Background: an optimization exercise with open tools, aiming at small area. Do not read the settings as production practice. Where RTL was checked, it was by simulation tests only, not by an equivalence proof against the original. Some runs may be left out. An edit can pass the tests and still lose a function that they never use. The RTL of run 3 was laid out without a check of its function.

File: run.sh
#!/bin/bash
# synth_recipe.tcl (not shown) runs the flow's synth.tcl, then flattens the netlist and writes it again
# the make line also repeats each setting of config.mk as NAME=value (left out here)
make -C /OpenROAD-flow-scripts/flow DESIGN_CONFIG=/design/flow/config.mk WORK_HOME=/design/flow/orfs CLKGATE_MAP_FILE= SYNTH_SCRIPT=/design/flow/synth_recipe.tcl finish
File: config.mk
export PLATFORM = sky130hd
export DESIGN_NAME = convolution_pipeline
export DESIGN_NICKNAME = convolution_pipeline
export VERILOG_FILES = /design/flow/design.v
export SDC_FILE = /design/flow/constraint.sdc
export NUM_CORES = 4
export LEC_CHECK = 0
export ABC_AREA = 1
export CAP_MARGIN = 20
export CORE_MARGIN = 2
export CORE_UTILIZATION = 65
export SLEW_MARGIN = 20
export SYNTH_HIERARCHICAL = 1
File: constraint.sdc
create_clock -name core_clock -period 8.5 [get_ports {clk}]
set_input_delay 1.7000 -clock core_clock [delete_from_list [all_inputs] [get_ports {clk}]]
set_output_delay 1.7000 -clock core_clock [all_outputs]
set_load 0.01 [all_outputs]
File: design.v
module fa_bit(input a, input b, input c, output s, output co);
assign s = a ^ b ^ c;
assign co = (a & b) | (a & c) | (b & c);
endmodule
module ha_bit(input a, input b, output s, output co);
assign s = a ^ b;
assign co = a & b;
endmodule
module pp_seln(input one, input two, input three, input a, input b, input c, output p);
assign p = ~((one & a) | (two & b) | (three & c));
endmodule
module pp_sel13n(input one, input three, input a, input c, output p);
assign p = ~((one & a) | (three & c));
endmodule
module pp_sel23n(input two, input three, input b, input c, output p);
assign p = ~((two & b) | (three & c));
endmodule
module pp_sel(input one, input two, input three, input a, input b, input c, output p);
assign p = (one & a) | (two & b) | (three & c);
endmodule
module pp_sel13(input one, input three, input a, input c, output p);
assign p = (one & a) | (three & c);
endmodule
module pp_sel23(input two, input three, input b, input c, output p);
assign p = (two & b) | (three & c);
endmodule
module mac_first(
	input clk,
	input rst,
	input v,
	input [15:0] x,
	input [17:0] x3,
	input [15:0] xp,
	input [16:0] w_in,
	output reg [16:0] y_out
);
wire s = w_in[16];
wire [17:0] wx = {s, w_in};
wire [8:0] one, two, three;
genvar g;
generate for(g=0; g<9; g=g+1) begin : dig
	assign one[g] = v & (wx[2*g +: 2] == 2'd1);
	assign two[g] = v & (wx[2*g +: 2] == 2'd2);
	assign three[g] = v & (wx[2*g +: 2] == 2'd3);
end endgenerate
wire pp1;
pp_sel13 u_pp2(.one(one[0]), .three(three[0]), .a(x[0]), .c(x3[0]), .p(pp1));
wire pp3;
pp_sel u_pp4(.one(one[0]), .two(two[0]), .three(three[0]), .a(x[1]), .b(x[0]), .c(x3[1]), .p(pp3));
wire pp5;
pp_sel u_pp6(.one(one[0]), .two(two[0]), .three(three[0]), .a(x[2]), .b(x[1]), .c(x3[2]), .p(pp5));
wire pp7;
pp_sel u_pp8(.one(one[0]), .two(two[0]), .three(three[0]), .a(x[3]), .b(x[2]), .c(x3[3]), .p(pp7));
wire pp9;
pp_sel u_pp10(.one(one[0]), .two(two[0]), .three(three[0]), .a(x[4]), .b(x[3]), .c(x3[4]), .p(pp9));
wire pp11;
pp_sel u_pp12(.one(one[0]), .two(two[0]), .three(three[0]), .a(x[5]), .b(x[4]), .c(x3[5]), .p(pp11));
wire pp13;
pp_sel u_pp14(.one(one[0]), .two(two[0]), .three(three[0]), .a(x[6]), .b(x[5]), .c(x3[6]), .p(pp13));
wire pp15;
pp_sel u_pp16(.one(one[0]), .two(two[0]), .three(three[0]), .a(x[7]), .b(x[6]), .c(x3[7]), .p(pp15));
wire pp17;
pp_sel u_pp18(.one(one[0]), .two(two[0]), .three(three[0]), .a(x[8]), .b(x[7]), .c(x3[8]), .p(pp17));
wire pp19;
pp_sel u_pp20(.one(one[0]), .two(two[0]), .three(three[0]), .a(x[9]), .b(x[8]), .c(x3[9]), .p(pp19));
wire pp21;
pp_sel u_pp22(.one(one[0]), .two(two[0]), .three(three[0]), .a(x[10]), .b(x[9]), .c(x3[10]), .p(pp21));
wire pp23;
pp_sel u_pp24(.one(one[0]), .two(two[0]), .three(three[0]), .a(x[11]), .b(x[10]), .c(x3[11]), .p(pp23));
wire pp25;
pp_sel u_pp26(.one(one[0]), .two(two[0]), .three(three[0]), .a(x[12]), .b(x[11]), .c(x3[12]), .p(pp25));
wire pp27;
pp_sel u_pp28(.one(one[0]), .two(two[0]), .three(three[0]), .a(x[13]), .b(x[12]), .c(x3[13]), .p(pp27));
wire pp29;
pp_sel u_pp30(.one(one[0]), .two(two[0]), .three(three[0]), .a(x[14]), .b(x[13]), .c(x3[14]), .p(pp29));
wire pp31;
pp_sel u_pp32(.one(one[0]), .two(two[0]), .three(three[0]), .a(x[15]), .b(x[14]), .c(x3[15]), .p(pp31));
wire pp33;
pp_sel23 u_pp34(.two(two[0]), .three(three[0]), .b(x[15]), .c(x3[16]), .p(pp33));
wire pp35;
assign pp35 = (three[0] & x3[17]);
wire pp37;
pp_sel13 u_pp38(.one(one[1]), .three(three[1]), .a(x[0]), .c(x3[0]), .p(pp37));
wire pp39;
pp_sel u_pp40(.one(one[1]), .two(two[1]), .three(three[1]), .a(x[1]), .b(x[0]), .c(x3[1]), .p(pp39));
wire pp41;
pp_sel u_pp42(.one(one[1]), .two(two[1]), .three(three[1]), .a(x[2]), .b(x[1]), .c(x3[2]), .p(pp41));
wire pp43;
pp_sel u_pp44(.one(one[1]), .two(two[1]), .three(three[1]), .a(x[3]), .b(x[2]), .c(x3[3]), .p(pp43));
wire pp45;
pp_sel u_pp46(.one(one[1]), .two(two[1]), .three(three[1]), .a(x[4]), .b(x[3]), .c(x3[4]), .p(pp45));
wire pp47;
pp_sel u_pp48(.one(one[1]), .two(two[1]), .three(three[1]), .a(x[5]), .b(x[4]), .c(x3[5]), .p(pp47));
wire pp49;
pp_sel u_pp50(.one(one[1]), .two(two[1]), .three(three[1]), .a(x[6]), .b(x[5]), .c(x3[6]), .p(pp49));
wire pp51;
pp_sel u_pp52(.one(one[1]), .two(two[1]), .three(three[1]), .a(x[7]), .b(x[6]), .c(x3[7]), .p(pp51));
wire pp53;
pp_sel u_pp54(.one(one[1]), .two(two[1]), .three(three[1]), .a(x[8]), .b(x[7]), .c(x3[8]), .p(pp53));
wire pp55;
pp_sel u_pp56(.one(one[1]), .two(two[1]), .three(three[1]), .a(x[9]), .b(x[8]), .c(x3[9]), .p(pp55));
wire pp57;
pp_sel u_pp58(.one(one[1]), .two(two[1]), .three(three[1]), .a(x[10]), .b(x[9]), .c(x3[10]), .p(pp57));
wire pp59;
pp_sel u_pp60(.one(one[1]), .two(two[1]), .three(three[1]), .a(x[11]), .b(x[10]), .c(x3[11]), .p(pp59));
wire pp61;
pp_sel u_pp62(.one(one[1]), .two(two[1]), .three(three[1]), .a(x[12]), .b(x[11]), .c(x3[12]), .p(pp61));
wire pp63;
pp_sel u_pp64(.one(one[1]), .two(two[1]), .three(three[1]), .a(x[13]), .b(x[12]), .c(x3[13]), .p(pp63));
wire pp65;
pp_sel u_pp66(.one(one[1]), .two(two[1]), .three(three[1]), .a(x[14]), .b(x[13]), .c(x3[14]), .p(pp65));
wire pp67;
pp_sel u_pp68(.one(one[1]), .two(two[1]), .three(three[1]), .a(x[15]), .b(x[14]), .c(x3[15]), .p(pp67));
wire pp69;
pp_sel23 u_pp70(.two(two[1]), .three(three[1]), .b(x[15]), .c(x3[16]), .p(pp69));
wire pp71;
pp_sel13 u_pp72(.one(one[2]), .three(three[2]), .a(x[0]), .c(x3[0]), .p(pp71));
wire pp73;
pp_sel u_pp74(.one(one[2]), .two(two[2]), .three(three[2]), .a(x[1]), .b(x[0]), .c(x3[1]), .p(pp73));
wire pp75;
pp_sel u_pp76(.one(one[2]), .two(two[2]), .three(three[2]), .a(x[2]), .b(x[1]), .c(x3[2]), .p(pp75));
wire pp77;
pp_sel u_pp78(.one(one[2]), .two(two[2]), .three(three[2]), .a(x[3]), .b(x[2]), .c(x3[3]), .p(pp77));
wire pp79;
pp_sel u_pp80(.one(one[2]), .two(two[2]), .three(three[2]), .a(x[4]), .b(x[3]), .c(x3[4]), .p(pp79));
wire pp81;
pp_sel u_pp82(.one(one[2]), .two(two[2]), .three(three[2]), .a(x[5]), .b(x[4]), .c(x3[5]), .p(pp81));
wire pp83;
pp_sel u_pp84(.one(one[2]), .two(two[2]), .three(three[2]), .a(x[6]), .b(x[5]), .c(x3[6]), .p(pp83));
wire pp85;
pp_sel u_pp86(.one(one[2]), .two(two[2]), .three(three[2]), .a(x[7]), .b(x[6]), .c(x3[7]), .p(pp85));
wire pp87;
pp_sel u_pp88(.one(one[2]), .two(two[2]), .three(three[2]), .a(x[8]), .b(x[7]), .c(x3[8]), .p(pp87));
wire pp89;
pp_sel u_pp90(.one(one[2]), .two(two[2]), .three(three[2]), .a(x[9]), .b(x[8]), .c(x3[9]), .p(pp89));
wire pp91;
pp_sel u_pp92(.one(one[2]), .two(two[2]), .three(three[2]), .a(x[10]), .b(x[9]), .c(x3[10]), .p(pp91));
wire pp93;
pp_sel u_pp94(.one(one[2]), .two(two[2]), .three(three[2]), .a(x[11]), .b(x[10]), .c(x3[11]), .p(pp93));
wire pp95;
pp_sel u_pp96(.one(one[2]), .two(two[2]), .three(three[2]), .a(x[12]), .b(x[11]), .c(x3[12]), .p(pp95));
wire pp97;
pp_sel u_pp98(.one(one[2]), .two(two[2]), .three(three[2]), .a(x[13]), .b(x[12]), .c(x3[13]), .p(pp97));
wire pp99;
pp_sel u_pp100(.one(one[2]), .two(two[2]), .three(three[2]), .a(x[14]), .b(x[13]), .c(x3[14]), .p(pp99));
wire pp101;
pp_sel13 u_pp102(.one(one[3]), .three(three[3]), .a(x[0]), .c(x3[0]), .p(pp101));
wire pp103;
pp_sel u_pp104(.one(one[3]), .two(two[3]), .three(three[3]), .a(x[1]), .b(x[0]), .c(x3[1]), .p(pp103));
wire pp105;
pp_sel u_pp106(.one(one[3]), .two(two[3]), .three(three[3]), .a(x[2]), .b(x[1]), .c(x3[2]), .p(pp105));
wire pp107;
pp_sel u_pp108(.one(one[3]), .two(two[3]), .three(three[3]), .a(x[3]), .b(x[2]), .c(x3[3]), .p(pp107));
wire pp109;
pp_sel u_pp110(.one(one[3]), .two(two[3]), .three(three[3]), .a(x[4]), .b(x[3]), .c(x3[4]), .p(pp109));
wire pp111;
pp_sel u_pp112(.one(one[3]), .two(two[3]), .three(three[3]), .a(x[5]), .b(x[4]), .c(x3[5]), .p(pp111));
wire pp113;
pp_sel u_pp114(.one(one[3]), .two(two[3]), .three(three[3]), .a(x[6]), .b(x[5]), .c(x3[6]), .p(pp113));
wire pp115;
pp_sel u_pp116(.one(one[3]), .two(two[3]), .three(three[3]), .a(x[7]), .b(x[6]), .c(x3[7]), .p(pp115));
wire pp117;
pp_sel u_pp118(.one(one[3]), .two(two[3]), .three(three[3]), .a(x[8]), .b(x[7]), .c(x3[8]), .p(pp117));
wire pp119;
pp_sel u_pp120(.one(one[3]), .two(two[3]), .three(three[3]), .a(x[9]), .b(x[8]), .c(x3[9]), .p(pp119));
wire pp121;
pp_sel u_pp122(.one(one[3]), .two(two[3]), .three(three[3]), .a(x[10]), .b(x[9]), .c(x3[10]), .p(pp121));
wire pp123;
pp_sel u_pp124(.one(one[3]), .two(two[3]), .three(three[3]), .a(x[11]), .b(x[10]), .c(x3[11]), .p(pp123));
wire pp125;
pp_sel u_pp126(.one(one[3]), .two(two[3]), .three(three[3]), .a(x[12]), .b(x[11]), .c(x3[12]), .p(pp125));
wire pp127;
pp_sel13 u_pp128(.one(one[4]), .three(three[4]), .a(x[0]), .c(x3[0]), .p(pp127));
wire pp129;
pp_sel u_pp130(.one(one[4]), .two(two[4]), .three(three[4]), .a(x[1]), .b(x[0]), .c(x3[1]), .p(pp129));
wire pp131;
pp_sel u_pp132(.one(one[4]), .two(two[4]), .three(three[4]), .a(x[2]), .b(x[1]), .c(x3[2]), .p(pp131));
wire pp133;
pp_sel u_pp134(.one(one[4]), .two(two[4]), .three(three[4]), .a(x[3]), .b(x[2]), .c(x3[3]), .p(pp133));
wire pp135;
pp_sel u_pp136(.one(one[4]), .two(two[4]), .three(three[4]), .a(x[4]), .b(x[3]), .c(x3[4]), .p(pp135));
wire pp137;
pp_sel u_pp138(.one(one[4]), .two(two[4]), .three(three[4]), .a(x[5]), .b(x[4]), .c(x3[5]), .p(pp137));
wire pp139;
pp_sel u_pp140(.one(one[4]), .two(two[4]), .three(three[4]), .a(x[6]), .b(x[5]), .c(x3[6]), .p(pp139));
wire pp141;
pp_sel u_pp142(.one(one[4]), .two(two[4]), .three(three[4]), .a(x[7]), .b(x[6]), .c(x3[7]), .p(pp141));
wire pp143;
pp_sel u_pp144(.one(one[4]), .two(two[4]), .three(three[4]), .a(x[8]), .b(x[7]), .c(x3[8]), .p(pp143));
wire pp145;
pp_sel u_pp146(.one(one[4]), .two(two[4]), .three(three[4]), .a(x[9]), .b(x[8]), .c(x3[9]), .p(pp145));
wire pp147;
pp_sel u_pp148(.one(one[4]), .two(two[4]), .three(three[4]), .a(x[10]), .b(x[9]), .c(x3[10]), .p(pp147));
wire pp149;
pp_sel13 u_pp150(.one(one[5]), .three(three[5]), .a(x[0]), .c(x3[0]), .p(pp149));
wire pp151;
pp_sel u_pp152(.one(one[5]), .two(two[5]), .three(three[5]), .a(x[1]), .b(x[0]), .c(x3[1]), .p(pp151));
wire pp153;
pp_sel u_pp154(.one(one[5]), .two(two[5]), .three(three[5]), .a(x[2]), .b(x[1]), .c(x3[2]), .p(pp153));
wire pp155;
pp_sel u_pp156(.one(one[5]), .two(two[5]), .three(three[5]), .a(x[3]), .b(x[2]), .c(x3[3]), .p(pp155));
wire pp157;
pp_sel u_pp158(.one(one[5]), .two(two[5]), .three(three[5]), .a(x[4]), .b(x[3]), .c(x3[4]), .p(pp157));
wire pp159;
pp_sel u_pp160(.one(one[5]), .two(two[5]), .three(three[5]), .a(x[5]), .b(x[4]), .c(x3[5]), .p(pp159));
wire pp161;
pp_sel u_pp162(.one(one[5]), .two(two[5]), .three(three[5]), .a(x[6]), .b(x[5]), .c(x3[6]), .p(pp161));
wire pp163;
pp_sel u_pp164(.one(one[5]), .two(two[5]), .three(three[5]), .a(x[7]), .b(x[6]), .c(x3[7]), .p(pp163));
wire pp165;
pp_sel u_pp166(.one(one[5]), .two(two[5]), .three(three[5]), .a(x[8]), .b(x[7]), .c(x3[8]), .p(pp165));
wire pp167;
pp_sel13 u_pp168(.one(one[6]), .three(three[6]), .a(x[0]), .c(x3[0]), .p(pp167));
wire pp169;
pp_sel u_pp170(.one(one[6]), .two(two[6]), .three(three[6]), .a(x[1]), .b(x[0]), .c(x3[1]), .p(pp169));
wire pp171;
pp_sel u_pp172(.one(one[6]), .two(two[6]), .three(three[6]), .a(x[2]), .b(x[1]), .c(x3[2]), .p(pp171));
wire pp173;
pp_sel u_pp174(.one(one[6]), .two(two[6]), .three(three[6]), .a(x[3]), .b(x[2]), .c(x3[3]), .p(pp173));
wire pp175;
pp_sel u_pp176(.one(one[6]), .two(two[6]), .three(three[6]), .a(x[4]), .b(x[3]), .c(x3[4]), .p(pp175));
wire pp177;
pp_sel u_pp178(.one(one[6]), .two(two[6]), .three(three[6]), .a(x[5]), .b(x[4]), .c(x3[5]), .p(pp177));
wire pp179;
pp_sel u_pp180(.one(one[6]), .two(two[6]), .three(three[6]), .a(x[6]), .b(x[5]), .c(x3[6]), .p(pp179));
wire pp181;
pp_sel13 u_pp182(.one(one[7]), .three(three[7]), .a(x[0]), .c(x3[0]), .p(pp181));
wire pp183;
pp_sel u_pp184(.one(one[7]), .two(two[7]), .three(three[7]), .a(x[1]), .b(x[0]), .c(x3[1]), .p(pp183));
wire pp185;
pp_sel u_pp186(.one(one[7]), .two(two[7]), .three(three[7]), .a(x[2]), .b(x[1]), .c(x3[2]), .p(pp185));
wire pp187;
pp_sel u_pp188(.one(one[7]), .two(two[7]), .three(three[7]), .a(x[3]), .b(x[2]), .c(x3[3]), .p(pp187));
wire pp189;
pp_sel u_pp190(.one(one[7]), .two(two[7]), .three(three[7]), .a(x[4]), .b(x[3]), .c(x3[4]), .p(pp189));
wire pp191;
pp_sel13 u_pp192(.one(one[8]), .three(three[8]), .a(x[0]), .c(x3[0]), .p(pp191));
wire pp193;
pp_sel u_pp194(.one(one[8]), .two(two[8]), .three(three[8]), .a(x[1]), .b(x[0]), .c(x3[1]), .p(pp193));
wire pp195;
pp_sel u_pp196(.one(one[8]), .two(two[8]), .three(three[8]), .a(x[2]), .b(x[1]), .c(x3[2]), .p(pp195));
wire pp197 = (s & x[0] & v);
wire s198, c199;
ha_bit u_ha200(.a(pp167), .b(pp153), .s(s198), .co(c199));
wire s201, c202;
fa_bit u_fa203(.a(pp169), .b(pp155), .c(pp137), .s(s201), .co(c202));
wire s204, c205;
fa_bit u_fa206(.a(pp181), .b(pp171), .c(pp157), .s(s204), .co(c205));
wire s207, c208;
ha_bit u_ha209(.a(pp139), .b(pp117), .s(s207), .co(c208));
wire s210, c211;
fa_bit u_fa212(.a(pp183), .b(pp173), .c(pp159), .s(s210), .co(c211));
wire s213, c214;
fa_bit u_fa215(.a(pp141), .b(pp119), .c(pp93), .s(s213), .co(c214));
wire s216, c217;
fa_bit u_fa218(.a(pp191), .b(pp185), .c(pp175), .s(s216), .co(c217));
wire s219, c220;
fa_bit u_fa221(.a(pp161), .b(pp143), .c(pp121), .s(s219), .co(c220));
wire s222, c223;
ha_bit u_ha224(.a(pp95), .b(pp65), .s(s222), .co(c223));
wire s225, c226;
fa_bit u_fa227(.a(pp193), .b(pp187), .c(pp177), .s(s225), .co(c226));
wire s228, c229;
fa_bit u_fa230(.a(pp163), .b(pp145), .c(pp123), .s(s228), .co(c229));
wire s231, c232;
fa_bit u_fa233(.a(pp97), .b(pp67), .c(pp35), .s(s231), .co(c232));
wire s234 = pp197 ^ pp195 ^ pp189;
wire s235 = pp179 ^ pp165 ^ pp147;
wire s236 = pp125 ^ pp99 ^ pp69;
wire s237, c238;
ha_bit u_ha239(.a(pp127), .b(pp105), .s(s237), .co(c238));
wire s240, c241;
fa_bit u_fa242(.a(pp129), .b(pp107), .c(pp81), .s(s240), .co(c241));
wire s243, c244;
fa_bit u_fa245(.a(pp149), .b(pp131), .c(pp109), .s(s243), .co(c244));
wire s246, c247;
ha_bit u_ha248(.a(pp83), .b(pp53), .s(s246), .co(c247));
wire s249, c250;
fa_bit u_fa251(.a(pp151), .b(pp133), .c(pp111), .s(s249), .co(c250));
wire s252, c253;
fa_bit u_fa254(.a(pp85), .b(pp55), .c(pp23), .s(s252), .co(c253));
wire s255, c256;
fa_bit u_fa257(.a(pp135), .b(s198), .c(pp113), .s(s255), .co(c256));
wire s258, c259;
fa_bit u_fa260(.a(pp87), .b(pp57), .c(pp25), .s(s258), .co(c259));
wire s261, c262;
fa_bit u_fa263(.a(c199), .b(pp115), .c(pp89), .s(s261), .co(c262));
wire s264, c265;
fa_bit u_fa266(.a(s201), .b(pp59), .c(pp27), .s(s264), .co(c265));
wire s267, c268;
fa_bit u_fa269(.a(c202), .b(s204), .c(pp91), .s(s267), .co(c268));
wire s270, c271;
fa_bit u_fa272(.a(s207), .b(pp61), .c(pp29), .s(s270), .co(c271));
wire s273, c274;
fa_bit u_fa275(.a(c205), .b(s210), .c(c208), .s(s273), .co(c274));
wire s276, c277;
fa_bit u_fa278(.a(pp63), .b(pp31), .c(s213), .s(s276), .co(c277));
wire s279, c280;
fa_bit u_fa281(.a(c211), .b(s216), .c(c214), .s(s279), .co(c280));
wire s282, c283;
fa_bit u_fa284(.a(s219), .b(pp33), .c(s222), .s(s282), .co(c283));
wire s285, c286;
fa_bit u_fa287(.a(c217), .b(s225), .c(c220), .s(s285), .co(c286));
wire s288, c289;
fa_bit u_fa290(.a(s228), .b(c223), .c(s231), .s(s288), .co(c289));
wire s291 = c226 ^ s234 ^ c229;
wire s292 = s235 ^ c232 ^ s236;
wire s293, c294;
ha_bit u_ha295(.a(pp101), .b(pp75), .s(s293), .co(c294));
wire s296, c297;
fa_bit u_fa298(.a(pp103), .b(pp77), .c(pp47), .s(s296), .co(c297));
wire s299, c300;
fa_bit u_fa301(.a(pp79), .b(s237), .c(pp49), .s(s299), .co(c300));
wire s302, c303;
fa_bit u_fa304(.a(c238), .b(pp51), .c(pp19), .s(s302), .co(c303));
wire s305, c306;
fa_bit u_fa307(.a(c241), .b(s243), .c(pp21), .s(s305), .co(c306));
wire s308, c309;
fa_bit u_fa310(.a(c244), .b(s249), .c(c247), .s(s308), .co(c309));
wire s311, c312;
fa_bit u_fa313(.a(c250), .b(s255), .c(c253), .s(s311), .co(c312));
wire s314, c315;
fa_bit u_fa316(.a(c256), .b(s261), .c(c259), .s(s314), .co(c315));
wire s317, c318;
fa_bit u_fa319(.a(c262), .b(s267), .c(c265), .s(s317), .co(c318));
wire s320, c321;
fa_bit u_fa322(.a(c268), .b(s273), .c(c271), .s(s320), .co(c321));
wire s323, c324;
fa_bit u_fa325(.a(c274), .b(c277), .c(s279), .s(s323), .co(c324));
wire s326, c327;
fa_bit u_fa328(.a(c280), .b(s285), .c(c283), .s(s326), .co(c327));
wire s329 = c286 ^ s291 ^ c289;
wire s330, c331;
ha_bit u_ha332(.a(pp71), .b(pp41), .s(s330), .co(c331));
wire s333, c334;
fa_bit u_fa335(.a(pp73), .b(pp43), .c(pp11), .s(s333), .co(c334));
wire s336, c337;
fa_bit u_fa338(.a(pp45), .b(s293), .c(pp13), .s(s336), .co(c337));
wire s339, c340;
fa_bit u_fa341(.a(c294), .b(pp15), .c(s296), .s(s339), .co(c340));
wire s342, c343;
fa_bit u_fa344(.a(pp17), .b(c297), .c(s299), .s(s342), .co(c343));
wire s345, c346;
fa_bit u_fa347(.a(s240), .b(c300), .c(s302), .s(s345), .co(c346));
wire s348, c349;
fa_bit u_fa350(.a(s246), .b(c303), .c(s305), .s(s348), .co(c349));
wire s351, c352;
fa_bit u_fa353(.a(c306), .b(s308), .c(s252), .s(s351), .co(c352));
wire s354, c355;
fa_bit u_fa356(.a(c309), .b(s258), .c(s311), .s(s354), .co(c355));
wire s357, c358;
fa_bit u_fa359(.a(s264), .b(c312), .c(s314), .s(s357), .co(c358));
wire s360, c361;
fa_bit u_fa362(.a(s270), .b(c315), .c(s317), .s(s360), .co(c361));
wire s363, c364;
fa_bit u_fa365(.a(c318), .b(s276), .c(s320), .s(s363), .co(c364));
wire s366, c367;
fa_bit u_fa368(.a(s282), .b(c321), .c(s323), .s(s366), .co(c367));
wire s369, c370;
fa_bit u_fa371(.a(c324), .b(s326), .c(s288), .s(s369), .co(c370));
wire s372 = c327 ^ s292 ^ s329;
wire s373, c374;
ha_bit u_ha375(.a(pp37), .b(pp5), .s(s373), .co(c374));
wire s376, c377;
fa_bit u_fa378(.a(pp39), .b(pp7), .c(c374), .s(s376), .co(c377));
wire s379, c380;
fa_bit u_fa381(.a(pp9), .b(s330), .c(c377), .s(s379), .co(c380));
wire s382, c383;
fa_bit u_fa384(.a(c331), .b(s333), .c(c380), .s(s382), .co(c383));
wire s385, c386;
fa_bit u_fa387(.a(c334), .b(s336), .c(c383), .s(s385), .co(c386));
wire s388, c389;
fa_bit u_fa390(.a(c337), .b(s339), .c(c386), .s(s388), .co(c389));
wire s391, c392;
fa_bit u_fa393(.a(c340), .b(s342), .c(c389), .s(s391), .co(c392));
wire s394, c395;
ha_bit u_ha396(.a(c343), .b(s345), .s(s394), .co(c395));
wire s397, c398;
ha_bit u_ha399(.a(c346), .b(s348), .s(s397), .co(c398));
wire s400, c401;
ha_bit u_ha402(.a(c349), .b(s351), .s(s400), .co(c401));
wire s403, c404;
ha_bit u_ha405(.a(c352), .b(s354), .s(s403), .co(c404));
wire s406, c407;
ha_bit u_ha408(.a(c355), .b(s357), .s(s406), .co(c407));
wire s409, c410;
ha_bit u_ha411(.a(c358), .b(s360), .s(s409), .co(c410));
wire s412, c413;
ha_bit u_ha414(.a(c361), .b(s363), .s(s412), .co(c413));
wire s415, c416;
ha_bit u_ha417(.a(c364), .b(s366), .s(s415), .co(c416));
wire s418, c419;
ha_bit u_ha420(.a(c367), .b(s369), .s(s418), .co(c419));
wire s421, c422;
ha_bit u_ha423(.a(c370), .b(s372), .s(s421), .co(c422));
wire g424 = c395 | (s394 & c392);
wire g425 = c401 | (s400 & c398);
wire p426 = s400 & s397;
wire g427 = c407 | (s406 & c404);
wire p428 = s406 & s403;
wire g429 = c413 | (s412 & c410);
wire p430 = s412 & s409;
wire g431 = c419 | (s418 & c416);
wire p432 = s418 & s415;
wire g433 = c398 | (s397 & g424);
wire g434 = g425 | (p426 & g424);
wire g435 = c410 | (s409 & g427);
wire p436 = s409 & p428;
wire g437 = g429 | (p430 & g427);
wire p438 = p430 & p428;
wire g439 = c422 | (s421 & g431);
wire p440 = s421 & p432;
wire g441 = c404 | (s403 & g434);
wire g442 = g427 | (p428 & g434);
wire g443 = g435 | (p436 & g434);
wire g444 = g437 | (p438 & g434);
wire g445 = c416 | (s415 & g444);
wire g446 = g431 | (p432 & g444);
wire g447 = g439 | (p440 & g444);
wire s448 = s394 ^ c392;
wire s449 = s397 ^ g424;
wire s450 = s400 ^ g433;
wire s451 = s403 ^ g434;
wire s452 = s406 ^ g441;
wire s453 = s409 ^ g442;
wire s454 = s412 ^ g443;
wire s455 = s415 ^ g444;
wire s456 = s418 ^ g445;
wire s457 = s421 ^ g446;
wire [18:0] sum = {s457, s456, s455, s454, s453, s452, s451, s450, s449, s448, s391, s388, s385, s382, s379, s376, s373, pp3, pp1};
wire [15:0] wm = w_in[15:0] ^ {16{s}};
reg big;
integer j;
always @(*) begin
	big = 1'b0;
	for(j=2; j<16; j=j+1)
		big = big | (wm[j] & xp[17-j]);
end
wire sat = (v & big) | ((sum[18:16] != 3'b000) & (sum[18:16] != 3'b111));
wire [16:0] res = sat ? (s ? 17'h10000 : 17'h0ffff) : sum[16:0];
always @(posedge clk or posedge rst) begin
	if(rst)
		y_out <= 17'h0;
	else
		y_out <= res;
end
endmodule
module mac_mid(
	input clk,
	input rst,
	input v,
	input [15:0] x,
	input [17:0] x3,
	input [15:0] xp,
	input [16:0] y_in,
	input [16:0] w_in,
	output reg [16:0] y_out
);
wire s = w_in[16];
wire [17:0] wx = {s, w_in};
wire [8:0] one, two, three;
genvar g;
generate for(g=0; g<9; g=g+1) begin : dig
	assign one[g] = v & (wx[2*g +: 2] == 2'd1);
	assign two[g] = v & (wx[2*g +: 2] == 2'd2);
	assign three[g] = v & (wx[2*g +: 2] == 2'd3);
end endgenerate
wire pp1;
pp_sel13 u_pp2(.one(one[0]), .three(three[0]), .a(x[0]), .c(x3[0]), .p(pp1));
wire pp3;
pp_sel u_pp4(.one(one[0]), .two(two[0]), .three(three[0]), .a(x[1]), .b(x[0]), .c(x3[1]), .p(pp3));
wire pp5;
pp_sel u_pp6(.one(one[0]), .two(two[0]), .three(three[0]), .a(x[2]), .b(x[1]), .c(x3[2]), .p(pp5));
wire pp7;
pp_sel u_pp8(.one(one[0]), .two(two[0]), .three(three[0]), .a(x[3]), .b(x[2]), .c(x3[3]), .p(pp7));
wire pp9;
pp_sel u_pp10(.one(one[0]), .two(two[0]), .three(three[0]), .a(x[4]), .b(x[3]), .c(x3[4]), .p(pp9));
wire pp11;
pp_sel u_pp12(.one(one[0]), .two(two[0]), .three(three[0]), .a(x[5]), .b(x[4]), .c(x3[5]), .p(pp11));
wire pp13;
pp_sel u_pp14(.one(one[0]), .two(two[0]), .three(three[0]), .a(x[6]), .b(x[5]), .c(x3[6]), .p(pp13));
wire pp15;
pp_sel u_pp16(.one(one[0]), .two(two[0]), .three(three[0]), .a(x[7]), .b(x[6]), .c(x3[7]), .p(pp15));
wire pp17;
pp_sel u_pp18(.one(one[0]), .two(two[0]), .three(three[0]), .a(x[8]), .b(x[7]), .c(x3[8]), .p(pp17));
wire pp19;
pp_sel u_pp20(.one(one[0]), .two(two[0]), .three(three[0]), .a(x[9]), .b(x[8]), .c(x3[9]), .p(pp19));
wire pp21;
pp_sel u_pp22(.one(one[0]), .two(two[0]), .three(three[0]), .a(x[10]), .b(x[9]), .c(x3[10]), .p(pp21));
wire pp23;
pp_sel u_pp24(.one(one[0]), .two(two[0]), .three(three[0]), .a(x[11]), .b(x[10]), .c(x3[11]), .p(pp23));
wire pp25;
pp_sel u_pp26(.one(one[0]), .two(two[0]), .three(three[0]), .a(x[12]), .b(x[11]), .c(x3[12]), .p(pp25));
wire pp27;
pp_sel u_pp28(.one(one[0]), .two(two[0]), .three(three[0]), .a(x[13]), .b(x[12]), .c(x3[13]), .p(pp27));
wire pp29;
pp_sel u_pp30(.one(one[0]), .two(two[0]), .three(three[0]), .a(x[14]), .b(x[13]), .c(x3[14]), .p(pp29));
wire pp31;
pp_sel u_pp32(.one(one[0]), .two(two[0]), .three(three[0]), .a(x[15]), .b(x[14]), .c(x3[15]), .p(pp31));
wire pp33;
pp_sel23 u_pp34(.two(two[0]), .three(three[0]), .b(x[15]), .c(x3[16]), .p(pp33));
wire pp35;
assign pp35 = (three[0] & x3[17]);
wire pp37;
pp_sel13 u_pp38(.one(one[1]), .three(three[1]), .a(x[0]), .c(x3[0]), .p(pp37));
wire pp39;
pp_sel u_pp40(.one(one[1]), .two(two[1]), .three(three[1]), .a(x[1]), .b(x[0]), .c(x3[1]), .p(pp39));
wire pp41;
pp_sel u_pp42(.one(one[1]), .two(two[1]), .three(three[1]), .a(x[2]), .b(x[1]), .c(x3[2]), .p(pp41));
wire pp43;
pp_sel u_pp44(.one(one[1]), .two(two[1]), .three(three[1]), .a(x[3]), .b(x[2]), .c(x3[3]), .p(pp43));
wire pp45;
pp_sel u_pp46(.one(one[1]), .two(two[1]), .three(three[1]), .a(x[4]), .b(x[3]), .c(x3[4]), .p(pp45));
wire pp47;
pp_sel u_pp48(.one(one[1]), .two(two[1]), .three(three[1]), .a(x[5]), .b(x[4]), .c(x3[5]), .p(pp47));
wire pp49;
pp_sel u_pp50(.one(one[1]), .two(two[1]), .three(three[1]), .a(x[6]), .b(x[5]), .c(x3[6]), .p(pp49));
wire pp51;
pp_sel u_pp52(.one(one[1]), .two(two[1]), .three(three[1]), .a(x[7]), .b(x[6]), .c(x3[7]), .p(pp51));
wire pp53;
pp_sel u_pp54(.one(one[1]), .two(two[1]), .three(three[1]), .a(x[8]), .b(x[7]), .c(x3[8]), .p(pp53));
wire pp55;
pp_sel u_pp56(.one(one[1]), .two(two[1]), .three(three[1]), .a(x[9]), .b(x[8]), .c(x3[9]), .p(pp55));
wire pp57;
pp_sel u_pp58(.one(one[1]), .two(two[1]), .three(three[1]), .a(x[10]), .b(x[9]), .c(x3[10]), .p(pp57));
wire pp59;
pp_sel u_pp60(.one(one[1]), .two(two[1]), .three(three[1]), .a(x[11]), .b(x[10]), .c(x3[11]), .p(pp59));
wire pp61;
pp_sel u_pp62(.one(one[1]), .two(two[1]), .three(three[1]), .a(x[12]), .b(x[11]), .c(x3[12]), .p(pp61));
wire pp63;
pp_sel u_pp64(.one(one[1]), .two(two[1]), .three(three[1]), .a(x[13]), .b(x[12]), .c(x3[13]), .p(pp63));
wire pp65;
pp_sel u_pp66(.one(one[1]), .two(two[1]), .three(three[1]), .a(x[14]), .b(x[13]), .c(x3[14]), .p(pp65));
wire pp67;
pp_sel u_pp68(.one(one[1]), .two(two[1]), .three(three[1]), .a(x[15]), .b(x[14]), .c(x3[15]), .p(pp67));
wire pp69;
pp_sel23 u_pp70(.two(two[1]), .three(three[1]), .b(x[15]), .c(x3[16]), .p(pp69));
wire pp71;
pp_sel13 u_pp72(.one(one[2]), .three(three[2]), .a(x[0]), .c(x3[0]), .p(pp71));
wire pp73;
pp_sel u_pp74(.one(one[2]), .two(two[2]), .three(three[2]), .a(x[1]), .b(x[0]), .c(x3[1]), .p(pp73));
wire pp75;
pp_sel u_pp76(.one(one[2]), .two(two[2]), .three(three[2]), .a(x[2]), .b(x[1]), .c(x3[2]), .p(pp75));
wire pp77;
pp_sel u_pp78(.one(one[2]), .two(two[2]), .three(three[2]), .a(x[3]), .b(x[2]), .c(x3[3]), .p(pp77));
wire pp79;
pp_sel u_pp80(.one(one[2]), .two(two[2]), .three(three[2]), .a(x[4]), .b(x[3]), .c(x3[4]), .p(pp79));
wire pp81;
pp_sel u_pp82(.one(one[2]), .two(two[2]), .three(three[2]), .a(x[5]), .b(x[4]), .c(x3[5]), .p(pp81));
wire pp83;
pp_sel u_pp84(.one(one[2]), .two(two[2]), .three(three[2]), .a(x[6]), .b(x[5]), .c(x3[6]), .p(pp83));
wire pp85;
pp_sel u_pp86(.one(one[2]), .two(two[2]), .three(three[2]), .a(x[7]), .b(x[6]), .c(x3[7]), .p(pp85));
wire pp87;
pp_sel u_pp88(.one(one[2]), .two(two[2]), .three(three[2]), .a(x[8]), .b(x[7]), .c(x3[8]), .p(pp87));
wire pp89;
pp_sel u_pp90(.one(one[2]), .two(two[2]), .three(three[2]), .a(x[9]), .b(x[8]), .c(x3[9]), .p(pp89));
wire pp91;
pp_sel u_pp92(.one(one[2]), .two(two[2]), .three(three[2]), .a(x[10]), .b(x[9]), .c(x3[10]), .p(pp91));
wire pp93;
pp_sel u_pp94(.one(one[2]), .two(two[2]), .three(three[2]), .a(x[11]), .b(x[10]), .c(x3[11]), .p(pp93));
wire pp95;
pp_sel u_pp96(.one(one[2]), .two(two[2]), .three(three[2]), .a(x[12]), .b(x[11]), .c(x3[12]), .p(pp95));
wire pp97;
pp_sel u_pp98(.one(one[2]), .two(two[2]), .three(three[2]), .a(x[13]), .b(x[12]), .c(x3[13]), .p(pp97));
wire pp99;
pp_sel u_pp100(.one(one[2]), .two(two[2]), .three(three[2]), .a(x[14]), .b(x[13]), .c(x3[14]), .p(pp99));
wire pp101;
pp_sel13 u_pp102(.one(one[3]), .three(three[3]), .a(x[0]), .c(x3[0]), .p(pp101));
wire pp103;
pp_sel u_pp104(.one(one[3]), .two(two[3]), .three(three[3]), .a(x[1]), .b(x[0]), .c(x3[1]), .p(pp103));
wire pp105;
pp_sel u_pp106(.one(one[3]), .two(two[3]), .three(three[3]), .a(x[2]), .b(x[1]), .c(x3[2]), .p(pp105));
wire pp107;
pp_sel u_pp108(.one(one[3]), .two(two[3]), .three(three[3]), .a(x[3]), .b(x[2]), .c(x3[3]), .p(pp107));
wire pp109;
pp_sel u_pp110(.one(one[3]), .two(two[3]), .three(three[3]), .a(x[4]), .b(x[3]), .c(x3[4]), .p(pp109));
wire pp111;
pp_sel u_pp112(.one(one[3]), .two(two[3]), .three(three[3]), .a(x[5]), .b(x[4]), .c(x3[5]), .p(pp111));
wire pp113;
pp_sel u_pp114(.one(one[3]), .two(two[3]), .three(three[3]), .a(x[6]), .b(x[5]), .c(x3[6]), .p(pp113));
wire pp115;
pp_sel u_pp116(.one(one[3]), .two(two[3]), .three(three[3]), .a(x[7]), .b(x[6]), .c(x3[7]), .p(pp115));
wire pp117;
pp_sel u_pp118(.one(one[3]), .two(two[3]), .three(three[3]), .a(x[8]), .b(x[7]), .c(x3[8]), .p(pp117));
wire pp119;
pp_sel u_pp120(.one(one[3]), .two(two[3]), .three(three[3]), .a(x[9]), .b(x[8]), .c(x3[9]), .p(pp119));
wire pp121;
pp_sel u_pp122(.one(one[3]), .two(two[3]), .three(three[3]), .a(x[10]), .b(x[9]), .c(x3[10]), .p(pp121));
wire pp123;
pp_sel u_pp124(.one(one[3]), .two(two[3]), .three(three[3]), .a(x[11]), .b(x[10]), .c(x3[11]), .p(pp123));
wire pp125;
pp_sel u_pp126(.one(one[3]), .two(two[3]), .three(three[3]), .a(x[12]), .b(x[11]), .c(x3[12]), .p(pp125));
wire pp127;
pp_sel13 u_pp128(.one(one[4]), .three(three[4]), .a(x[0]), .c(x3[0]), .p(pp127));
wire pp129;
pp_sel u_pp130(.one(one[4]), .two(two[4]), .three(three[4]), .a(x[1]), .b(x[0]), .c(x3[1]), .p(pp129));
wire pp131;
pp_sel u_pp132(.one(one[4]), .two(two[4]), .three(three[4]), .a(x[2]), .b(x[1]), .c(x3[2]), .p(pp131));
wire pp133;
pp_sel u_pp134(.one(one[4]), .two(two[4]), .three(three[4]), .a(x[3]), .b(x[2]), .c(x3[3]), .p(pp133));
wire pp135;
pp_sel u_pp136(.one(one[4]), .two(two[4]), .three(three[4]), .a(x[4]), .b(x[3]), .c(x3[4]), .p(pp135));
wire pp137;
pp_sel u_pp138(.one(one[4]), .two(two[4]), .three(three[4]), .a(x[5]), .b(x[4]), .c(x3[5]), .p(pp137));
wire pp139;
pp_sel u_pp140(.one(one[4]), .two(two[4]), .three(three[4]), .a(x[6]), .b(x[5]), .c(x3[6]), .p(pp139));
wire pp141;
pp_sel u_pp142(.one(one[4]), .two(two[4]), .three(three[4]), .a(x[7]), .b(x[6]), .c(x3[7]), .p(pp141));
wire pp143;
pp_sel u_pp144(.one(one[4]), .two(two[4]), .three(three[4]), .a(x[8]), .b(x[7]), .c(x3[8]), .p(pp143));
wire pp145;
pp_sel u_pp146(.one(one[4]), .two(two[4]), .three(three[4]), .a(x[9]), .b(x[8]), .c(x3[9]), .p(pp145));
wire pp147;
pp_sel u_pp148(.one(one[4]), .two(two[4]), .three(three[4]), .a(x[10]), .b(x[9]), .c(x3[10]), .p(pp147));
wire pp149;
pp_sel13 u_pp150(.one(one[5]), .three(three[5]), .a(x[0]), .c(x3[0]), .p(pp149));
wire pp151;
pp_sel u_pp152(.one(one[5]), .two(two[5]), .three(three[5]), .a(x[1]), .b(x[0]), .c(x3[1]), .p(pp151));
wire pp153;
pp_sel u_pp154(.one(one[5]), .two(two[5]), .three(three[5]), .a(x[2]), .b(x[1]), .c(x3[2]), .p(pp153));
wire pp155;
pp_sel u_pp156(.one(one[5]), .two(two[5]), .three(three[5]), .a(x[3]), .b(x[2]), .c(x3[3]), .p(pp155));
wire pp157;
pp_sel u_pp158(.one(one[5]), .two(two[5]), .three(three[5]), .a(x[4]), .b(x[3]), .c(x3[4]), .p(pp157));
wire pp159;
pp_sel u_pp160(.one(one[5]), .two(two[5]), .three(three[5]), .a(x[5]), .b(x[4]), .c(x3[5]), .p(pp159));
wire pp161;
pp_sel u_pp162(.one(one[5]), .two(two[5]), .three(three[5]), .a(x[6]), .b(x[5]), .c(x3[6]), .p(pp161));
wire pp163;
pp_sel u_pp164(.one(one[5]), .two(two[5]), .three(three[5]), .a(x[7]), .b(x[6]), .c(x3[7]), .p(pp163));
wire pp165;
pp_sel u_pp166(.one(one[5]), .two(two[5]), .three(three[5]), .a(x[8]), .b(x[7]), .c(x3[8]), .p(pp165));
wire pp167;
pp_sel13 u_pp168(.one(one[6]), .three(three[6]), .a(x[0]), .c(x3[0]), .p(pp167));
wire pp169;
pp_sel u_pp170(.one(one[6]), .two(two[6]), .three(three[6]), .a(x[1]), .b(x[0]), .c(x3[1]), .p(pp169));
wire pp171;
pp_sel u_pp172(.one(one[6]), .two(two[6]), .three(three[6]), .a(x[2]), .b(x[1]), .c(x3[2]), .p(pp171));
wire pp173;
pp_sel u_pp174(.one(one[6]), .two(two[6]), .three(three[6]), .a(x[3]), .b(x[2]), .c(x3[3]), .p(pp173));
wire pp175;
pp_sel u_pp176(.one(one[6]), .two(two[6]), .three(three[6]), .a(x[4]), .b(x[3]), .c(x3[4]), .p(pp175));
wire pp177;
pp_sel u_pp178(.one(one[6]), .two(two[6]), .three(three[6]), .a(x[5]), .b(x[4]), .c(x3[5]), .p(pp177));
wire pp179;
pp_sel u_pp180(.one(one[6]), .two(two[6]), .three(three[6]), .a(x[6]), .b(x[5]), .c(x3[6]), .p(pp179));
wire pp181;
pp_sel13 u_pp182(.one(one[7]), .three(three[7]), .a(x[0]), .c(x3[0]), .p(pp181));
wire pp183;
pp_sel u_pp184(.one(one[7]), .two(two[7]), .three(three[7]), .a(x[1]), .b(x[0]), .c(x3[1]), .p(pp183));
wire pp185;
pp_sel u_pp186(.one(one[7]), .two(two[7]), .three(three[7]), .a(x[2]), .b(x[1]), .c(x3[2]), .p(pp185));
wire pp187;
pp_sel u_pp188(.one(one[7]), .two(two[7]), .three(three[7]), .a(x[3]), .b(x[2]), .c(x3[3]), .p(pp187));
wire pp189;
pp_sel u_pp190(.one(one[7]), .two(two[7]), .three(three[7]), .a(x[4]), .b(x[3]), .c(x3[4]), .p(pp189));
wire pp191;
pp_sel13 u_pp192(.one(one[8]), .three(three[8]), .a(x[0]), .c(x3[0]), .p(pp191));
wire pp193;
pp_sel u_pp194(.one(one[8]), .two(two[8]), .three(three[8]), .a(x[1]), .b(x[0]), .c(x3[1]), .p(pp193));
wire pp195;
pp_sel u_pp196(.one(one[8]), .two(two[8]), .three(three[8]), .a(x[2]), .b(x[1]), .c(x3[2]), .p(pp195));
wire pp197 = (s & x[0] & v);
wire i198 = ~y_in[16];
wire i199 = ~i198;
wire i200 = ~i198;
wire i201 = ~i198;
wire s202, c203;
ha_bit u_ha204(.a(i199), .b(pp191), .s(s202), .co(c203));
wire s205, c206;
fa_bit u_fa207(.a(i200), .b(pp193), .c(pp187), .s(s205), .co(c206));
wire s208 = i201 ^ pp197 ^ pp195;
wire s209, c210;
ha_bit u_ha211(.a(y_in[10]), .b(pp149), .s(s209), .co(c210));
wire s212, c213;
fa_bit u_fa214(.a(y_in[11]), .b(pp151), .c(pp133), .s(s212), .co(c213));
wire s215, c216;
fa_bit u_fa217(.a(y_in[12]), .b(pp167), .c(pp153), .s(s215), .co(c216));
wire s218, c219;
ha_bit u_ha220(.a(pp135), .b(pp113), .s(s218), .co(c219));
wire s221, c222;
fa_bit u_fa223(.a(y_in[13]), .b(pp169), .c(pp155), .s(s221), .co(c222));
wire s224, c225;
fa_bit u_fa226(.a(pp137), .b(pp115), .c(pp89), .s(s224), .co(c225));
wire s227, c228;
fa_bit u_fa229(.a(y_in[14]), .b(pp181), .c(pp171), .s(s227), .co(c228));
wire s230, c231;
fa_bit u_fa232(.a(pp157), .b(pp139), .c(pp117), .s(s230), .co(c231));
wire s233, c234;
ha_bit u_ha235(.a(pp91), .b(pp61), .s(s233), .co(c234));
wire s236, c237;
fa_bit u_fa238(.a(y_in[15]), .b(pp183), .c(pp173), .s(s236), .co(c237));
wire s239, c240;
fa_bit u_fa241(.a(pp159), .b(pp141), .c(pp119), .s(s239), .co(c240));
wire s242, c243;
fa_bit u_fa244(.a(pp93), .b(pp63), .c(pp31), .s(s242), .co(c243));
wire s245, c246;
fa_bit u_fa247(.a(pp185), .b(s202), .c(pp175), .s(s245), .co(c246));
wire s248, c249;
fa_bit u_fa250(.a(pp161), .b(pp143), .c(pp121), .s(s248), .co(c249));
wire s251, c252;
fa_bit u_fa253(.a(pp95), .b(pp65), .c(pp33), .s(s251), .co(c252));
wire s254, c255;
fa_bit u_fa256(.a(c203), .b(pp177), .c(pp163), .s(s254), .co(c255));
wire s257, c258;
fa_bit u_fa259(.a(s205), .b(pp145), .c(pp123), .s(s257), .co(c258));
wire s260, c261;
fa_bit u_fa262(.a(pp97), .b(pp67), .c(pp35), .s(s260), .co(c261));
wire s263 = pp189 ^ pp179 ^ s208;
wire s264 = c206 ^ pp165 ^ pp147;
wire s265 = pp125 ^ pp99 ^ pp69;
wire s266, c267;
ha_bit u_ha268(.a(y_in[6]), .b(pp101), .s(s266), .co(c267));
wire s269, c270;
fa_bit u_fa271(.a(y_in[7]), .b(pp103), .c(pp77), .s(s269), .co(c270));
wire s272, c273;
fa_bit u_fa274(.a(y_in[8]), .b(pp127), .c(pp105), .s(s272), .co(c273));
wire s275, c276;
ha_bit u_ha277(.a(pp79), .b(pp49), .s(s275), .co(c276));
wire s278, c279;
fa_bit u_fa280(.a(y_in[9]), .b(pp129), .c(pp107), .s(s278), .co(c279));
wire s281, c282;
fa_bit u_fa283(.a(pp81), .b(pp51), .c(pp19), .s(s281), .co(c282));
wire s284, c285;
fa_bit u_fa286(.a(pp131), .b(s209), .c(pp109), .s(s284), .co(c285));
wire s287, c288;
fa_bit u_fa289(.a(pp83), .b(pp53), .c(pp21), .s(s287), .co(c288));
wire s290, c291;
fa_bit u_fa292(.a(c210), .b(pp111), .c(pp85), .s(s290), .co(c291));
wire s293, c294;
fa_bit u_fa295(.a(s212), .b(pp55), .c(pp23), .s(s293), .co(c294));
wire s296, c297;
fa_bit u_fa298(.a(s215), .b(c213), .c(pp87), .s(s296), .co(c297));
wire s299, c300;
fa_bit u_fa301(.a(s218), .b(pp57), .c(pp25), .s(s299), .co(c300));
wire s302, c303;
fa_bit u_fa304(.a(c216), .b(s221), .c(c219), .s(s302), .co(c303));
wire s305, c306;
fa_bit u_fa307(.a(pp59), .b(pp27), .c(s224), .s(s305), .co(c306));
wire s308, c309;
fa_bit u_fa310(.a(s227), .b(c222), .c(c225), .s(s308), .co(c309));
wire s311, c312;
fa_bit u_fa313(.a(s230), .b(pp29), .c(s233), .s(s311), .co(c312));
wire s314, c315;
fa_bit u_fa316(.a(c228), .b(s236), .c(c231), .s(s314), .co(c315));
wire s317, c318;
fa_bit u_fa319(.a(s239), .b(c234), .c(s242), .s(s317), .co(c318));
wire s320, c321;
fa_bit u_fa322(.a(c237), .b(s245), .c(c240), .s(s320), .co(c321));
wire s323, c324;
fa_bit u_fa325(.a(s248), .b(c243), .c(s251), .s(s323), .co(c324));
wire s326, c327;
fa_bit u_fa328(.a(c246), .b(s254), .c(c249), .s(s326), .co(c327));
wire s329, c330;
fa_bit u_fa331(.a(s257), .b(c252), .c(s260), .s(s329), .co(c330));
wire s332 = c255 ^ s263 ^ c258;
wire s333 = s264 ^ c261 ^ s265;
wire s334, c335;
ha_bit u_ha336(.a(y_in[4]), .b(pp71), .s(s334), .co(c335));
wire s337, c338;
fa_bit u_fa339(.a(y_in[5]), .b(pp73), .c(pp43), .s(s337), .co(c338));
wire s340, c341;
fa_bit u_fa342(.a(pp75), .b(s266), .c(pp45), .s(s340), .co(c341));
wire s343, c344;
fa_bit u_fa345(.a(c267), .b(pp47), .c(pp15), .s(s343), .co(c344));
wire s346, c347;
fa_bit u_fa348(.a(s272), .b(c270), .c(pp17), .s(s346), .co(c347));
wire s349, c350;
fa_bit u_fa351(.a(c273), .b(s278), .c(c276), .s(s349), .co(c350));
wire s352, c353;
fa_bit u_fa354(.a(c279), .b(s284), .c(c282), .s(s352), .co(c353));
wire s355, c356;
fa_bit u_fa357(.a(c285), .b(s290), .c(c288), .s(s355), .co(c356));
wire s358, c359;
fa_bit u_fa360(.a(c291), .b(s296), .c(c294), .s(s358), .co(c359));
wire s361, c362;
fa_bit u_fa363(.a(c297), .b(s302), .c(c300), .s(s361), .co(c362));
wire s364, c365;
fa_bit u_fa366(.a(c303), .b(c306), .c(s308), .s(s364), .co(c365));
wire s367, c368;
fa_bit u_fa369(.a(c309), .b(s314), .c(c312), .s(s367), .co(c368));
wire s370, c371;
fa_bit u_fa372(.a(c315), .b(s320), .c(c318), .s(s370), .co(c371));
wire s373, c374;
fa_bit u_fa375(.a(c321), .b(s326), .c(c324), .s(s373), .co(c374));
wire s376 = c327 ^ s332 ^ c330;
wire s377, c378;
ha_bit u_ha379(.a(y_in[2]), .b(pp37), .s(s377), .co(c378));
wire s380, c381;
fa_bit u_fa382(.a(y_in[3]), .b(pp39), .c(pp7), .s(s380), .co(c381));
wire s383, c384;
fa_bit u_fa385(.a(pp41), .b(s334), .c(pp9), .s(s383), .co(c384));
wire s386, c387;
fa_bit u_fa388(.a(c335), .b(pp11), .c(s337), .s(s386), .co(c387));
wire s389, c390;
fa_bit u_fa391(.a(pp13), .b(c338), .c(s340), .s(s389), .co(c390));
wire s392, c393;
fa_bit u_fa394(.a(c341), .b(s269), .c(s343), .s(s392), .co(c393));
wire s395, c396;
fa_bit u_fa397(.a(s275), .b(c344), .c(s346), .s(s395), .co(c396));
wire s398, c399;
fa_bit u_fa400(.a(c347), .b(s349), .c(s281), .s(s398), .co(c399));
wire s401, c402;
fa_bit u_fa403(.a(c350), .b(s287), .c(s352), .s(s401), .co(c402));
wire s404, c405;
fa_bit u_fa406(.a(s293), .b(c353), .c(s355), .s(s404), .co(c405));
wire s407, c408;
fa_bit u_fa409(.a(s299), .b(c356), .c(s358), .s(s407), .co(c408));
wire s410, c411;
fa_bit u_fa412(.a(s305), .b(c359), .c(s361), .s(s410), .co(c411));
wire s413, c414;
fa_bit u_fa415(.a(s311), .b(c362), .c(s364), .s(s413), .co(c414));
wire s416, c417;
fa_bit u_fa418(.a(c365), .b(s367), .c(s317), .s(s416), .co(c417));
wire s419, c420;
fa_bit u_fa421(.a(c368), .b(s323), .c(s370), .s(s419), .co(c420));
wire s422, c423;
fa_bit u_fa424(.a(s329), .b(c371), .c(s373), .s(s422), .co(c423));
wire s425 = s333 ^ c374 ^ s376;
wire s426, c427;
ha_bit u_ha428(.a(y_in[0]), .b(pp1), .s(s426), .co(c427));
wire s429, c430;
fa_bit u_fa431(.a(y_in[1]), .b(pp3), .c(c427), .s(s429), .co(c430));
wire s432, c433;
fa_bit u_fa434(.a(pp5), .b(s377), .c(c430), .s(s432), .co(c433));
wire s435, c436;
fa_bit u_fa437(.a(c378), .b(s380), .c(c433), .s(s435), .co(c436));
wire s438, c439;
fa_bit u_fa440(.a(c381), .b(s383), .c(c436), .s(s438), .co(c439));
wire s441, c442;
fa_bit u_fa443(.a(c384), .b(s386), .c(c439), .s(s441), .co(c442));
wire s444, c445;
fa_bit u_fa446(.a(c387), .b(s389), .c(c442), .s(s444), .co(c445));
wire s447, c448;
fa_bit u_fa449(.a(c390), .b(s392), .c(c445), .s(s447), .co(c448));
wire s450, c451;
fa_bit u_fa452(.a(c393), .b(s395), .c(c448), .s(s450), .co(c451));
wire s453, c454;
ha_bit u_ha455(.a(c396), .b(s398), .s(s453), .co(c454));
wire s456, c457;
ha_bit u_ha458(.a(c399), .b(s401), .s(s456), .co(c457));
wire s459, c460;
ha_bit u_ha461(.a(c402), .b(s404), .s(s459), .co(c460));
wire s462, c463;
ha_bit u_ha464(.a(c405), .b(s407), .s(s462), .co(c463));
wire s465, c466;
ha_bit u_ha467(.a(c408), .b(s410), .s(s465), .co(c466));
wire s468, c469;
ha_bit u_ha470(.a(c411), .b(s413), .s(s468), .co(c469));
wire s471, c472;
ha_bit u_ha473(.a(c414), .b(s416), .s(s471), .co(c472));
wire s474, c475;
ha_bit u_ha476(.a(c417), .b(s419), .s(s474), .co(c475));
wire s477, c478;
ha_bit u_ha479(.a(c420), .b(s422), .s(s477), .co(c478));
wire s480, c481;
ha_bit u_ha482(.a(c423), .b(s425), .s(s480), .co(c481));
wire g483 = c454 | (s453 & c451);
wire g484 = c460 | (s459 & c457);
wire p485 = s459 & s456;
wire g486 = c466 | (s465 & c463);
wire p487 = s465 & s462;
wire g488 = c472 | (s471 & c469);
wire p489 = s471 & s468;
wire g490 = c478 | (s477 & c475);
wire p491 = s477 & s474;
wire g492 = c457 | (s456 & g483);
wire g493 = g484 | (p485 & g483);
wire g494 = c469 | (s468 & g486);
wire p495 = s468 & p487;
wire g496 = g488 | (p489 & g486);
wire p497 = p489 & p487;
wire g498 = c481 | (s480 & g490);
wire p499 = s480 & p491;
wire g500 = c463 | (s462 & g493);
wire g501 = g486 | (p487 & g493);
wire g502 = g494 | (p495 & g493);
wire g503 = g496 | (p497 & g493);
wire g504 = c475 | (s474 & g503);
wire g505 = g490 | (p491 & g503);
wire g506 = g498 | (p499 & g503);
wire s507 = s453 ^ c451;
wire s508 = s456 ^ g483;
wire s509 = s459 ^ g492;
wire s510 = s462 ^ g493;
wire s511 = s465 ^ g500;
wire s512 = s468 ^ g501;
wire s513 = s471 ^ g502;
wire s514 = s474 ^ g503;
wire s515 = s477 ^ g504;
wire s516 = s480 ^ g505;
wire [18:0] sum = {s516, s515, s514, s513, s512, s511, s510, s509, s508, s507, s450, s447, s444, s441, s438, s435, s432, s429, s426};
wire [15:0] wm = w_in[15:0] ^ {16{s}};
reg big;
integer j;
always @(*) begin
	big = 1'b0;
	for(j=2; j<16; j=j+1)
		big = big | (wm[j] & xp[17-j]);
end
wire sat = (v & big) | ((sum[18:16] != 3'b000) & (sum[18:16] != 3'b111));
wire [16:0] res = sat ? (s ? 17'h10000 : 17'h0ffff) : sum[16:0];
always @(posedge clk or posedge rst) begin
	if(rst)
		y_out <= 17'h0;
	else
		y_out <= res;
end
endmodule
module mac_mid_u(
	input clk,
	input rst,
	input [15:0] x,
	input [17:0] x3,
	input [15:0] xp,
	input [16:0] y_in,
	input [16:0] w_in,
	output reg [16:0] y_out
);
wire s = w_in[16];
wire [17:0] wx = {s, w_in};
wire [8:0] one, two, three;
genvar g;
generate for(g=0; g<9; g=g+1) begin : dig
	assign one[g] = (wx[2*g +: 2] == 2'd1);
	assign two[g] = (wx[2*g +: 2] == 2'd2);
	assign three[g] = (wx[2*g +: 2] == 2'd3);
end endgenerate
wire pp1;
pp_sel13 u_pp2(.one(one[0]), .three(three[0]), .a(x[0]), .c(x3[0]), .p(pp1));
wire pp3;
pp_sel u_pp4(.one(one[0]), .two(two[0]), .three(three[0]), .a(x[1]), .b(x[0]), .c(x3[1]), .p(pp3));
wire pp5;
pp_sel u_pp6(.one(one[0]), .two(two[0]), .three(three[0]), .a(x[2]), .b(x[1]), .c(x3[2]), .p(pp5));
wire pp7;
pp_sel u_pp8(.one(one[0]), .two(two[0]), .three(three[0]), .a(x[3]), .b(x[2]), .c(x3[3]), .p(pp7));
wire pp9;
pp_sel u_pp10(.one(one[0]), .two(two[0]), .three(three[0]), .a(x[4]), .b(x[3]), .c(x3[4]), .p(pp9));
wire pp11;
pp_sel u_pp12(.one(one[0]), .two(two[0]), .three(three[0]), .a(x[5]), .b(x[4]), .c(x3[5]), .p(pp11));
wire pp13;
pp_sel u_pp14(.one(one[0]), .two(two[0]), .three(three[0]), .a(x[6]), .b(x[5]), .c(x3[6]), .p(pp13));
wire pp15;
pp_sel u_pp16(.one(one[0]), .two(two[0]), .three(three[0]), .a(x[7]), .b(x[6]), .c(x3[7]), .p(pp15));
wire pp17;
pp_sel u_pp18(.one(one[0]), .two(two[0]), .three(three[0]), .a(x[8]), .b(x[7]), .c(x3[8]), .p(pp17));
wire pp19;
pp_sel u_pp20(.one(one[0]), .two(two[0]), .three(three[0]), .a(x[9]), .b(x[8]), .c(x3[9]), .p(pp19));
wire pp21;
pp_sel u_pp22(.one(one[0]), .two(two[0]), .three(three[0]), .a(x[10]), .b(x[9]), .c(x3[10]), .p(pp21));
wire pp23;
pp_sel u_pp24(.one(one[0]), .two(two[0]), .three(three[0]), .a(x[11]), .b(x[10]), .c(x3[11]), .p(pp23));
wire pp25;
pp_sel u_pp26(.one(one[0]), .two(two[0]), .three(three[0]), .a(x[12]), .b(x[11]), .c(x3[12]), .p(pp25));
wire pp27;
pp_sel u_pp28(.one(one[0]), .two(two[0]), .three(three[0]), .a(x[13]), .b(x[12]), .c(x3[13]), .p(pp27));
wire pp29;
pp_sel u_pp30(.one(one[0]), .two(two[0]), .three(three[0]), .a(x[14]), .b(x[13]), .c(x3[14]), .p(pp29));
wire pp31;
pp_sel u_pp32(.one(one[0]), .two(two[0]), .three(three[0]), .a(x[15]), .b(x[14]), .c(x3[15]), .p(pp31));
wire pp33;
pp_sel23 u_pp34(.two(two[0]), .three(three[0]), .b(x[15]), .c(x3[16]), .p(pp33));
wire pp35;
assign pp35 = (three[0] & x3[17]);
wire pp37;
pp_sel13 u_pp38(.one(one[1]), .three(three[1]), .a(x[0]), .c(x3[0]), .p(pp37));
wire pp39;
pp_sel u_pp40(.one(one[1]), .two(two[1]), .three(three[1]), .a(x[1]), .b(x[0]), .c(x3[1]), .p(pp39));
wire pp41;
pp_sel u_pp42(.one(one[1]), .two(two[1]), .three(three[1]), .a(x[2]), .b(x[1]), .c(x3[2]), .p(pp41));
wire pp43;
pp_sel u_pp44(.one(one[1]), .two(two[1]), .three(three[1]), .a(x[3]), .b(x[2]), .c(x3[3]), .p(pp43));
wire pp45;
pp_sel u_pp46(.one(one[1]), .two(two[1]), .three(three[1]), .a(x[4]), .b(x[3]), .c(x3[4]), .p(pp45));
wire pp47;
pp_sel u_pp48(.one(one[1]), .two(two[1]), .three(three[1]), .a(x[5]), .b(x[4]), .c(x3[5]), .p(pp47));
wire pp49;
pp_sel u_pp50(.one(one[1]), .two(two[1]), .three(three[1]), .a(x[6]), .b(x[5]), .c(x3[6]), .p(pp49));
wire pp51;
pp_sel u_pp52(.one(one[1]), .two(two[1]), .three(three[1]), .a(x[7]), .b(x[6]), .c(x3[7]), .p(pp51));
wire pp53;
pp_sel u_pp54(.one(one[1]), .two(two[1]), .three(three[1]), .a(x[8]), .b(x[7]), .c(x3[8]), .p(pp53));
wire pp55;
pp_sel u_pp56(.one(one[1]), .two(two[1]), .three(three[1]), .a(x[9]), .b(x[8]), .c(x3[9]), .p(pp55));
wire pp57;
pp_sel u_pp58(.one(one[1]), .two(two[1]), .three(three[1]), .a(x[10]), .b(x[9]), .c(x3[10]), .p(pp57));
wire pp59;
pp_sel u_pp60(.one(one[1]), .two(two[1]), .three(three[1]), .a(x[11]), .b(x[10]), .c(x3[11]), .p(pp59));
wire pp61;
pp_sel u_pp62(.one(one[1]), .two(two[1]), .three(three[1]), .a(x[12]), .b(x[11]), .c(x3[12]), .p(pp61));
wire pp63;
pp_sel u_pp64(.one(one[1]), .two(two[1]), .three(three[1]), .a(x[13]), .b(x[12]), .c(x3[13]), .p(pp63));
wire pp65;
pp_sel u_pp66(.one(one[1]), .two(two[1]), .three(three[1]), .a(x[14]), .b(x[13]), .c(x3[14]), .p(pp65));
wire pp67;
pp_sel u_pp68(.one(one[1]), .two(two[1]), .three(three[1]), .a(x[15]), .b(x[14]), .c(x3[15]), .p(pp67));
wire pp69;
pp_sel23 u_pp70(.two(two[1]), .three(three[1]), .b(x[15]), .c(x3[16]), .p(pp69));
wire pp71;
pp_sel13 u_pp72(.one(one[2]), .three(three[2]), .a(x[0]), .c(x3[0]), .p(pp71));
wire pp73;
pp_sel u_pp74(.one(one[2]), .two(two[2]), .three(three[2]), .a(x[1]), .b(x[0]), .c(x3[1]), .p(pp73));
wire pp75;
pp_sel u_pp76(.one(one[2]), .two(two[2]), .three(three[2]), .a(x[2]), .b(x[1]), .c(x3[2]), .p(pp75));
wire pp77;
pp_sel u_pp78(.one(one[2]), .two(two[2]), .three(three[2]), .a(x[3]), .b(x[2]), .c(x3[3]), .p(pp77));
wire pp79;
pp_sel u_pp80(.one(one[2]), .two(two[2]), .three(three[2]), .a(x[4]), .b(x[3]), .c(x3[4]), .p(pp79));
wire pp81;
pp_sel u_pp82(.one(one[2]), .two(two[2]), .three(three[2]), .a(x[5]), .b(x[4]), .c(x3[5]), .p(pp81));
wire pp83;
pp_sel u_pp84(.one(one[2]), .two(two[2]), .three(three[2]), .a(x[6]), .b(x[5]), .c(x3[6]), .p(pp83));
wire pp85;
pp_sel u_pp86(.one(one[2]), .two(two[2]), .three(three[2]), .a(x[7]), .b(x[6]), .c(x3[7]), .p(pp85));
wire pp87;
pp_sel u_pp88(.one(one[2]), .two(two[2]), .three(three[2]), .a(x[8]), .b(x[7]), .c(x3[8]), .p(pp87));
wire pp89;
pp_sel u_pp90(.one(one[2]), .two(two[2]), .three(three[2]), .a(x[9]), .b(x[8]), .c(x3[9]), .p(pp89));
wire pp91;
pp_sel u_pp92(.one(one[2]), .two(two[2]), .three(three[2]), .a(x[10]), .b(x[9]), .c(x3[10]), .p(pp91));
wire pp93;
pp_sel u_pp94(.one(one[2]), .two(two[2]), .three(three[2]), .a(x[11]), .b(x[10]), .c(x3[11]), .p(pp93));
wire pp95;
pp_sel u_pp96(.one(one[2]), .two(two[2]), .three(three[2]), .a(x[12]), .b(x[11]), .c(x3[12]), .p(pp95));
wire pp97;
pp_sel u_pp98(.one(one[2]), .two(two[2]), .three(three[2]), .a(x[13]), .b(x[12]), .c(x3[13]), .p(pp97));
wire pp99;
pp_sel u_pp100(.one(one[2]), .two(two[2]), .three(three[2]), .a(x[14]), .b(x[13]), .c(x3[14]), .p(pp99));
wire pp101;
pp_sel13 u_pp102(.one(one[3]), .three(three[3]), .a(x[0]), .c(x3[0]), .p(pp101));
wire pp103;
pp_sel u_pp104(.one(one[3]), .two(two[3]), .three(three[3]), .a(x[1]), .b(x[0]), .c(x3[1]), .p(pp103));
wire pp105;
pp_sel u_pp106(.one(one[3]), .two(two[3]), .three(three[3]), .a(x[2]), .b(x[1]), .c(x3[2]), .p(pp105));
wire pp107;
pp_sel u_pp108(.one(one[3]), .two(two[3]), .three(three[3]), .a(x[3]), .b(x[2]), .c(x3[3]), .p(pp107));
wire pp109;
pp_sel u_pp110(.one(one[3]), .two(two[3]), .three(three[3]), .a(x[4]), .b(x[3]), .c(x3[4]), .p(pp109));
wire pp111;
pp_sel u_pp112(.one(one[3]), .two(two[3]), .three(three[3]), .a(x[5]), .b(x[4]), .c(x3[5]), .p(pp111));
wire pp113;
pp_sel u_pp114(.one(one[3]), .two(two[3]), .three(three[3]), .a(x[6]), .b(x[5]), .c(x3[6]), .p(pp113));
wire pp115;
pp_sel u_pp116(.one(one[3]), .two(two[3]), .three(three[3]), .a(x[7]), .b(x[6]), .c(x3[7]), .p(pp115));
wire pp117;
pp_sel u_pp118(.one(one[3]), .two(two[3]), .three(three[3]), .a(x[8]), .b(x[7]), .c(x3[8]), .p(pp117));
wire pp119;
pp_sel u_pp120(.one(one[3]), .two(two[3]), .three(three[3]), .a(x[9]), .b(x[8]), .c(x3[9]), .p(pp119));
wire pp121;
pp_sel u_pp122(.one(one[3]), .two(two[3]), .three(three[3]), .a(x[10]), .b(x[9]), .c(x3[10]), .p(pp121));
wire pp123;
pp_sel u_pp124(.one(one[3]), .two(two[3]), .three(three[3]), .a(x[11]), .b(x[10]), .c(x3[11]), .p(pp123));
wire pp125;
pp_sel u_pp126(.one(one[3]), .two(two[3]), .three(three[3]), .a(x[12]), .b(x[11]), .c(x3[12]), .p(pp125));
wire pp127;
pp_sel13 u_pp128(.one(one[4]), .three(three[4]), .a(x[0]), .c(x3[0]), .p(pp127));
wire pp129;
pp_sel u_pp130(.one(one[4]), .two(two[4]), .three(three[4]), .a(x[1]), .b(x[0]), .c(x3[1]), .p(pp129));
wire pp131;
pp_sel u_pp132(.one(one[4]), .two(two[4]), .three(three[4]), .a(x[2]), .b(x[1]), .c(x3[2]), .p(pp131));
wire pp133;
pp_sel u_pp134(.one(one[4]), .two(two[4]), .three(three[4]), .a(x[3]), .b(x[2]), .c(x3[3]), .p(pp133));
wire pp135;
pp_sel u_pp136(.one(one[4]), .two(two[4]), .three(three[4]), .a(x[4]), .b(x[3]), .c(x3[4]), .p(pp135));
wire pp137;
pp_sel u_pp138(.one(one[4]), .two(two[4]), .three(three[4]), .a(x[5]), .b(x[4]), .c(x3[5]), .p(pp137));
wire pp139;
pp_sel u_pp140(.one(one[4]), .two(two[4]), .three(three[4]), .a(x[6]), .b(x[5]), .c(x3[6]), .p(pp139));
wire pp141;
pp_sel u_pp142(.one(one[4]), .two(two[4]), .three(three[4]), .a(x[7]), .b(x[6]), .c(x3[7]), .p(pp141));
wire pp143;
pp_sel u_pp144(.one(one[4]), .two(two[4]), .three(three[4]), .a(x[8]), .b(x[7]), .c(x3[8]), .p(pp143));
wire pp145;
pp_sel u_pp146(.one(one[4]), .two(two[4]), .three(three[4]), .a(x[9]), .b(x[8]), .c(x3[9]), .p(pp145));
wire pp147;
pp_sel u_pp148(.one(one[4]), .two(two[4]), .three(three[4]), .a(x[10]), .b(x[9]), .c(x3[10]), .p(pp147));
wire pp149;
pp_sel13 u_pp150(.one(one[5]), .three(three[5]), .a(x[0]), .c(x3[0]), .p(pp149));
wire pp151;
pp_sel u_pp152(.one(one[5]), .two(two[5]), .three(three[5]), .a(x[1]), .b(x[0]), .c(x3[1]), .p(pp151));
wire pp153;
pp_sel u_pp154(.one(one[5]), .two(two[5]), .three(three[5]), .a(x[2]), .b(x[1]), .c(x3[2]), .p(pp153));
wire pp155;
pp_sel u_pp156(.one(one[5]), .two(two[5]), .three(three[5]), .a(x[3]), .b(x[2]), .c(x3[3]), .p(pp155));
wire pp157;
pp_sel u_pp158(.one(one[5]), .two(two[5]), .three(three[5]), .a(x[4]), .b(x[3]), .c(x3[4]), .p(pp157));
wire pp159;
pp_sel u_pp160(.one(one[5]), .two(two[5]), .three(three[5]), .a(x[5]), .b(x[4]), .c(x3[5]), .p(pp159));
wire pp161;
pp_sel u_pp162(.one(one[5]), .two(two[5]), .three(three[5]), .a(x[6]), .b(x[5]), .c(x3[6]), .p(pp161));
wire pp163;
pp_sel u_pp164(.one(one[5]), .two(two[5]), .three(three[5]), .a(x[7]), .b(x[6]), .c(x3[7]), .p(pp163));
wire pp165;
pp_sel u_pp166(.one(one[5]), .two(two[5]), .three(three[5]), .a(x[8]), .b(x[7]), .c(x3[8]), .p(pp165));
wire pp167;
pp_sel13 u_pp168(.one(one[6]), .three(three[6]), .a(x[0]), .c(x3[0]), .p(pp167));
wire pp169;
pp_sel u_pp170(.one(one[6]), .two(two[6]), .three(three[6]), .a(x[1]), .b(x[0]), .c(x3[1]), .p(pp169));
wire pp171;
pp_sel u_pp172(.one(one[6]), .two(two[6]), .three(three[6]), .a(x[2]), .b(x[1]), .c(x3[2]), .p(pp171));
wire pp173;
pp_sel u_pp174(.one(one[6]), .two(two[6]), .three(three[6]), .a(x[3]), .b(x[2]), .c(x3[3]), .p(pp173));
wire pp175;
pp_sel u_pp176(.one(one[6]), .two(two[6]), .three(three[6]), .a(x[4]), .b(x[3]), .c(x3[4]), .p(pp175));
wire pp177;
pp_sel u_pp178(.one(one[6]), .two(two[6]), .three(three[6]), .a(x[5]), .b(x[4]), .c(x3[5]), .p(pp177));
wire pp179;
pp_sel u_pp180(.one(one[6]), .two(two[6]), .three(three[6]), .a(x[6]), .b(x[5]), .c(x3[6]), .p(pp179));
wire pp181;
pp_sel13 u_pp182(.one(one[7]), .three(three[7]), .a(x[0]), .c(x3[0]), .p(pp181));
wire pp183;
pp_sel u_pp184(.one(one[7]), .two(two[7]), .three(three[7]), .a(x[1]), .b(x[0]), .c(x3[1]), .p(pp183));
wire pp185;
pp_sel u_pp186(.one(one[7]), .two(two[7]), .three(three[7]), .a(x[2]), .b(x[1]), .c(x3[2]), .p(pp185));
wire pp187;
pp_sel u_pp188(.one(one[7]), .two(two[7]), .three(three[7]), .a(x[3]), .b(x[2]), .c(x3[3]), .p(pp187));
wire pp189;
pp_sel u_pp190(.one(one[7]), .two(two[7]), .three(three[7]), .a(x[4]), .b(x[3]), .c(x3[4]), .p(pp189));
wire pp191;
pp_sel13 u_pp192(.one(one[8]), .three(three[8]), .a(x[0]), .c(x3[0]), .p(pp191));
wire pp193;
pp_sel u_pp194(.one(one[8]), .two(two[8]), .three(three[8]), .a(x[1]), .b(x[0]), .c(x3[1]), .p(pp193));
wire pp195;
pp_sel u_pp196(.one(one[8]), .two(two[8]), .three(three[8]), .a(x[2]), .b(x[1]), .c(x3[2]), .p(pp195));
wire pp197 = (s & x[0]);
wire i198 = ~y_in[16];
wire i199 = ~i198;
wire i200 = ~i198;
wire i201 = ~i198;
wire s202, c203;
ha_bit u_ha204(.a(i199), .b(pp191), .s(s202), .co(c203));
wire s205, c206;
fa_bit u_fa207(.a(i200), .b(pp193), .c(pp187), .s(s205), .co(c206));
wire s208 = i201 ^ pp197 ^ pp195;
wire s209, c210;
ha_bit u_ha211(.a(y_in[10]), .b(pp149), .s(s209), .co(c210));
wire s212, c213;
fa_bit u_fa214(.a(y_in[11]), .b(pp151), .c(pp133), .s(s212), .co(c213));
wire s215, c216;
fa_bit u_fa217(.a(y_in[12]), .b(pp167), .c(pp153), .s(s215), .co(c216));
wire s218, c219;
ha_bit u_ha220(.a(pp135), .b(pp113), .s(s218), .co(c219));
wire s221, c222;
fa_bit u_fa223(.a(y_in[13]), .b(pp169), .c(pp155), .s(s221), .co(c222));
wire s224, c225;
fa_bit u_fa226(.a(pp137), .b(pp115), .c(pp89), .s(s224), .co(c225));
wire s227, c228;
fa_bit u_fa229(.a(y_in[14]), .b(pp181), .c(pp171), .s(s227), .co(c228));
wire s230, c231;
fa_bit u_fa232(.a(pp157), .b(pp139), .c(pp117), .s(s230), .co(c231));
wire s233, c234;
ha_bit u_ha235(.a(pp91), .b(pp61), .s(s233), .co(c234));
wire s236, c237;
fa_bit u_fa238(.a(y_in[15]), .b(pp183), .c(pp173), .s(s236), .co(c237));
wire s239, c240;
fa_bit u_fa241(.a(pp159), .b(pp141), .c(pp119), .s(s239), .co(c240));
wire s242, c243;
fa_bit u_fa244(.a(pp93), .b(pp63), .c(pp31), .s(s242), .co(c243));
wire s245, c246;
fa_bit u_fa247(.a(pp185), .b(s202), .c(pp175), .s(s245), .co(c246));
wire s248, c249;
fa_bit u_fa250(.a(pp161), .b(pp143), .c(pp121), .s(s248), .co(c249));
wire s251, c252;
fa_bit u_fa253(.a(pp95), .b(pp65), .c(pp33), .s(s251), .co(c252));
wire s254, c255;
fa_bit u_fa256(.a(c203), .b(pp177), .c(pp163), .s(s254), .co(c255));
wire s257, c258;
fa_bit u_fa259(.a(s205), .b(pp145), .c(pp123), .s(s257), .co(c258));
wire s260, c261;
fa_bit u_fa262(.a(pp97), .b(pp67), .c(pp35), .s(s260), .co(c261));
wire s263 = pp189 ^ pp179 ^ s208;
wire s264 = c206 ^ pp165 ^ pp147;
wire s265 = pp125 ^ pp99 ^ pp69;
wire s266, c267;
ha_bit u_ha268(.a(y_in[6]), .b(pp101), .s(s266), .co(c267));
wire s269, c270;
fa_bit u_fa271(.a(y_in[7]), .b(pp103), .c(pp77), .s(s269), .co(c270));
wire s272, c273;
fa_bit u_fa274(.a(y_in[8]), .b(pp127), .c(pp105), .s(s272), .co(c273));
wire s275, c276;
ha_bit u_ha277(.a(pp79), .b(pp49), .s(s275), .co(c276));
wire s278, c279;
fa_bit u_fa280(.a(y_in[9]), .b(pp129), .c(pp107), .s(s278), .co(c279));
wire s281, c282;
fa_bit u_fa283(.a(pp81), .b(pp51), .c(pp19), .s(s281), .co(c282));
wire s284, c285;
fa_bit u_fa286(.a(pp131), .b(s209), .c(pp109), .s(s284), .co(c285));
wire s287, c288;
fa_bit u_fa289(.a(pp83), .b(pp53), .c(pp21), .s(s287), .co(c288));
wire s290, c291;
fa_bit u_fa292(.a(c210), .b(pp111), .c(pp85), .s(s290), .co(c291));
wire s293, c294;
fa_bit u_fa295(.a(s212), .b(pp55), .c(pp23), .s(s293), .co(c294));
wire s296, c297;
fa_bit u_fa298(.a(s215), .b(c213), .c(pp87), .s(s296), .co(c297));
wire s299, c300;
fa_bit u_fa301(.a(s218), .b(pp57), .c(pp25), .s(s299), .co(c300));
wire s302, c303;
fa_bit u_fa304(.a(c216), .b(s221), .c(c219), .s(s302), .co(c303));
wire s305, c306;
fa_bit u_fa307(.a(pp59), .b(pp27), .c(s224), .s(s305), .co(c306));
wire s308, c309;
fa_bit u_fa310(.a(s227), .b(c222), .c(c225), .s(s308), .co(c309));
wire s311, c312;
fa_bit u_fa313(.a(s230), .b(pp29), .c(s233), .s(s311), .co(c312));
wire s314, c315;
fa_bit u_fa316(.a(c228), .b(s236), .c(c231), .s(s314), .co(c315));
wire s317, c318;
fa_bit u_fa319(.a(s239), .b(c234), .c(s242), .s(s317), .co(c318));
wire s320, c321;
fa_bit u_fa322(.a(c237), .b(s245), .c(c240), .s(s320), .co(c321));
wire s323, c324;
fa_bit u_fa325(.a(s248), .b(c243), .c(s251), .s(s323), .co(c324));
wire s326, c327;
fa_bit u_fa328(.a(c246), .b(s254), .c(c249), .s(s326), .co(c327));
wire s329, c330;
fa_bit u_fa331(.a(s257), .b(c252), .c(s260), .s(s329), .co(c330));
wire s332 = c255 ^ s263 ^ c258;
wire s333 = s264 ^ c261 ^ s265;
wire s334, c335;
ha_bit u_ha336(.a(y_in[4]), .b(pp71), .s(s334), .co(c335));
wire s337, c338;
fa_bit u_fa339(.a(y_in[5]), .b(pp73), .c(pp43), .s(s337), .co(c338));
wire s340, c341;
fa_bit u_fa342(.a(pp75), .b(s266), .c(pp45), .s(s340), .co(c341));
wire s343, c344;
fa_bit u_fa345(.a(c267), .b(pp47), .c(pp15), .s(s343), .co(c344));
wire s346, c347;
fa_bit u_fa348(.a(s272), .b(c270), .c(pp17), .s(s346), .co(c347));
wire s349, c350;
fa_bit u_fa351(.a(c273), .b(s278), .c(c276), .s(s349), .co(c350));
wire s352, c353;
fa_bit u_fa354(.a(c279), .b(s284), .c(c282), .s(s352), .co(c353));
wire s355, c356;
fa_bit u_fa357(.a(c285), .b(s290), .c(c288), .s(s355), .co(c356));
wire s358, c359;
fa_bit u_fa360(.a(c291), .b(s296), .c(c294), .s(s358), .co(c359));
wire s361, c362;
fa_bit u_fa363(.a(c297), .b(s302), .c(c300), .s(s361), .co(c362));
wire s364, c365;
fa_bit u_fa366(.a(c303), .b(c306), .c(s308), .s(s364), .co(c365));
wire s367, c368;
fa_bit u_fa369(.a(c309), .b(s314), .c(c312), .s(s367), .co(c368));
wire s370, c371;
fa_bit u_fa372(.a(c315), .b(s320), .c(c318), .s(s370), .co(c371));
wire s373, c374;
fa_bit u_fa375(.a(c321), .b(s326), .c(c324), .s(s373), .co(c374));
wire s376 = c327 ^ s332 ^ c330;
wire s377, c378;
ha_bit u_ha379(.a(y_in[2]), .b(pp37), .s(s377), .co(c378));
wire s380, c381;
fa_bit u_fa382(.a(y_in[3]), .b(pp39), .c(pp7), .s(s380), .co(c381));
wire s383, c384;
fa_bit u_fa385(.a(pp41), .b(s334), .c(pp9), .s(s383), .co(c384));
wire s386, c387;
fa_bit u_fa388(.a(c335), .b(pp11), .c(s337), .s(s386), .co(c387));
wire s389, c390;
fa_bit u_fa391(.a(pp13), .b(c338), .c(s340), .s(s389), .co(c390));
wire s392, c393;
fa_bit u_fa394(.a(c341), .b(s269), .c(s343), .s(s392), .co(c393));
wire s395, c396;
fa_bit u_fa397(.a(s275), .b(c344), .c(s346), .s(s395), .co(c396));
wire s398, c399;
fa_bit u_fa400(.a(c347), .b(s349), .c(s281), .s(s398), .co(c399));
wire s401, c402;
fa_bit u_fa403(.a(c350), .b(s287), .c(s352), .s(s401), .co(c402));
wire s404, c405;
fa_bit u_fa406(.a(s293), .b(c353), .c(s355), .s(s404), .co(c405));
wire s407, c408;
fa_bit u_fa409(.a(s299), .b(c356), .c(s358), .s(s407), .co(c408));
wire s410, c411;
fa_bit u_fa412(.a(s305), .b(c359), .c(s361), .s(s410), .co(c411));
wire s413, c414;
fa_bit u_fa415(.a(s311), .b(c362), .c(s364), .s(s413), .co(c414));
wire s416, c417;
fa_bit u_fa418(.a(c365), .b(s367), .c(s317), .s(s416), .co(c417));
wire s419, c420;
fa_bit u_fa421(.a(c368), .b(s323), .c(s370), .s(s419), .co(c420));
wire s422, c423;
fa_bit u_fa424(.a(s329), .b(c371), .c(s373), .s(s422), .co(c423));
wire s425 = s333 ^ c374 ^ s376;
wire s426, c427;
ha_bit u_ha428(.a(y_in[0]), .b(pp1), .s(s426), .co(c427));
wire s429, c430;
fa_bit u_fa431(.a(y_in[1]), .b(pp3), .c(c427), .s(s429), .co(c430));
wire s432, c433;
fa_bit u_fa434(.a(pp5), .b(s377), .c(c430), .s(s432), .co(c433));
wire s435, c436;
fa_bit u_fa437(.a(c378), .b(s380), .c(c433), .s(s435), .co(c436));
wire s438, c439;
fa_bit u_fa440(.a(c381), .b(s383), .c(c436), .s(s438), .co(c439));
wire s441, c442;
fa_bit u_fa443(.a(c384), .b(s386), .c(c439), .s(s441), .co(c442));
wire s444, c445;
fa_bit u_fa446(.a(c387), .b(s389), .c(c442), .s(s444), .co(c445));
wire s447, c448;
fa_bit u_fa449(.a(c390), .b(s392), .c(c445), .s(s447), .co(c448));
wire s450, c451;
fa_bit u_fa452(.a(c393), .b(s395), .c(c448), .s(s450), .co(c451));
wire s453, c454;
ha_bit u_ha455(.a(c396), .b(s398), .s(s453), .co(c454));
wire s456, c457;
ha_bit u_ha458(.a(c399), .b(s401), .s(s456), .co(c457));
wire s459, c460;
ha_bit u_ha461(.a(c402), .b(s404), .s(s459), .co(c460));
wire s462, c463;
ha_bit u_ha464(.a(c405), .b(s407), .s(s462), .co(c463));
wire s465, c466;
ha_bit u_ha467(.a(c408), .b(s410), .s(s465), .co(c466));
wire s468, c469;
ha_bit u_ha470(.a(c411), .b(s413), .s(s468), .co(c469));
wire s471, c472;
ha_bit u_ha473(.a(c414), .b(s416), .s(s471), .co(c472));
wire s474, c475;
ha_bit u_ha476(.a(c417), .b(s419), .s(s474), .co(c475));
wire s477, c478;
ha_bit u_ha479(.a(c420), .b(s422), .s(s477), .co(c478));
wire s480, c481;
ha_bit u_ha482(.a(c423), .b(s425), .s(s480), .co(c481));
wire g483 = c454 | (s453 & c451);
wire g484 = c460 | (s459 & c457);
wire p485 = s459 & s456;
wire g486 = c466 | (s465 & c463);
wire p487 = s465 & s462;
wire g488 = c472 | (s471 & c469);
wire p489 = s471 & s468;
wire g490 = c478 | (s477 & c475);
wire p491 = s477 & s474;
wire g492 = c457 | (s456 & g483);
wire g493 = g484 | (p485 & g483);
wire g494 = c469 | (s468 & g486);
wire p495 = s468 & p487;
wire g496 = g488 | (p489 & g486);
wire p497 = p489 & p487;
wire g498 = c481 | (s480 & g490);
wire p499 = s480 & p491;
wire g500 = c463 | (s462 & g493);
wire g501 = g486 | (p487 & g493);
wire g502 = g494 | (p495 & g493);
wire g503 = g496 | (p497 & g493);
wire g504 = c475 | (s474 & g503);
wire g505 = g490 | (p491 & g503);
wire g506 = g498 | (p499 & g503);
wire s507 = s453 ^ c451;
wire s508 = s456 ^ g483;
wire s509 = s459 ^ g492;
wire s510 = s462 ^ g493;
wire s511 = s465 ^ g500;
wire s512 = s468 ^ g501;
wire s513 = s471 ^ g502;
wire s514 = s474 ^ g503;
wire s515 = s477 ^ g504;
wire s516 = s480 ^ g505;
wire [18:0] sum = {s516, s515, s514, s513, s512, s511, s510, s509, s508, s507, s450, s447, s444, s441, s438, s435, s432, s429, s426};
wire [15:0] wm = w_in[15:0] ^ {16{s}};
reg big;
integer j;
always @(*) begin
	big = 1'b0;
	for(j=2; j<16; j=j+1)
		big = big | (wm[j] & xp[17-j]);
end
wire sat = (big) | ((sum[18:16] != 3'b000) & (sum[18:16] != 3'b111));
wire [16:0] res = sat ? (s ? 17'h10000 : 17'h0ffff) : sum[16:0];
always @(posedge clk or posedge rst) begin
	if(rst)
		y_out <= 17'h0;
	else
		y_out <= res;
end
endmodule
module mac_last_u(
	input clk,
	input rst,
	input [15:0] x,
	input [17:0] x3,
	input [15:0] xp,
	input [16:0] y_in,
	input [16:0] w_in,
	output reg [15:0] y_out
);
wire s = w_in[16];
wire [17:0] wx = {s, w_in};
wire [8:0] one, two, three;
genvar g;
generate for(g=0; g<9; g=g+1) begin : dig
	assign one[g] = (wx[2*g +: 2] == 2'd1);
	assign two[g] = (wx[2*g +: 2] == 2'd2);
	assign three[g] = (wx[2*g +: 2] == 2'd3);
end endgenerate
wire pp1;
pp_sel13 u_pp2(.one(one[0]), .three(three[0]), .a(x[0]), .c(x3[0]), .p(pp1));
wire pp3;
pp_sel u_pp4(.one(one[0]), .two(two[0]), .three(three[0]), .a(x[1]), .b(x[0]), .c(x3[1]), .p(pp3));
wire pp5;
pp_sel u_pp6(.one(one[0]), .two(two[0]), .three(three[0]), .a(x[2]), .b(x[1]), .c(x3[2]), .p(pp5));
wire pp7;
pp_sel u_pp8(.one(one[0]), .two(two[0]), .three(three[0]), .a(x[3]), .b(x[2]), .c(x3[3]), .p(pp7));
wire pp9;
pp_sel u_pp10(.one(one[0]), .two(two[0]), .three(three[0]), .a(x[4]), .b(x[3]), .c(x3[4]), .p(pp9));
wire pp11;
pp_sel u_pp12(.one(one[0]), .two(two[0]), .three(three[0]), .a(x[5]), .b(x[4]), .c(x3[5]), .p(pp11));
wire pp13;
pp_sel u_pp14(.one(one[0]), .two(two[0]), .three(three[0]), .a(x[6]), .b(x[5]), .c(x3[6]), .p(pp13));
wire pp15;
pp_sel u_pp16(.one(one[0]), .two(two[0]), .three(three[0]), .a(x[7]), .b(x[6]), .c(x3[7]), .p(pp15));
wire pp17;
pp_sel u_pp18(.one(one[0]), .two(two[0]), .three(three[0]), .a(x[8]), .b(x[7]), .c(x3[8]), .p(pp17));
wire pp19;
pp_sel u_pp20(.one(one[0]), .two(two[0]), .three(three[0]), .a(x[9]), .b(x[8]), .c(x3[9]), .p(pp19));
wire pp21;
pp_sel u_pp22(.one(one[0]), .two(two[0]), .three(three[0]), .a(x[10]), .b(x[9]), .c(x3[10]), .p(pp21));
wire pp23;
pp_sel u_pp24(.one(one[0]), .two(two[0]), .three(three[0]), .a(x[11]), .b(x[10]), .c(x3[11]), .p(pp23));
wire pp25;
pp_sel u_pp26(.one(one[0]), .two(two[0]), .three(three[0]), .a(x[12]), .b(x[11]), .c(x3[12]), .p(pp25));
wire pp27;
pp_sel u_pp28(.one(one[0]), .two(two[0]), .three(three[0]), .a(x[13]), .b(x[12]), .c(x3[13]), .p(pp27));
wire pp29;
pp_sel u_pp30(.one(one[0]), .two(two[0]), .three(three[0]), .a(x[14]), .b(x[13]), .c(x3[14]), .p(pp29));
wire pp31;
pp_sel u_pp32(.one(one[0]), .two(two[0]), .three(three[0]), .a(x[15]), .b(x[14]), .c(x3[15]), .p(pp31));
wire pp33;
pp_sel23 u_pp34(.two(two[0]), .three(three[0]), .b(x[15]), .c(x3[16]), .p(pp33));
wire pp35;
assign pp35 = (three[0] & x3[17]);
wire pp37;
pp_sel13 u_pp38(.one(one[1]), .three(three[1]), .a(x[0]), .c(x3[0]), .p(pp37));
wire pp39;
pp_sel u_pp40(.one(one[1]), .two(two[1]), .three(three[1]), .a(x[1]), .b(x[0]), .c(x3[1]), .p(pp39));
wire pp41;
pp_sel u_pp42(.one(one[1]), .two(two[1]), .three(three[1]), .a(x[2]), .b(x[1]), .c(x3[2]), .p(pp41));
wire pp43;
pp_sel u_pp44(.one(one[1]), .two(two[1]), .three(three[1]), .a(x[3]), .b(x[2]), .c(x3[3]), .p(pp43));
wire pp45;
pp_sel u_pp46(.one(one[1]), .two(two[1]), .three(three[1]), .a(x[4]), .b(x[3]), .c(x3[4]), .p(pp45));
wire pp47;
pp_sel u_pp48(.one(one[1]), .two(two[1]), .three(three[1]), .a(x[5]), .b(x[4]), .c(x3[5]), .p(pp47));
wire pp49;
pp_sel u_pp50(.one(one[1]), .two(two[1]), .three(three[1]), .a(x[6]), .b(x[5]), .c(x3[6]), .p(pp49));
wire pp51;
pp_sel u_pp52(.one(one[1]), .two(two[1]), .three(three[1]), .a(x[7]), .b(x[6]), .c(x3[7]), .p(pp51));
wire pp53;
pp_sel u_pp54(.one(one[1]), .two(two[1]), .three(three[1]), .a(x[8]), .b(x[7]), .c(x3[8]), .p(pp53));
wire pp55;
pp_sel u_pp56(.one(one[1]), .two(two[1]), .three(three[1]), .a(x[9]), .b(x[8]), .c(x3[9]), .p(pp55));
wire pp57;
pp_sel u_pp58(.one(one[1]), .two(two[1]), .three(three[1]), .a(x[10]), .b(x[9]), .c(x3[10]), .p(pp57));
wire pp59;
pp_sel u_pp60(.one(one[1]), .two(two[1]), .three(three[1]), .a(x[11]), .b(x[10]), .c(x3[11]), .p(pp59));
wire pp61;
pp_sel u_pp62(.one(one[1]), .two(two[1]), .three(three[1]), .a(x[12]), .b(x[11]), .c(x3[12]), .p(pp61));
wire pp63;
pp_sel u_pp64(.one(one[1]), .two(two[1]), .three(three[1]), .a(x[13]), .b(x[12]), .c(x3[13]), .p(pp63));
wire pp65;
pp_sel u_pp66(.one(one[1]), .two(two[1]), .three(three[1]), .a(x[14]), .b(x[13]), .c(x3[14]), .p(pp65));
wire pp67;
pp_sel u_pp68(.one(one[1]), .two(two[1]), .three(three[1]), .a(x[15]), .b(x[14]), .c(x3[15]), .p(pp67));
wire pp69;
pp_sel23 u_pp70(.two(two[1]), .three(three[1]), .b(x[15]), .c(x3[16]), .p(pp69));
wire pp71;
pp_sel13 u_pp72(.one(one[2]), .three(three[2]), .a(x[0]), .c(x3[0]), .p(pp71));
wire pp73;
pp_sel u_pp74(.one(one[2]), .two(two[2]), .three(three[2]), .a(x[1]), .b(x[0]), .c(x3[1]), .p(pp73));
wire pp75;
pp_sel u_pp76(.one(one[2]), .two(two[2]), .three(three[2]), .a(x[2]), .b(x[1]), .c(x3[2]), .p(pp75));
wire pp77;
pp_sel u_pp78(.one(one[2]), .two(two[2]), .three(three[2]), .a(x[3]), .b(x[2]), .c(x3[3]), .p(pp77));
wire pp79;
pp_sel u_pp80(.one(one[2]), .two(two[2]), .three(three[2]), .a(x[4]), .b(x[3]), .c(x3[4]), .p(pp79));
wire pp81;
pp_sel u_pp82(.one(one[2]), .two(two[2]), .three(three[2]), .a(x[5]), .b(x[4]), .c(x3[5]), .p(pp81));
wire pp83;
pp_sel u_pp84(.one(one[2]), .two(two[2]), .three(three[2]), .a(x[6]), .b(x[5]), .c(x3[6]), .p(pp83));
wire pp85;
pp_sel u_pp86(.one(one[2]), .two(two[2]), .three(three[2]), .a(x[7]), .b(x[6]), .c(x3[7]), .p(pp85));
wire pp87;
pp_sel u_pp88(.one(one[2]), .two(two[2]), .three(three[2]), .a(x[8]), .b(x[7]), .c(x3[8]), .p(pp87));
wire pp89;
pp_sel u_pp90(.one(one[2]), .two(two[2]), .three(three[2]), .a(x[9]), .b(x[8]), .c(x3[9]), .p(pp89));
wire pp91;
pp_sel u_pp92(.one(one[2]), .two(two[2]), .three(three[2]), .a(x[10]), .b(x[9]), .c(x3[10]), .p(pp91));
wire pp93;
pp_sel u_pp94(.one(one[2]), .two(two[2]), .three(three[2]), .a(x[11]), .b(x[10]), .c(x3[11]), .p(pp93));
wire pp95;
pp_sel u_pp96(.one(one[2]), .two(two[2]), .three(three[2]), .a(x[12]), .b(x[11]), .c(x3[12]), .p(pp95));
wire pp97;
pp_sel u_pp98(.one(one[2]), .two(two[2]), .three(three[2]), .a(x[13]), .b(x[12]), .c(x3[13]), .p(pp97));
wire pp99;
pp_sel u_pp100(.one(one[2]), .two(two[2]), .three(three[2]), .a(x[14]), .b(x[13]), .c(x3[14]), .p(pp99));
wire pp101;
pp_sel13 u_pp102(.one(one[3]), .three(three[3]), .a(x[0]), .c(x3[0]), .p(pp101));
wire pp103;
pp_sel u_pp104(.one(one[3]), .two(two[3]), .three(three[3]), .a(x[1]), .b(x[0]), .c(x3[1]), .p(pp103));
wire pp105;
pp_sel u_pp106(.one(one[3]), .two(two[3]), .three(three[3]), .a(x[2]), .b(x[1]), .c(x3[2]), .p(pp105));
wire pp107;
pp_sel u_pp108(.one(one[3]), .two(two[3]), .three(three[3]), .a(x[3]), .b(x[2]), .c(x3[3]), .p(pp107));
wire pp109;
pp_sel u_pp110(.one(one[3]), .two(two[3]), .three(three[3]), .a(x[4]), .b(x[3]), .c(x3[4]), .p(pp109));
wire pp111;
pp_sel u_pp112(.one(one[3]), .two(two[3]), .three(three[3]), .a(x[5]), .b(x[4]), .c(x3[5]), .p(pp111));
wire pp113;
pp_sel u_pp114(.one(one[3]), .two(two[3]), .three(three[3]), .a(x[6]), .b(x[5]), .c(x3[6]), .p(pp113));
wire pp115;
pp_sel u_pp116(.one(one[3]), .two(two[3]), .three(three[3]), .a(x[7]), .b(x[6]), .c(x3[7]), .p(pp115));
wire pp117;
pp_sel u_pp118(.one(one[3]), .two(two[3]), .three(three[3]), .a(x[8]), .b(x[7]), .c(x3[8]), .p(pp117));
wire pp119;
pp_sel u_pp120(.one(one[3]), .two(two[3]), .three(three[3]), .a(x[9]), .b(x[8]), .c(x3[9]), .p(pp119));
wire pp121;
pp_sel u_pp122(.one(one[3]), .two(two[3]), .three(three[3]), .a(x[10]), .b(x[9]), .c(x3[10]), .p(pp121));
wire pp123;
pp_sel u_pp124(.one(one[3]), .two(two[3]), .three(three[3]), .a(x[11]), .b(x[10]), .c(x3[11]), .p(pp123));
wire pp125;
pp_sel u_pp126(.one(one[3]), .two(two[3]), .three(three[3]), .a(x[12]), .b(x[11]), .c(x3[12]), .p(pp125));
wire pp127;
pp_sel13 u_pp128(.one(one[4]), .three(three[4]), .a(x[0]), .c(x3[0]), .p(pp127));
wire pp129;
pp_sel u_pp130(.one(one[4]), .two(two[4]), .three(three[4]), .a(x[1]), .b(x[0]), .c(x3[1]), .p(pp129));
wire pp131;
pp_sel u_pp132(.one(one[4]), .two(two[4]), .three(three[4]), .a(x[2]), .b(x[1]), .c(x3[2]), .p(pp131));
wire pp133;
pp_sel u_pp134(.one(one[4]), .two(two[4]), .three(three[4]), .a(x[3]), .b(x[2]), .c(x3[3]), .p(pp133));
wire pp135;
pp_sel u_pp136(.one(one[4]), .two(two[4]), .three(three[4]), .a(x[4]), .b(x[3]), .c(x3[4]), .p(pp135));
wire pp137;
pp_sel u_pp138(.one(one[4]), .two(two[4]), .three(three[4]), .a(x[5]), .b(x[4]), .c(x3[5]), .p(pp137));
wire pp139;
pp_sel u_pp140(.one(one[4]), .two(two[4]), .three(three[4]), .a(x[6]), .b(x[5]), .c(x3[6]), .p(pp139));
wire pp141;
pp_sel u_pp142(.one(one[4]), .two(two[4]), .three(three[4]), .a(x[7]), .b(x[6]), .c(x3[7]), .p(pp141));
wire pp143;
pp_sel u_pp144(.one(one[4]), .two(two[4]), .three(three[4]), .a(x[8]), .b(x[7]), .c(x3[8]), .p(pp143));
wire pp145;
pp_sel u_pp146(.one(one[4]), .two(two[4]), .three(three[4]), .a(x[9]), .b(x[8]), .c(x3[9]), .p(pp145));
wire pp147;
pp_sel u_pp148(.one(one[4]), .two(two[4]), .three(three[4]), .a(x[10]), .b(x[9]), .c(x3[10]), .p(pp147));
wire pp149;
pp_sel13 u_pp150(.one(one[5]), .three(three[5]), .a(x[0]), .c(x3[0]), .p(pp149));
wire pp151;
pp_sel u_pp152(.one(one[5]), .two(two[5]), .three(three[5]), .a(x[1]), .b(x[0]), .c(x3[1]), .p(pp151));
wire pp153;
pp_sel u_pp154(.one(one[5]), .two(two[5]), .three(three[5]), .a(x[2]), .b(x[1]), .c(x3[2]), .p(pp153));
wire pp155;
pp_sel u_pp156(.one(one[5]), .two(two[5]), .three(three[5]), .a(x[3]), .b(x[2]), .c(x3[3]), .p(pp155));
wire pp157;
pp_sel u_pp158(.one(one[5]), .two(two[5]), .three(three[5]), .a(x[4]), .b(x[3]), .c(x3[4]), .p(pp157));
wire pp159;
pp_sel u_pp160(.one(one[5]), .two(two[5]), .three(three[5]), .a(x[5]), .b(x[4]), .c(x3[5]), .p(pp159));
wire pp161;
pp_sel u_pp162(.one(one[5]), .two(two[5]), .three(three[5]), .a(x[6]), .b(x[5]), .c(x3[6]), .p(pp161));
wire pp163;
pp_sel u_pp164(.one(one[5]), .two(two[5]), .three(three[5]), .a(x[7]), .b(x[6]), .c(x3[7]), .p(pp163));
wire pp165;
pp_sel u_pp166(.one(one[5]), .two(two[5]), .three(three[5]), .a(x[8]), .b(x[7]), .c(x3[8]), .p(pp165));
wire pp167;
pp_sel13 u_pp168(.one(one[6]), .three(three[6]), .a(x[0]), .c(x3[0]), .p(pp167));
wire pp169;
pp_sel u_pp170(.one(one[6]), .two(two[6]), .three(three[6]), .a(x[1]), .b(x[0]), .c(x3[1]), .p(pp169));
wire pp171;
pp_sel u_pp172(.one(one[6]), .two(two[6]), .three(three[6]), .a(x[2]), .b(x[1]), .c(x3[2]), .p(pp171));
wire pp173;
pp_sel u_pp174(.one(one[6]), .two(two[6]), .three(three[6]), .a(x[3]), .b(x[2]), .c(x3[3]), .p(pp173));
wire pp175;
pp_sel u_pp176(.one(one[6]), .two(two[6]), .three(three[6]), .a(x[4]), .b(x[3]), .c(x3[4]), .p(pp175));
wire pp177;
pp_sel u_pp178(.one(one[6]), .two(two[6]), .three(three[6]), .a(x[5]), .b(x[4]), .c(x3[5]), .p(pp177));
wire pp179;
pp_sel u_pp180(.one(one[6]), .two(two[6]), .three(three[6]), .a(x[6]), .b(x[5]), .c(x3[6]), .p(pp179));
wire pp181;
pp_sel13 u_pp182(.one(one[7]), .three(three[7]), .a(x[0]), .c(x3[0]), .p(pp181));
wire pp183;
pp_sel u_pp184(.one(one[7]), .two(two[7]), .three(three[7]), .a(x[1]), .b(x[0]), .c(x3[1]), .p(pp183));
wire pp185;
pp_sel u_pp186(.one(one[7]), .two(two[7]), .three(three[7]), .a(x[2]), .b(x[1]), .c(x3[2]), .p(pp185));
wire pp187;
pp_sel u_pp188(.one(one[7]), .two(two[7]), .three(three[7]), .a(x[3]), .b(x[2]), .c(x3[3]), .p(pp187));
wire pp189;
pp_sel u_pp190(.one(one[7]), .two(two[7]), .three(three[7]), .a(x[4]), .b(x[3]), .c(x3[4]), .p(pp189));
wire pp191;
pp_sel13 u_pp192(.one(one[8]), .three(three[8]), .a(x[0]), .c(x3[0]), .p(pp191));
wire pp193;
pp_sel u_pp194(.one(one[8]), .two(two[8]), .three(three[8]), .a(x[1]), .b(x[0]), .c(x3[1]), .p(pp193));
wire pp195;
pp_sel u_pp196(.one(one[8]), .two(two[8]), .three(three[8]), .a(x[2]), .b(x[1]), .c(x3[2]), .p(pp195));
wire pp197 = (s & x[0]);
wire i198 = ~y_in[16];
wire i199 = ~i198;
wire i200 = ~i198;
wire i201 = ~i198;
wire s202, c203;
ha_bit u_ha204(.a(i199), .b(pp191), .s(s202), .co(c203));
wire s205, c206;
fa_bit u_fa207(.a(i200), .b(pp193), .c(pp187), .s(s205), .co(c206));
wire s208 = i201 ^ pp197 ^ pp195;
wire s209, c210;
ha_bit u_ha211(.a(y_in[10]), .b(pp149), .s(s209), .co(c210));
wire s212, c213;
fa_bit u_fa214(.a(y_in[11]), .b(pp151), .c(pp133), .s(s212), .co(c213));
wire s215, c216;
fa_bit u_fa217(.a(y_in[12]), .b(pp167), .c(pp153), .s(s215), .co(c216));
wire s218, c219;
ha_bit u_ha220(.a(pp135), .b(pp113), .s(s218), .co(c219));
wire s221, c222;
fa_bit u_fa223(.a(y_in[13]), .b(pp169), .c(pp155), .s(s221), .co(c222));
wire s224, c225;
fa_bit u_fa226(.a(pp137), .b(pp115), .c(pp89), .s(s224), .co(c225));
wire s227, c228;
fa_bit u_fa229(.a(y_in[14]), .b(pp181), .c(pp171), .s(s227), .co(c228));
wire s230, c231;
fa_bit u_fa232(.a(pp157), .b(pp139), .c(pp117), .s(s230), .co(c231));
wire s233, c234;
ha_bit u_ha235(.a(pp91), .b(pp61), .s(s233), .co(c234));
wire s236, c237;
fa_bit u_fa238(.a(y_in[15]), .b(pp183), .c(pp173), .s(s236), .co(c237));
wire s239, c240;
fa_bit u_fa241(.a(pp159), .b(pp141), .c(pp119), .s(s239), .co(c240));
wire s242, c243;
fa_bit u_fa244(.a(pp93), .b(pp63), .c(pp31), .s(s242), .co(c243));
wire s245, c246;
fa_bit u_fa247(.a(pp185), .b(s202), .c(pp175), .s(s245), .co(c246));
wire s248, c249;
fa_bit u_fa250(.a(pp161), .b(pp143), .c(pp121), .s(s248), .co(c249));
wire s251, c252;
fa_bit u_fa253(.a(pp95), .b(pp65), .c(pp33), .s(s251), .co(c252));
wire s254, c255;
fa_bit u_fa256(.a(c203), .b(pp177), .c(pp163), .s(s254), .co(c255));
wire s257, c258;
fa_bit u_fa259(.a(s205), .b(pp145), .c(pp123), .s(s257), .co(c258));
wire s260, c261;
fa_bit u_fa262(.a(pp97), .b(pp67), .c(pp35), .s(s260), .co(c261));
wire s263 = pp189 ^ pp179 ^ s208;
wire s264 = c206 ^ pp165 ^ pp147;
wire s265 = pp125 ^ pp99 ^ pp69;
wire s266, c267;
ha_bit u_ha268(.a(y_in[6]), .b(pp101), .s(s266), .co(c267));
wire s269, c270;
fa_bit u_fa271(.a(y_in[7]), .b(pp103), .c(pp77), .s(s269), .co(c270));
wire s272, c273;
fa_bit u_fa274(.a(y_in[8]), .b(pp127), .c(pp105), .s(s272), .co(c273));
wire s275, c276;
ha_bit u_ha277(.a(pp79), .b(pp49), .s(s275), .co(c276));
wire s278, c279;
fa_bit u_fa280(.a(y_in[9]), .b(pp129), .c(pp107), .s(s278), .co(c279));
wire s281, c282;
fa_bit u_fa283(.a(pp81), .b(pp51), .c(pp19), .s(s281), .co(c282));
wire s284, c285;
fa_bit u_fa286(.a(pp131), .b(s209), .c(pp109), .s(s284), .co(c285));
wire s287, c288;
fa_bit u_fa289(.a(pp83), .b(pp53), .c(pp21), .s(s287), .co(c288));
wire s290, c291;
fa_bit u_fa292(.a(c210), .b(pp111), .c(pp85), .s(s290), .co(c291));
wire s293, c294;
fa_bit u_fa295(.a(s212), .b(pp55), .c(pp23), .s(s293), .co(c294));
wire s296, c297;
fa_bit u_fa298(.a(s215), .b(c213), .c(pp87), .s(s296), .co(c297));
wire s299, c300;
fa_bit u_fa301(.a(s218), .b(pp57), .c(pp25), .s(s299), .co(c300));
wire s302, c303;
fa_bit u_fa304(.a(c216), .b(s221), .c(c219), .s(s302), .co(c303));
wire s305, c306;
fa_bit u_fa307(.a(pp59), .b(pp27), .c(s224), .s(s305), .co(c306));
wire s308, c309;
fa_bit u_fa310(.a(s227), .b(c222), .c(c225), .s(s308), .co(c309));
wire s311, c312;
fa_bit u_fa313(.a(s230), .b(pp29), .c(s233), .s(s311), .co(c312));
wire s314, c315;
fa_bit u_fa316(.a(c228), .b(s236), .c(c231), .s(s314), .co(c315));
wire s317, c318;
fa_bit u_fa319(.a(s239), .b(c234), .c(s242), .s(s317), .co(c318));
wire s320, c321;
fa_bit u_fa322(.a(c237), .b(s245), .c(c240), .s(s320), .co(c321));
wire s323, c324;
fa_bit u_fa325(.a(s248), .b(c243), .c(s251), .s(s323), .co(c324));
wire s326, c327;
fa_bit u_fa328(.a(c246), .b(s254), .c(c249), .s(s326), .co(c327));
wire s329, c330;
fa_bit u_fa331(.a(s257), .b(c252), .c(s260), .s(s329), .co(c330));
wire s332 = c255 ^ s263 ^ c258;
wire s333 = s264 ^ c261 ^ s265;
wire s334, c335;
ha_bit u_ha336(.a(y_in[4]), .b(pp71), .s(s334), .co(c335));
wire s337, c338;
fa_bit u_fa339(.a(y_in[5]), .b(pp73), .c(pp43), .s(s337), .co(c338));
wire s340, c341;
fa_bit u_fa342(.a(pp75), .b(s266), .c(pp45), .s(s340), .co(c341));
wire s343, c344;
fa_bit u_fa345(.a(c267), .b(pp47), .c(pp15), .s(s343), .co(c344));
wire s346, c347;
fa_bit u_fa348(.a(s272), .b(c270), .c(pp17), .s(s346), .co(c347));
wire s349, c350;
fa_bit u_fa351(.a(c273), .b(s278), .c(c276), .s(s349), .co(c350));
wire s352, c353;
fa_bit u_fa354(.a(c279), .b(s284), .c(c282), .s(s352), .co(c353));
wire s355, c356;
fa_bit u_fa357(.a(c285), .b(s290), .c(c288), .s(s355), .co(c356));
wire s358, c359;
fa_bit u_fa360(.a(c291), .b(s296), .c(c294), .s(s358), .co(c359));
wire s361, c362;
fa_bit u_fa363(.a(c297), .b(s302), .c(c300), .s(s361), .co(c362));
wire s364, c365;
fa_bit u_fa366(.a(c303), .b(c306), .c(s308), .s(s364), .co(c365));
wire s367, c368;
fa_bit u_fa369(.a(c309), .b(s314), .c(c312), .s(s367), .co(c368));
wire s370, c371;
fa_bit u_fa372(.a(c315), .b(s320), .c(c318), .s(s370), .co(c371));
wire s373, c374;
fa_bit u_fa375(.a(c321), .b(s326), .c(c324), .s(s373), .co(c374));
wire s376 = c327 ^ s332 ^ c330;
wire s377, c378;
ha_bit u_ha379(.a(y_in[2]), .b(pp37), .s(s377), .co(c378));
wire s380, c381;
fa_bit u_fa382(.a(y_in[3]), .b(pp39), .c(pp7), .s(s380), .co(c381));
wire s383, c384;
fa_bit u_fa385(.a(pp41), .b(s334), .c(pp9), .s(s383), .co(c384));
wire s386, c387;
fa_bit u_fa388(.a(c335), .b(pp11), .c(s337), .s(s386), .co(c387));
wire s389, c390;
fa_bit u_fa391(.a(pp13), .b(c338), .c(s340), .s(s389), .co(c390));
wire s392, c393;
fa_bit u_fa394(.a(c341), .b(s269), .c(s343), .s(s392), .co(c393));
wire s395, c396;
fa_bit u_fa397(.a(s275), .b(c344), .c(s346), .s(s395), .co(c396));
wire s398, c399;
fa_bit u_fa400(.a(c347), .b(s349), .c(s281), .s(s398), .co(c399));
wire s401, c402;
fa_bit u_fa403(.a(c350), .b(s287), .c(s352), .s(s401), .co(c402));
wire s404, c405;
fa_bit u_fa406(.a(s293), .b(c353), .c(s355), .s(s404), .co(c405));
wire s407, c408;
fa_bit u_fa409(.a(s299), .b(c356), .c(s358), .s(s407), .co(c408));
wire s410, c411;
fa_bit u_fa412(.a(s305), .b(c359), .c(s361), .s(s410), .co(c411));
wire s413, c414;
fa_bit u_fa415(.a(s311), .b(c362), .c(s364), .s(s413), .co(c414));
wire s416, c417;
fa_bit u_fa418(.a(c365), .b(s367), .c(s317), .s(s416), .co(c417));
wire s419, c420;
fa_bit u_fa421(.a(c368), .b(s323), .c(s370), .s(s419), .co(c420));
wire s422, c423;
fa_bit u_fa424(.a(s329), .b(c371), .c(s373), .s(s422), .co(c423));
wire s425 = s333 ^ c374 ^ s376;
wire s426, c427;
ha_bit u_ha428(.a(y_in[0]), .b(pp1), .s(s426), .co(c427));
wire s429, c430;
fa_bit u_fa431(.a(y_in[1]), .b(pp3), .c(c427), .s(s429), .co(c430));
wire s432, c433;
fa_bit u_fa434(.a(pp5), .b(s377), .c(c430), .s(s432), .co(c433));
wire s435, c436;
fa_bit u_fa437(.a(c378), .b(s380), .c(c433), .s(s435), .co(c436));
wire s438, c439;
fa_bit u_fa440(.a(c381), .b(s383), .c(c436), .s(s438), .co(c439));
wire s441, c442;
fa_bit u_fa443(.a(c384), .b(s386), .c(c439), .s(s441), .co(c442));
wire s444, c445;
fa_bit u_fa446(.a(c387), .b(s389), .c(c442), .s(s444), .co(c445));
wire s447, c448;
fa_bit u_fa449(.a(c390), .b(s392), .c(c445), .s(s447), .co(c448));
wire s450, c451;
fa_bit u_fa452(.a(c393), .b(s395), .c(c448), .s(s450), .co(c451));
wire s453, c454;
ha_bit u_ha455(.a(c396), .b(s398), .s(s453), .co(c454));
wire s456, c457;
ha_bit u_ha458(.a(c399), .b(s401), .s(s456), .co(c457));
wire s459, c460;
ha_bit u_ha461(.a(c402), .b(s404), .s(s459), .co(c460));
wire s462, c463;
ha_bit u_ha464(.a(c405), .b(s407), .s(s462), .co(c463));
wire s465, c466;
ha_bit u_ha467(.a(c408), .b(s410), .s(s465), .co(c466));
wire s468, c469;
ha_bit u_ha470(.a(c411), .b(s413), .s(s468), .co(c469));
wire s471, c472;
ha_bit u_ha473(.a(c414), .b(s416), .s(s471), .co(c472));
wire s474, c475;
ha_bit u_ha476(.a(c417), .b(s419), .s(s474), .co(c475));
wire s477, c478;
ha_bit u_ha479(.a(c420), .b(s422), .s(s477), .co(c478));
wire s480, c481;
ha_bit u_ha482(.a(c423), .b(s425), .s(s480), .co(c481));
wire g483 = c454 | (s453 & c451);
wire g484 = c460 | (s459 & c457);
wire p485 = s459 & s456;
wire g486 = c466 | (s465 & c463);
wire p487 = s465 & s462;
wire g488 = c472 | (s471 & c469);
wire p489 = s471 & s468;
wire g490 = c478 | (s477 & c475);
wire p491 = s477 & s474;
wire g492 = c457 | (s456 & g483);
wire g493 = g484 | (p485 & g483);
wire g494 = c469 | (s468 & g486);
wire p495 = s468 & p487;
wire g496 = g488 | (p489 & g486);
wire p497 = p489 & p487;
wire g498 = c481 | (s480 & g490);
wire p499 = s480 & p491;
wire g500 = c463 | (s462 & g493);
wire g501 = g486 | (p487 & g493);
wire g502 = g494 | (p495 & g493);
wire g503 = g496 | (p497 & g493);
wire g504 = c475 | (s474 & g503);
wire g505 = g490 | (p491 & g503);
wire g506 = g498 | (p499 & g503);
wire s507 = s453 ^ c451;
wire s508 = s456 ^ g483;
wire s509 = s459 ^ g492;
wire s510 = s462 ^ g493;
wire s511 = s465 ^ g500;
wire s512 = s468 ^ g501;
wire s513 = s471 ^ g502;
wire s514 = s474 ^ g503;
wire s515 = s477 ^ g504;
wire s516 = s480 ^ g505;
wire [18:0] sum = {s516, s515, s514, s513, s512, s511, s510, s509, s508, s507, s450, s447, s444, s441, s438, s435, s432, s429, s426};
wire [15:0] wm = w_in[15:0] ^ {16{s}};
reg big;
integer j;
always @(*) begin
	big = 1'b0;
	for(j=2; j<16; j=j+1)
		big = big | (wm[j] & xp[17-j]);
end
wire sat = (big) | ((sum[18:16] != 3'b000) & (sum[18:16] != 3'b111));
wire [15:0] res = sat ? (s ? 16'h0 : 16'hffff) : (sum[16] ? 16'h0 : sum[15:0]);
always @(posedge clk or posedge rst) begin
	if(rst)
		y_out <= 16'h0;
	else
		y_out <= res;
end
endmodule
module mac_row_first(
	input clk,
	input rst,
	input v,
	input [15:0] x,
	input [16:0] wa,
	input [16:0] wb,
	input [16:0] wc,
	output [16:0] y_out
);
wire [17:0] x3;
wire s1, c2;
ha_bit u_ha3(.a(x[1]), .b(x[0]), .s(s1), .co(c2));
wire s4, c5;
ha_bit u_ha6(.a(x[2]), .b(x[1]), .s(s4), .co(c5));
wire s7, c8;
ha_bit u_ha9(.a(x[3]), .b(x[2]), .s(s7), .co(c8));
wire s10, c11;
ha_bit u_ha12(.a(x[4]), .b(x[3]), .s(s10), .co(c11));
wire s13, c14;
ha_bit u_ha15(.a(x[5]), .b(x[4]), .s(s13), .co(c14));
wire s16, c17;
ha_bit u_ha18(.a(x[6]), .b(x[5]), .s(s16), .co(c17));
wire s19, c20;
ha_bit u_ha21(.a(x[7]), .b(x[6]), .s(s19), .co(c20));
wire s22, c23;
ha_bit u_ha24(.a(x[8]), .b(x[7]), .s(s22), .co(c23));
wire s25, c26;
ha_bit u_ha27(.a(x[9]), .b(x[8]), .s(s25), .co(c26));
wire s28, c29;
ha_bit u_ha30(.a(x[10]), .b(x[9]), .s(s28), .co(c29));
wire s31, c32;
ha_bit u_ha33(.a(x[11]), .b(x[10]), .s(s31), .co(c32));
wire s34, c35;
ha_bit u_ha36(.a(x[12]), .b(x[11]), .s(s34), .co(c35));
wire s37, c38;
ha_bit u_ha39(.a(x[13]), .b(x[12]), .s(s37), .co(c38));
wire s40, c41;
ha_bit u_ha42(.a(x[14]), .b(x[13]), .s(s40), .co(c41));
wire s43, c44;
ha_bit u_ha45(.a(x[15]), .b(x[14]), .s(s43), .co(c44));
wire g46 = c5 | (s4 & c2);
wire g47 = c11 | (s10 & c8);
wire p48 = s10 & s7;
wire g49 = c17 | (s16 & c14);
wire p50 = s16 & s13;
wire g51 = c23 | (s22 & c20);
wire p52 = s22 & s19;
wire g53 = c29 | (s28 & c26);
wire p54 = s28 & s25;
wire g55 = c35 | (s34 & c32);
wire p56 = s34 & s31;
wire g57 = c41 | (s40 & c38);
wire p58 = s40 & s37;
wire g59 = x[15] & c44;
wire p60 = x[15] & s43;
wire g61 = c8 | (s7 & g46);
wire g62 = g47 | (p48 & g46);
wire g63 = c20 | (s19 & g49);
wire p64 = s19 & p50;
wire g65 = g51 | (p52 & g49);
wire p66 = p52 & p50;
wire g67 = c32 | (s31 & g53);
wire p68 = s31 & p54;
wire g69 = g55 | (p56 & g53);
wire p70 = p56 & p54;
wire g71 = c44 | (s43 & g57);
wire p72 = s43 & p58;
wire g73 = g59 | (p60 & g57);
wire p74 = p60 & p58;
wire g75 = c14 | (s13 & g62);
wire g76 = g49 | (p50 & g62);
wire g77 = g63 | (p64 & g62);
wire g78 = g65 | (p66 & g62);
wire g79 = c38 | (s37 & g69);
wire p80 = s37 & p70;
wire g81 = g57 | (p58 & g69);
wire p82 = p58 & p70;
wire g83 = g71 | (p72 & g69);
wire p84 = p72 & p70;
wire g85 = g73 | (p74 & g69);
wire p86 = p74 & p70;
wire g87 = c26 | (s25 & g78);
wire g88 = g53 | (p54 & g78);
wire g89 = g67 | (p68 & g78);
wire g90 = g69 | (p70 & g78);
wire g91 = g79 | (p80 & g78);
wire g92 = g81 | (p82 & g78);
wire g93 = g83 | (p84 & g78);
wire g94 = g85 | (p86 & g78);
wire s95 = s4 ^ c2;
wire s96 = s7 ^ g46;
wire s97 = s10 ^ g61;
wire s98 = s13 ^ g62;
wire s99 = s16 ^ g75;
wire s100 = s19 ^ g76;
wire s101 = s22 ^ g77;
wire s102 = s25 ^ g78;
wire s103 = s28 ^ g87;
wire s104 = s31 ^ g88;
wire s105 = s34 ^ g89;
wire s106 = s37 ^ g90;
wire s107 = s40 ^ g91;
wire s108 = s43 ^ g92;
wire s109 = x[15] ^ g93;
assign x3 = {g94, s109, s108, s107, s106, s105, s104, s103, s102, s101, s100, s99, s98, s97, s96, s95, s1, x[0]};
wire [15:0] xp;
genvar g;
generate for(g=0; g<16; g=g+1) begin : pre
	assign xp[g] = |x[15:g];
end endgenerate
wire [16:0] ya, yb;
mac_first sa(.clk(clk), .rst(rst), .v(v), .x(x), .x3(x3), .xp(xp), .w_in(wa), .y_out(ya));
mac_mid sb(.clk(clk), .rst(rst), .v(v), .x(x), .x3(x3), .xp(xp), .y_in(ya), .w_in(wb), .y_out(yb));
mac_mid sc(.clk(clk), .rst(rst), .v(v), .x(x), .x3(x3), .xp(xp), .y_in(yb), .w_in(wc), .y_out(y_out));
endmodule
module mac_row_mid(
	input clk,
	input rst,
	input v,
	input [15:0] x,
	input [16:0] y_in,
	input [16:0] wa,
	input [16:0] wb,
	input [16:0] wc,
	output [16:0] y_out
);
wire [17:0] x3;
wire s1, c2;
ha_bit u_ha3(.a(x[1]), .b(x[0]), .s(s1), .co(c2));
wire s4, c5;
ha_bit u_ha6(.a(x[2]), .b(x[1]), .s(s4), .co(c5));
wire s7, c8;
ha_bit u_ha9(.a(x[3]), .b(x[2]), .s(s7), .co(c8));
wire s10, c11;
ha_bit u_ha12(.a(x[4]), .b(x[3]), .s(s10), .co(c11));
wire s13, c14;
ha_bit u_ha15(.a(x[5]), .b(x[4]), .s(s13), .co(c14));
wire s16, c17;
ha_bit u_ha18(.a(x[6]), .b(x[5]), .s(s16), .co(c17));
wire s19, c20;
ha_bit u_ha21(.a(x[7]), .b(x[6]), .s(s19), .co(c20));
wire s22, c23;
ha_bit u_ha24(.a(x[8]), .b(x[7]), .s(s22), .co(c23));
wire s25, c26;
ha_bit u_ha27(.a(x[9]), .b(x[8]), .s(s25), .co(c26));
wire s28, c29;
ha_bit u_ha30(.a(x[10]), .b(x[9]), .s(s28), .co(c29));
wire s31, c32;
ha_bit u_ha33(.a(x[11]), .b(x[10]), .s(s31), .co(c32));
wire s34, c35;
ha_bit u_ha36(.a(x[12]), .b(x[11]), .s(s34), .co(c35));
wire s37, c38;
ha_bit u_ha39(.a(x[13]), .b(x[12]), .s(s37), .co(c38));
wire s40, c41;
ha_bit u_ha42(.a(x[14]), .b(x[13]), .s(s40), .co(c41));
wire s43, c44;
ha_bit u_ha45(.a(x[15]), .b(x[14]), .s(s43), .co(c44));
wire g46 = c5 | (s4 & c2);
wire g47 = c11 | (s10 & c8);
wire p48 = s10 & s7;
wire g49 = c17 | (s16 & c14);
wire p50 = s16 & s13;
wire g51 = c23 | (s22 & c20);
wire p52 = s22 & s19;
wire g53 = c29 | (s28 & c26);
wire p54 = s28 & s25;
wire g55 = c35 | (s34 & c32);
wire p56 = s34 & s31;
wire g57 = c41 | (s40 & c38);
wire p58 = s40 & s37;
wire g59 = x[15] & c44;
wire p60 = x[15] & s43;
wire g61 = c8 | (s7 & g46);
wire g62 = g47 | (p48 & g46);
wire g63 = c20 | (s19 & g49);
wire p64 = s19 & p50;
wire g65 = g51 | (p52 & g49);
wire p66 = p52 & p50;
wire g67 = c32 | (s31 & g53);
wire p68 = s31 & p54;
wire g69 = g55 | (p56 & g53);
wire p70 = p56 & p54;
wire g71 = c44 | (s43 & g57);
wire p72 = s43 & p58;
wire g73 = g59 | (p60 & g57);
wire p74 = p60 & p58;
wire g75 = c14 | (s13 & g62);
wire g76 = g49 | (p50 & g62);
wire g77 = g63 | (p64 & g62);
wire g78 = g65 | (p66 & g62);
wire g79 = c38 | (s37 & g69);
wire p80 = s37 & p70;
wire g81 = g57 | (p58 & g69);
wire p82 = p58 & p70;
wire g83 = g71 | (p72 & g69);
wire p84 = p72 & p70;
wire g85 = g73 | (p74 & g69);
wire p86 = p74 & p70;
wire g87 = c26 | (s25 & g78);
wire g88 = g53 | (p54 & g78);
wire g89 = g67 | (p68 & g78);
wire g90 = g69 | (p70 & g78);
wire g91 = g79 | (p80 & g78);
wire g92 = g81 | (p82 & g78);
wire g93 = g83 | (p84 & g78);
wire g94 = g85 | (p86 & g78);
wire s95 = s4 ^ c2;
wire s96 = s7 ^ g46;
wire s97 = s10 ^ g61;
wire s98 = s13 ^ g62;
wire s99 = s16 ^ g75;
wire s100 = s19 ^ g76;
wire s101 = s22 ^ g77;
wire s102 = s25 ^ g78;
wire s103 = s28 ^ g87;
wire s104 = s31 ^ g88;
wire s105 = s34 ^ g89;
wire s106 = s37 ^ g90;
wire s107 = s40 ^ g91;
wire s108 = s43 ^ g92;
wire s109 = x[15] ^ g93;
assign x3 = {g94, s109, s108, s107, s106, s105, s104, s103, s102, s101, s100, s99, s98, s97, s96, s95, s1, x[0]};
wire [15:0] xp;
genvar g;
generate for(g=0; g<16; g=g+1) begin : pre
	assign xp[g] = |x[15:g];
end endgenerate
wire [16:0] ya, yb;
mac_mid sa(.clk(clk), .rst(rst), .v(v), .x(x), .x3(x3), .xp(xp), .y_in(y_in), .w_in(wa), .y_out(ya));
mac_mid sb(.clk(clk), .rst(rst), .v(v), .x(x), .x3(x3), .xp(xp), .y_in(ya), .w_in(wb), .y_out(yb));
mac_mid sc(.clk(clk), .rst(rst), .v(v), .x(x), .x3(x3), .xp(xp), .y_in(yb), .w_in(wc), .y_out(y_out));
endmodule
module mac_row_last(
	input clk,
	input rst,
	input [15:0] x,
	input [16:0] y_in,
	input [16:0] wa,
	input [16:0] wb,
	input [16:0] wc,
	output [15:0] y_out
);
wire [17:0] x3;
wire s1, c2;
ha_bit u_ha3(.a(x[1]), .b(x[0]), .s(s1), .co(c2));
wire s4, c5;
ha_bit u_ha6(.a(x[2]), .b(x[1]), .s(s4), .co(c5));
wire s7, c8;
ha_bit u_ha9(.a(x[3]), .b(x[2]), .s(s7), .co(c8));
wire s10, c11;
ha_bit u_ha12(.a(x[4]), .b(x[3]), .s(s10), .co(c11));
wire s13, c14;
ha_bit u_ha15(.a(x[5]), .b(x[4]), .s(s13), .co(c14));
wire s16, c17;
ha_bit u_ha18(.a(x[6]), .b(x[5]), .s(s16), .co(c17));
wire s19, c20;
ha_bit u_ha21(.a(x[7]), .b(x[6]), .s(s19), .co(c20));
wire s22, c23;
ha_bit u_ha24(.a(x[8]), .b(x[7]), .s(s22), .co(c23));
wire s25, c26;
ha_bit u_ha27(.a(x[9]), .b(x[8]), .s(s25), .co(c26));
wire s28, c29;
ha_bit u_ha30(.a(x[10]), .b(x[9]), .s(s28), .co(c29));
wire s31, c32;
ha_bit u_ha33(.a(x[11]), .b(x[10]), .s(s31), .co(c32));
wire s34, c35;
ha_bit u_ha36(.a(x[12]), .b(x[11]), .s(s34), .co(c35));
wire s37, c38;
ha_bit u_ha39(.a(x[13]), .b(x[12]), .s(s37), .co(c38));
wire s40, c41;
ha_bit u_ha42(.a(x[14]), .b(x[13]), .s(s40), .co(c41));
wire s43, c44;
ha_bit u_ha45(.a(x[15]), .b(x[14]), .s(s43), .co(c44));
wire g46 = c5 | (s4 & c2);
wire g47 = c11 | (s10 & c8);
wire p48 = s10 & s7;
wire g49 = c17 | (s16 & c14);
wire p50 = s16 & s13;
wire g51 = c23 | (s22 & c20);
wire p52 = s22 & s19;
wire g53 = c29 | (s28 & c26);
wire p54 = s28 & s25;
wire g55 = c35 | (s34 & c32);
wire p56 = s34 & s31;
wire g57 = c41 | (s40 & c38);
wire p58 = s40 & s37;
wire g59 = x[15] & c44;
wire p60 = x[15] & s43;
wire g61 = c8 | (s7 & g46);
wire g62 = g47 | (p48 & g46);
wire g63 = c20 | (s19 & g49);
wire p64 = s19 & p50;
wire g65 = g51 | (p52 & g49);
wire p66 = p52 & p50;
wire g67 = c32 | (s31 & g53);
wire p68 = s31 & p54;
wire g69 = g55 | (p56 & g53);
wire p70 = p56 & p54;
wire g71 = c44 | (s43 & g57);
wire p72 = s43 & p58;
wire g73 = g59 | (p60 & g57);
wire p74 = p60 & p58;
wire g75 = c14 | (s13 & g62);
wire g76 = g49 | (p50 & g62);
wire g77 = g63 | (p64 & g62);
wire g78 = g65 | (p66 & g62);
wire g79 = c38 | (s37 & g69);
wire p80 = s37 & p70;
wire g81 = g57 | (p58 & g69);
wire p82 = p58 & p70;
wire g83 = g71 | (p72 & g69);
wire p84 = p72 & p70;
wire g85 = g73 | (p74 & g69);
wire p86 = p74 & p70;
wire g87 = c26 | (s25 & g78);
wire g88 = g53 | (p54 & g78);
wire g89 = g67 | (p68 & g78);
wire g90 = g69 | (p70 & g78);
wire g91 = g79 | (p80 & g78);
wire g92 = g81 | (p82 & g78);
wire g93 = g83 | (p84 & g78);
wire g94 = g85 | (p86 & g78);
wire s95 = s4 ^ c2;
wire s96 = s7 ^ g46;
wire s97 = s10 ^ g61;
wire s98 = s13 ^ g62;
wire s99 = s16 ^ g75;
wire s100 = s19 ^ g76;
wire s101 = s22 ^ g77;
wire s102 = s25 ^ g78;
wire s103 = s28 ^ g87;
wire s104 = s31 ^ g88;
wire s105 = s34 ^ g89;
wire s106 = s37 ^ g90;
wire s107 = s40 ^ g91;
wire s108 = s43 ^ g92;
wire s109 = x[15] ^ g93;
assign x3 = {g94, s109, s108, s107, s106, s105, s104, s103, s102, s101, s100, s99, s98, s97, s96, s95, s1, x[0]};
wire [15:0] xp;
genvar g;
generate for(g=0; g<16; g=g+1) begin : pre
	assign xp[g] = |x[15:g];
end endgenerate
wire [16:0] ya, yb;
mac_mid_u sa(.clk(clk), .rst(rst), .x(x), .x3(x3), .xp(xp), .y_in(y_in), .w_in(wa), .y_out(ya));
mac_mid_u sb(.clk(clk), .rst(rst), .x(x), .x3(x3), .xp(xp), .y_in(ya), .w_in(wb), .y_out(yb));
mac_last_u sc(.clk(clk), .rst(rst), .x(x), .x3(x3), .xp(xp), .y_in(yb), .w_in(wc), .y_out(y_out));
endmodule
module convolution_pipeline(
	y_out,
	y_valid,
	clk,
	rst,
	x_in,
	w0,
	w1,
	w2,
	w3,
	w4,
	w5,
	w6,
	w7,
	w8
);
parameter length = 32;
output [15:0] y_out;
output reg y_valid;
input clk;
input rst;
input [15:0] x_in;
input [16:0] w0;
input [16:0] w1;
input [16:0] w2;
input [16:0] w3;
input [16:0] w4;
input [16:0] w5;
input [16:0] w6;
input [16:0] w7;
input [16:0] w8;
localparam DL = length - 3;
reg [15:0] line0;
reg [15:0] line [1:2*DL];
integer i;
always @(posedge clk or posedge rst) begin
	if(rst)
		line0 <= 16'h0;
	else
		line0 <= x_in;
end
always @(posedge clk) begin
	line[1] <= line0;
	for(i=2; i<=2*DL; i=i+1)
		line[i] <= line[i-1];
end
reg [5:0] fill;
reg v0, v1;
always @(posedge clk or posedge rst) begin
	if(rst) begin
		fill <= 0;
		v0 <= 1'b0;
		v1 <= 1'b0;
	end
	else begin
		if(!v0)
			fill <= fill + 1'b1;
		if(fill == DL)
			v1 <= 1'b1;
		if(fill == 2*DL)
			v0 <= 1'b1;
	end
end
always @(posedge clk or posedge rst) begin
	if(rst)
		y_valid <= 1'b0;
	else
		y_valid <= fill != 0;
end
wire [16:0] a2, a5;
mac_row_first r0(.clk(clk), .rst(rst), .v(v0), .x(line[2*DL]), .wa(w0), .wb(w1), .wc(w2), .y_out(a2));
mac_row_mid r1(.clk(clk), .rst(rst), .v(v1), .x(line[DL]), .y_in(a2), .wa(w3), .wb(w4), .wc(w5), .y_out(a5));
mac_row_last r2(.clk(clk), .rst(rst), .x(line0), .y_in(a5), .wa(w6), .wb(w7), .wc(w8), .y_out(y_out));
endmodule
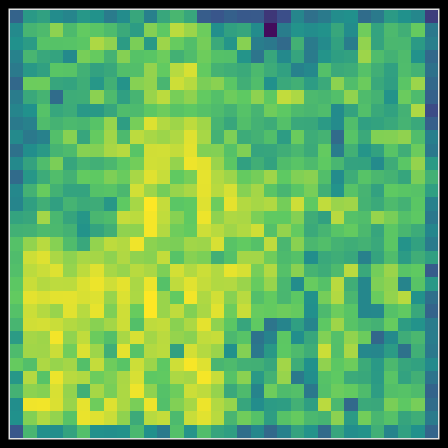
run_1/density.png
32 x 32 tiles, from dark purple (low) to yellow (high), 0 to 100% covered.
fullest tile: 100%
tiles over 75% full: 41%
mean over tiles: 70%

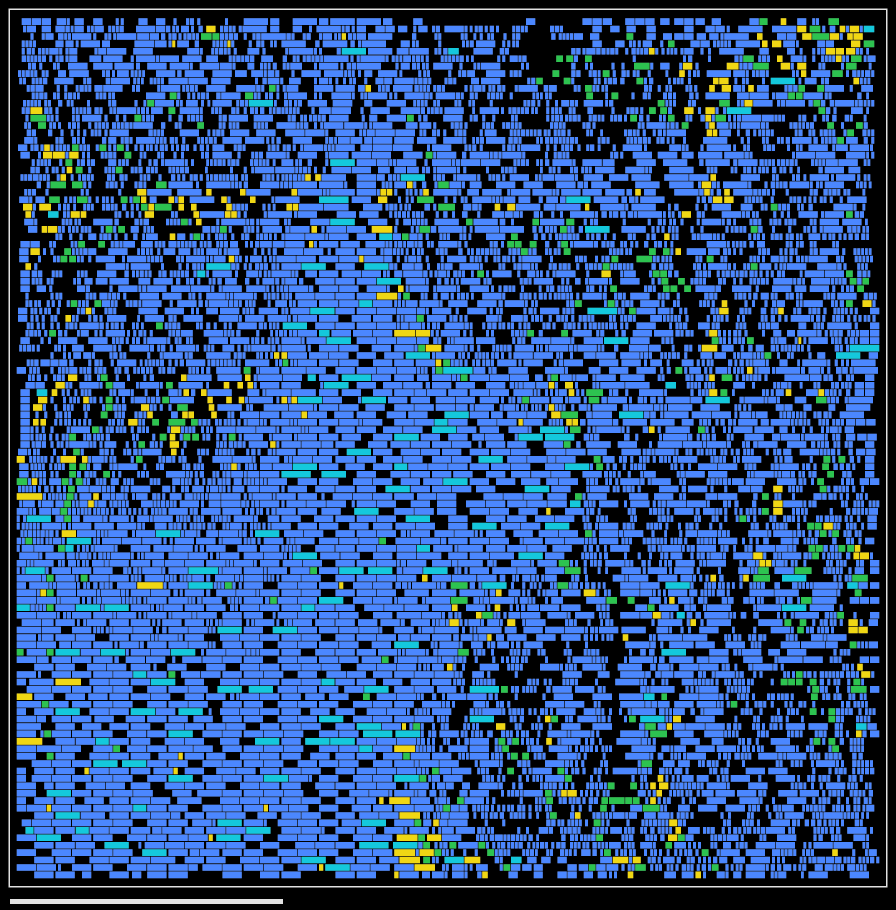
run_1/drive_strength.png
The bar under the picture is 100 um long.
| color | size | cells | share | most used |
|---|---|---|---|---|
| green | drive 3 to 4 | 313 | 3.7% | buf_4 |
| blue | drive 1 or less | 7834 | 92% | nand2_1 |
| cyan | drive 6 and up | 140 | 1.6% | clkbuf_16 |
| yellow | drive 2 | 260 | 3.0% | nand2_2 |

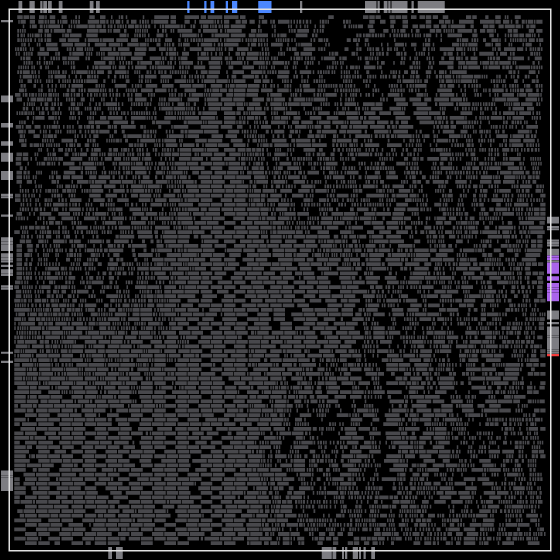
run_1/pins.png
Pins as bars across the die edge, other pins in gray.
| color | port | pins | direction | edge |
|---|---|---|---|---|
| purple | w3 | 17 | input | right |
| red | y_valid | 1 | output | right |
| blue | y_out | 16 | output | top |

==> run 1: worst min-delay path by stage <==
stage / from / to / cells after the start
2_1_floorplan: line[9][0] / line[10][0] / 0
3_3_place_gp: line[21][9] / line[22][9] / 0
3_5_place_dp: line[28][3] / line[29][3] / 0
4_1_cts: line[14][15] / line[15][15] / 0
5_1_grt: line[54][1] / line[55][1] / 0
6_report: line[54][1] / line[55][1] / 0
==> run 1: metrics by stage <==
step                utilization (%)
finish                         74.0
global route                   74.0
CTS                            74.0
detailed placement             70.7
global placement               70.7
floorplan                         -
==> run 1: cell type report <==
type                            instances  area (um^2)
Clock inverter                         45          557
Inverter                              481         1870
Tap cell                             1298         1620
Timing Repair Buffer                  440         3800
Fill cell                            7252        26000
Sequential cell                      1105        23000
Clock buffer                          135         2720
Antenna cell                            6         15.0
Multi-Input combinational cell       6341        40300
==> run 1: worst max-delay path: cells and delay by family <==
| kind | cells | cell delay (ns) |
|---|---|---|
| simple gates | 14 | 2.28 |
| fa+ha+maj | 9 | 3.23 |
| buf+inv | 5 | 0.91 |
| xor+xnor | 1 | 0.15 |
==> run 1: per-layer routing <==
layer  up-vias  part of all wire [%]  global-route usage [%]
met2      4424                    44                    66.5
met5         -                0.0072                       0
met4         2                   8.4                    29.8
li1      26100                     -                       -
met1     27200                    35                    52.5
met3      1313                    13                    13.7
==> run 1: registers in the layout, indices dropped and copies added (netlist names) <==
register	flops
r2.sb.y_out	17
r2.sc.y_out	16
line0	16
r1.sc.y_out	17
v0	1
r1.sa.y_out	17
r2.sa.y_out	17
fill	6
line	928
r0.sc.y_out	17
y_valid	1
r0.sb.y_out	17
v1	1
r0.sa.y_out	17
r1.sb.y_out	17
==> implementation parameters, run 1 <==
Parameter                              Value

Drt
  Detailed-route vias per instance    6.00
  Initial drt markers    8077
  Overall via count from detail_route    slightly below 60000
  Average routed wire per standard cell    22.6 um
  Drt first pass iters    7
  Remaining routing DRC violations    0
  Aggregate routed wire length    222 mm
  Remaining antenna violation count    0

Critical path
  FF-to-FF setup slack    0.85 ns
  Beginning of the worst register-to-register path    v0
  Worst setup path startpoint    w2[0]
  Crit path largest cell delay    0.85 ns
  Critical Path Most Common Cell    sky130_fd_sc_hd__fa_1
  Data arrival time at the worst-slack endpoint    between 8 and 9 ns
  Crit path capture type    register
  Biggest fanout along the worst timing path    18
  Slowest cell on crit path    sky130_fd_sc_hd__nor3_2
  Critical Path End    r0.sc.y_out[7]
  Class of the most critical setup path    in2reg
  Required time worst endpoint    9.03 ns
  Nature of the critical path startpoint    primary input
  Endpoint of the worst-slack reg-to-reg timing path    r0.sb.y_out[1]
  Cell depth of the worst flop-to-flop path    28

CTS
  Number of buffers created by CTS    a little under 100
  CTS Hold Buffers Added    0
  CTS tree    built
  Maximum buffer depth of the clock tree    3
  H-tree levels    3
  CTS Root Cell    sky130_fd_sc_hd__clkbuf_16
  Clk Latency, worst-skew pair    a little over 0.7 ns
  Clock-pin slew of the registers on the worst-case setup and hold paths    0.06 ns
  Setup fix buffers added after clock tree synthesis    0
  Clock tree sinks    1105
  Total of cells resized after clock tree synthesis    0

Synthesis
  Synthesized area divided by synthesized cell count    8.23 um^2
  Count of warnings emitted by yosys    13
  Cell area after synthesis    65400 um^2
  Cell count after synthesis    7946

STA
  Transition time at the pin with the least slew margin    1.28 ns
  Top achievable clock speed    0.129 GHz
  Fin Clk Skew    around 0.066 ns
  Final worst-path cycle share    91.3%
  Max-Slew Margin vs Limit    14.6%
  Number of setup violations in the final report    0
  Total count of hold-check failures in the final report    0
  RSZ-0062 raised after global routing    no
  Fin worst setup slack    0.738 ns
  Final Slew Violations    0
  Final Critical Period    7.76 ns
  Worst-case hold slack    between 0.3 and 0.4 ns
  Total negative slack    0 ns

Final layout
  Final cell count without fillers    9851
  Fraction of layout cells with a size suffix above 1    8.34%
  Commonest cells after routing, fill and taps aside    sky130_fd_sc_hd__nand2_1, sky130_fd_sc_hd__dfxtp_1, sky130_fd_sc_hd__nand3_1, sky130_fd_sc_hd__fa_1, sky130_fd_sc_hd__inv_1
  Count of nets after finishing    9535
  Total non-filler cell area in the finished layout    73900 um^2
  Growth of design area from synthesis to finish    13.0%
  Commonest non-fill, non-tap cell in the layout    sky130_fd_sc_hd__nand2_1

Status
  Outcome  timing/DRC/antenna clean

GRT
  Global-route total usage across every layer    43.4%
  Vias in the first global route    just under 60000
  Maximum number of pins on one net before global-route repair    56
  Aggregate global routing overflow    0
  Initial antenna violation count    7
  Global-route wire length before repair    roughly 340 mm

Placement
  Weighted congestion at the end of routability-driven global placement    1.01
  Count of input and output buffers    187
  Post-Place Worst Slack    0.256 ns
  Post-placement cell count    9665
  Area after detailed placement    70600 um^2
  HPWL after DPL    150 mm

Floorplanning
  Number of primary I/O pins    188
  Chip width    roughly 320 um
  Full die area    103000 um^2
  Initial standard-cell utilization of the core    65.5%
  FP Rows    116
  Die height    321 um
  Placeable Area    99900 um^2

Hold path
  Class of the tightest hold or removal check    reg2reg

Job
  Max_cap viols    0
run_1/final_routing.png
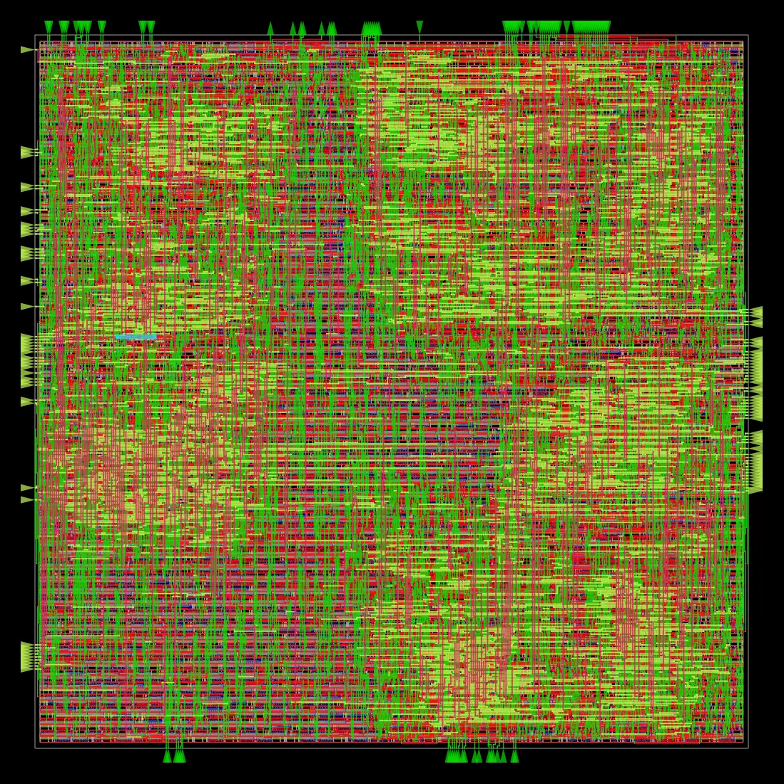

==> inputs of run 2 (changes only) <==
--- a/config.mk
+++ b/config.mk
@@ -10,4 +10,6 @@
 export CORE_MARGIN = 2
 export CORE_UTILIZATION = 65
+export CTS_BUF_LIST = sky130_fd_sc_hd__clkbuf_2 sky130_fd_sc_hd__clkbuf_4 sky130_fd_sc_hd__clkbuf_8
+export CTS_CLUSTER_SIZE = 30
 export SLEW_MARGIN = 20
 export SYNTH_HIERARCHICAL = 1
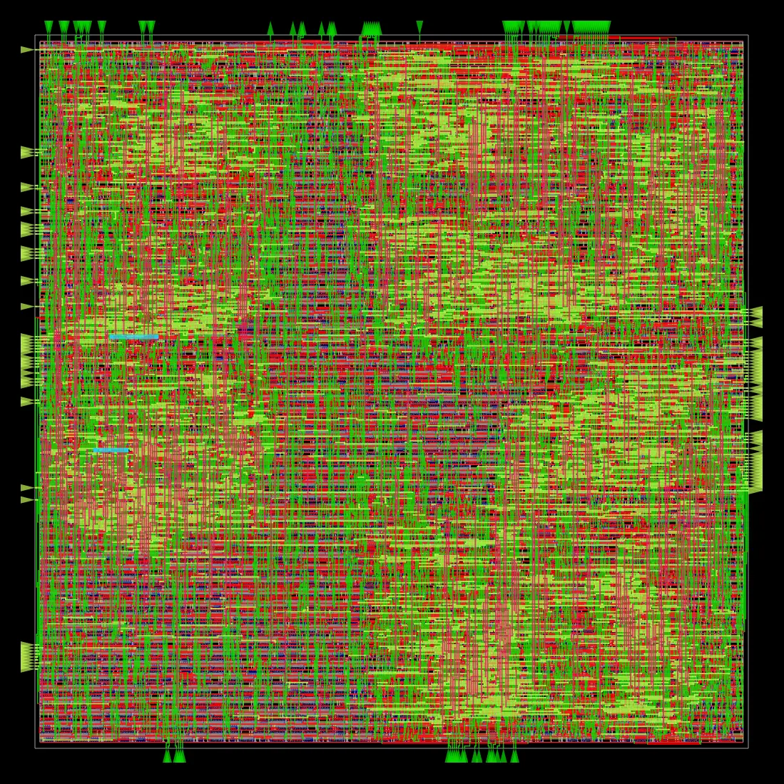
run_2/final_routing.png
average routed wire per standard cell: 22.0 um
Detail Route met3 WL: 28.1 mm
max layer used: met5
aggregate routed wire length: 219 mm
global-route total usage across every layer: 42.8%

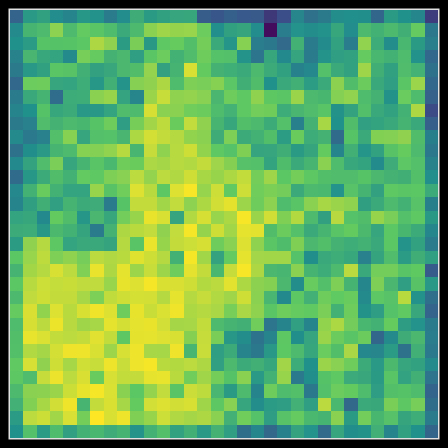
run_2/density.png
32 x 32 tiles, from dark purple (low) to yellow (high), 0 to 100% covered.
tiles over 75% full: 43%
fullest tile: 100%
mean over tiles: 70%

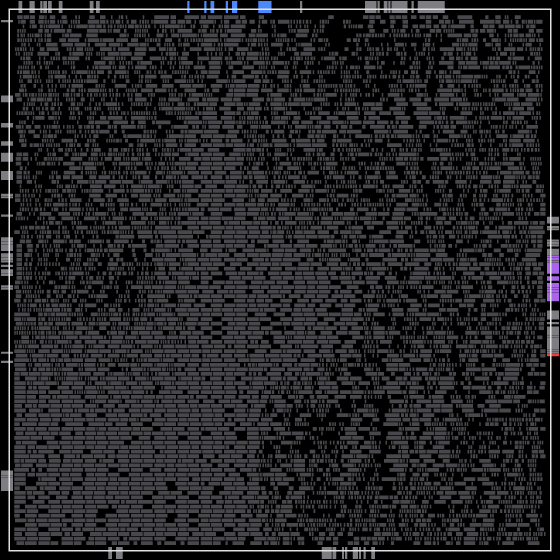
run_2/pins.png
Pins as bars across the die edge, other pins in gray.
| color | port | pins | direction | edge |
|---|---|---|---|---|
| blue | y_out | 16 | output | top |
| purple | w3 | 17 | input | right |
| red | y_valid | 1 | output | right |

==> implementation parameters, run 2 <==
Parameter                              Value

Status
  Outcome  timing/DRC/antenna clean (unchanged)

Critical path
  Critical Path Most Common Cell    sky130_fd_sc_hd__fa_1 (unchanged)
  Worst setup path startpoint    v0 (was w2[0])
  Required time worst endpoint    9.15 ns (was 9.03 ns)
  Slowest cell on crit path    sky130_fd_sc_hd__nor3_2 (unchanged)
  Crit path largest cell delay    1.04 ns (was 0.85 ns)
  Nature of the critical path startpoint    register (was primary input)
  Kind of cell with the highest combined delay on the critical path    adder cells (unchanged)
  Crit path capture type    register (unchanged)
  Endpoint of the worst-slack reg-to-reg timing path    r0.sb.y_out[7] (was r0.sb.y_out[1])
  Critical Path End    r0.sb.y_out[7] (was r0.sc.y_out[7])
  Cell depth of the worst flop-to-flop path    28 (unchanged)
  FF-to-FF setup slack    0.79 ns (was 0.85 ns)
  Crit path depth    28 (was 29)
  Data arrival time at the worst-slack endpoint    8.36 ns (was 8.29 ns)
  Class of the most critical setup path    reg2reg (was in2reg)
  Beginning of the worst register-to-register path    v0 (unchanged)
  Sum of buffers and inverters on the critical path    4 (was 5)
  Biggest fanout along the worst timing path    24 (was 18)

Placement
  Weighted congestion at the end of routability-driven global placement    1.01 (unchanged)
  Count of input and output buffers    187 (unchanged)
  HPWL after DPL    150 mm (unchanged)
  Post-placement cell count    9665 (unchanged)
  Post-Place Worst Slack    0.256 ns (unchanged)

STA
  Fin Clk Skew    0.111 ns (was 0.0662 ns)
  Final Critical Period    7.71 ns (was 7.76 ns)
  Transition time at the pin with the least slew margin    1.22 ns (was 1.28 ns)
  Fin worst setup slack    0.791 ns (was 0.738 ns)
  Worst-case hold slack    0.243 ns (was 0.301 ns)
  Total count of hold-check failures in the final report    0 (unchanged)
  Top achievable clock speed    0.130 GHz (was 0.129 GHz)
  Max-Slew Margin vs Limit    18.5% (was 14.6%)
  RSZ-0062 raised after global routing    no (unchanged)
  Total negative slack    0 ns (unchanged)
  Number of setup violations in the final report    0 (unchanged)
  Final worst-path cycle share    90.7% (was 91.3%)
  Final Slew Violations    0 (unchanged)

Final layout
  Multi-input logic area    40300 um^2 (unchanged)
  Fill cells    7221 (was 7252)
  Footprint of the flip-flops and latches    23000 um^2 (unchanged)
  Growth of design area from synthesis to finish    13.6% (was 13.0%)
  Commonest non-fill, non-tap cell in the layout    sky130_fd_sc_hd__nand2_1 (unchanged)
  Final cell count without fillers    9951 (was 9851)
  Commonest cells after routing, fill and taps aside    sky130_fd_sc_hd__nand2_1, sky130_fd_sc_hd__dfxtp_1, sky130_fd_sc_hd__nand3_1, sky130_fd_sc_hd__fa_1, sky130_fd_sc_hd__inv_1 (unchanged)
  Fraction of layout cells with a size suffix above 1    9.67% (was 8.34%)
  Flip-flop count of the largest register after layout    928 (unchanged)
  Count of nets after finishing    9595 (was 9535)
  Largest Register    line (unchanged)

CTS
  CTS Root Cell    sky130_fd_sc_hd__clkbuf_8 (was sky130_fd_sc_hd__clkbuf_16)
  H-tree levels    4 (was 3)
  Clk Latency, worst-skew pair    0.88 ns (was 0.71 ns)
  Total of cells resized after clock tree synthesis    0 (unchanged)
  Clock-pin slew of the registers on the worst-case setup and hold paths    0.08 ns (was 0.06 ns)
  CTS Hold Buffers Added    0 (unchanged)
  Maximum buffer depth of the clock tree    3 (unchanged)
  Number of buffers created by CTS    157 (was 97)
  Clock tree sinks    1105 (unchanged)
  CTS tree    built (unchanged)
  Setup fix buffers added after clock tree synthesis    0 (unchanged)

GRT
  Aggregate global routing overflow    0 (unchanged)
  Initial antenna violation count    8 (was 7)
  Global-route wire length before repair    336 mm (was 340 mm)
  Maximum number of pins on one net before global-route repair    56 (unchanged)
  Vias in the first global route    59000 (about the same)

Drt
  Overall via count from detail_route    59200 (was 59100)
  Remaining routing DRC violations    0 (unchanged)
  Remaining antenna violation count    0 (unchanged)
  Drt first pass iters    10 (was 7)
  Detailed-route vias per instance    5.95 (was 6.00)
  Initial drt markers    7587 (was 8077)

Floorplanning
  FP Rows    116 (unchanged)
  Full die area    103000 um^2 (unchanged)
  Initial standard-cell utilization of the core    65.5% (unchanged)
  Number of primary I/O pins    188 (unchanged)
  Placeable Area    99900 um^2 (unchanged)
  Die height    321 um (unchanged)
  Chip width    321 um (unchanged)

Hold path
  Class of the tightest hold or removal check    reg2reg (unchanged)
  Number of stages on the worst hold path    0 (unchanged)
  Start point of the worst min-delay path    line[54][15] (was line[54][1])

Synthesis
  Count of warnings emitted by yosys    13 (unchanged)
  Cell count after synthesis    7946 (unchanged)
  Synthesized area divided by synthesized cell count    8.23 um^2 (unchanged)
  Cell area after synthesis    65400 um^2 (unchanged)

Job
  Max_cap viols    0 (unchanged)
==> run 2: worst register-to-register path, delay by kind of cell (launching register included) <==
family	cells	cell delay, ns
buf+inv	4	0.78
simple gates	14	2.52
flops	1	0.87
fa+ha+maj	9	3.23
xor+xnor	1	0.13
==> run 2: metal layers <==
metal | global-route usage, % | vias up | share of wire [%]
met2 | 64.9 | 4316 | 44
met3 | 13.2 | 1229 | 13
met4 | 29.6 | 4 | 8.1
met1 | 52.5 | 27400 | 35
li1 | - | 26200 | -
met5 | 0 | - | 0.016
==> run 2: area by class of cell <==
cell class	count	share of cell area (%)
clock inverter	38	0.806
timing repair buffer	440	5.11
sequential	1105	31.0
antenna	6	0.0202
tap	1298	2.19
multi-input combinational	6341	54.3
inverter	481	2.52
clock buffer	242	4.08
==> run 2: stage by stage <==
stage / area [um^2] / util, %
floorplan: 65500 / -
global placement: 70600 / 70.7
detailed placement: 70600 / 70.7
CTS: 74200 / 74.3
global route: 74200 / 74.3
finish: 74200 / 74.3
==> run 2: worst min-delay path by stage <==
stage	endpoint	slack, ns
floorplan	line[10][0]	0.31
global placement	line[22][9]	0.31
detailed placement	line[29][3]	0.31
CTS	line[55][15]	0.25
global route	line[55][15]	0.25
finish	line[55][15]	0.24
--- run 3 (changed files replaced; the others as in run 2) ---
==> design.v <==
module n_shift_register
#(parameter n=1)
(
	out,
	clk,
	rst,
	in
);
output [16:0] out;
input clk;
input rst;
input [16:0] in;
reg [16:0] registers [0:n-1];
assign out = registers[n-1];
integer i;
always@(posedge clk or posedge rst) begin
	if(rst) begin
		for(i=0; i<n; i=i+1) begin
			registers[i] <= 0;
		end
	end
	else begin
		for(i=1; i<n; i=i+1) begin
			registers[i] <= registers[i-1];
		end
		registers[0] <= in;
	end
end
endmodule
module pipeline_unit(
	y_out,
	clk,
	rst,
	x_in,
	y_in,
	w_in
);
output reg [16:0] y_out;
input clk;
input rst;
input [16:0] x_in;
input [16:0] y_in;
input [16:0] w_in;
wire [33:0] x_in_ext;
assign x_in_ext = x_in[16] ? {17'h1ffff, x_in} : x_in;
wire [33:0] y_in_ext;
assign y_in_ext = y_in[16] ? {17'h1ffff, y_in} : y_in;
wire [33:0] w_in_ext;
assign w_in_ext = w_in[16] ? {17'h1ffff, w_in} : w_in;
wire [33:0] y_out_ext;
assign y_out_ext = y_in_ext + x_in_ext*w_in_ext;
always@(posedge clk or posedge rst) begin
	if(rst) begin
		y_out <= 0;
	end
	else begin
		y_out <= $signed(y_out_ext) > $signed(34'h00000ffff) ? 17'h0ffff :
				$signed(y_out_ext) < $signed(34'h3ffff0000) ? 17'h10000 : y_out_ext[16:0];
	end
end
endmodule
module convolution_pipeline(
	y_out,
	y_valid,
	clk,
	rst,
	x_in,
	w0,
	w1,
	w2,
	w3,
	w4,
	w5,
	w6,
	w7,
	w8
);
parameter length = 32;
output [15:0] y_out;
output reg y_valid;
input clk;
input rst;
input [15:0] x_in;
input [16:0] w0;
input [16:0] w1;
input [16:0] w2;
input [16:0] w3;
input [16:0] w4;
input [16:0] w5;
input [16:0] w6;
input [16:0] w7;
input [16:0] w8;
wire [16:0] x_in_ext;
assign x_in_ext = {1'b0, x_in};
wire [16:0] y0_out;
wire [16:0] y1_out;
wire [16:0] y2_out;
wire [16:0] y3_out;
wire [16:0] y4_out;
wire [16:0] y5_out;
wire [16:0] y6_out;
wire [16:0] y7_out;
wire [16:0] y8_out;
assign y_out = $signed(y8_out) < $signed(17'h0) ? 16'h0 : y8_out[15:0];
always@(posedge clk or posedge rst) begin
	if(rst) begin
		y_valid <= 1'b0;
	end
	else begin
		y_valid <= 1'b1;
	end
end
wire [16:0] r0_out;
wire [16:0] r1_out;
pipeline_unit p0(
	.y_out(y0_out),
	.clk(clk),
	.rst(rst),
	.x_in(x_in_ext),
	.y_in(17'h0),
	.w_in(w0)
);
pipeline_unit p1(
	.y_out(y1_out),
	.clk(clk),
	.rst(rst),
	.x_in(x_in_ext),
	.y_in(y0_out),
	.w_in(w1)
);
pipeline_unit p2(
	.y_out(y2_out),
	.clk(clk),
	.rst(rst),
	.x_in(x_in_ext),
	.y_in(y1_out),
	.w_in(w2)
);
n_shift_register #(length-3) r0(
	.out(r0_out),
	.clk(clk),
	.rst(rst),
	.in(y2_out)
);
pipeline_unit p3(
	.y_out(y3_out),
	.clk(clk),
	.rst(rst),
	.x_in(x_in_ext),
	.y_in(r0_out),
	.w_in(w3)
);
pipeline_unit p4(
	.y_out(y4_out),
	.clk(clk),
	.rst(rst),
	.x_in(x_in_ext),
	.y_in(y3_out),
	.w_in(w4)
);
pipeline_unit p5(
	.y_out(y5_out),
	.clk(clk),
	.rst(rst),
	.x_in(x_in_ext),
	.y_in(y4_out),
	.w_in(w5)
);
n_shift_register #(length-3) r1(
	.out(r1_out),
	.clk(clk),
	.rst(rst),
	.in(y5_out)
);
pipeline_unit p6(
	.y_out(y6_out),
	.clk(clk),
	.rst(rst),
	.x_in(x_in_ext),
	.y_in(r1_out),
	.w_in(w6)
);
pipeline_unit p7(
	.y_out(y7_out),
	.clk(clk),
	.rst(rst),
	.x_in(x_in_ext),
	.y_in(y6_out),
	.w_in(w7)
);
pipeline_unit p8(
	.y_out(y8_out),
	.clk(clk),
	.rst(rst),
	.x_in(x_in_ext),
	.y_in(y7_out),
	.w_in(w8)
);
endmodule
==> config.mk <==
export PLATFORM = sky130hd
export DESIGN_NAME = convolution_pipeline
export DESIGN_NICKNAME = convolution_pipeline
export VERILOG_FILES = /design/flow/design.v
export SDC_FILE = /design/flow/constraint.sdc
export NUM_CORES = 4
export LEC_CHECK = 0
export CAP_MARGIN = 20
export CORE_MARGIN = 2
export CORE_UTILIZATION = 40
export SLEW_MARGIN = 20
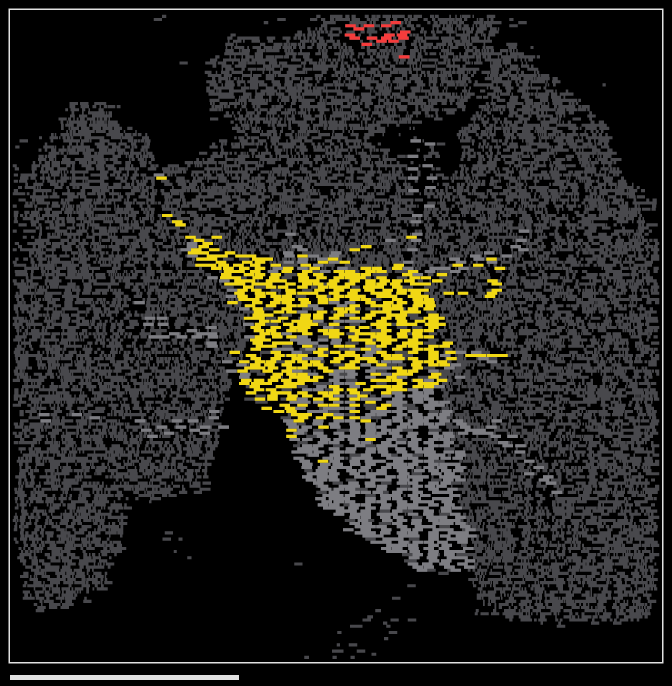
run_3/hierarchy.png
The bar under the picture is 200 um long. Other sequential cells in the stronger gray, the rest of the logic in the fainter gray.
| color | scope | sequential cells | where |
|---|---|---|---|
| yellow | r0 | 493 | middle |
| red | p8 | 17 | top middle |

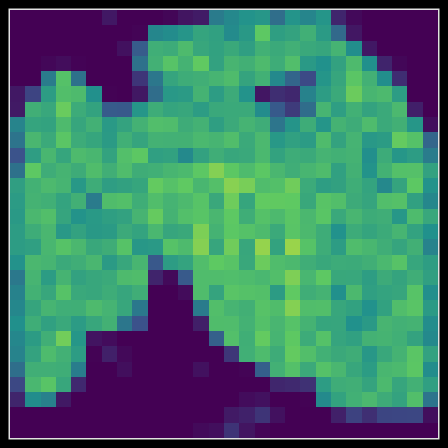
run_3/density.png
28 x 28 tiles, from dark purple (low) to yellow (high), 0 to 100% covered.
fullest tile: 84%
nearly empty tiles: 20%
mean over tiles: 45%

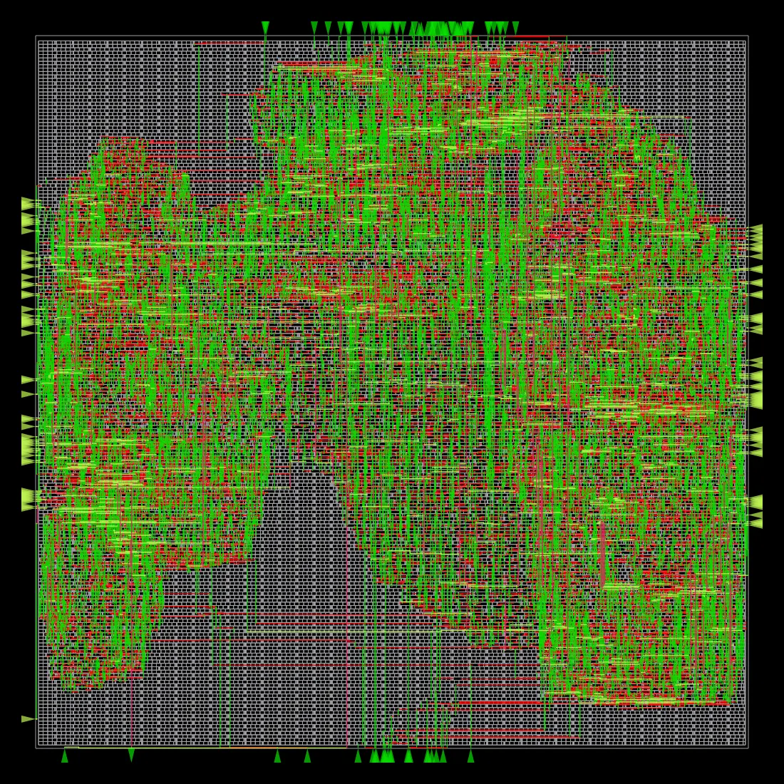
run_3/final_routing.png
overall via count from detail_route: 84400
max layer used: met4

==> implementation parameters, run 3 <==
Parameter                              Value

Critical path
  FF-to-FF setup slack    2.14 ns (was 0.79 ns)
  Nature of the critical path startpoint    primary input (was register)
  Kind of cell with the highest combined delay on the critical path    adder cells (unchanged)
  Beginning of the worst register-to-register path    p7.y_out[9] (was v0)
  Required time worst endpoint    9.03 ns (was 9.15 ns)
  Cell depth of the worst flop-to-flop path    23 (was 28)
  Class of the most critical setup path    in2reg (was reg2reg)
  Endpoint of the worst-slack reg-to-reg timing path    p8.y_out[7] (was r0.sb.y_out[7])
  Critical Path End    p6.y_out[5] (was r0.sb.y_out[7])
  Sum of buffers and inverters on the critical path    9 (was 4)
  Crit path largest cell delay    0.54 ns (was 1.04 ns)
  Biggest fanout along the worst timing path    17 (was 24)
  Crit path depth    28 (unchanged)
  Critical Path Most Common Cell    sky130_fd_sc_hd__fa_1 (unchanged)
  Slowest cell on crit path    sky130_fd_sc_hd__fa_1 (was sky130_fd_sc_hd__nor3_2)

GRT
  Busiest layer in global routing    met2 (unchanged)
  Global-route total usage across every layer    20.3% (was 42.8%)
  Met1 usage in global routing    28.1% (was 52.5%)
  Aggregate global routing overflow    0 (unchanged)
  Initial antenna violation count    22 (was 8)
  Met2 capacity usage during global routing    34.6% (was 64.9%)
  Met3 track utilization from global routing    1.80% (was 13.2%)
  Maximum number of pins on one net before global-route repair    195 (was 56)
  Vias in the first global route    94400 (was 59000)

Drt
  Average routed wire per standard cell    17.5 um (was 22.0 um)
  Remaining antenna violation count    0 (unchanged)
  Aggregate routed wire length    314 mm (was 219 mm)
  Initial drt markers    4814 (was 7587)
  Remaining routing DRC violations    0 (unchanged)
  Drt first pass iters    6 (was 10)

CTS
  Clock-pin slew of the registers on the worst-case setup and hold paths    0.06 ns (was 0.08 ns)
  Clock tree sinks    1140 (was 1105)
  Maximum buffer depth of the clock tree    3 (unchanged)
  CTS Root Cell    sky130_fd_sc_hd__clkbuf_16 (was sky130_fd_sc_hd__clkbuf_8)
  Clk Latency, worst-skew pair    0.78 ns (was 0.88 ns)
  CTS tree    built (unchanged)
  H-tree levels    3 (was 4)

STA
  Transition time at the pin with the least slew margin    0.872 ns (was 1.22 ns)
  Final Slew Violations    0 (unchanged)
  Fin Clk Skew    0.135 ns (was 0.111 ns)
  Worst-case hold slack    0.243 ns (about the same)
  Top achievable clock speed    0.121 GHz (was 0.130 GHz)
  Fin worst setup slack    0.216 ns (was 0.791 ns)
  Final Critical Period    8.28 ns (was 7.71 ns)
  Number of setup violations in the final report    0 (unchanged)
  Final worst-path cycle share    97.5% (was 90.7%)
  Max-Slew Margin vs Limit    41.8% (was 18.5%)
  Total count of hold-check failures in the final report    0 (unchanged)

Final layout
  Commonest cells after routing, fill and taps aside    sky130_fd_sc_hd__inv_1, sky130_fd_sc_hd__fa_1, sky130_fd_sc_hd__nand2_1, sky130_fd_sc_hd__buf_4, sky130_fd_sc_hd__and2_1 (was sky130_fd_sc_hd__nand2_1, sky130_fd_sc_hd__dfxtp_1, sky130_fd_sc_hd__nand3_1, sky130_fd_sc_hd__fa_1, sky130_fd_sc_hd__inv_1)
  Total non-filler cell area in the finished layout    151000 um^2 (was 74200 um^2)
  Growth of design area from synthesis to finish    17.6% (was 13.6%)
  Commonest non-fill, non-tap cell in the layout    sky130_fd_sc_hd__inv_1 (was sky130_fd_sc_hd__nand2_1)
  Footprint of the flip-flops and latches    28500 um^2 (was 23000 um^2)
  Count of nets after finishing    17100 (was 9595)
  Largest registers    r0.registers: 493 flops, r1.registers: 493 flops

Floorplanning
  Full die area    325000 um^2 (was 103000 um^2)
  Placeable Area    318000 um^2 (was 99900 um^2)
  FP Rows    207 (was 116)
  Chip width    570 um (was 321 um)
  Initial standard-cell utilization of the core    40.3% (was 65.5%)
  Die height    570 um (was 321 um)

Synthesis
  Sequential cell area fraction in the yosys report    22.3%
  Cell area after synthesis    128000 um^2 (was 65400 um^2)
  Synthesized area divided by synthesized cell count    10.4 um^2 (was 8.23 um^2)
  Cell count after synthesis    12300 (was 7946)
  Most used standard cell by instance count after synthesis    sky130_fd_sc_hd__inv_1
  Count of warnings emitted by yosys    4 (was 13)

Hold path
  Class of the tightest hold or removal check    reg2reg (unchanged)

Status
  Outcome  timing/DRC/antenna clean (unchanged)

Placement
  Weighted congestion at the end of routability-driven global placement    0.872 (was 1.01)
  Area after detailed placement    146000 um^2 (was 70600 um^2)
  HPWL after DPL    259 mm (was 150 mm)
  Post-Place Worst Slack    -0.704 ns (was 0.256 ns)
  Count of input and output buffers    187 (unchanged)

Job
  Max_cap viols    0 (unchanged)
[run 3: worst min-delay path by stage]
| stage | end | from | depth (start not counted) |
|---|---|---|---|
| finish | r1.registers[28][1] | r1.registers[27][1] | 0 |
| global route | r1.registers[28][1] | r1.registers[27][1] | 0 |
| CTS | r1.registers[28][1] | r1.registers[27][1] | 0 |
| detailed placement | r0.registers[0][10] | p2.y_out[10] | 0 |
| global placement | r0.registers[24][12] | r0.registers[23][12] | 0 |
| floorplan | r0.registers[0][0] | p2.y_out[0] | 0 |
[run 3: kinds of logic (layout without fill, tap and decap cells)]
logic type               count (synthesis)  after routing
other                                    1             14
adder cells (fa/ha/maj)               3325           3325
buffers and inverters                 3411           4798
multiplexers                            10             10
XOR/XNOR                               316            316
AND/OR/NAND/NOR                       3135           3135
flip-flops                            1140           1140
AO/OA/AOI/OAI                          981            982
[run 3: what timing repair did]
action / 4_1_cts / 5_1_grt
buffers inserted: 0 / 3
endpoints found under the setup margin: 3 / 141
gates resized for setup: 1 / 67
hold buffers: 0 / 0
pin swaps: 0 / 9
gates cloned: 0 / 3
[run 3: final cells by class]
cell class	instances	share of cell area, %
Antenna cell	13	0.0216
Clock buffer	149	2.06
Clock inverter	61	0.546
Inverter	2915	7.26
Multi-Input combinational cell	7769	57.7
Sequential cell	1140	18.9
Tap cell	4180	3.47
Timing Repair Buffer	1673	10.0
[run 3: metal layers]
metal | vias to the layer above | share of wire (%)
met3 | 314 | 4.0
met2 | 1635 | 49
li1 | 38700 | -
met5 | - | 0
met1 | 43700 | 44
met4 | 0 | 2.6
[run 3: stage by stage]
step / cells / utilization [%] / setup TNS [ns]
floorplan: 12300 / - / -
global placement: 17700 / 46.0 / -57.09
detailed placement: 17700 / 46.0 / -60.79
CTS: 17900 / 47.2 / 0
global route: 17900 / 47.4 / -0.0133
finish: 17900 / 47.4 / 0
--- run 4: outline of the changes from run 3 ---
design.v: 199 -> 2429 lines; modules unchanged: 0
  fa_bit: new, 4 lines
  ha_bit: new, 4 lines
  pp_seln: new, 3 lines
  pp_sel13n: new, 3 lines
  pp_sel23n: new, 3 lines
  pp_sel: new, 3 lines
  pp_sel13: new, 3 lines
  pp_sel23: new, 3 lines
  mac_first: new, 467 lines
  mac_mid: new, 505 lines
  mac_mid_u: new, 504 lines
  mac_last_u: new, 504 lines
  mac_row_first: new, 116 lines
  mac_row_mid: new, 117 lines
  mac_row_last: new, 116 lines
  convolution_pipeline: edited, 138 -> 74 lines
  removed: n_shift_register, pipeline_unit
==> module ha_bit as of run 4 <==
module ha_bit(input a, input b, output s, output co);
assign s = a ^ b;
assign co = a & b;
endmodule
==> module pp_seln as of run 4 <==
module pp_seln(input one, input two, input three, input a, input b, input c, output p);
assign p = ~((one & a) | (two & b) | (three & c));
endmodule
==> module fa_bit as of run 4 <==
module fa_bit(input a, input b, input c, output s, output co);
assign s = a ^ b ^ c;
assign co = (a & b) | (a & c) | (b & c);
endmodule
==> module pp_sel23 as of run 4 <==
module pp_sel23(input two, input three, input b, input c, output p);
assign p = (two & b) | (three & c);
endmodule
==> module pp_sel13 as of run 4 <==
module pp_sel13(input one, input three, input a, input c, output p);
assign p = (one & a) | (three & c);
endmodule
==> module pp_sel as of run 4 <==
module pp_sel(input one, input two, input three, input a, input b, input c, output p);
assign p = (one & a) | (two & b) | (three & c);
endmodule
==> module mac_row_mid as of run 4 <==
module mac_row_mid(
	input clk,
	input rst,
	input v,
	input [15:0] x,
	input [16:0] y_in,
	input [16:0] wa,
	input [16:0] wb,
	input [16:0] wc,
	output [16:0] y_out
);
wire [17:0] x3;
wire s1, c2;
ha_bit u_ha3(.a(x[1]), .b(x[0]), .s(s1), .co(c2));
wire s4, c5;
ha_bit u_ha6(.a(x[2]), .b(x[1]), .s(s4), .co(c5));
wire s7, c8;
ha_bit u_ha9(.a(x[3]), .b(x[2]), .s(s7), .co(c8));
wire s10, c11;
ha_bit u_ha12(.a(x[4]), .b(x[3]), .s(s10), .co(c11));
wire s13, c14;
ha_bit u_ha15(.a(x[5]), .b(x[4]), .s(s13), .co(c14));
wire s16, c17;
ha_bit u_ha18(.a(x[6]), .b(x[5]), .s(s16), .co(c17));
wire s19, c20;
ha_bit u_ha21(.a(x[7]), .b(x[6]), .s(s19), .co(c20));
wire s22, c23;
ha_bit u_ha24(.a(x[8]), .b(x[7]), .s(s22), .co(c23));
wire s25, c26;
ha_bit u_ha27(.a(x[9]), .b(x[8]), .s(s25), .co(c26));
wire s28, c29;
ha_bit u_ha30(.a(x[10]), .b(x[9]), .s(s28), .co(c29));
wire s31, c32;
ha_bit u_ha33(.a(x[11]), .b(x[10]), .s(s31), .co(c32));
wire s34, c35;
ha_bit u_ha36(.a(x[12]), .b(x[11]), .s(s34), .co(c35));
wire s37, c38;
ha_bit u_ha39(.a(x[13]), .b(x[12]), .s(s37), .co(c38));
wire s40, c41;
ha_bit u_ha42(.a(x[14]), .b(x[13]), .s(s40), .co(c41));
wire s43, c44;
ha_bit u_ha45(.a(x[15]), .b(x[14]), .s(s43), .co(c44));
wire g46 = c5 | (s4 & c2);
wire g47 = c11 | (s10 & c8);
wire p48 = s10 & s7;
wire g49 = c17 | (s16 & c14);
wire p50 = s16 & s13;
wire g51 = c23 | (s22 & c20);
wire p52 = s22 & s19;
wire g53 = c29 | (s28 & c26);
wire p54 = s28 & s25;
wire g55 = c35 | (s34 & c32);
wire p56 = s34 & s31;
wire g57 = c41 | (s40 & c38);
wire p58 = s40 & s37;
wire g59 = x[15] & c44;
wire p60 = x[15] & s43;
wire g61 = c8 | (s7 & g46);
wire g62 = g47 | (p48 & g46);
wire g63 = c20 | (s19 & g49);
wire p64 = s19 & p50;
wire g65 = g51 | (p52 & g49);
wire p66 = p52 & p50;
wire g67 = c32 | (s31 & g53);
wire p68 = s31 & p54;
wire g69 = g55 | (p56 & g53);
wire p70 = p56 & p54;
wire g71 = c44 | (s43 & g57);
wire p72 = s43 & p58;
wire g73 = g59 | (p60 & g57);
wire p74 = p60 & p58;
wire g75 = c14 | (s13 & g62);
wire g76 = g49 | (p50 & g62);
wire g77 = g63 | (p64 & g62);
wire g78 = g65 | (p66 & g62);
wire g79 = c38 | (s37 & g69);
wire p80 = s37 & p70;
wire g81 = g57 | (p58 & g69);
wire p82 = p58 & p70;
wire g83 = g71 | (p72 & g69);
wire p84 = p72 & p70;
wire g85 = g73 | (p74 & g69);
wire p86 = p74 & p70;
wire g87 = c26 | (s25 & g78);
wire g88 = g53 | (p54 & g78);
wire g89 = g67 | (p68 & g78);
wire g90 = g69 | (p70 & g78);
wire g91 = g79 | (p80 & g78);
wire g92 = g81 | (p82 & g78);
wire g93 = g83 | (p84 & g78);
wire g94 = g85 | (p86 & g78);
wire s95 = s4 ^ c2;
wire s96 = s7 ^ g46;
wire s97 = s10 ^ g61;
wire s98 = s13 ^ g62;
wire s99 = s16 ^ g75;
wire s100 = s19 ^ g76;
wire s101 = s22 ^ g77;
wire s102 = s25 ^ g78;
wire s103 = s28 ^ g87;
wire s104 = s31 ^ g88;
wire s105 = s34 ^ g89;
wire s106 = s37 ^ g90;
wire s107 = s40 ^ g91;
wire s108 = s43 ^ g92;
wire s109 = x[15] ^ g93;
assign x3 = {g94, s109, s108, s107, s106, s105, s104, s103, s102, s101, s100, s99, s98, s97, s96, s95, s1, x[0]};
wire [15:0] xp;
genvar g;
generate for(g=0; g<16; g=g+1) begin : pre
	assign xp[g] = |x[15:g];
end endgenerate
wire [16:0] ya, yb;
mac_mid #(1) sa(.clk(clk), .rst(rst), .v(v), .x(x), .x3(x3), .xp(xp), .y_in(y_in), .w_in(wa), .y_out(ya));
mac_mid #(0) sb(.clk(clk), .rst(rst), .v(v), .x(x), .x3(x3), .xp(xp), .y_in(ya), .w_in(wb), .y_out(yb));
mac_mid #(1) sc(.clk(clk), .rst(rst), .v(v), .x(x), .x3(x3), .xp(xp), .y_in(yb), .w_in(wc), .y_out(y_out));
endmodule
==> module convolution_pipeline as of run 4 <==
module convolution_pipeline(
	y_out,
	y_valid,
	clk,
	rst,
	x_in,
	w0,
	w1,
	w2,
	w3,
	w4,
	w5,
	w6,
	w7,
	w8
);
parameter length = 32;
output [15:0] y_out;
output reg y_valid;
input clk;
input rst;
input [15:0] x_in;
input [16:0] w0;
input [16:0] w1;
input [16:0] w2;
input [16:0] w3;
input [16:0] w4;
input [16:0] w5;
input [16:0] w6;
input [16:0] w7;
input [16:0] w8;
localparam DL = length - 3;
reg [15:0] line0;
reg [15:0] line [1:2*DL];
integer i;
always @(posedge clk or posedge rst) begin
	if(rst)
		line0 <= 16'h0;
	else
		line0 <= x_in;
end
always @(posedge clk) begin
	line[1] <= line0;
	for(i=2; i<=2*DL; i=i+1)
		line[i] <= line[i-1];
end
reg [5:0] fill;
reg v0, v1;
always @(posedge clk or posedge rst) begin
	if(rst) begin
		fill <= 0;
		v0 <= 1'b0;
		v1 <= 1'b0;
	end
	else begin
		if(!v0)
			fill <= fill + 1'b1;
		if(fill == DL)
			v1 <= 1'b1;
		if(fill == 2*DL)
			v0 <= 1'b1;
	end
end
always @(posedge clk or posedge rst) begin
	if(rst)
		y_valid <= 1'b0;
	else
		y_valid <= fill != 0;
end
wire [16:0] a2, a5;
mac_row_first r0(.clk(clk), .rst(rst), .v(v0), .x(line[2*DL]), .wa(w0), .wb(w1), .wc(w2), .y_out(a2));
mac_row_mid r1(.clk(clk), .rst(rst), .v(v1), .x(line[DL]), .y_in(a2), .wa(w3), .wb(w4), .wc(w5), .y_out(a5));
mac_row_last r2(.clk(clk), .rst(rst), .x(line0), .y_in(a5), .wa(w6), .wb(w7), .wc(w8), .y_out(y_out));
endmodule
==> module pp_sel23n as of run 4 <==
module pp_sel23n(input two, input three, input b, input c, output p);
assign p = ~((two & b) | (three & c));
endmodule
==> module mac_row_last as of run 4 <==
module mac_row_last(
	input clk,
	input rst,
	input [15:0] x,
	input [16:0] y_in,
	input [16:0] wa,
	input [16:0] wb,
	input [16:0] wc,
	output [15:0] y_out
);
wire [17:0] x3;
wire s1, c2;
ha_bit u_ha3(.a(x[1]), .b(x[0]), .s(s1), .co(c2));
wire s4, c5;
ha_bit u_ha6(.a(x[2]), .b(x[1]), .s(s4), .co(c5));
wire s7, c8;
ha_bit u_ha9(.a(x[3]), .b(x[2]), .s(s7), .co(c8));
wire s10, c11;
ha_bit u_ha12(.a(x[4]), .b(x[3]), .s(s10), .co(c11));
wire s13, c14;
ha_bit u_ha15(.a(x[5]), .b(x[4]), .s(s13), .co(c14));
wire s16, c17;
ha_bit u_ha18(.a(x[6]), .b(x[5]), .s(s16), .co(c17));
wire s19, c20;
ha_bit u_ha21(.a(x[7]), .b(x[6]), .s(s19), .co(c20));
wire s22, c23;
ha_bit u_ha24(.a(x[8]), .b(x[7]), .s(s22), .co(c23));
wire s25, c26;
ha_bit u_ha27(.a(x[9]), .b(x[8]), .s(s25), .co(c26));
wire s28, c29;
ha_bit u_ha30(.a(x[10]), .b(x[9]), .s(s28), .co(c29));
wire s31, c32;
ha_bit u_ha33(.a(x[11]), .b(x[10]), .s(s31), .co(c32));
wire s34, c35;
ha_bit u_ha36(.a(x[12]), .b(x[11]), .s(s34), .co(c35));
wire s37, c38;
ha_bit u_ha39(.a(x[13]), .b(x[12]), .s(s37), .co(c38));
wire s40, c41;
ha_bit u_ha42(.a(x[14]), .b(x[13]), .s(s40), .co(c41));
wire s43, c44;
ha_bit u_ha45(.a(x[15]), .b(x[14]), .s(s43), .co(c44));
wire g46 = c5 | (s4 & c2);
wire g47 = c11 | (s10 & c8);
wire p48 = s10 & s7;
wire g49 = c17 | (s16 & c14);
wire p50 = s16 & s13;
wire g51 = c23 | (s22 & c20);
wire p52 = s22 & s19;
wire g53 = c29 | (s28 & c26);
wire p54 = s28 & s25;
wire g55 = c35 | (s34 & c32);
wire p56 = s34 & s31;
wire g57 = c41 | (s40 & c38);
wire p58 = s40 & s37;
wire g59 = x[15] & c44;
wire p60 = x[15] & s43;
wire g61 = c8 | (s7 & g46);
wire g62 = g47 | (p48 & g46);
wire g63 = c20 | (s19 & g49);
wire p64 = s19 & p50;
wire g65 = g51 | (p52 & g49);
wire p66 = p52 & p50;
wire g67 = c32 | (s31 & g53);
wire p68 = s31 & p54;
wire g69 = g55 | (p56 & g53);
wire p70 = p56 & p54;
wire g71 = c44 | (s43 & g57);
wire p72 = s43 & p58;
wire g73 = g59 | (p60 & g57);
wire p74 = p60 & p58;
wire g75 = c14 | (s13 & g62);
wire g76 = g49 | (p50 & g62);
wire g77 = g63 | (p64 & g62);
wire g78 = g65 | (p66 & g62);
wire g79 = c38 | (s37 & g69);
wire p80 = s37 & p70;
wire g81 = g57 | (p58 & g69);
wire p82 = p58 & p70;
wire g83 = g71 | (p72 & g69);
wire p84 = p72 & p70;
wire g85 = g73 | (p74 & g69);
wire p86 = p74 & p70;
wire g87 = c26 | (s25 & g78);
wire g88 = g53 | (p54 & g78);
wire g89 = g67 | (p68 & g78);
wire g90 = g69 | (p70 & g78);
wire g91 = g79 | (p80 & g78);
wire g92 = g81 | (p82 & g78);
wire g93 = g83 | (p84 & g78);
wire g94 = g85 | (p86 & g78);
wire s95 = s4 ^ c2;
wire s96 = s7 ^ g46;
wire s97 = s10 ^ g61;
wire s98 = s13 ^ g62;
wire s99 = s16 ^ g75;
wire s100 = s19 ^ g76;
wire s101 = s22 ^ g77;
wire s102 = s25 ^ g78;
wire s103 = s28 ^ g87;
wire s104 = s31 ^ g88;
wire s105 = s34 ^ g89;
wire s106 = s37 ^ g90;
wire s107 = s40 ^ g91;
wire s108 = s43 ^ g92;
wire s109 = x[15] ^ g93;
assign x3 = {g94, s109, s108, s107, s106, s105, s104, s103, s102, s101, s100, s99, s98, s97, s96, s95, s1, x[0]};
wire [15:0] xp;
genvar g;
generate for(g=0; g<16; g=g+1) begin : pre
	assign xp[g] = |x[15:g];
end endgenerate
wire [16:0] ya, yb;
mac_mid_u #(0) sa(.clk(clk), .rst(rst), .x(x), .x3(x3), .xp(xp), .y_in(y_in), .w_in(wa), .y_out(ya));
mac_mid_u #(0) sb(.clk(clk), .rst(rst), .x(x), .x3(x3), .xp(xp), .y_in(ya), .w_in(wb), .y_out(yb));
mac_last_u #(0) sc(.clk(clk), .rst(rst), .x(x), .x3(x3), .xp(xp), .y_in(yb), .w_in(wc), .y_out(y_out));
endmodule
==> module mac_row_first as of run 4 <==
module mac_row_first(
	input clk,
	input rst,
	input v,
	input [15:0] x,
	input [16:0] wa,
	input [16:0] wb,
	input [16:0] wc,
	output [16:0] y_out
);
wire [17:0] x3;
wire s1, c2;
ha_bit u_ha3(.a(x[1]), .b(x[0]), .s(s1), .co(c2));
wire s4, c5;
ha_bit u_ha6(.a(x[2]), .b(x[1]), .s(s4), .co(c5));
wire s7, c8;
ha_bit u_ha9(.a(x[3]), .b(x[2]), .s(s7), .co(c8));
wire s10, c11;
ha_bit u_ha12(.a(x[4]), .b(x[3]), .s(s10), .co(c11));
wire s13, c14;
ha_bit u_ha15(.a(x[5]), .b(x[4]), .s(s13), .co(c14));
wire s16, c17;
ha_bit u_ha18(.a(x[6]), .b(x[5]), .s(s16), .co(c17));
wire s19, c20;
ha_bit u_ha21(.a(x[7]), .b(x[6]), .s(s19), .co(c20));
wire s22, c23;
ha_bit u_ha24(.a(x[8]), .b(x[7]), .s(s22), .co(c23));
wire s25, c26;
ha_bit u_ha27(.a(x[9]), .b(x[8]), .s(s25), .co(c26));
wire s28, c29;
ha_bit u_ha30(.a(x[10]), .b(x[9]), .s(s28), .co(c29));
wire s31, c32;
ha_bit u_ha33(.a(x[11]), .b(x[10]), .s(s31), .co(c32));
wire s34, c35;
ha_bit u_ha36(.a(x[12]), .b(x[11]), .s(s34), .co(c35));
wire s37, c38;
ha_bit u_ha39(.a(x[13]), .b(x[12]), .s(s37), .co(c38));
wire s40, c41;
ha_bit u_ha42(.a(x[14]), .b(x[13]), .s(s40), .co(c41));
wire s43, c44;
ha_bit u_ha45(.a(x[15]), .b(x[14]), .s(s43), .co(c44));
wire g46 = c5 | (s4 & c2);
wire g47 = c11 | (s10 & c8);
wire p48 = s10 & s7;
wire g49 = c17 | (s16 & c14);
wire p50 = s16 & s13;
wire g51 = c23 | (s22 & c20);
wire p52 = s22 & s19;
wire g53 = c29 | (s28 & c26);
wire p54 = s28 & s25;
wire g55 = c35 | (s34 & c32);
wire p56 = s34 & s31;
wire g57 = c41 | (s40 & c38);
wire p58 = s40 & s37;
wire g59 = x[15] & c44;
wire p60 = x[15] & s43;
wire g61 = c8 | (s7 & g46);
wire g62 = g47 | (p48 & g46);
wire g63 = c20 | (s19 & g49);
wire p64 = s19 & p50;
wire g65 = g51 | (p52 & g49);
wire p66 = p52 & p50;
wire g67 = c32 | (s31 & g53);
wire p68 = s31 & p54;
wire g69 = g55 | (p56 & g53);
wire p70 = p56 & p54;
wire g71 = c44 | (s43 & g57);
wire p72 = s43 & p58;
wire g73 = g59 | (p60 & g57);
wire p74 = p60 & p58;
wire g75 = c14 | (s13 & g62);
wire g76 = g49 | (p50 & g62);
wire g77 = g63 | (p64 & g62);
wire g78 = g65 | (p66 & g62);
wire g79 = c38 | (s37 & g69);
wire p80 = s37 & p70;
wire g81 = g57 | (p58 & g69);
wire p82 = p58 & p70;
wire g83 = g71 | (p72 & g69);
wire p84 = p72 & p70;
wire g85 = g73 | (p74 & g69);
wire p86 = p74 & p70;
wire g87 = c26 | (s25 & g78);
wire g88 = g53 | (p54 & g78);
wire g89 = g67 | (p68 & g78);
wire g90 = g69 | (p70 & g78);
wire g91 = g79 | (p80 & g78);
wire g92 = g81 | (p82 & g78);
wire g93 = g83 | (p84 & g78);
wire g94 = g85 | (p86 & g78);
wire s95 = s4 ^ c2;
wire s96 = s7 ^ g46;
wire s97 = s10 ^ g61;
wire s98 = s13 ^ g62;
wire s99 = s16 ^ g75;
wire s100 = s19 ^ g76;
wire s101 = s22 ^ g77;
wire s102 = s25 ^ g78;
wire s103 = s28 ^ g87;
wire s104 = s31 ^ g88;
wire s105 = s34 ^ g89;
wire s106 = s37 ^ g90;
wire s107 = s40 ^ g91;
wire s108 = s43 ^ g92;
wire s109 = x[15] ^ g93;
assign x3 = {g94, s109, s108, s107, s106, s105, s104, s103, s102, s101, s100, s99, s98, s97, s96, s95, s1, x[0]};
wire [15:0] xp;
genvar g;
generate for(g=0; g<16; g=g+1) begin : pre
	assign xp[g] = |x[15:g];
end endgenerate
wire [16:0] ya, yb;
mac_first #(0) sa(.clk(clk), .rst(rst), .v(v), .x(x), .x3(x3), .xp(xp), .w_in(wa), .y_out(ya));
mac_mid #(1) sb(.clk(clk), .rst(rst), .v(v), .x(x), .x3(x3), .xp(xp), .y_in(ya), .w_in(wb), .y_out(yb));
mac_mid #(0) sc(.clk(clk), .rst(rst), .v(v), .x(x), .x3(x3), .xp(xp), .y_in(yb), .w_in(wc), .y_out(y_out));
endmodule
==> module pp_sel13n as of run 4 <==
module pp_sel13n(input one, input three, input a, input c, output p);
assign p = ~((one & a) | (three & c));
endmodule
--- a/config.mk
+++ b/config.mk
@@ -8,4 +8,5 @@
 export CAP_MARGIN = 20
 export CORE_MARGIN = 2
-export CORE_UTILIZATION = 40
+export CORE_UTILIZATION = 50
 export SLEW_MARGIN = 20
+export SYNTH_HIERARCHICAL = 1
==> implementation parameters, run 4 <==
Parameter                              Value

Floorplanning
  FP Rows    127 (was 207)
  Placeable Area    120000 um^2 (was 318000 um^2)
  Full die area    124000 um^2 (was 325000 um^2)
  Initial standard-cell utilization of the core    50.4% (was 40.3%)
  Number of primary I/O pins    188 (unchanged)
  Die height    351 um (was 570 um)
  Chip width    351 um (was 570 um)

Final layout
  Commonest cells after routing, fill and taps aside    sky130_fd_sc_hd__dfxtp_1, sky130_fd_sc_hd__a222oi_1, sky130_fd_sc_hd__fa_1, sky130_fd_sc_hd__ha_1, sky130_fd_sc_hd__buf_4 (was sky130_fd_sc_hd__inv_1, sky130_fd_sc_hd__fa_1, sky130_fd_sc_hd__nand2_1, sky130_fd_sc_hd__buf_4, sky130_fd_sc_hd__and2_1)
  Final cell count without fillers    6990 (was 17900)
  Count of nets after finishing    6428 (was 17100)
  Fraction of layout cells with a size suffix above 1    13.3% (was 13.0%)
  Commonest non-fill, non-tap cell in the layout    sky130_fd_sc_hd__dfxtp_1 (was sky130_fd_sc_hd__inv_1)
  Growth of design area from synthesis to finish    15.8% (was 17.6%)
  Total non-filler cell area in the finished layout    69900 um^2 (was 151000 um^2)
  Flip-flop count of the largest register after layout    928
  Largest Register    line

CTS
  Clk Latency, worst-skew pair    0.74 ns (was 0.78 ns)
  CTS Root Cell    sky130_fd_sc_hd__clkbuf_16 (unchanged)
  Maximum buffer depth of the clock tree    3 (unchanged)
  H-tree levels    3 (unchanged)
  Total of cells resized after clock tree synthesis    0 (was 1)
  Number of buffers created by CTS    104 (was 112)
  Setup fix buffers added after clock tree synthesis    0 (unchanged)
  Clock tree sinks    1105 (was 1140)
  CTS Hold Buffers Added    0 (unchanged)
  Clock-pin slew of the registers on the worst-case setup and hold paths    0.06 ns (about the same)
  CTS tree    built (unchanged)

Synthesis
  Cell count after synthesis    4755 (was 12300)
  Cell area after synthesis    60400 um^2 (was 128000 um^2)
  Count of warnings emitted by yosys    14 (was 4)
  Synthesized area divided by synthesized cell count    12.7 um^2 (was 10.4 um^2)

STA
  Final Slew Violations    0 (unchanged)
  RSZ-0062 raised after global routing    no
  Transition time at the pin with the least slew margin    1.15 ns (was 0.872 ns)
  Final worst-path cycle share    87.4% (was 97.5%)
  Total count of hold-check failures in the final report    0 (unchanged)
  Final Critical Period    7.43 ns (was 8.28 ns)
  Top achievable clock speed    0.135 GHz (was 0.121 GHz)
  Fin Clk Skew    0.0798 ns (was 0.135 ns)
  Max-Slew Margin vs Limit    23.3% (was 41.8%)
  Number of setup violations in the final report    0 (unchanged)
  Total negative slack    0 ns (unchanged)
  Worst-case hold slack    0.256 ns (was 0.243 ns)

Hold path
  Class of the tightest hold or removal check    reg2reg (unchanged)

GRT
  Maximum number of pins on one net before global-route repair    86 (was 195)
  Global-route total usage across every layer    29.5% (was 20.3%)
  Aggregate global routing overflow    0 (unchanged)
  Initial antenna violation count    4 (was 22)
  Vias in the first global route    47400 (was 94400)
  Global-route wire length before repair    282 mm (was 522 mm)

Drt
  Initial drt markers    9566 (was 4814)
  Overall via count from detail_route    46800 (was 84400)
  Drt first pass iters    17 (was 6)
  Aggregate routed wire length    184 mm (was 314 mm)
  Remaining routing DRC violations    0 (unchanged)
  Remaining antenna violation count    0 (unchanged)
  Detailed-route vias per instance    6.69 (was 4.71)
  Average routed wire per standard cell    26.3 um (was 17.5 um)

Critical path
  Required time worst endpoint    9.07 ns (was 9.03 ns)
  Critical Path Most Common Cell    sky130_fd_sc_hd__xnor2_1 (was sky130_fd_sc_hd__fa_1)
  Data arrival time at the worst-slack endpoint    8.00 ns (was 8.82 ns)
  Crit path capture type    register (unchanged)
  Crit path largest cell delay    0.70 ns (was 0.54 ns)
  Class of the most critical setup path    reg2reg (was in2reg)
  Kind of cell with the highest combined delay on the critical path    adder cells (unchanged)
  Biggest fanout along the worst timing path    17 (unchanged)
  Sum of buffers and inverters on the critical path    2 (was 9)
  Nature of the critical path startpoint    register (was primary input)
  Slowest cell on crit path    sky130_fd_sc_hd__dfxtp_1 (was sky130_fd_sc_hd__fa_1)

Placement
  Count of input and output buffers    187 (unchanged)
  HPWL after DPL    130 mm (was 259 mm)
  Area after detailed placement    66100 um^2 (was 146000 um^2)
  Weighted congestion at the end of routability-driven global placement    0.936 (was 0.872)
  Post-placement cell count    6792 (was 17700)

Status
  Outcome  timing/DRC/antenna clean (unchanged)

Job
  Max_cap viols    0 (unchanged)
==> run 4: final timing paths <==
check | end | cells after the start | from | slack (ns)
setup / recovery | r0.sa.y_out[1] | 28 | line[58][3] | 1.07
hold / removal | line[16][1] | 0 | line[15][1] | 0.26
setup reg to reg | r0.sa.y_out[1] | 28 | line[58][3] | 1.07
hold reg to reg | line[16][1] | 0 | line[15][1] | 0.26
max in group asynchronous | line0[0] | 3 | rst | 5.89
min in group asynchronous | fill[0] | 2 | rst | 1.86
==> run 4: area by class of cell <==
type,count,area [um^2]
timing repair buffer,432,3720
clock inverter,57,890
tap,1612,2020
multi-input combinational,3419,36900
antenna,1,2.50
sequential,1105,22600
fill,9970,49900
clock buffer,139,2900
inverter,225,845
==> run 4: routing by layer <==
metal  track usage (%)  wire length, um
met3              6.37            20600
met4              14.8             9140
met2              46.7            84000
met5             0.157               46
met1              38.3            69900
==> run 4: metrics by stage <==
step	utilization, %	worst slack, ns
2_1_floorplan	-	0.0408
3_3_place_gp	55.2	0.808
3_5_place_dp	55.2	0.874
4_1_cts	58.3	1.10
5_1_grt	58.3	0.554
6_report	58.3	1.07
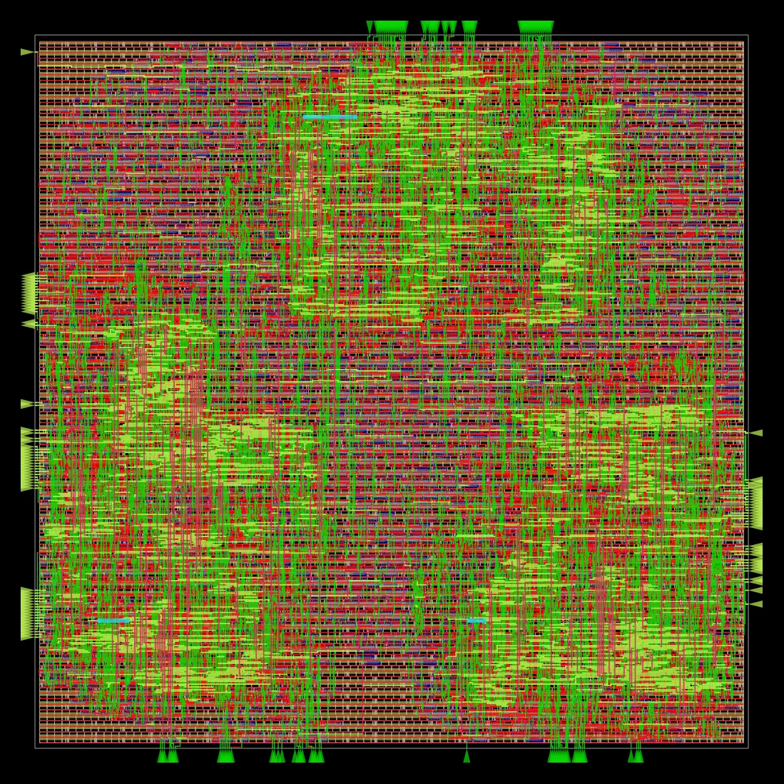
run_4/final_routing.png
max layer used: met5
wire length on met1: 69.9 mm

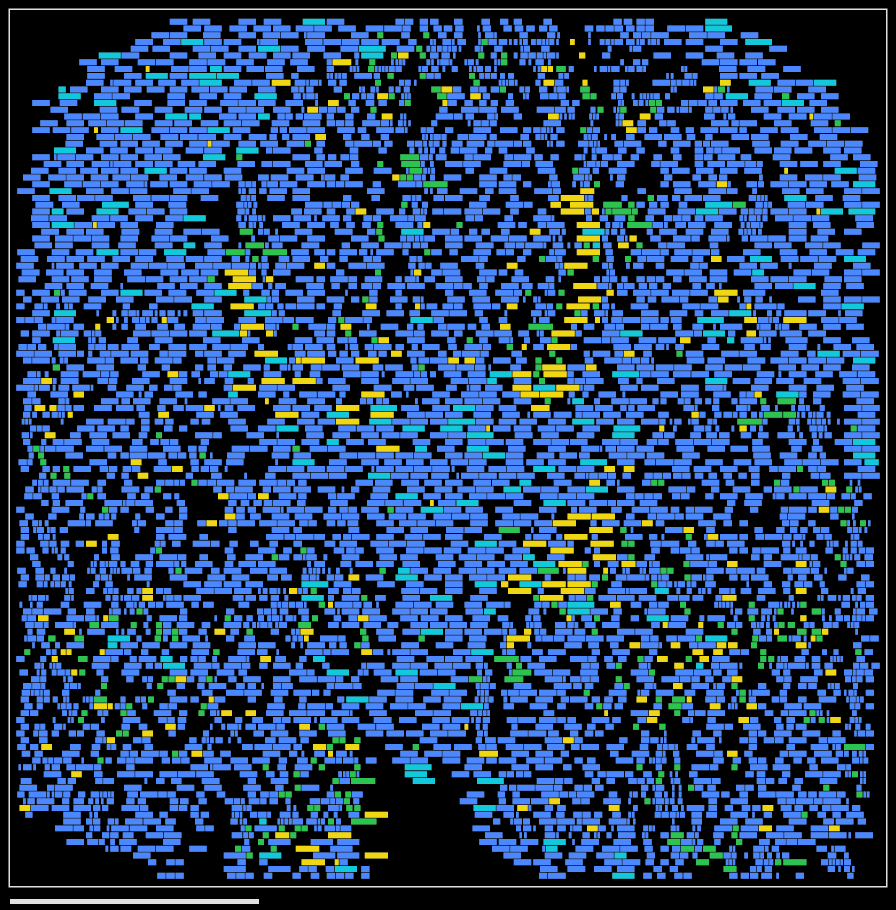
run_4/drive_strength.png
The bar under the picture is 100 um long.
| color | size | cells | share | most used |
|---|---|---|---|---|
| green | drive 3 to 4 | 311 | 5.8% | buf_4 |
| blue | drive 1 or less | 4660 | 87% | dfxtp_1 |
| yellow | drive 2 | 254 | 4.7% | a22oi_2 |
| cyan | drive 6 and up | 152 | 2.8% | clkbuf_16 |

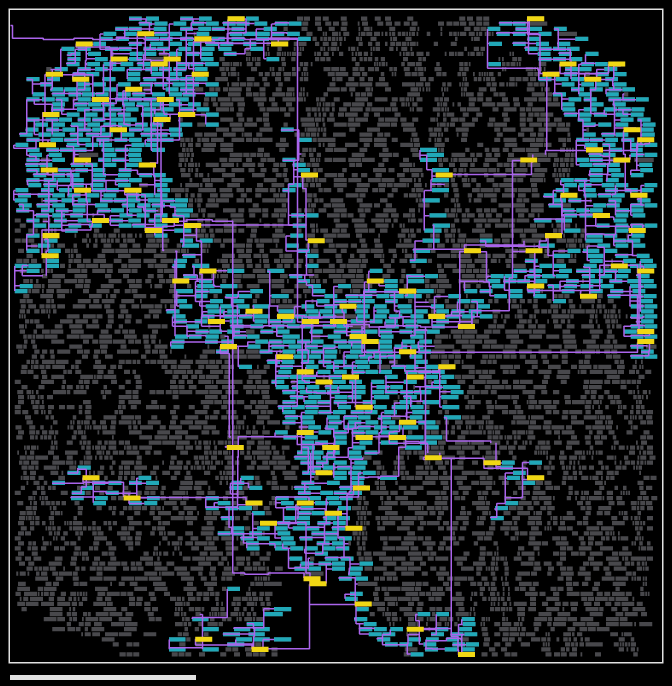
run_4/clock_map.png
The bar under the picture is 100 um long.
[purple] clock wires | length: 11800 um
[yellow] cells driving clock nets | count: 104
[cyan] flip-flops | count: 1105
flops lie: widely spread
routed clock nets: 105


## Gallery

Clock wires, drivers and flops.
panel A
The bar under the picture is 100 um long.
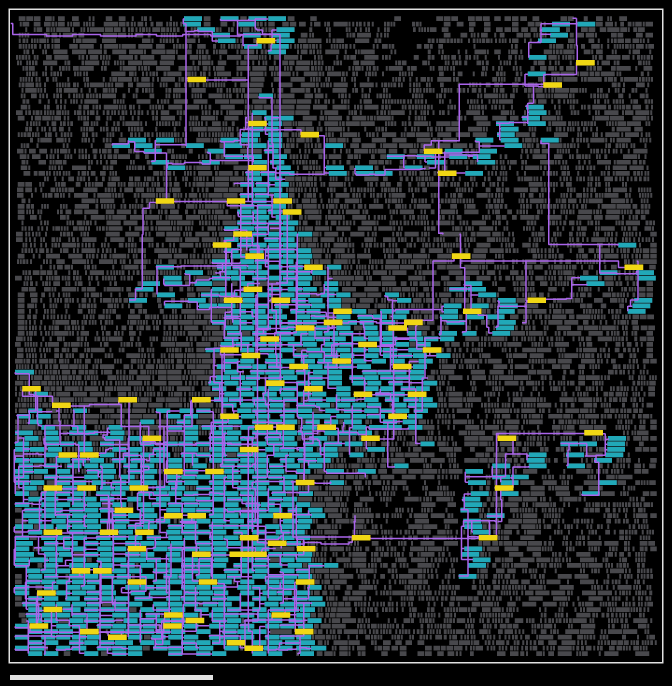
panel B
The bar under the picture is 200 um long.
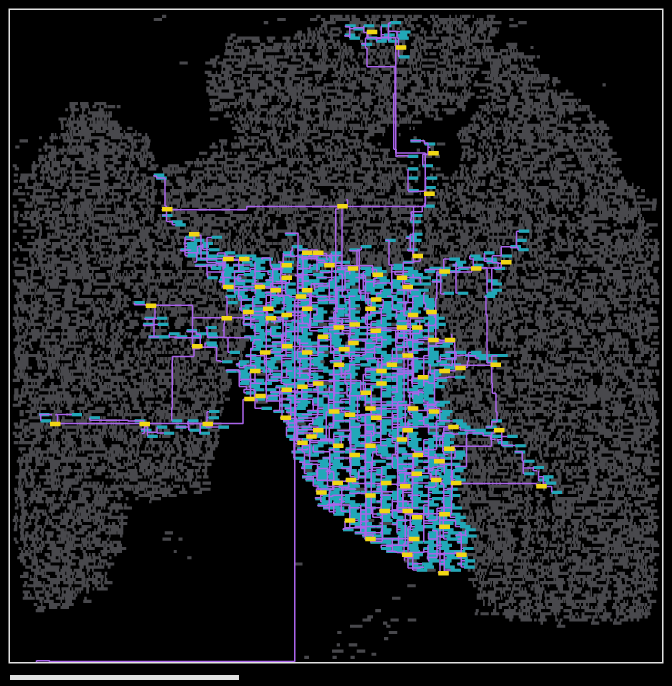
Run 1 is panel A.
Run 3 is panel B.
The one with the largest die is panel B.

Key to panel B:
[purple] clock wires | length: 14800 um
[cyan] flip-flops | count: 1140
[yellow] cells driving clock nets | count: 112
routed clock nets: 113

static timing again, ports no longer ideal:
The flow's constraints put no driver on any port. The routed layouts listed below were extracted and timed again, unchanged, in two steps. Step 1 sets driving cells, clkbuf_16 on the clock port and buf_2 on the other inputs (assumed; they add their load-dependent delay and slew). Step 2 also shifts input and output timing later by t, the mid clock arrival at the registers, as if the neighbouring blocks saw the same clock. Slacks: ideal ports / drivers / drivers and shift; pairs: ideal ports / drivers.
| run | shift t [ns] | setup slack, ns | hold WS [ns] | worst slew at a driven data input, ns | pins driven straight from the clock port |
|---|---|---|---|---|---|
| run 1 | 0.746 | 0.738 / 0.780 / 0.034 | 0.301 / 0.301 / 0.301 | 0.10 | 1 |
| run 2 | 0.894 | 0.791 / 0.791 / 0.090 | 0.243 / 0.243 / 0.243 | 0.11 | 1 |
| run 3 | 0.811 | 0.216 / 0.250 / -0.561 | 0.243 / 0.243 / 0.243 | 0.24 | 1 |
| run 4 | 0.773 | 1.068 / 1.068 / 0.689 | 0.256 / 0.256 / 0.256 | 0.09 | 1 |
With both steps, setup timing fails in run 3, where it was met with ideal ports. The setup slack of run 3, which loses most, moves by +0.034 ns with the drivers and by -0.777 ns with both steps.
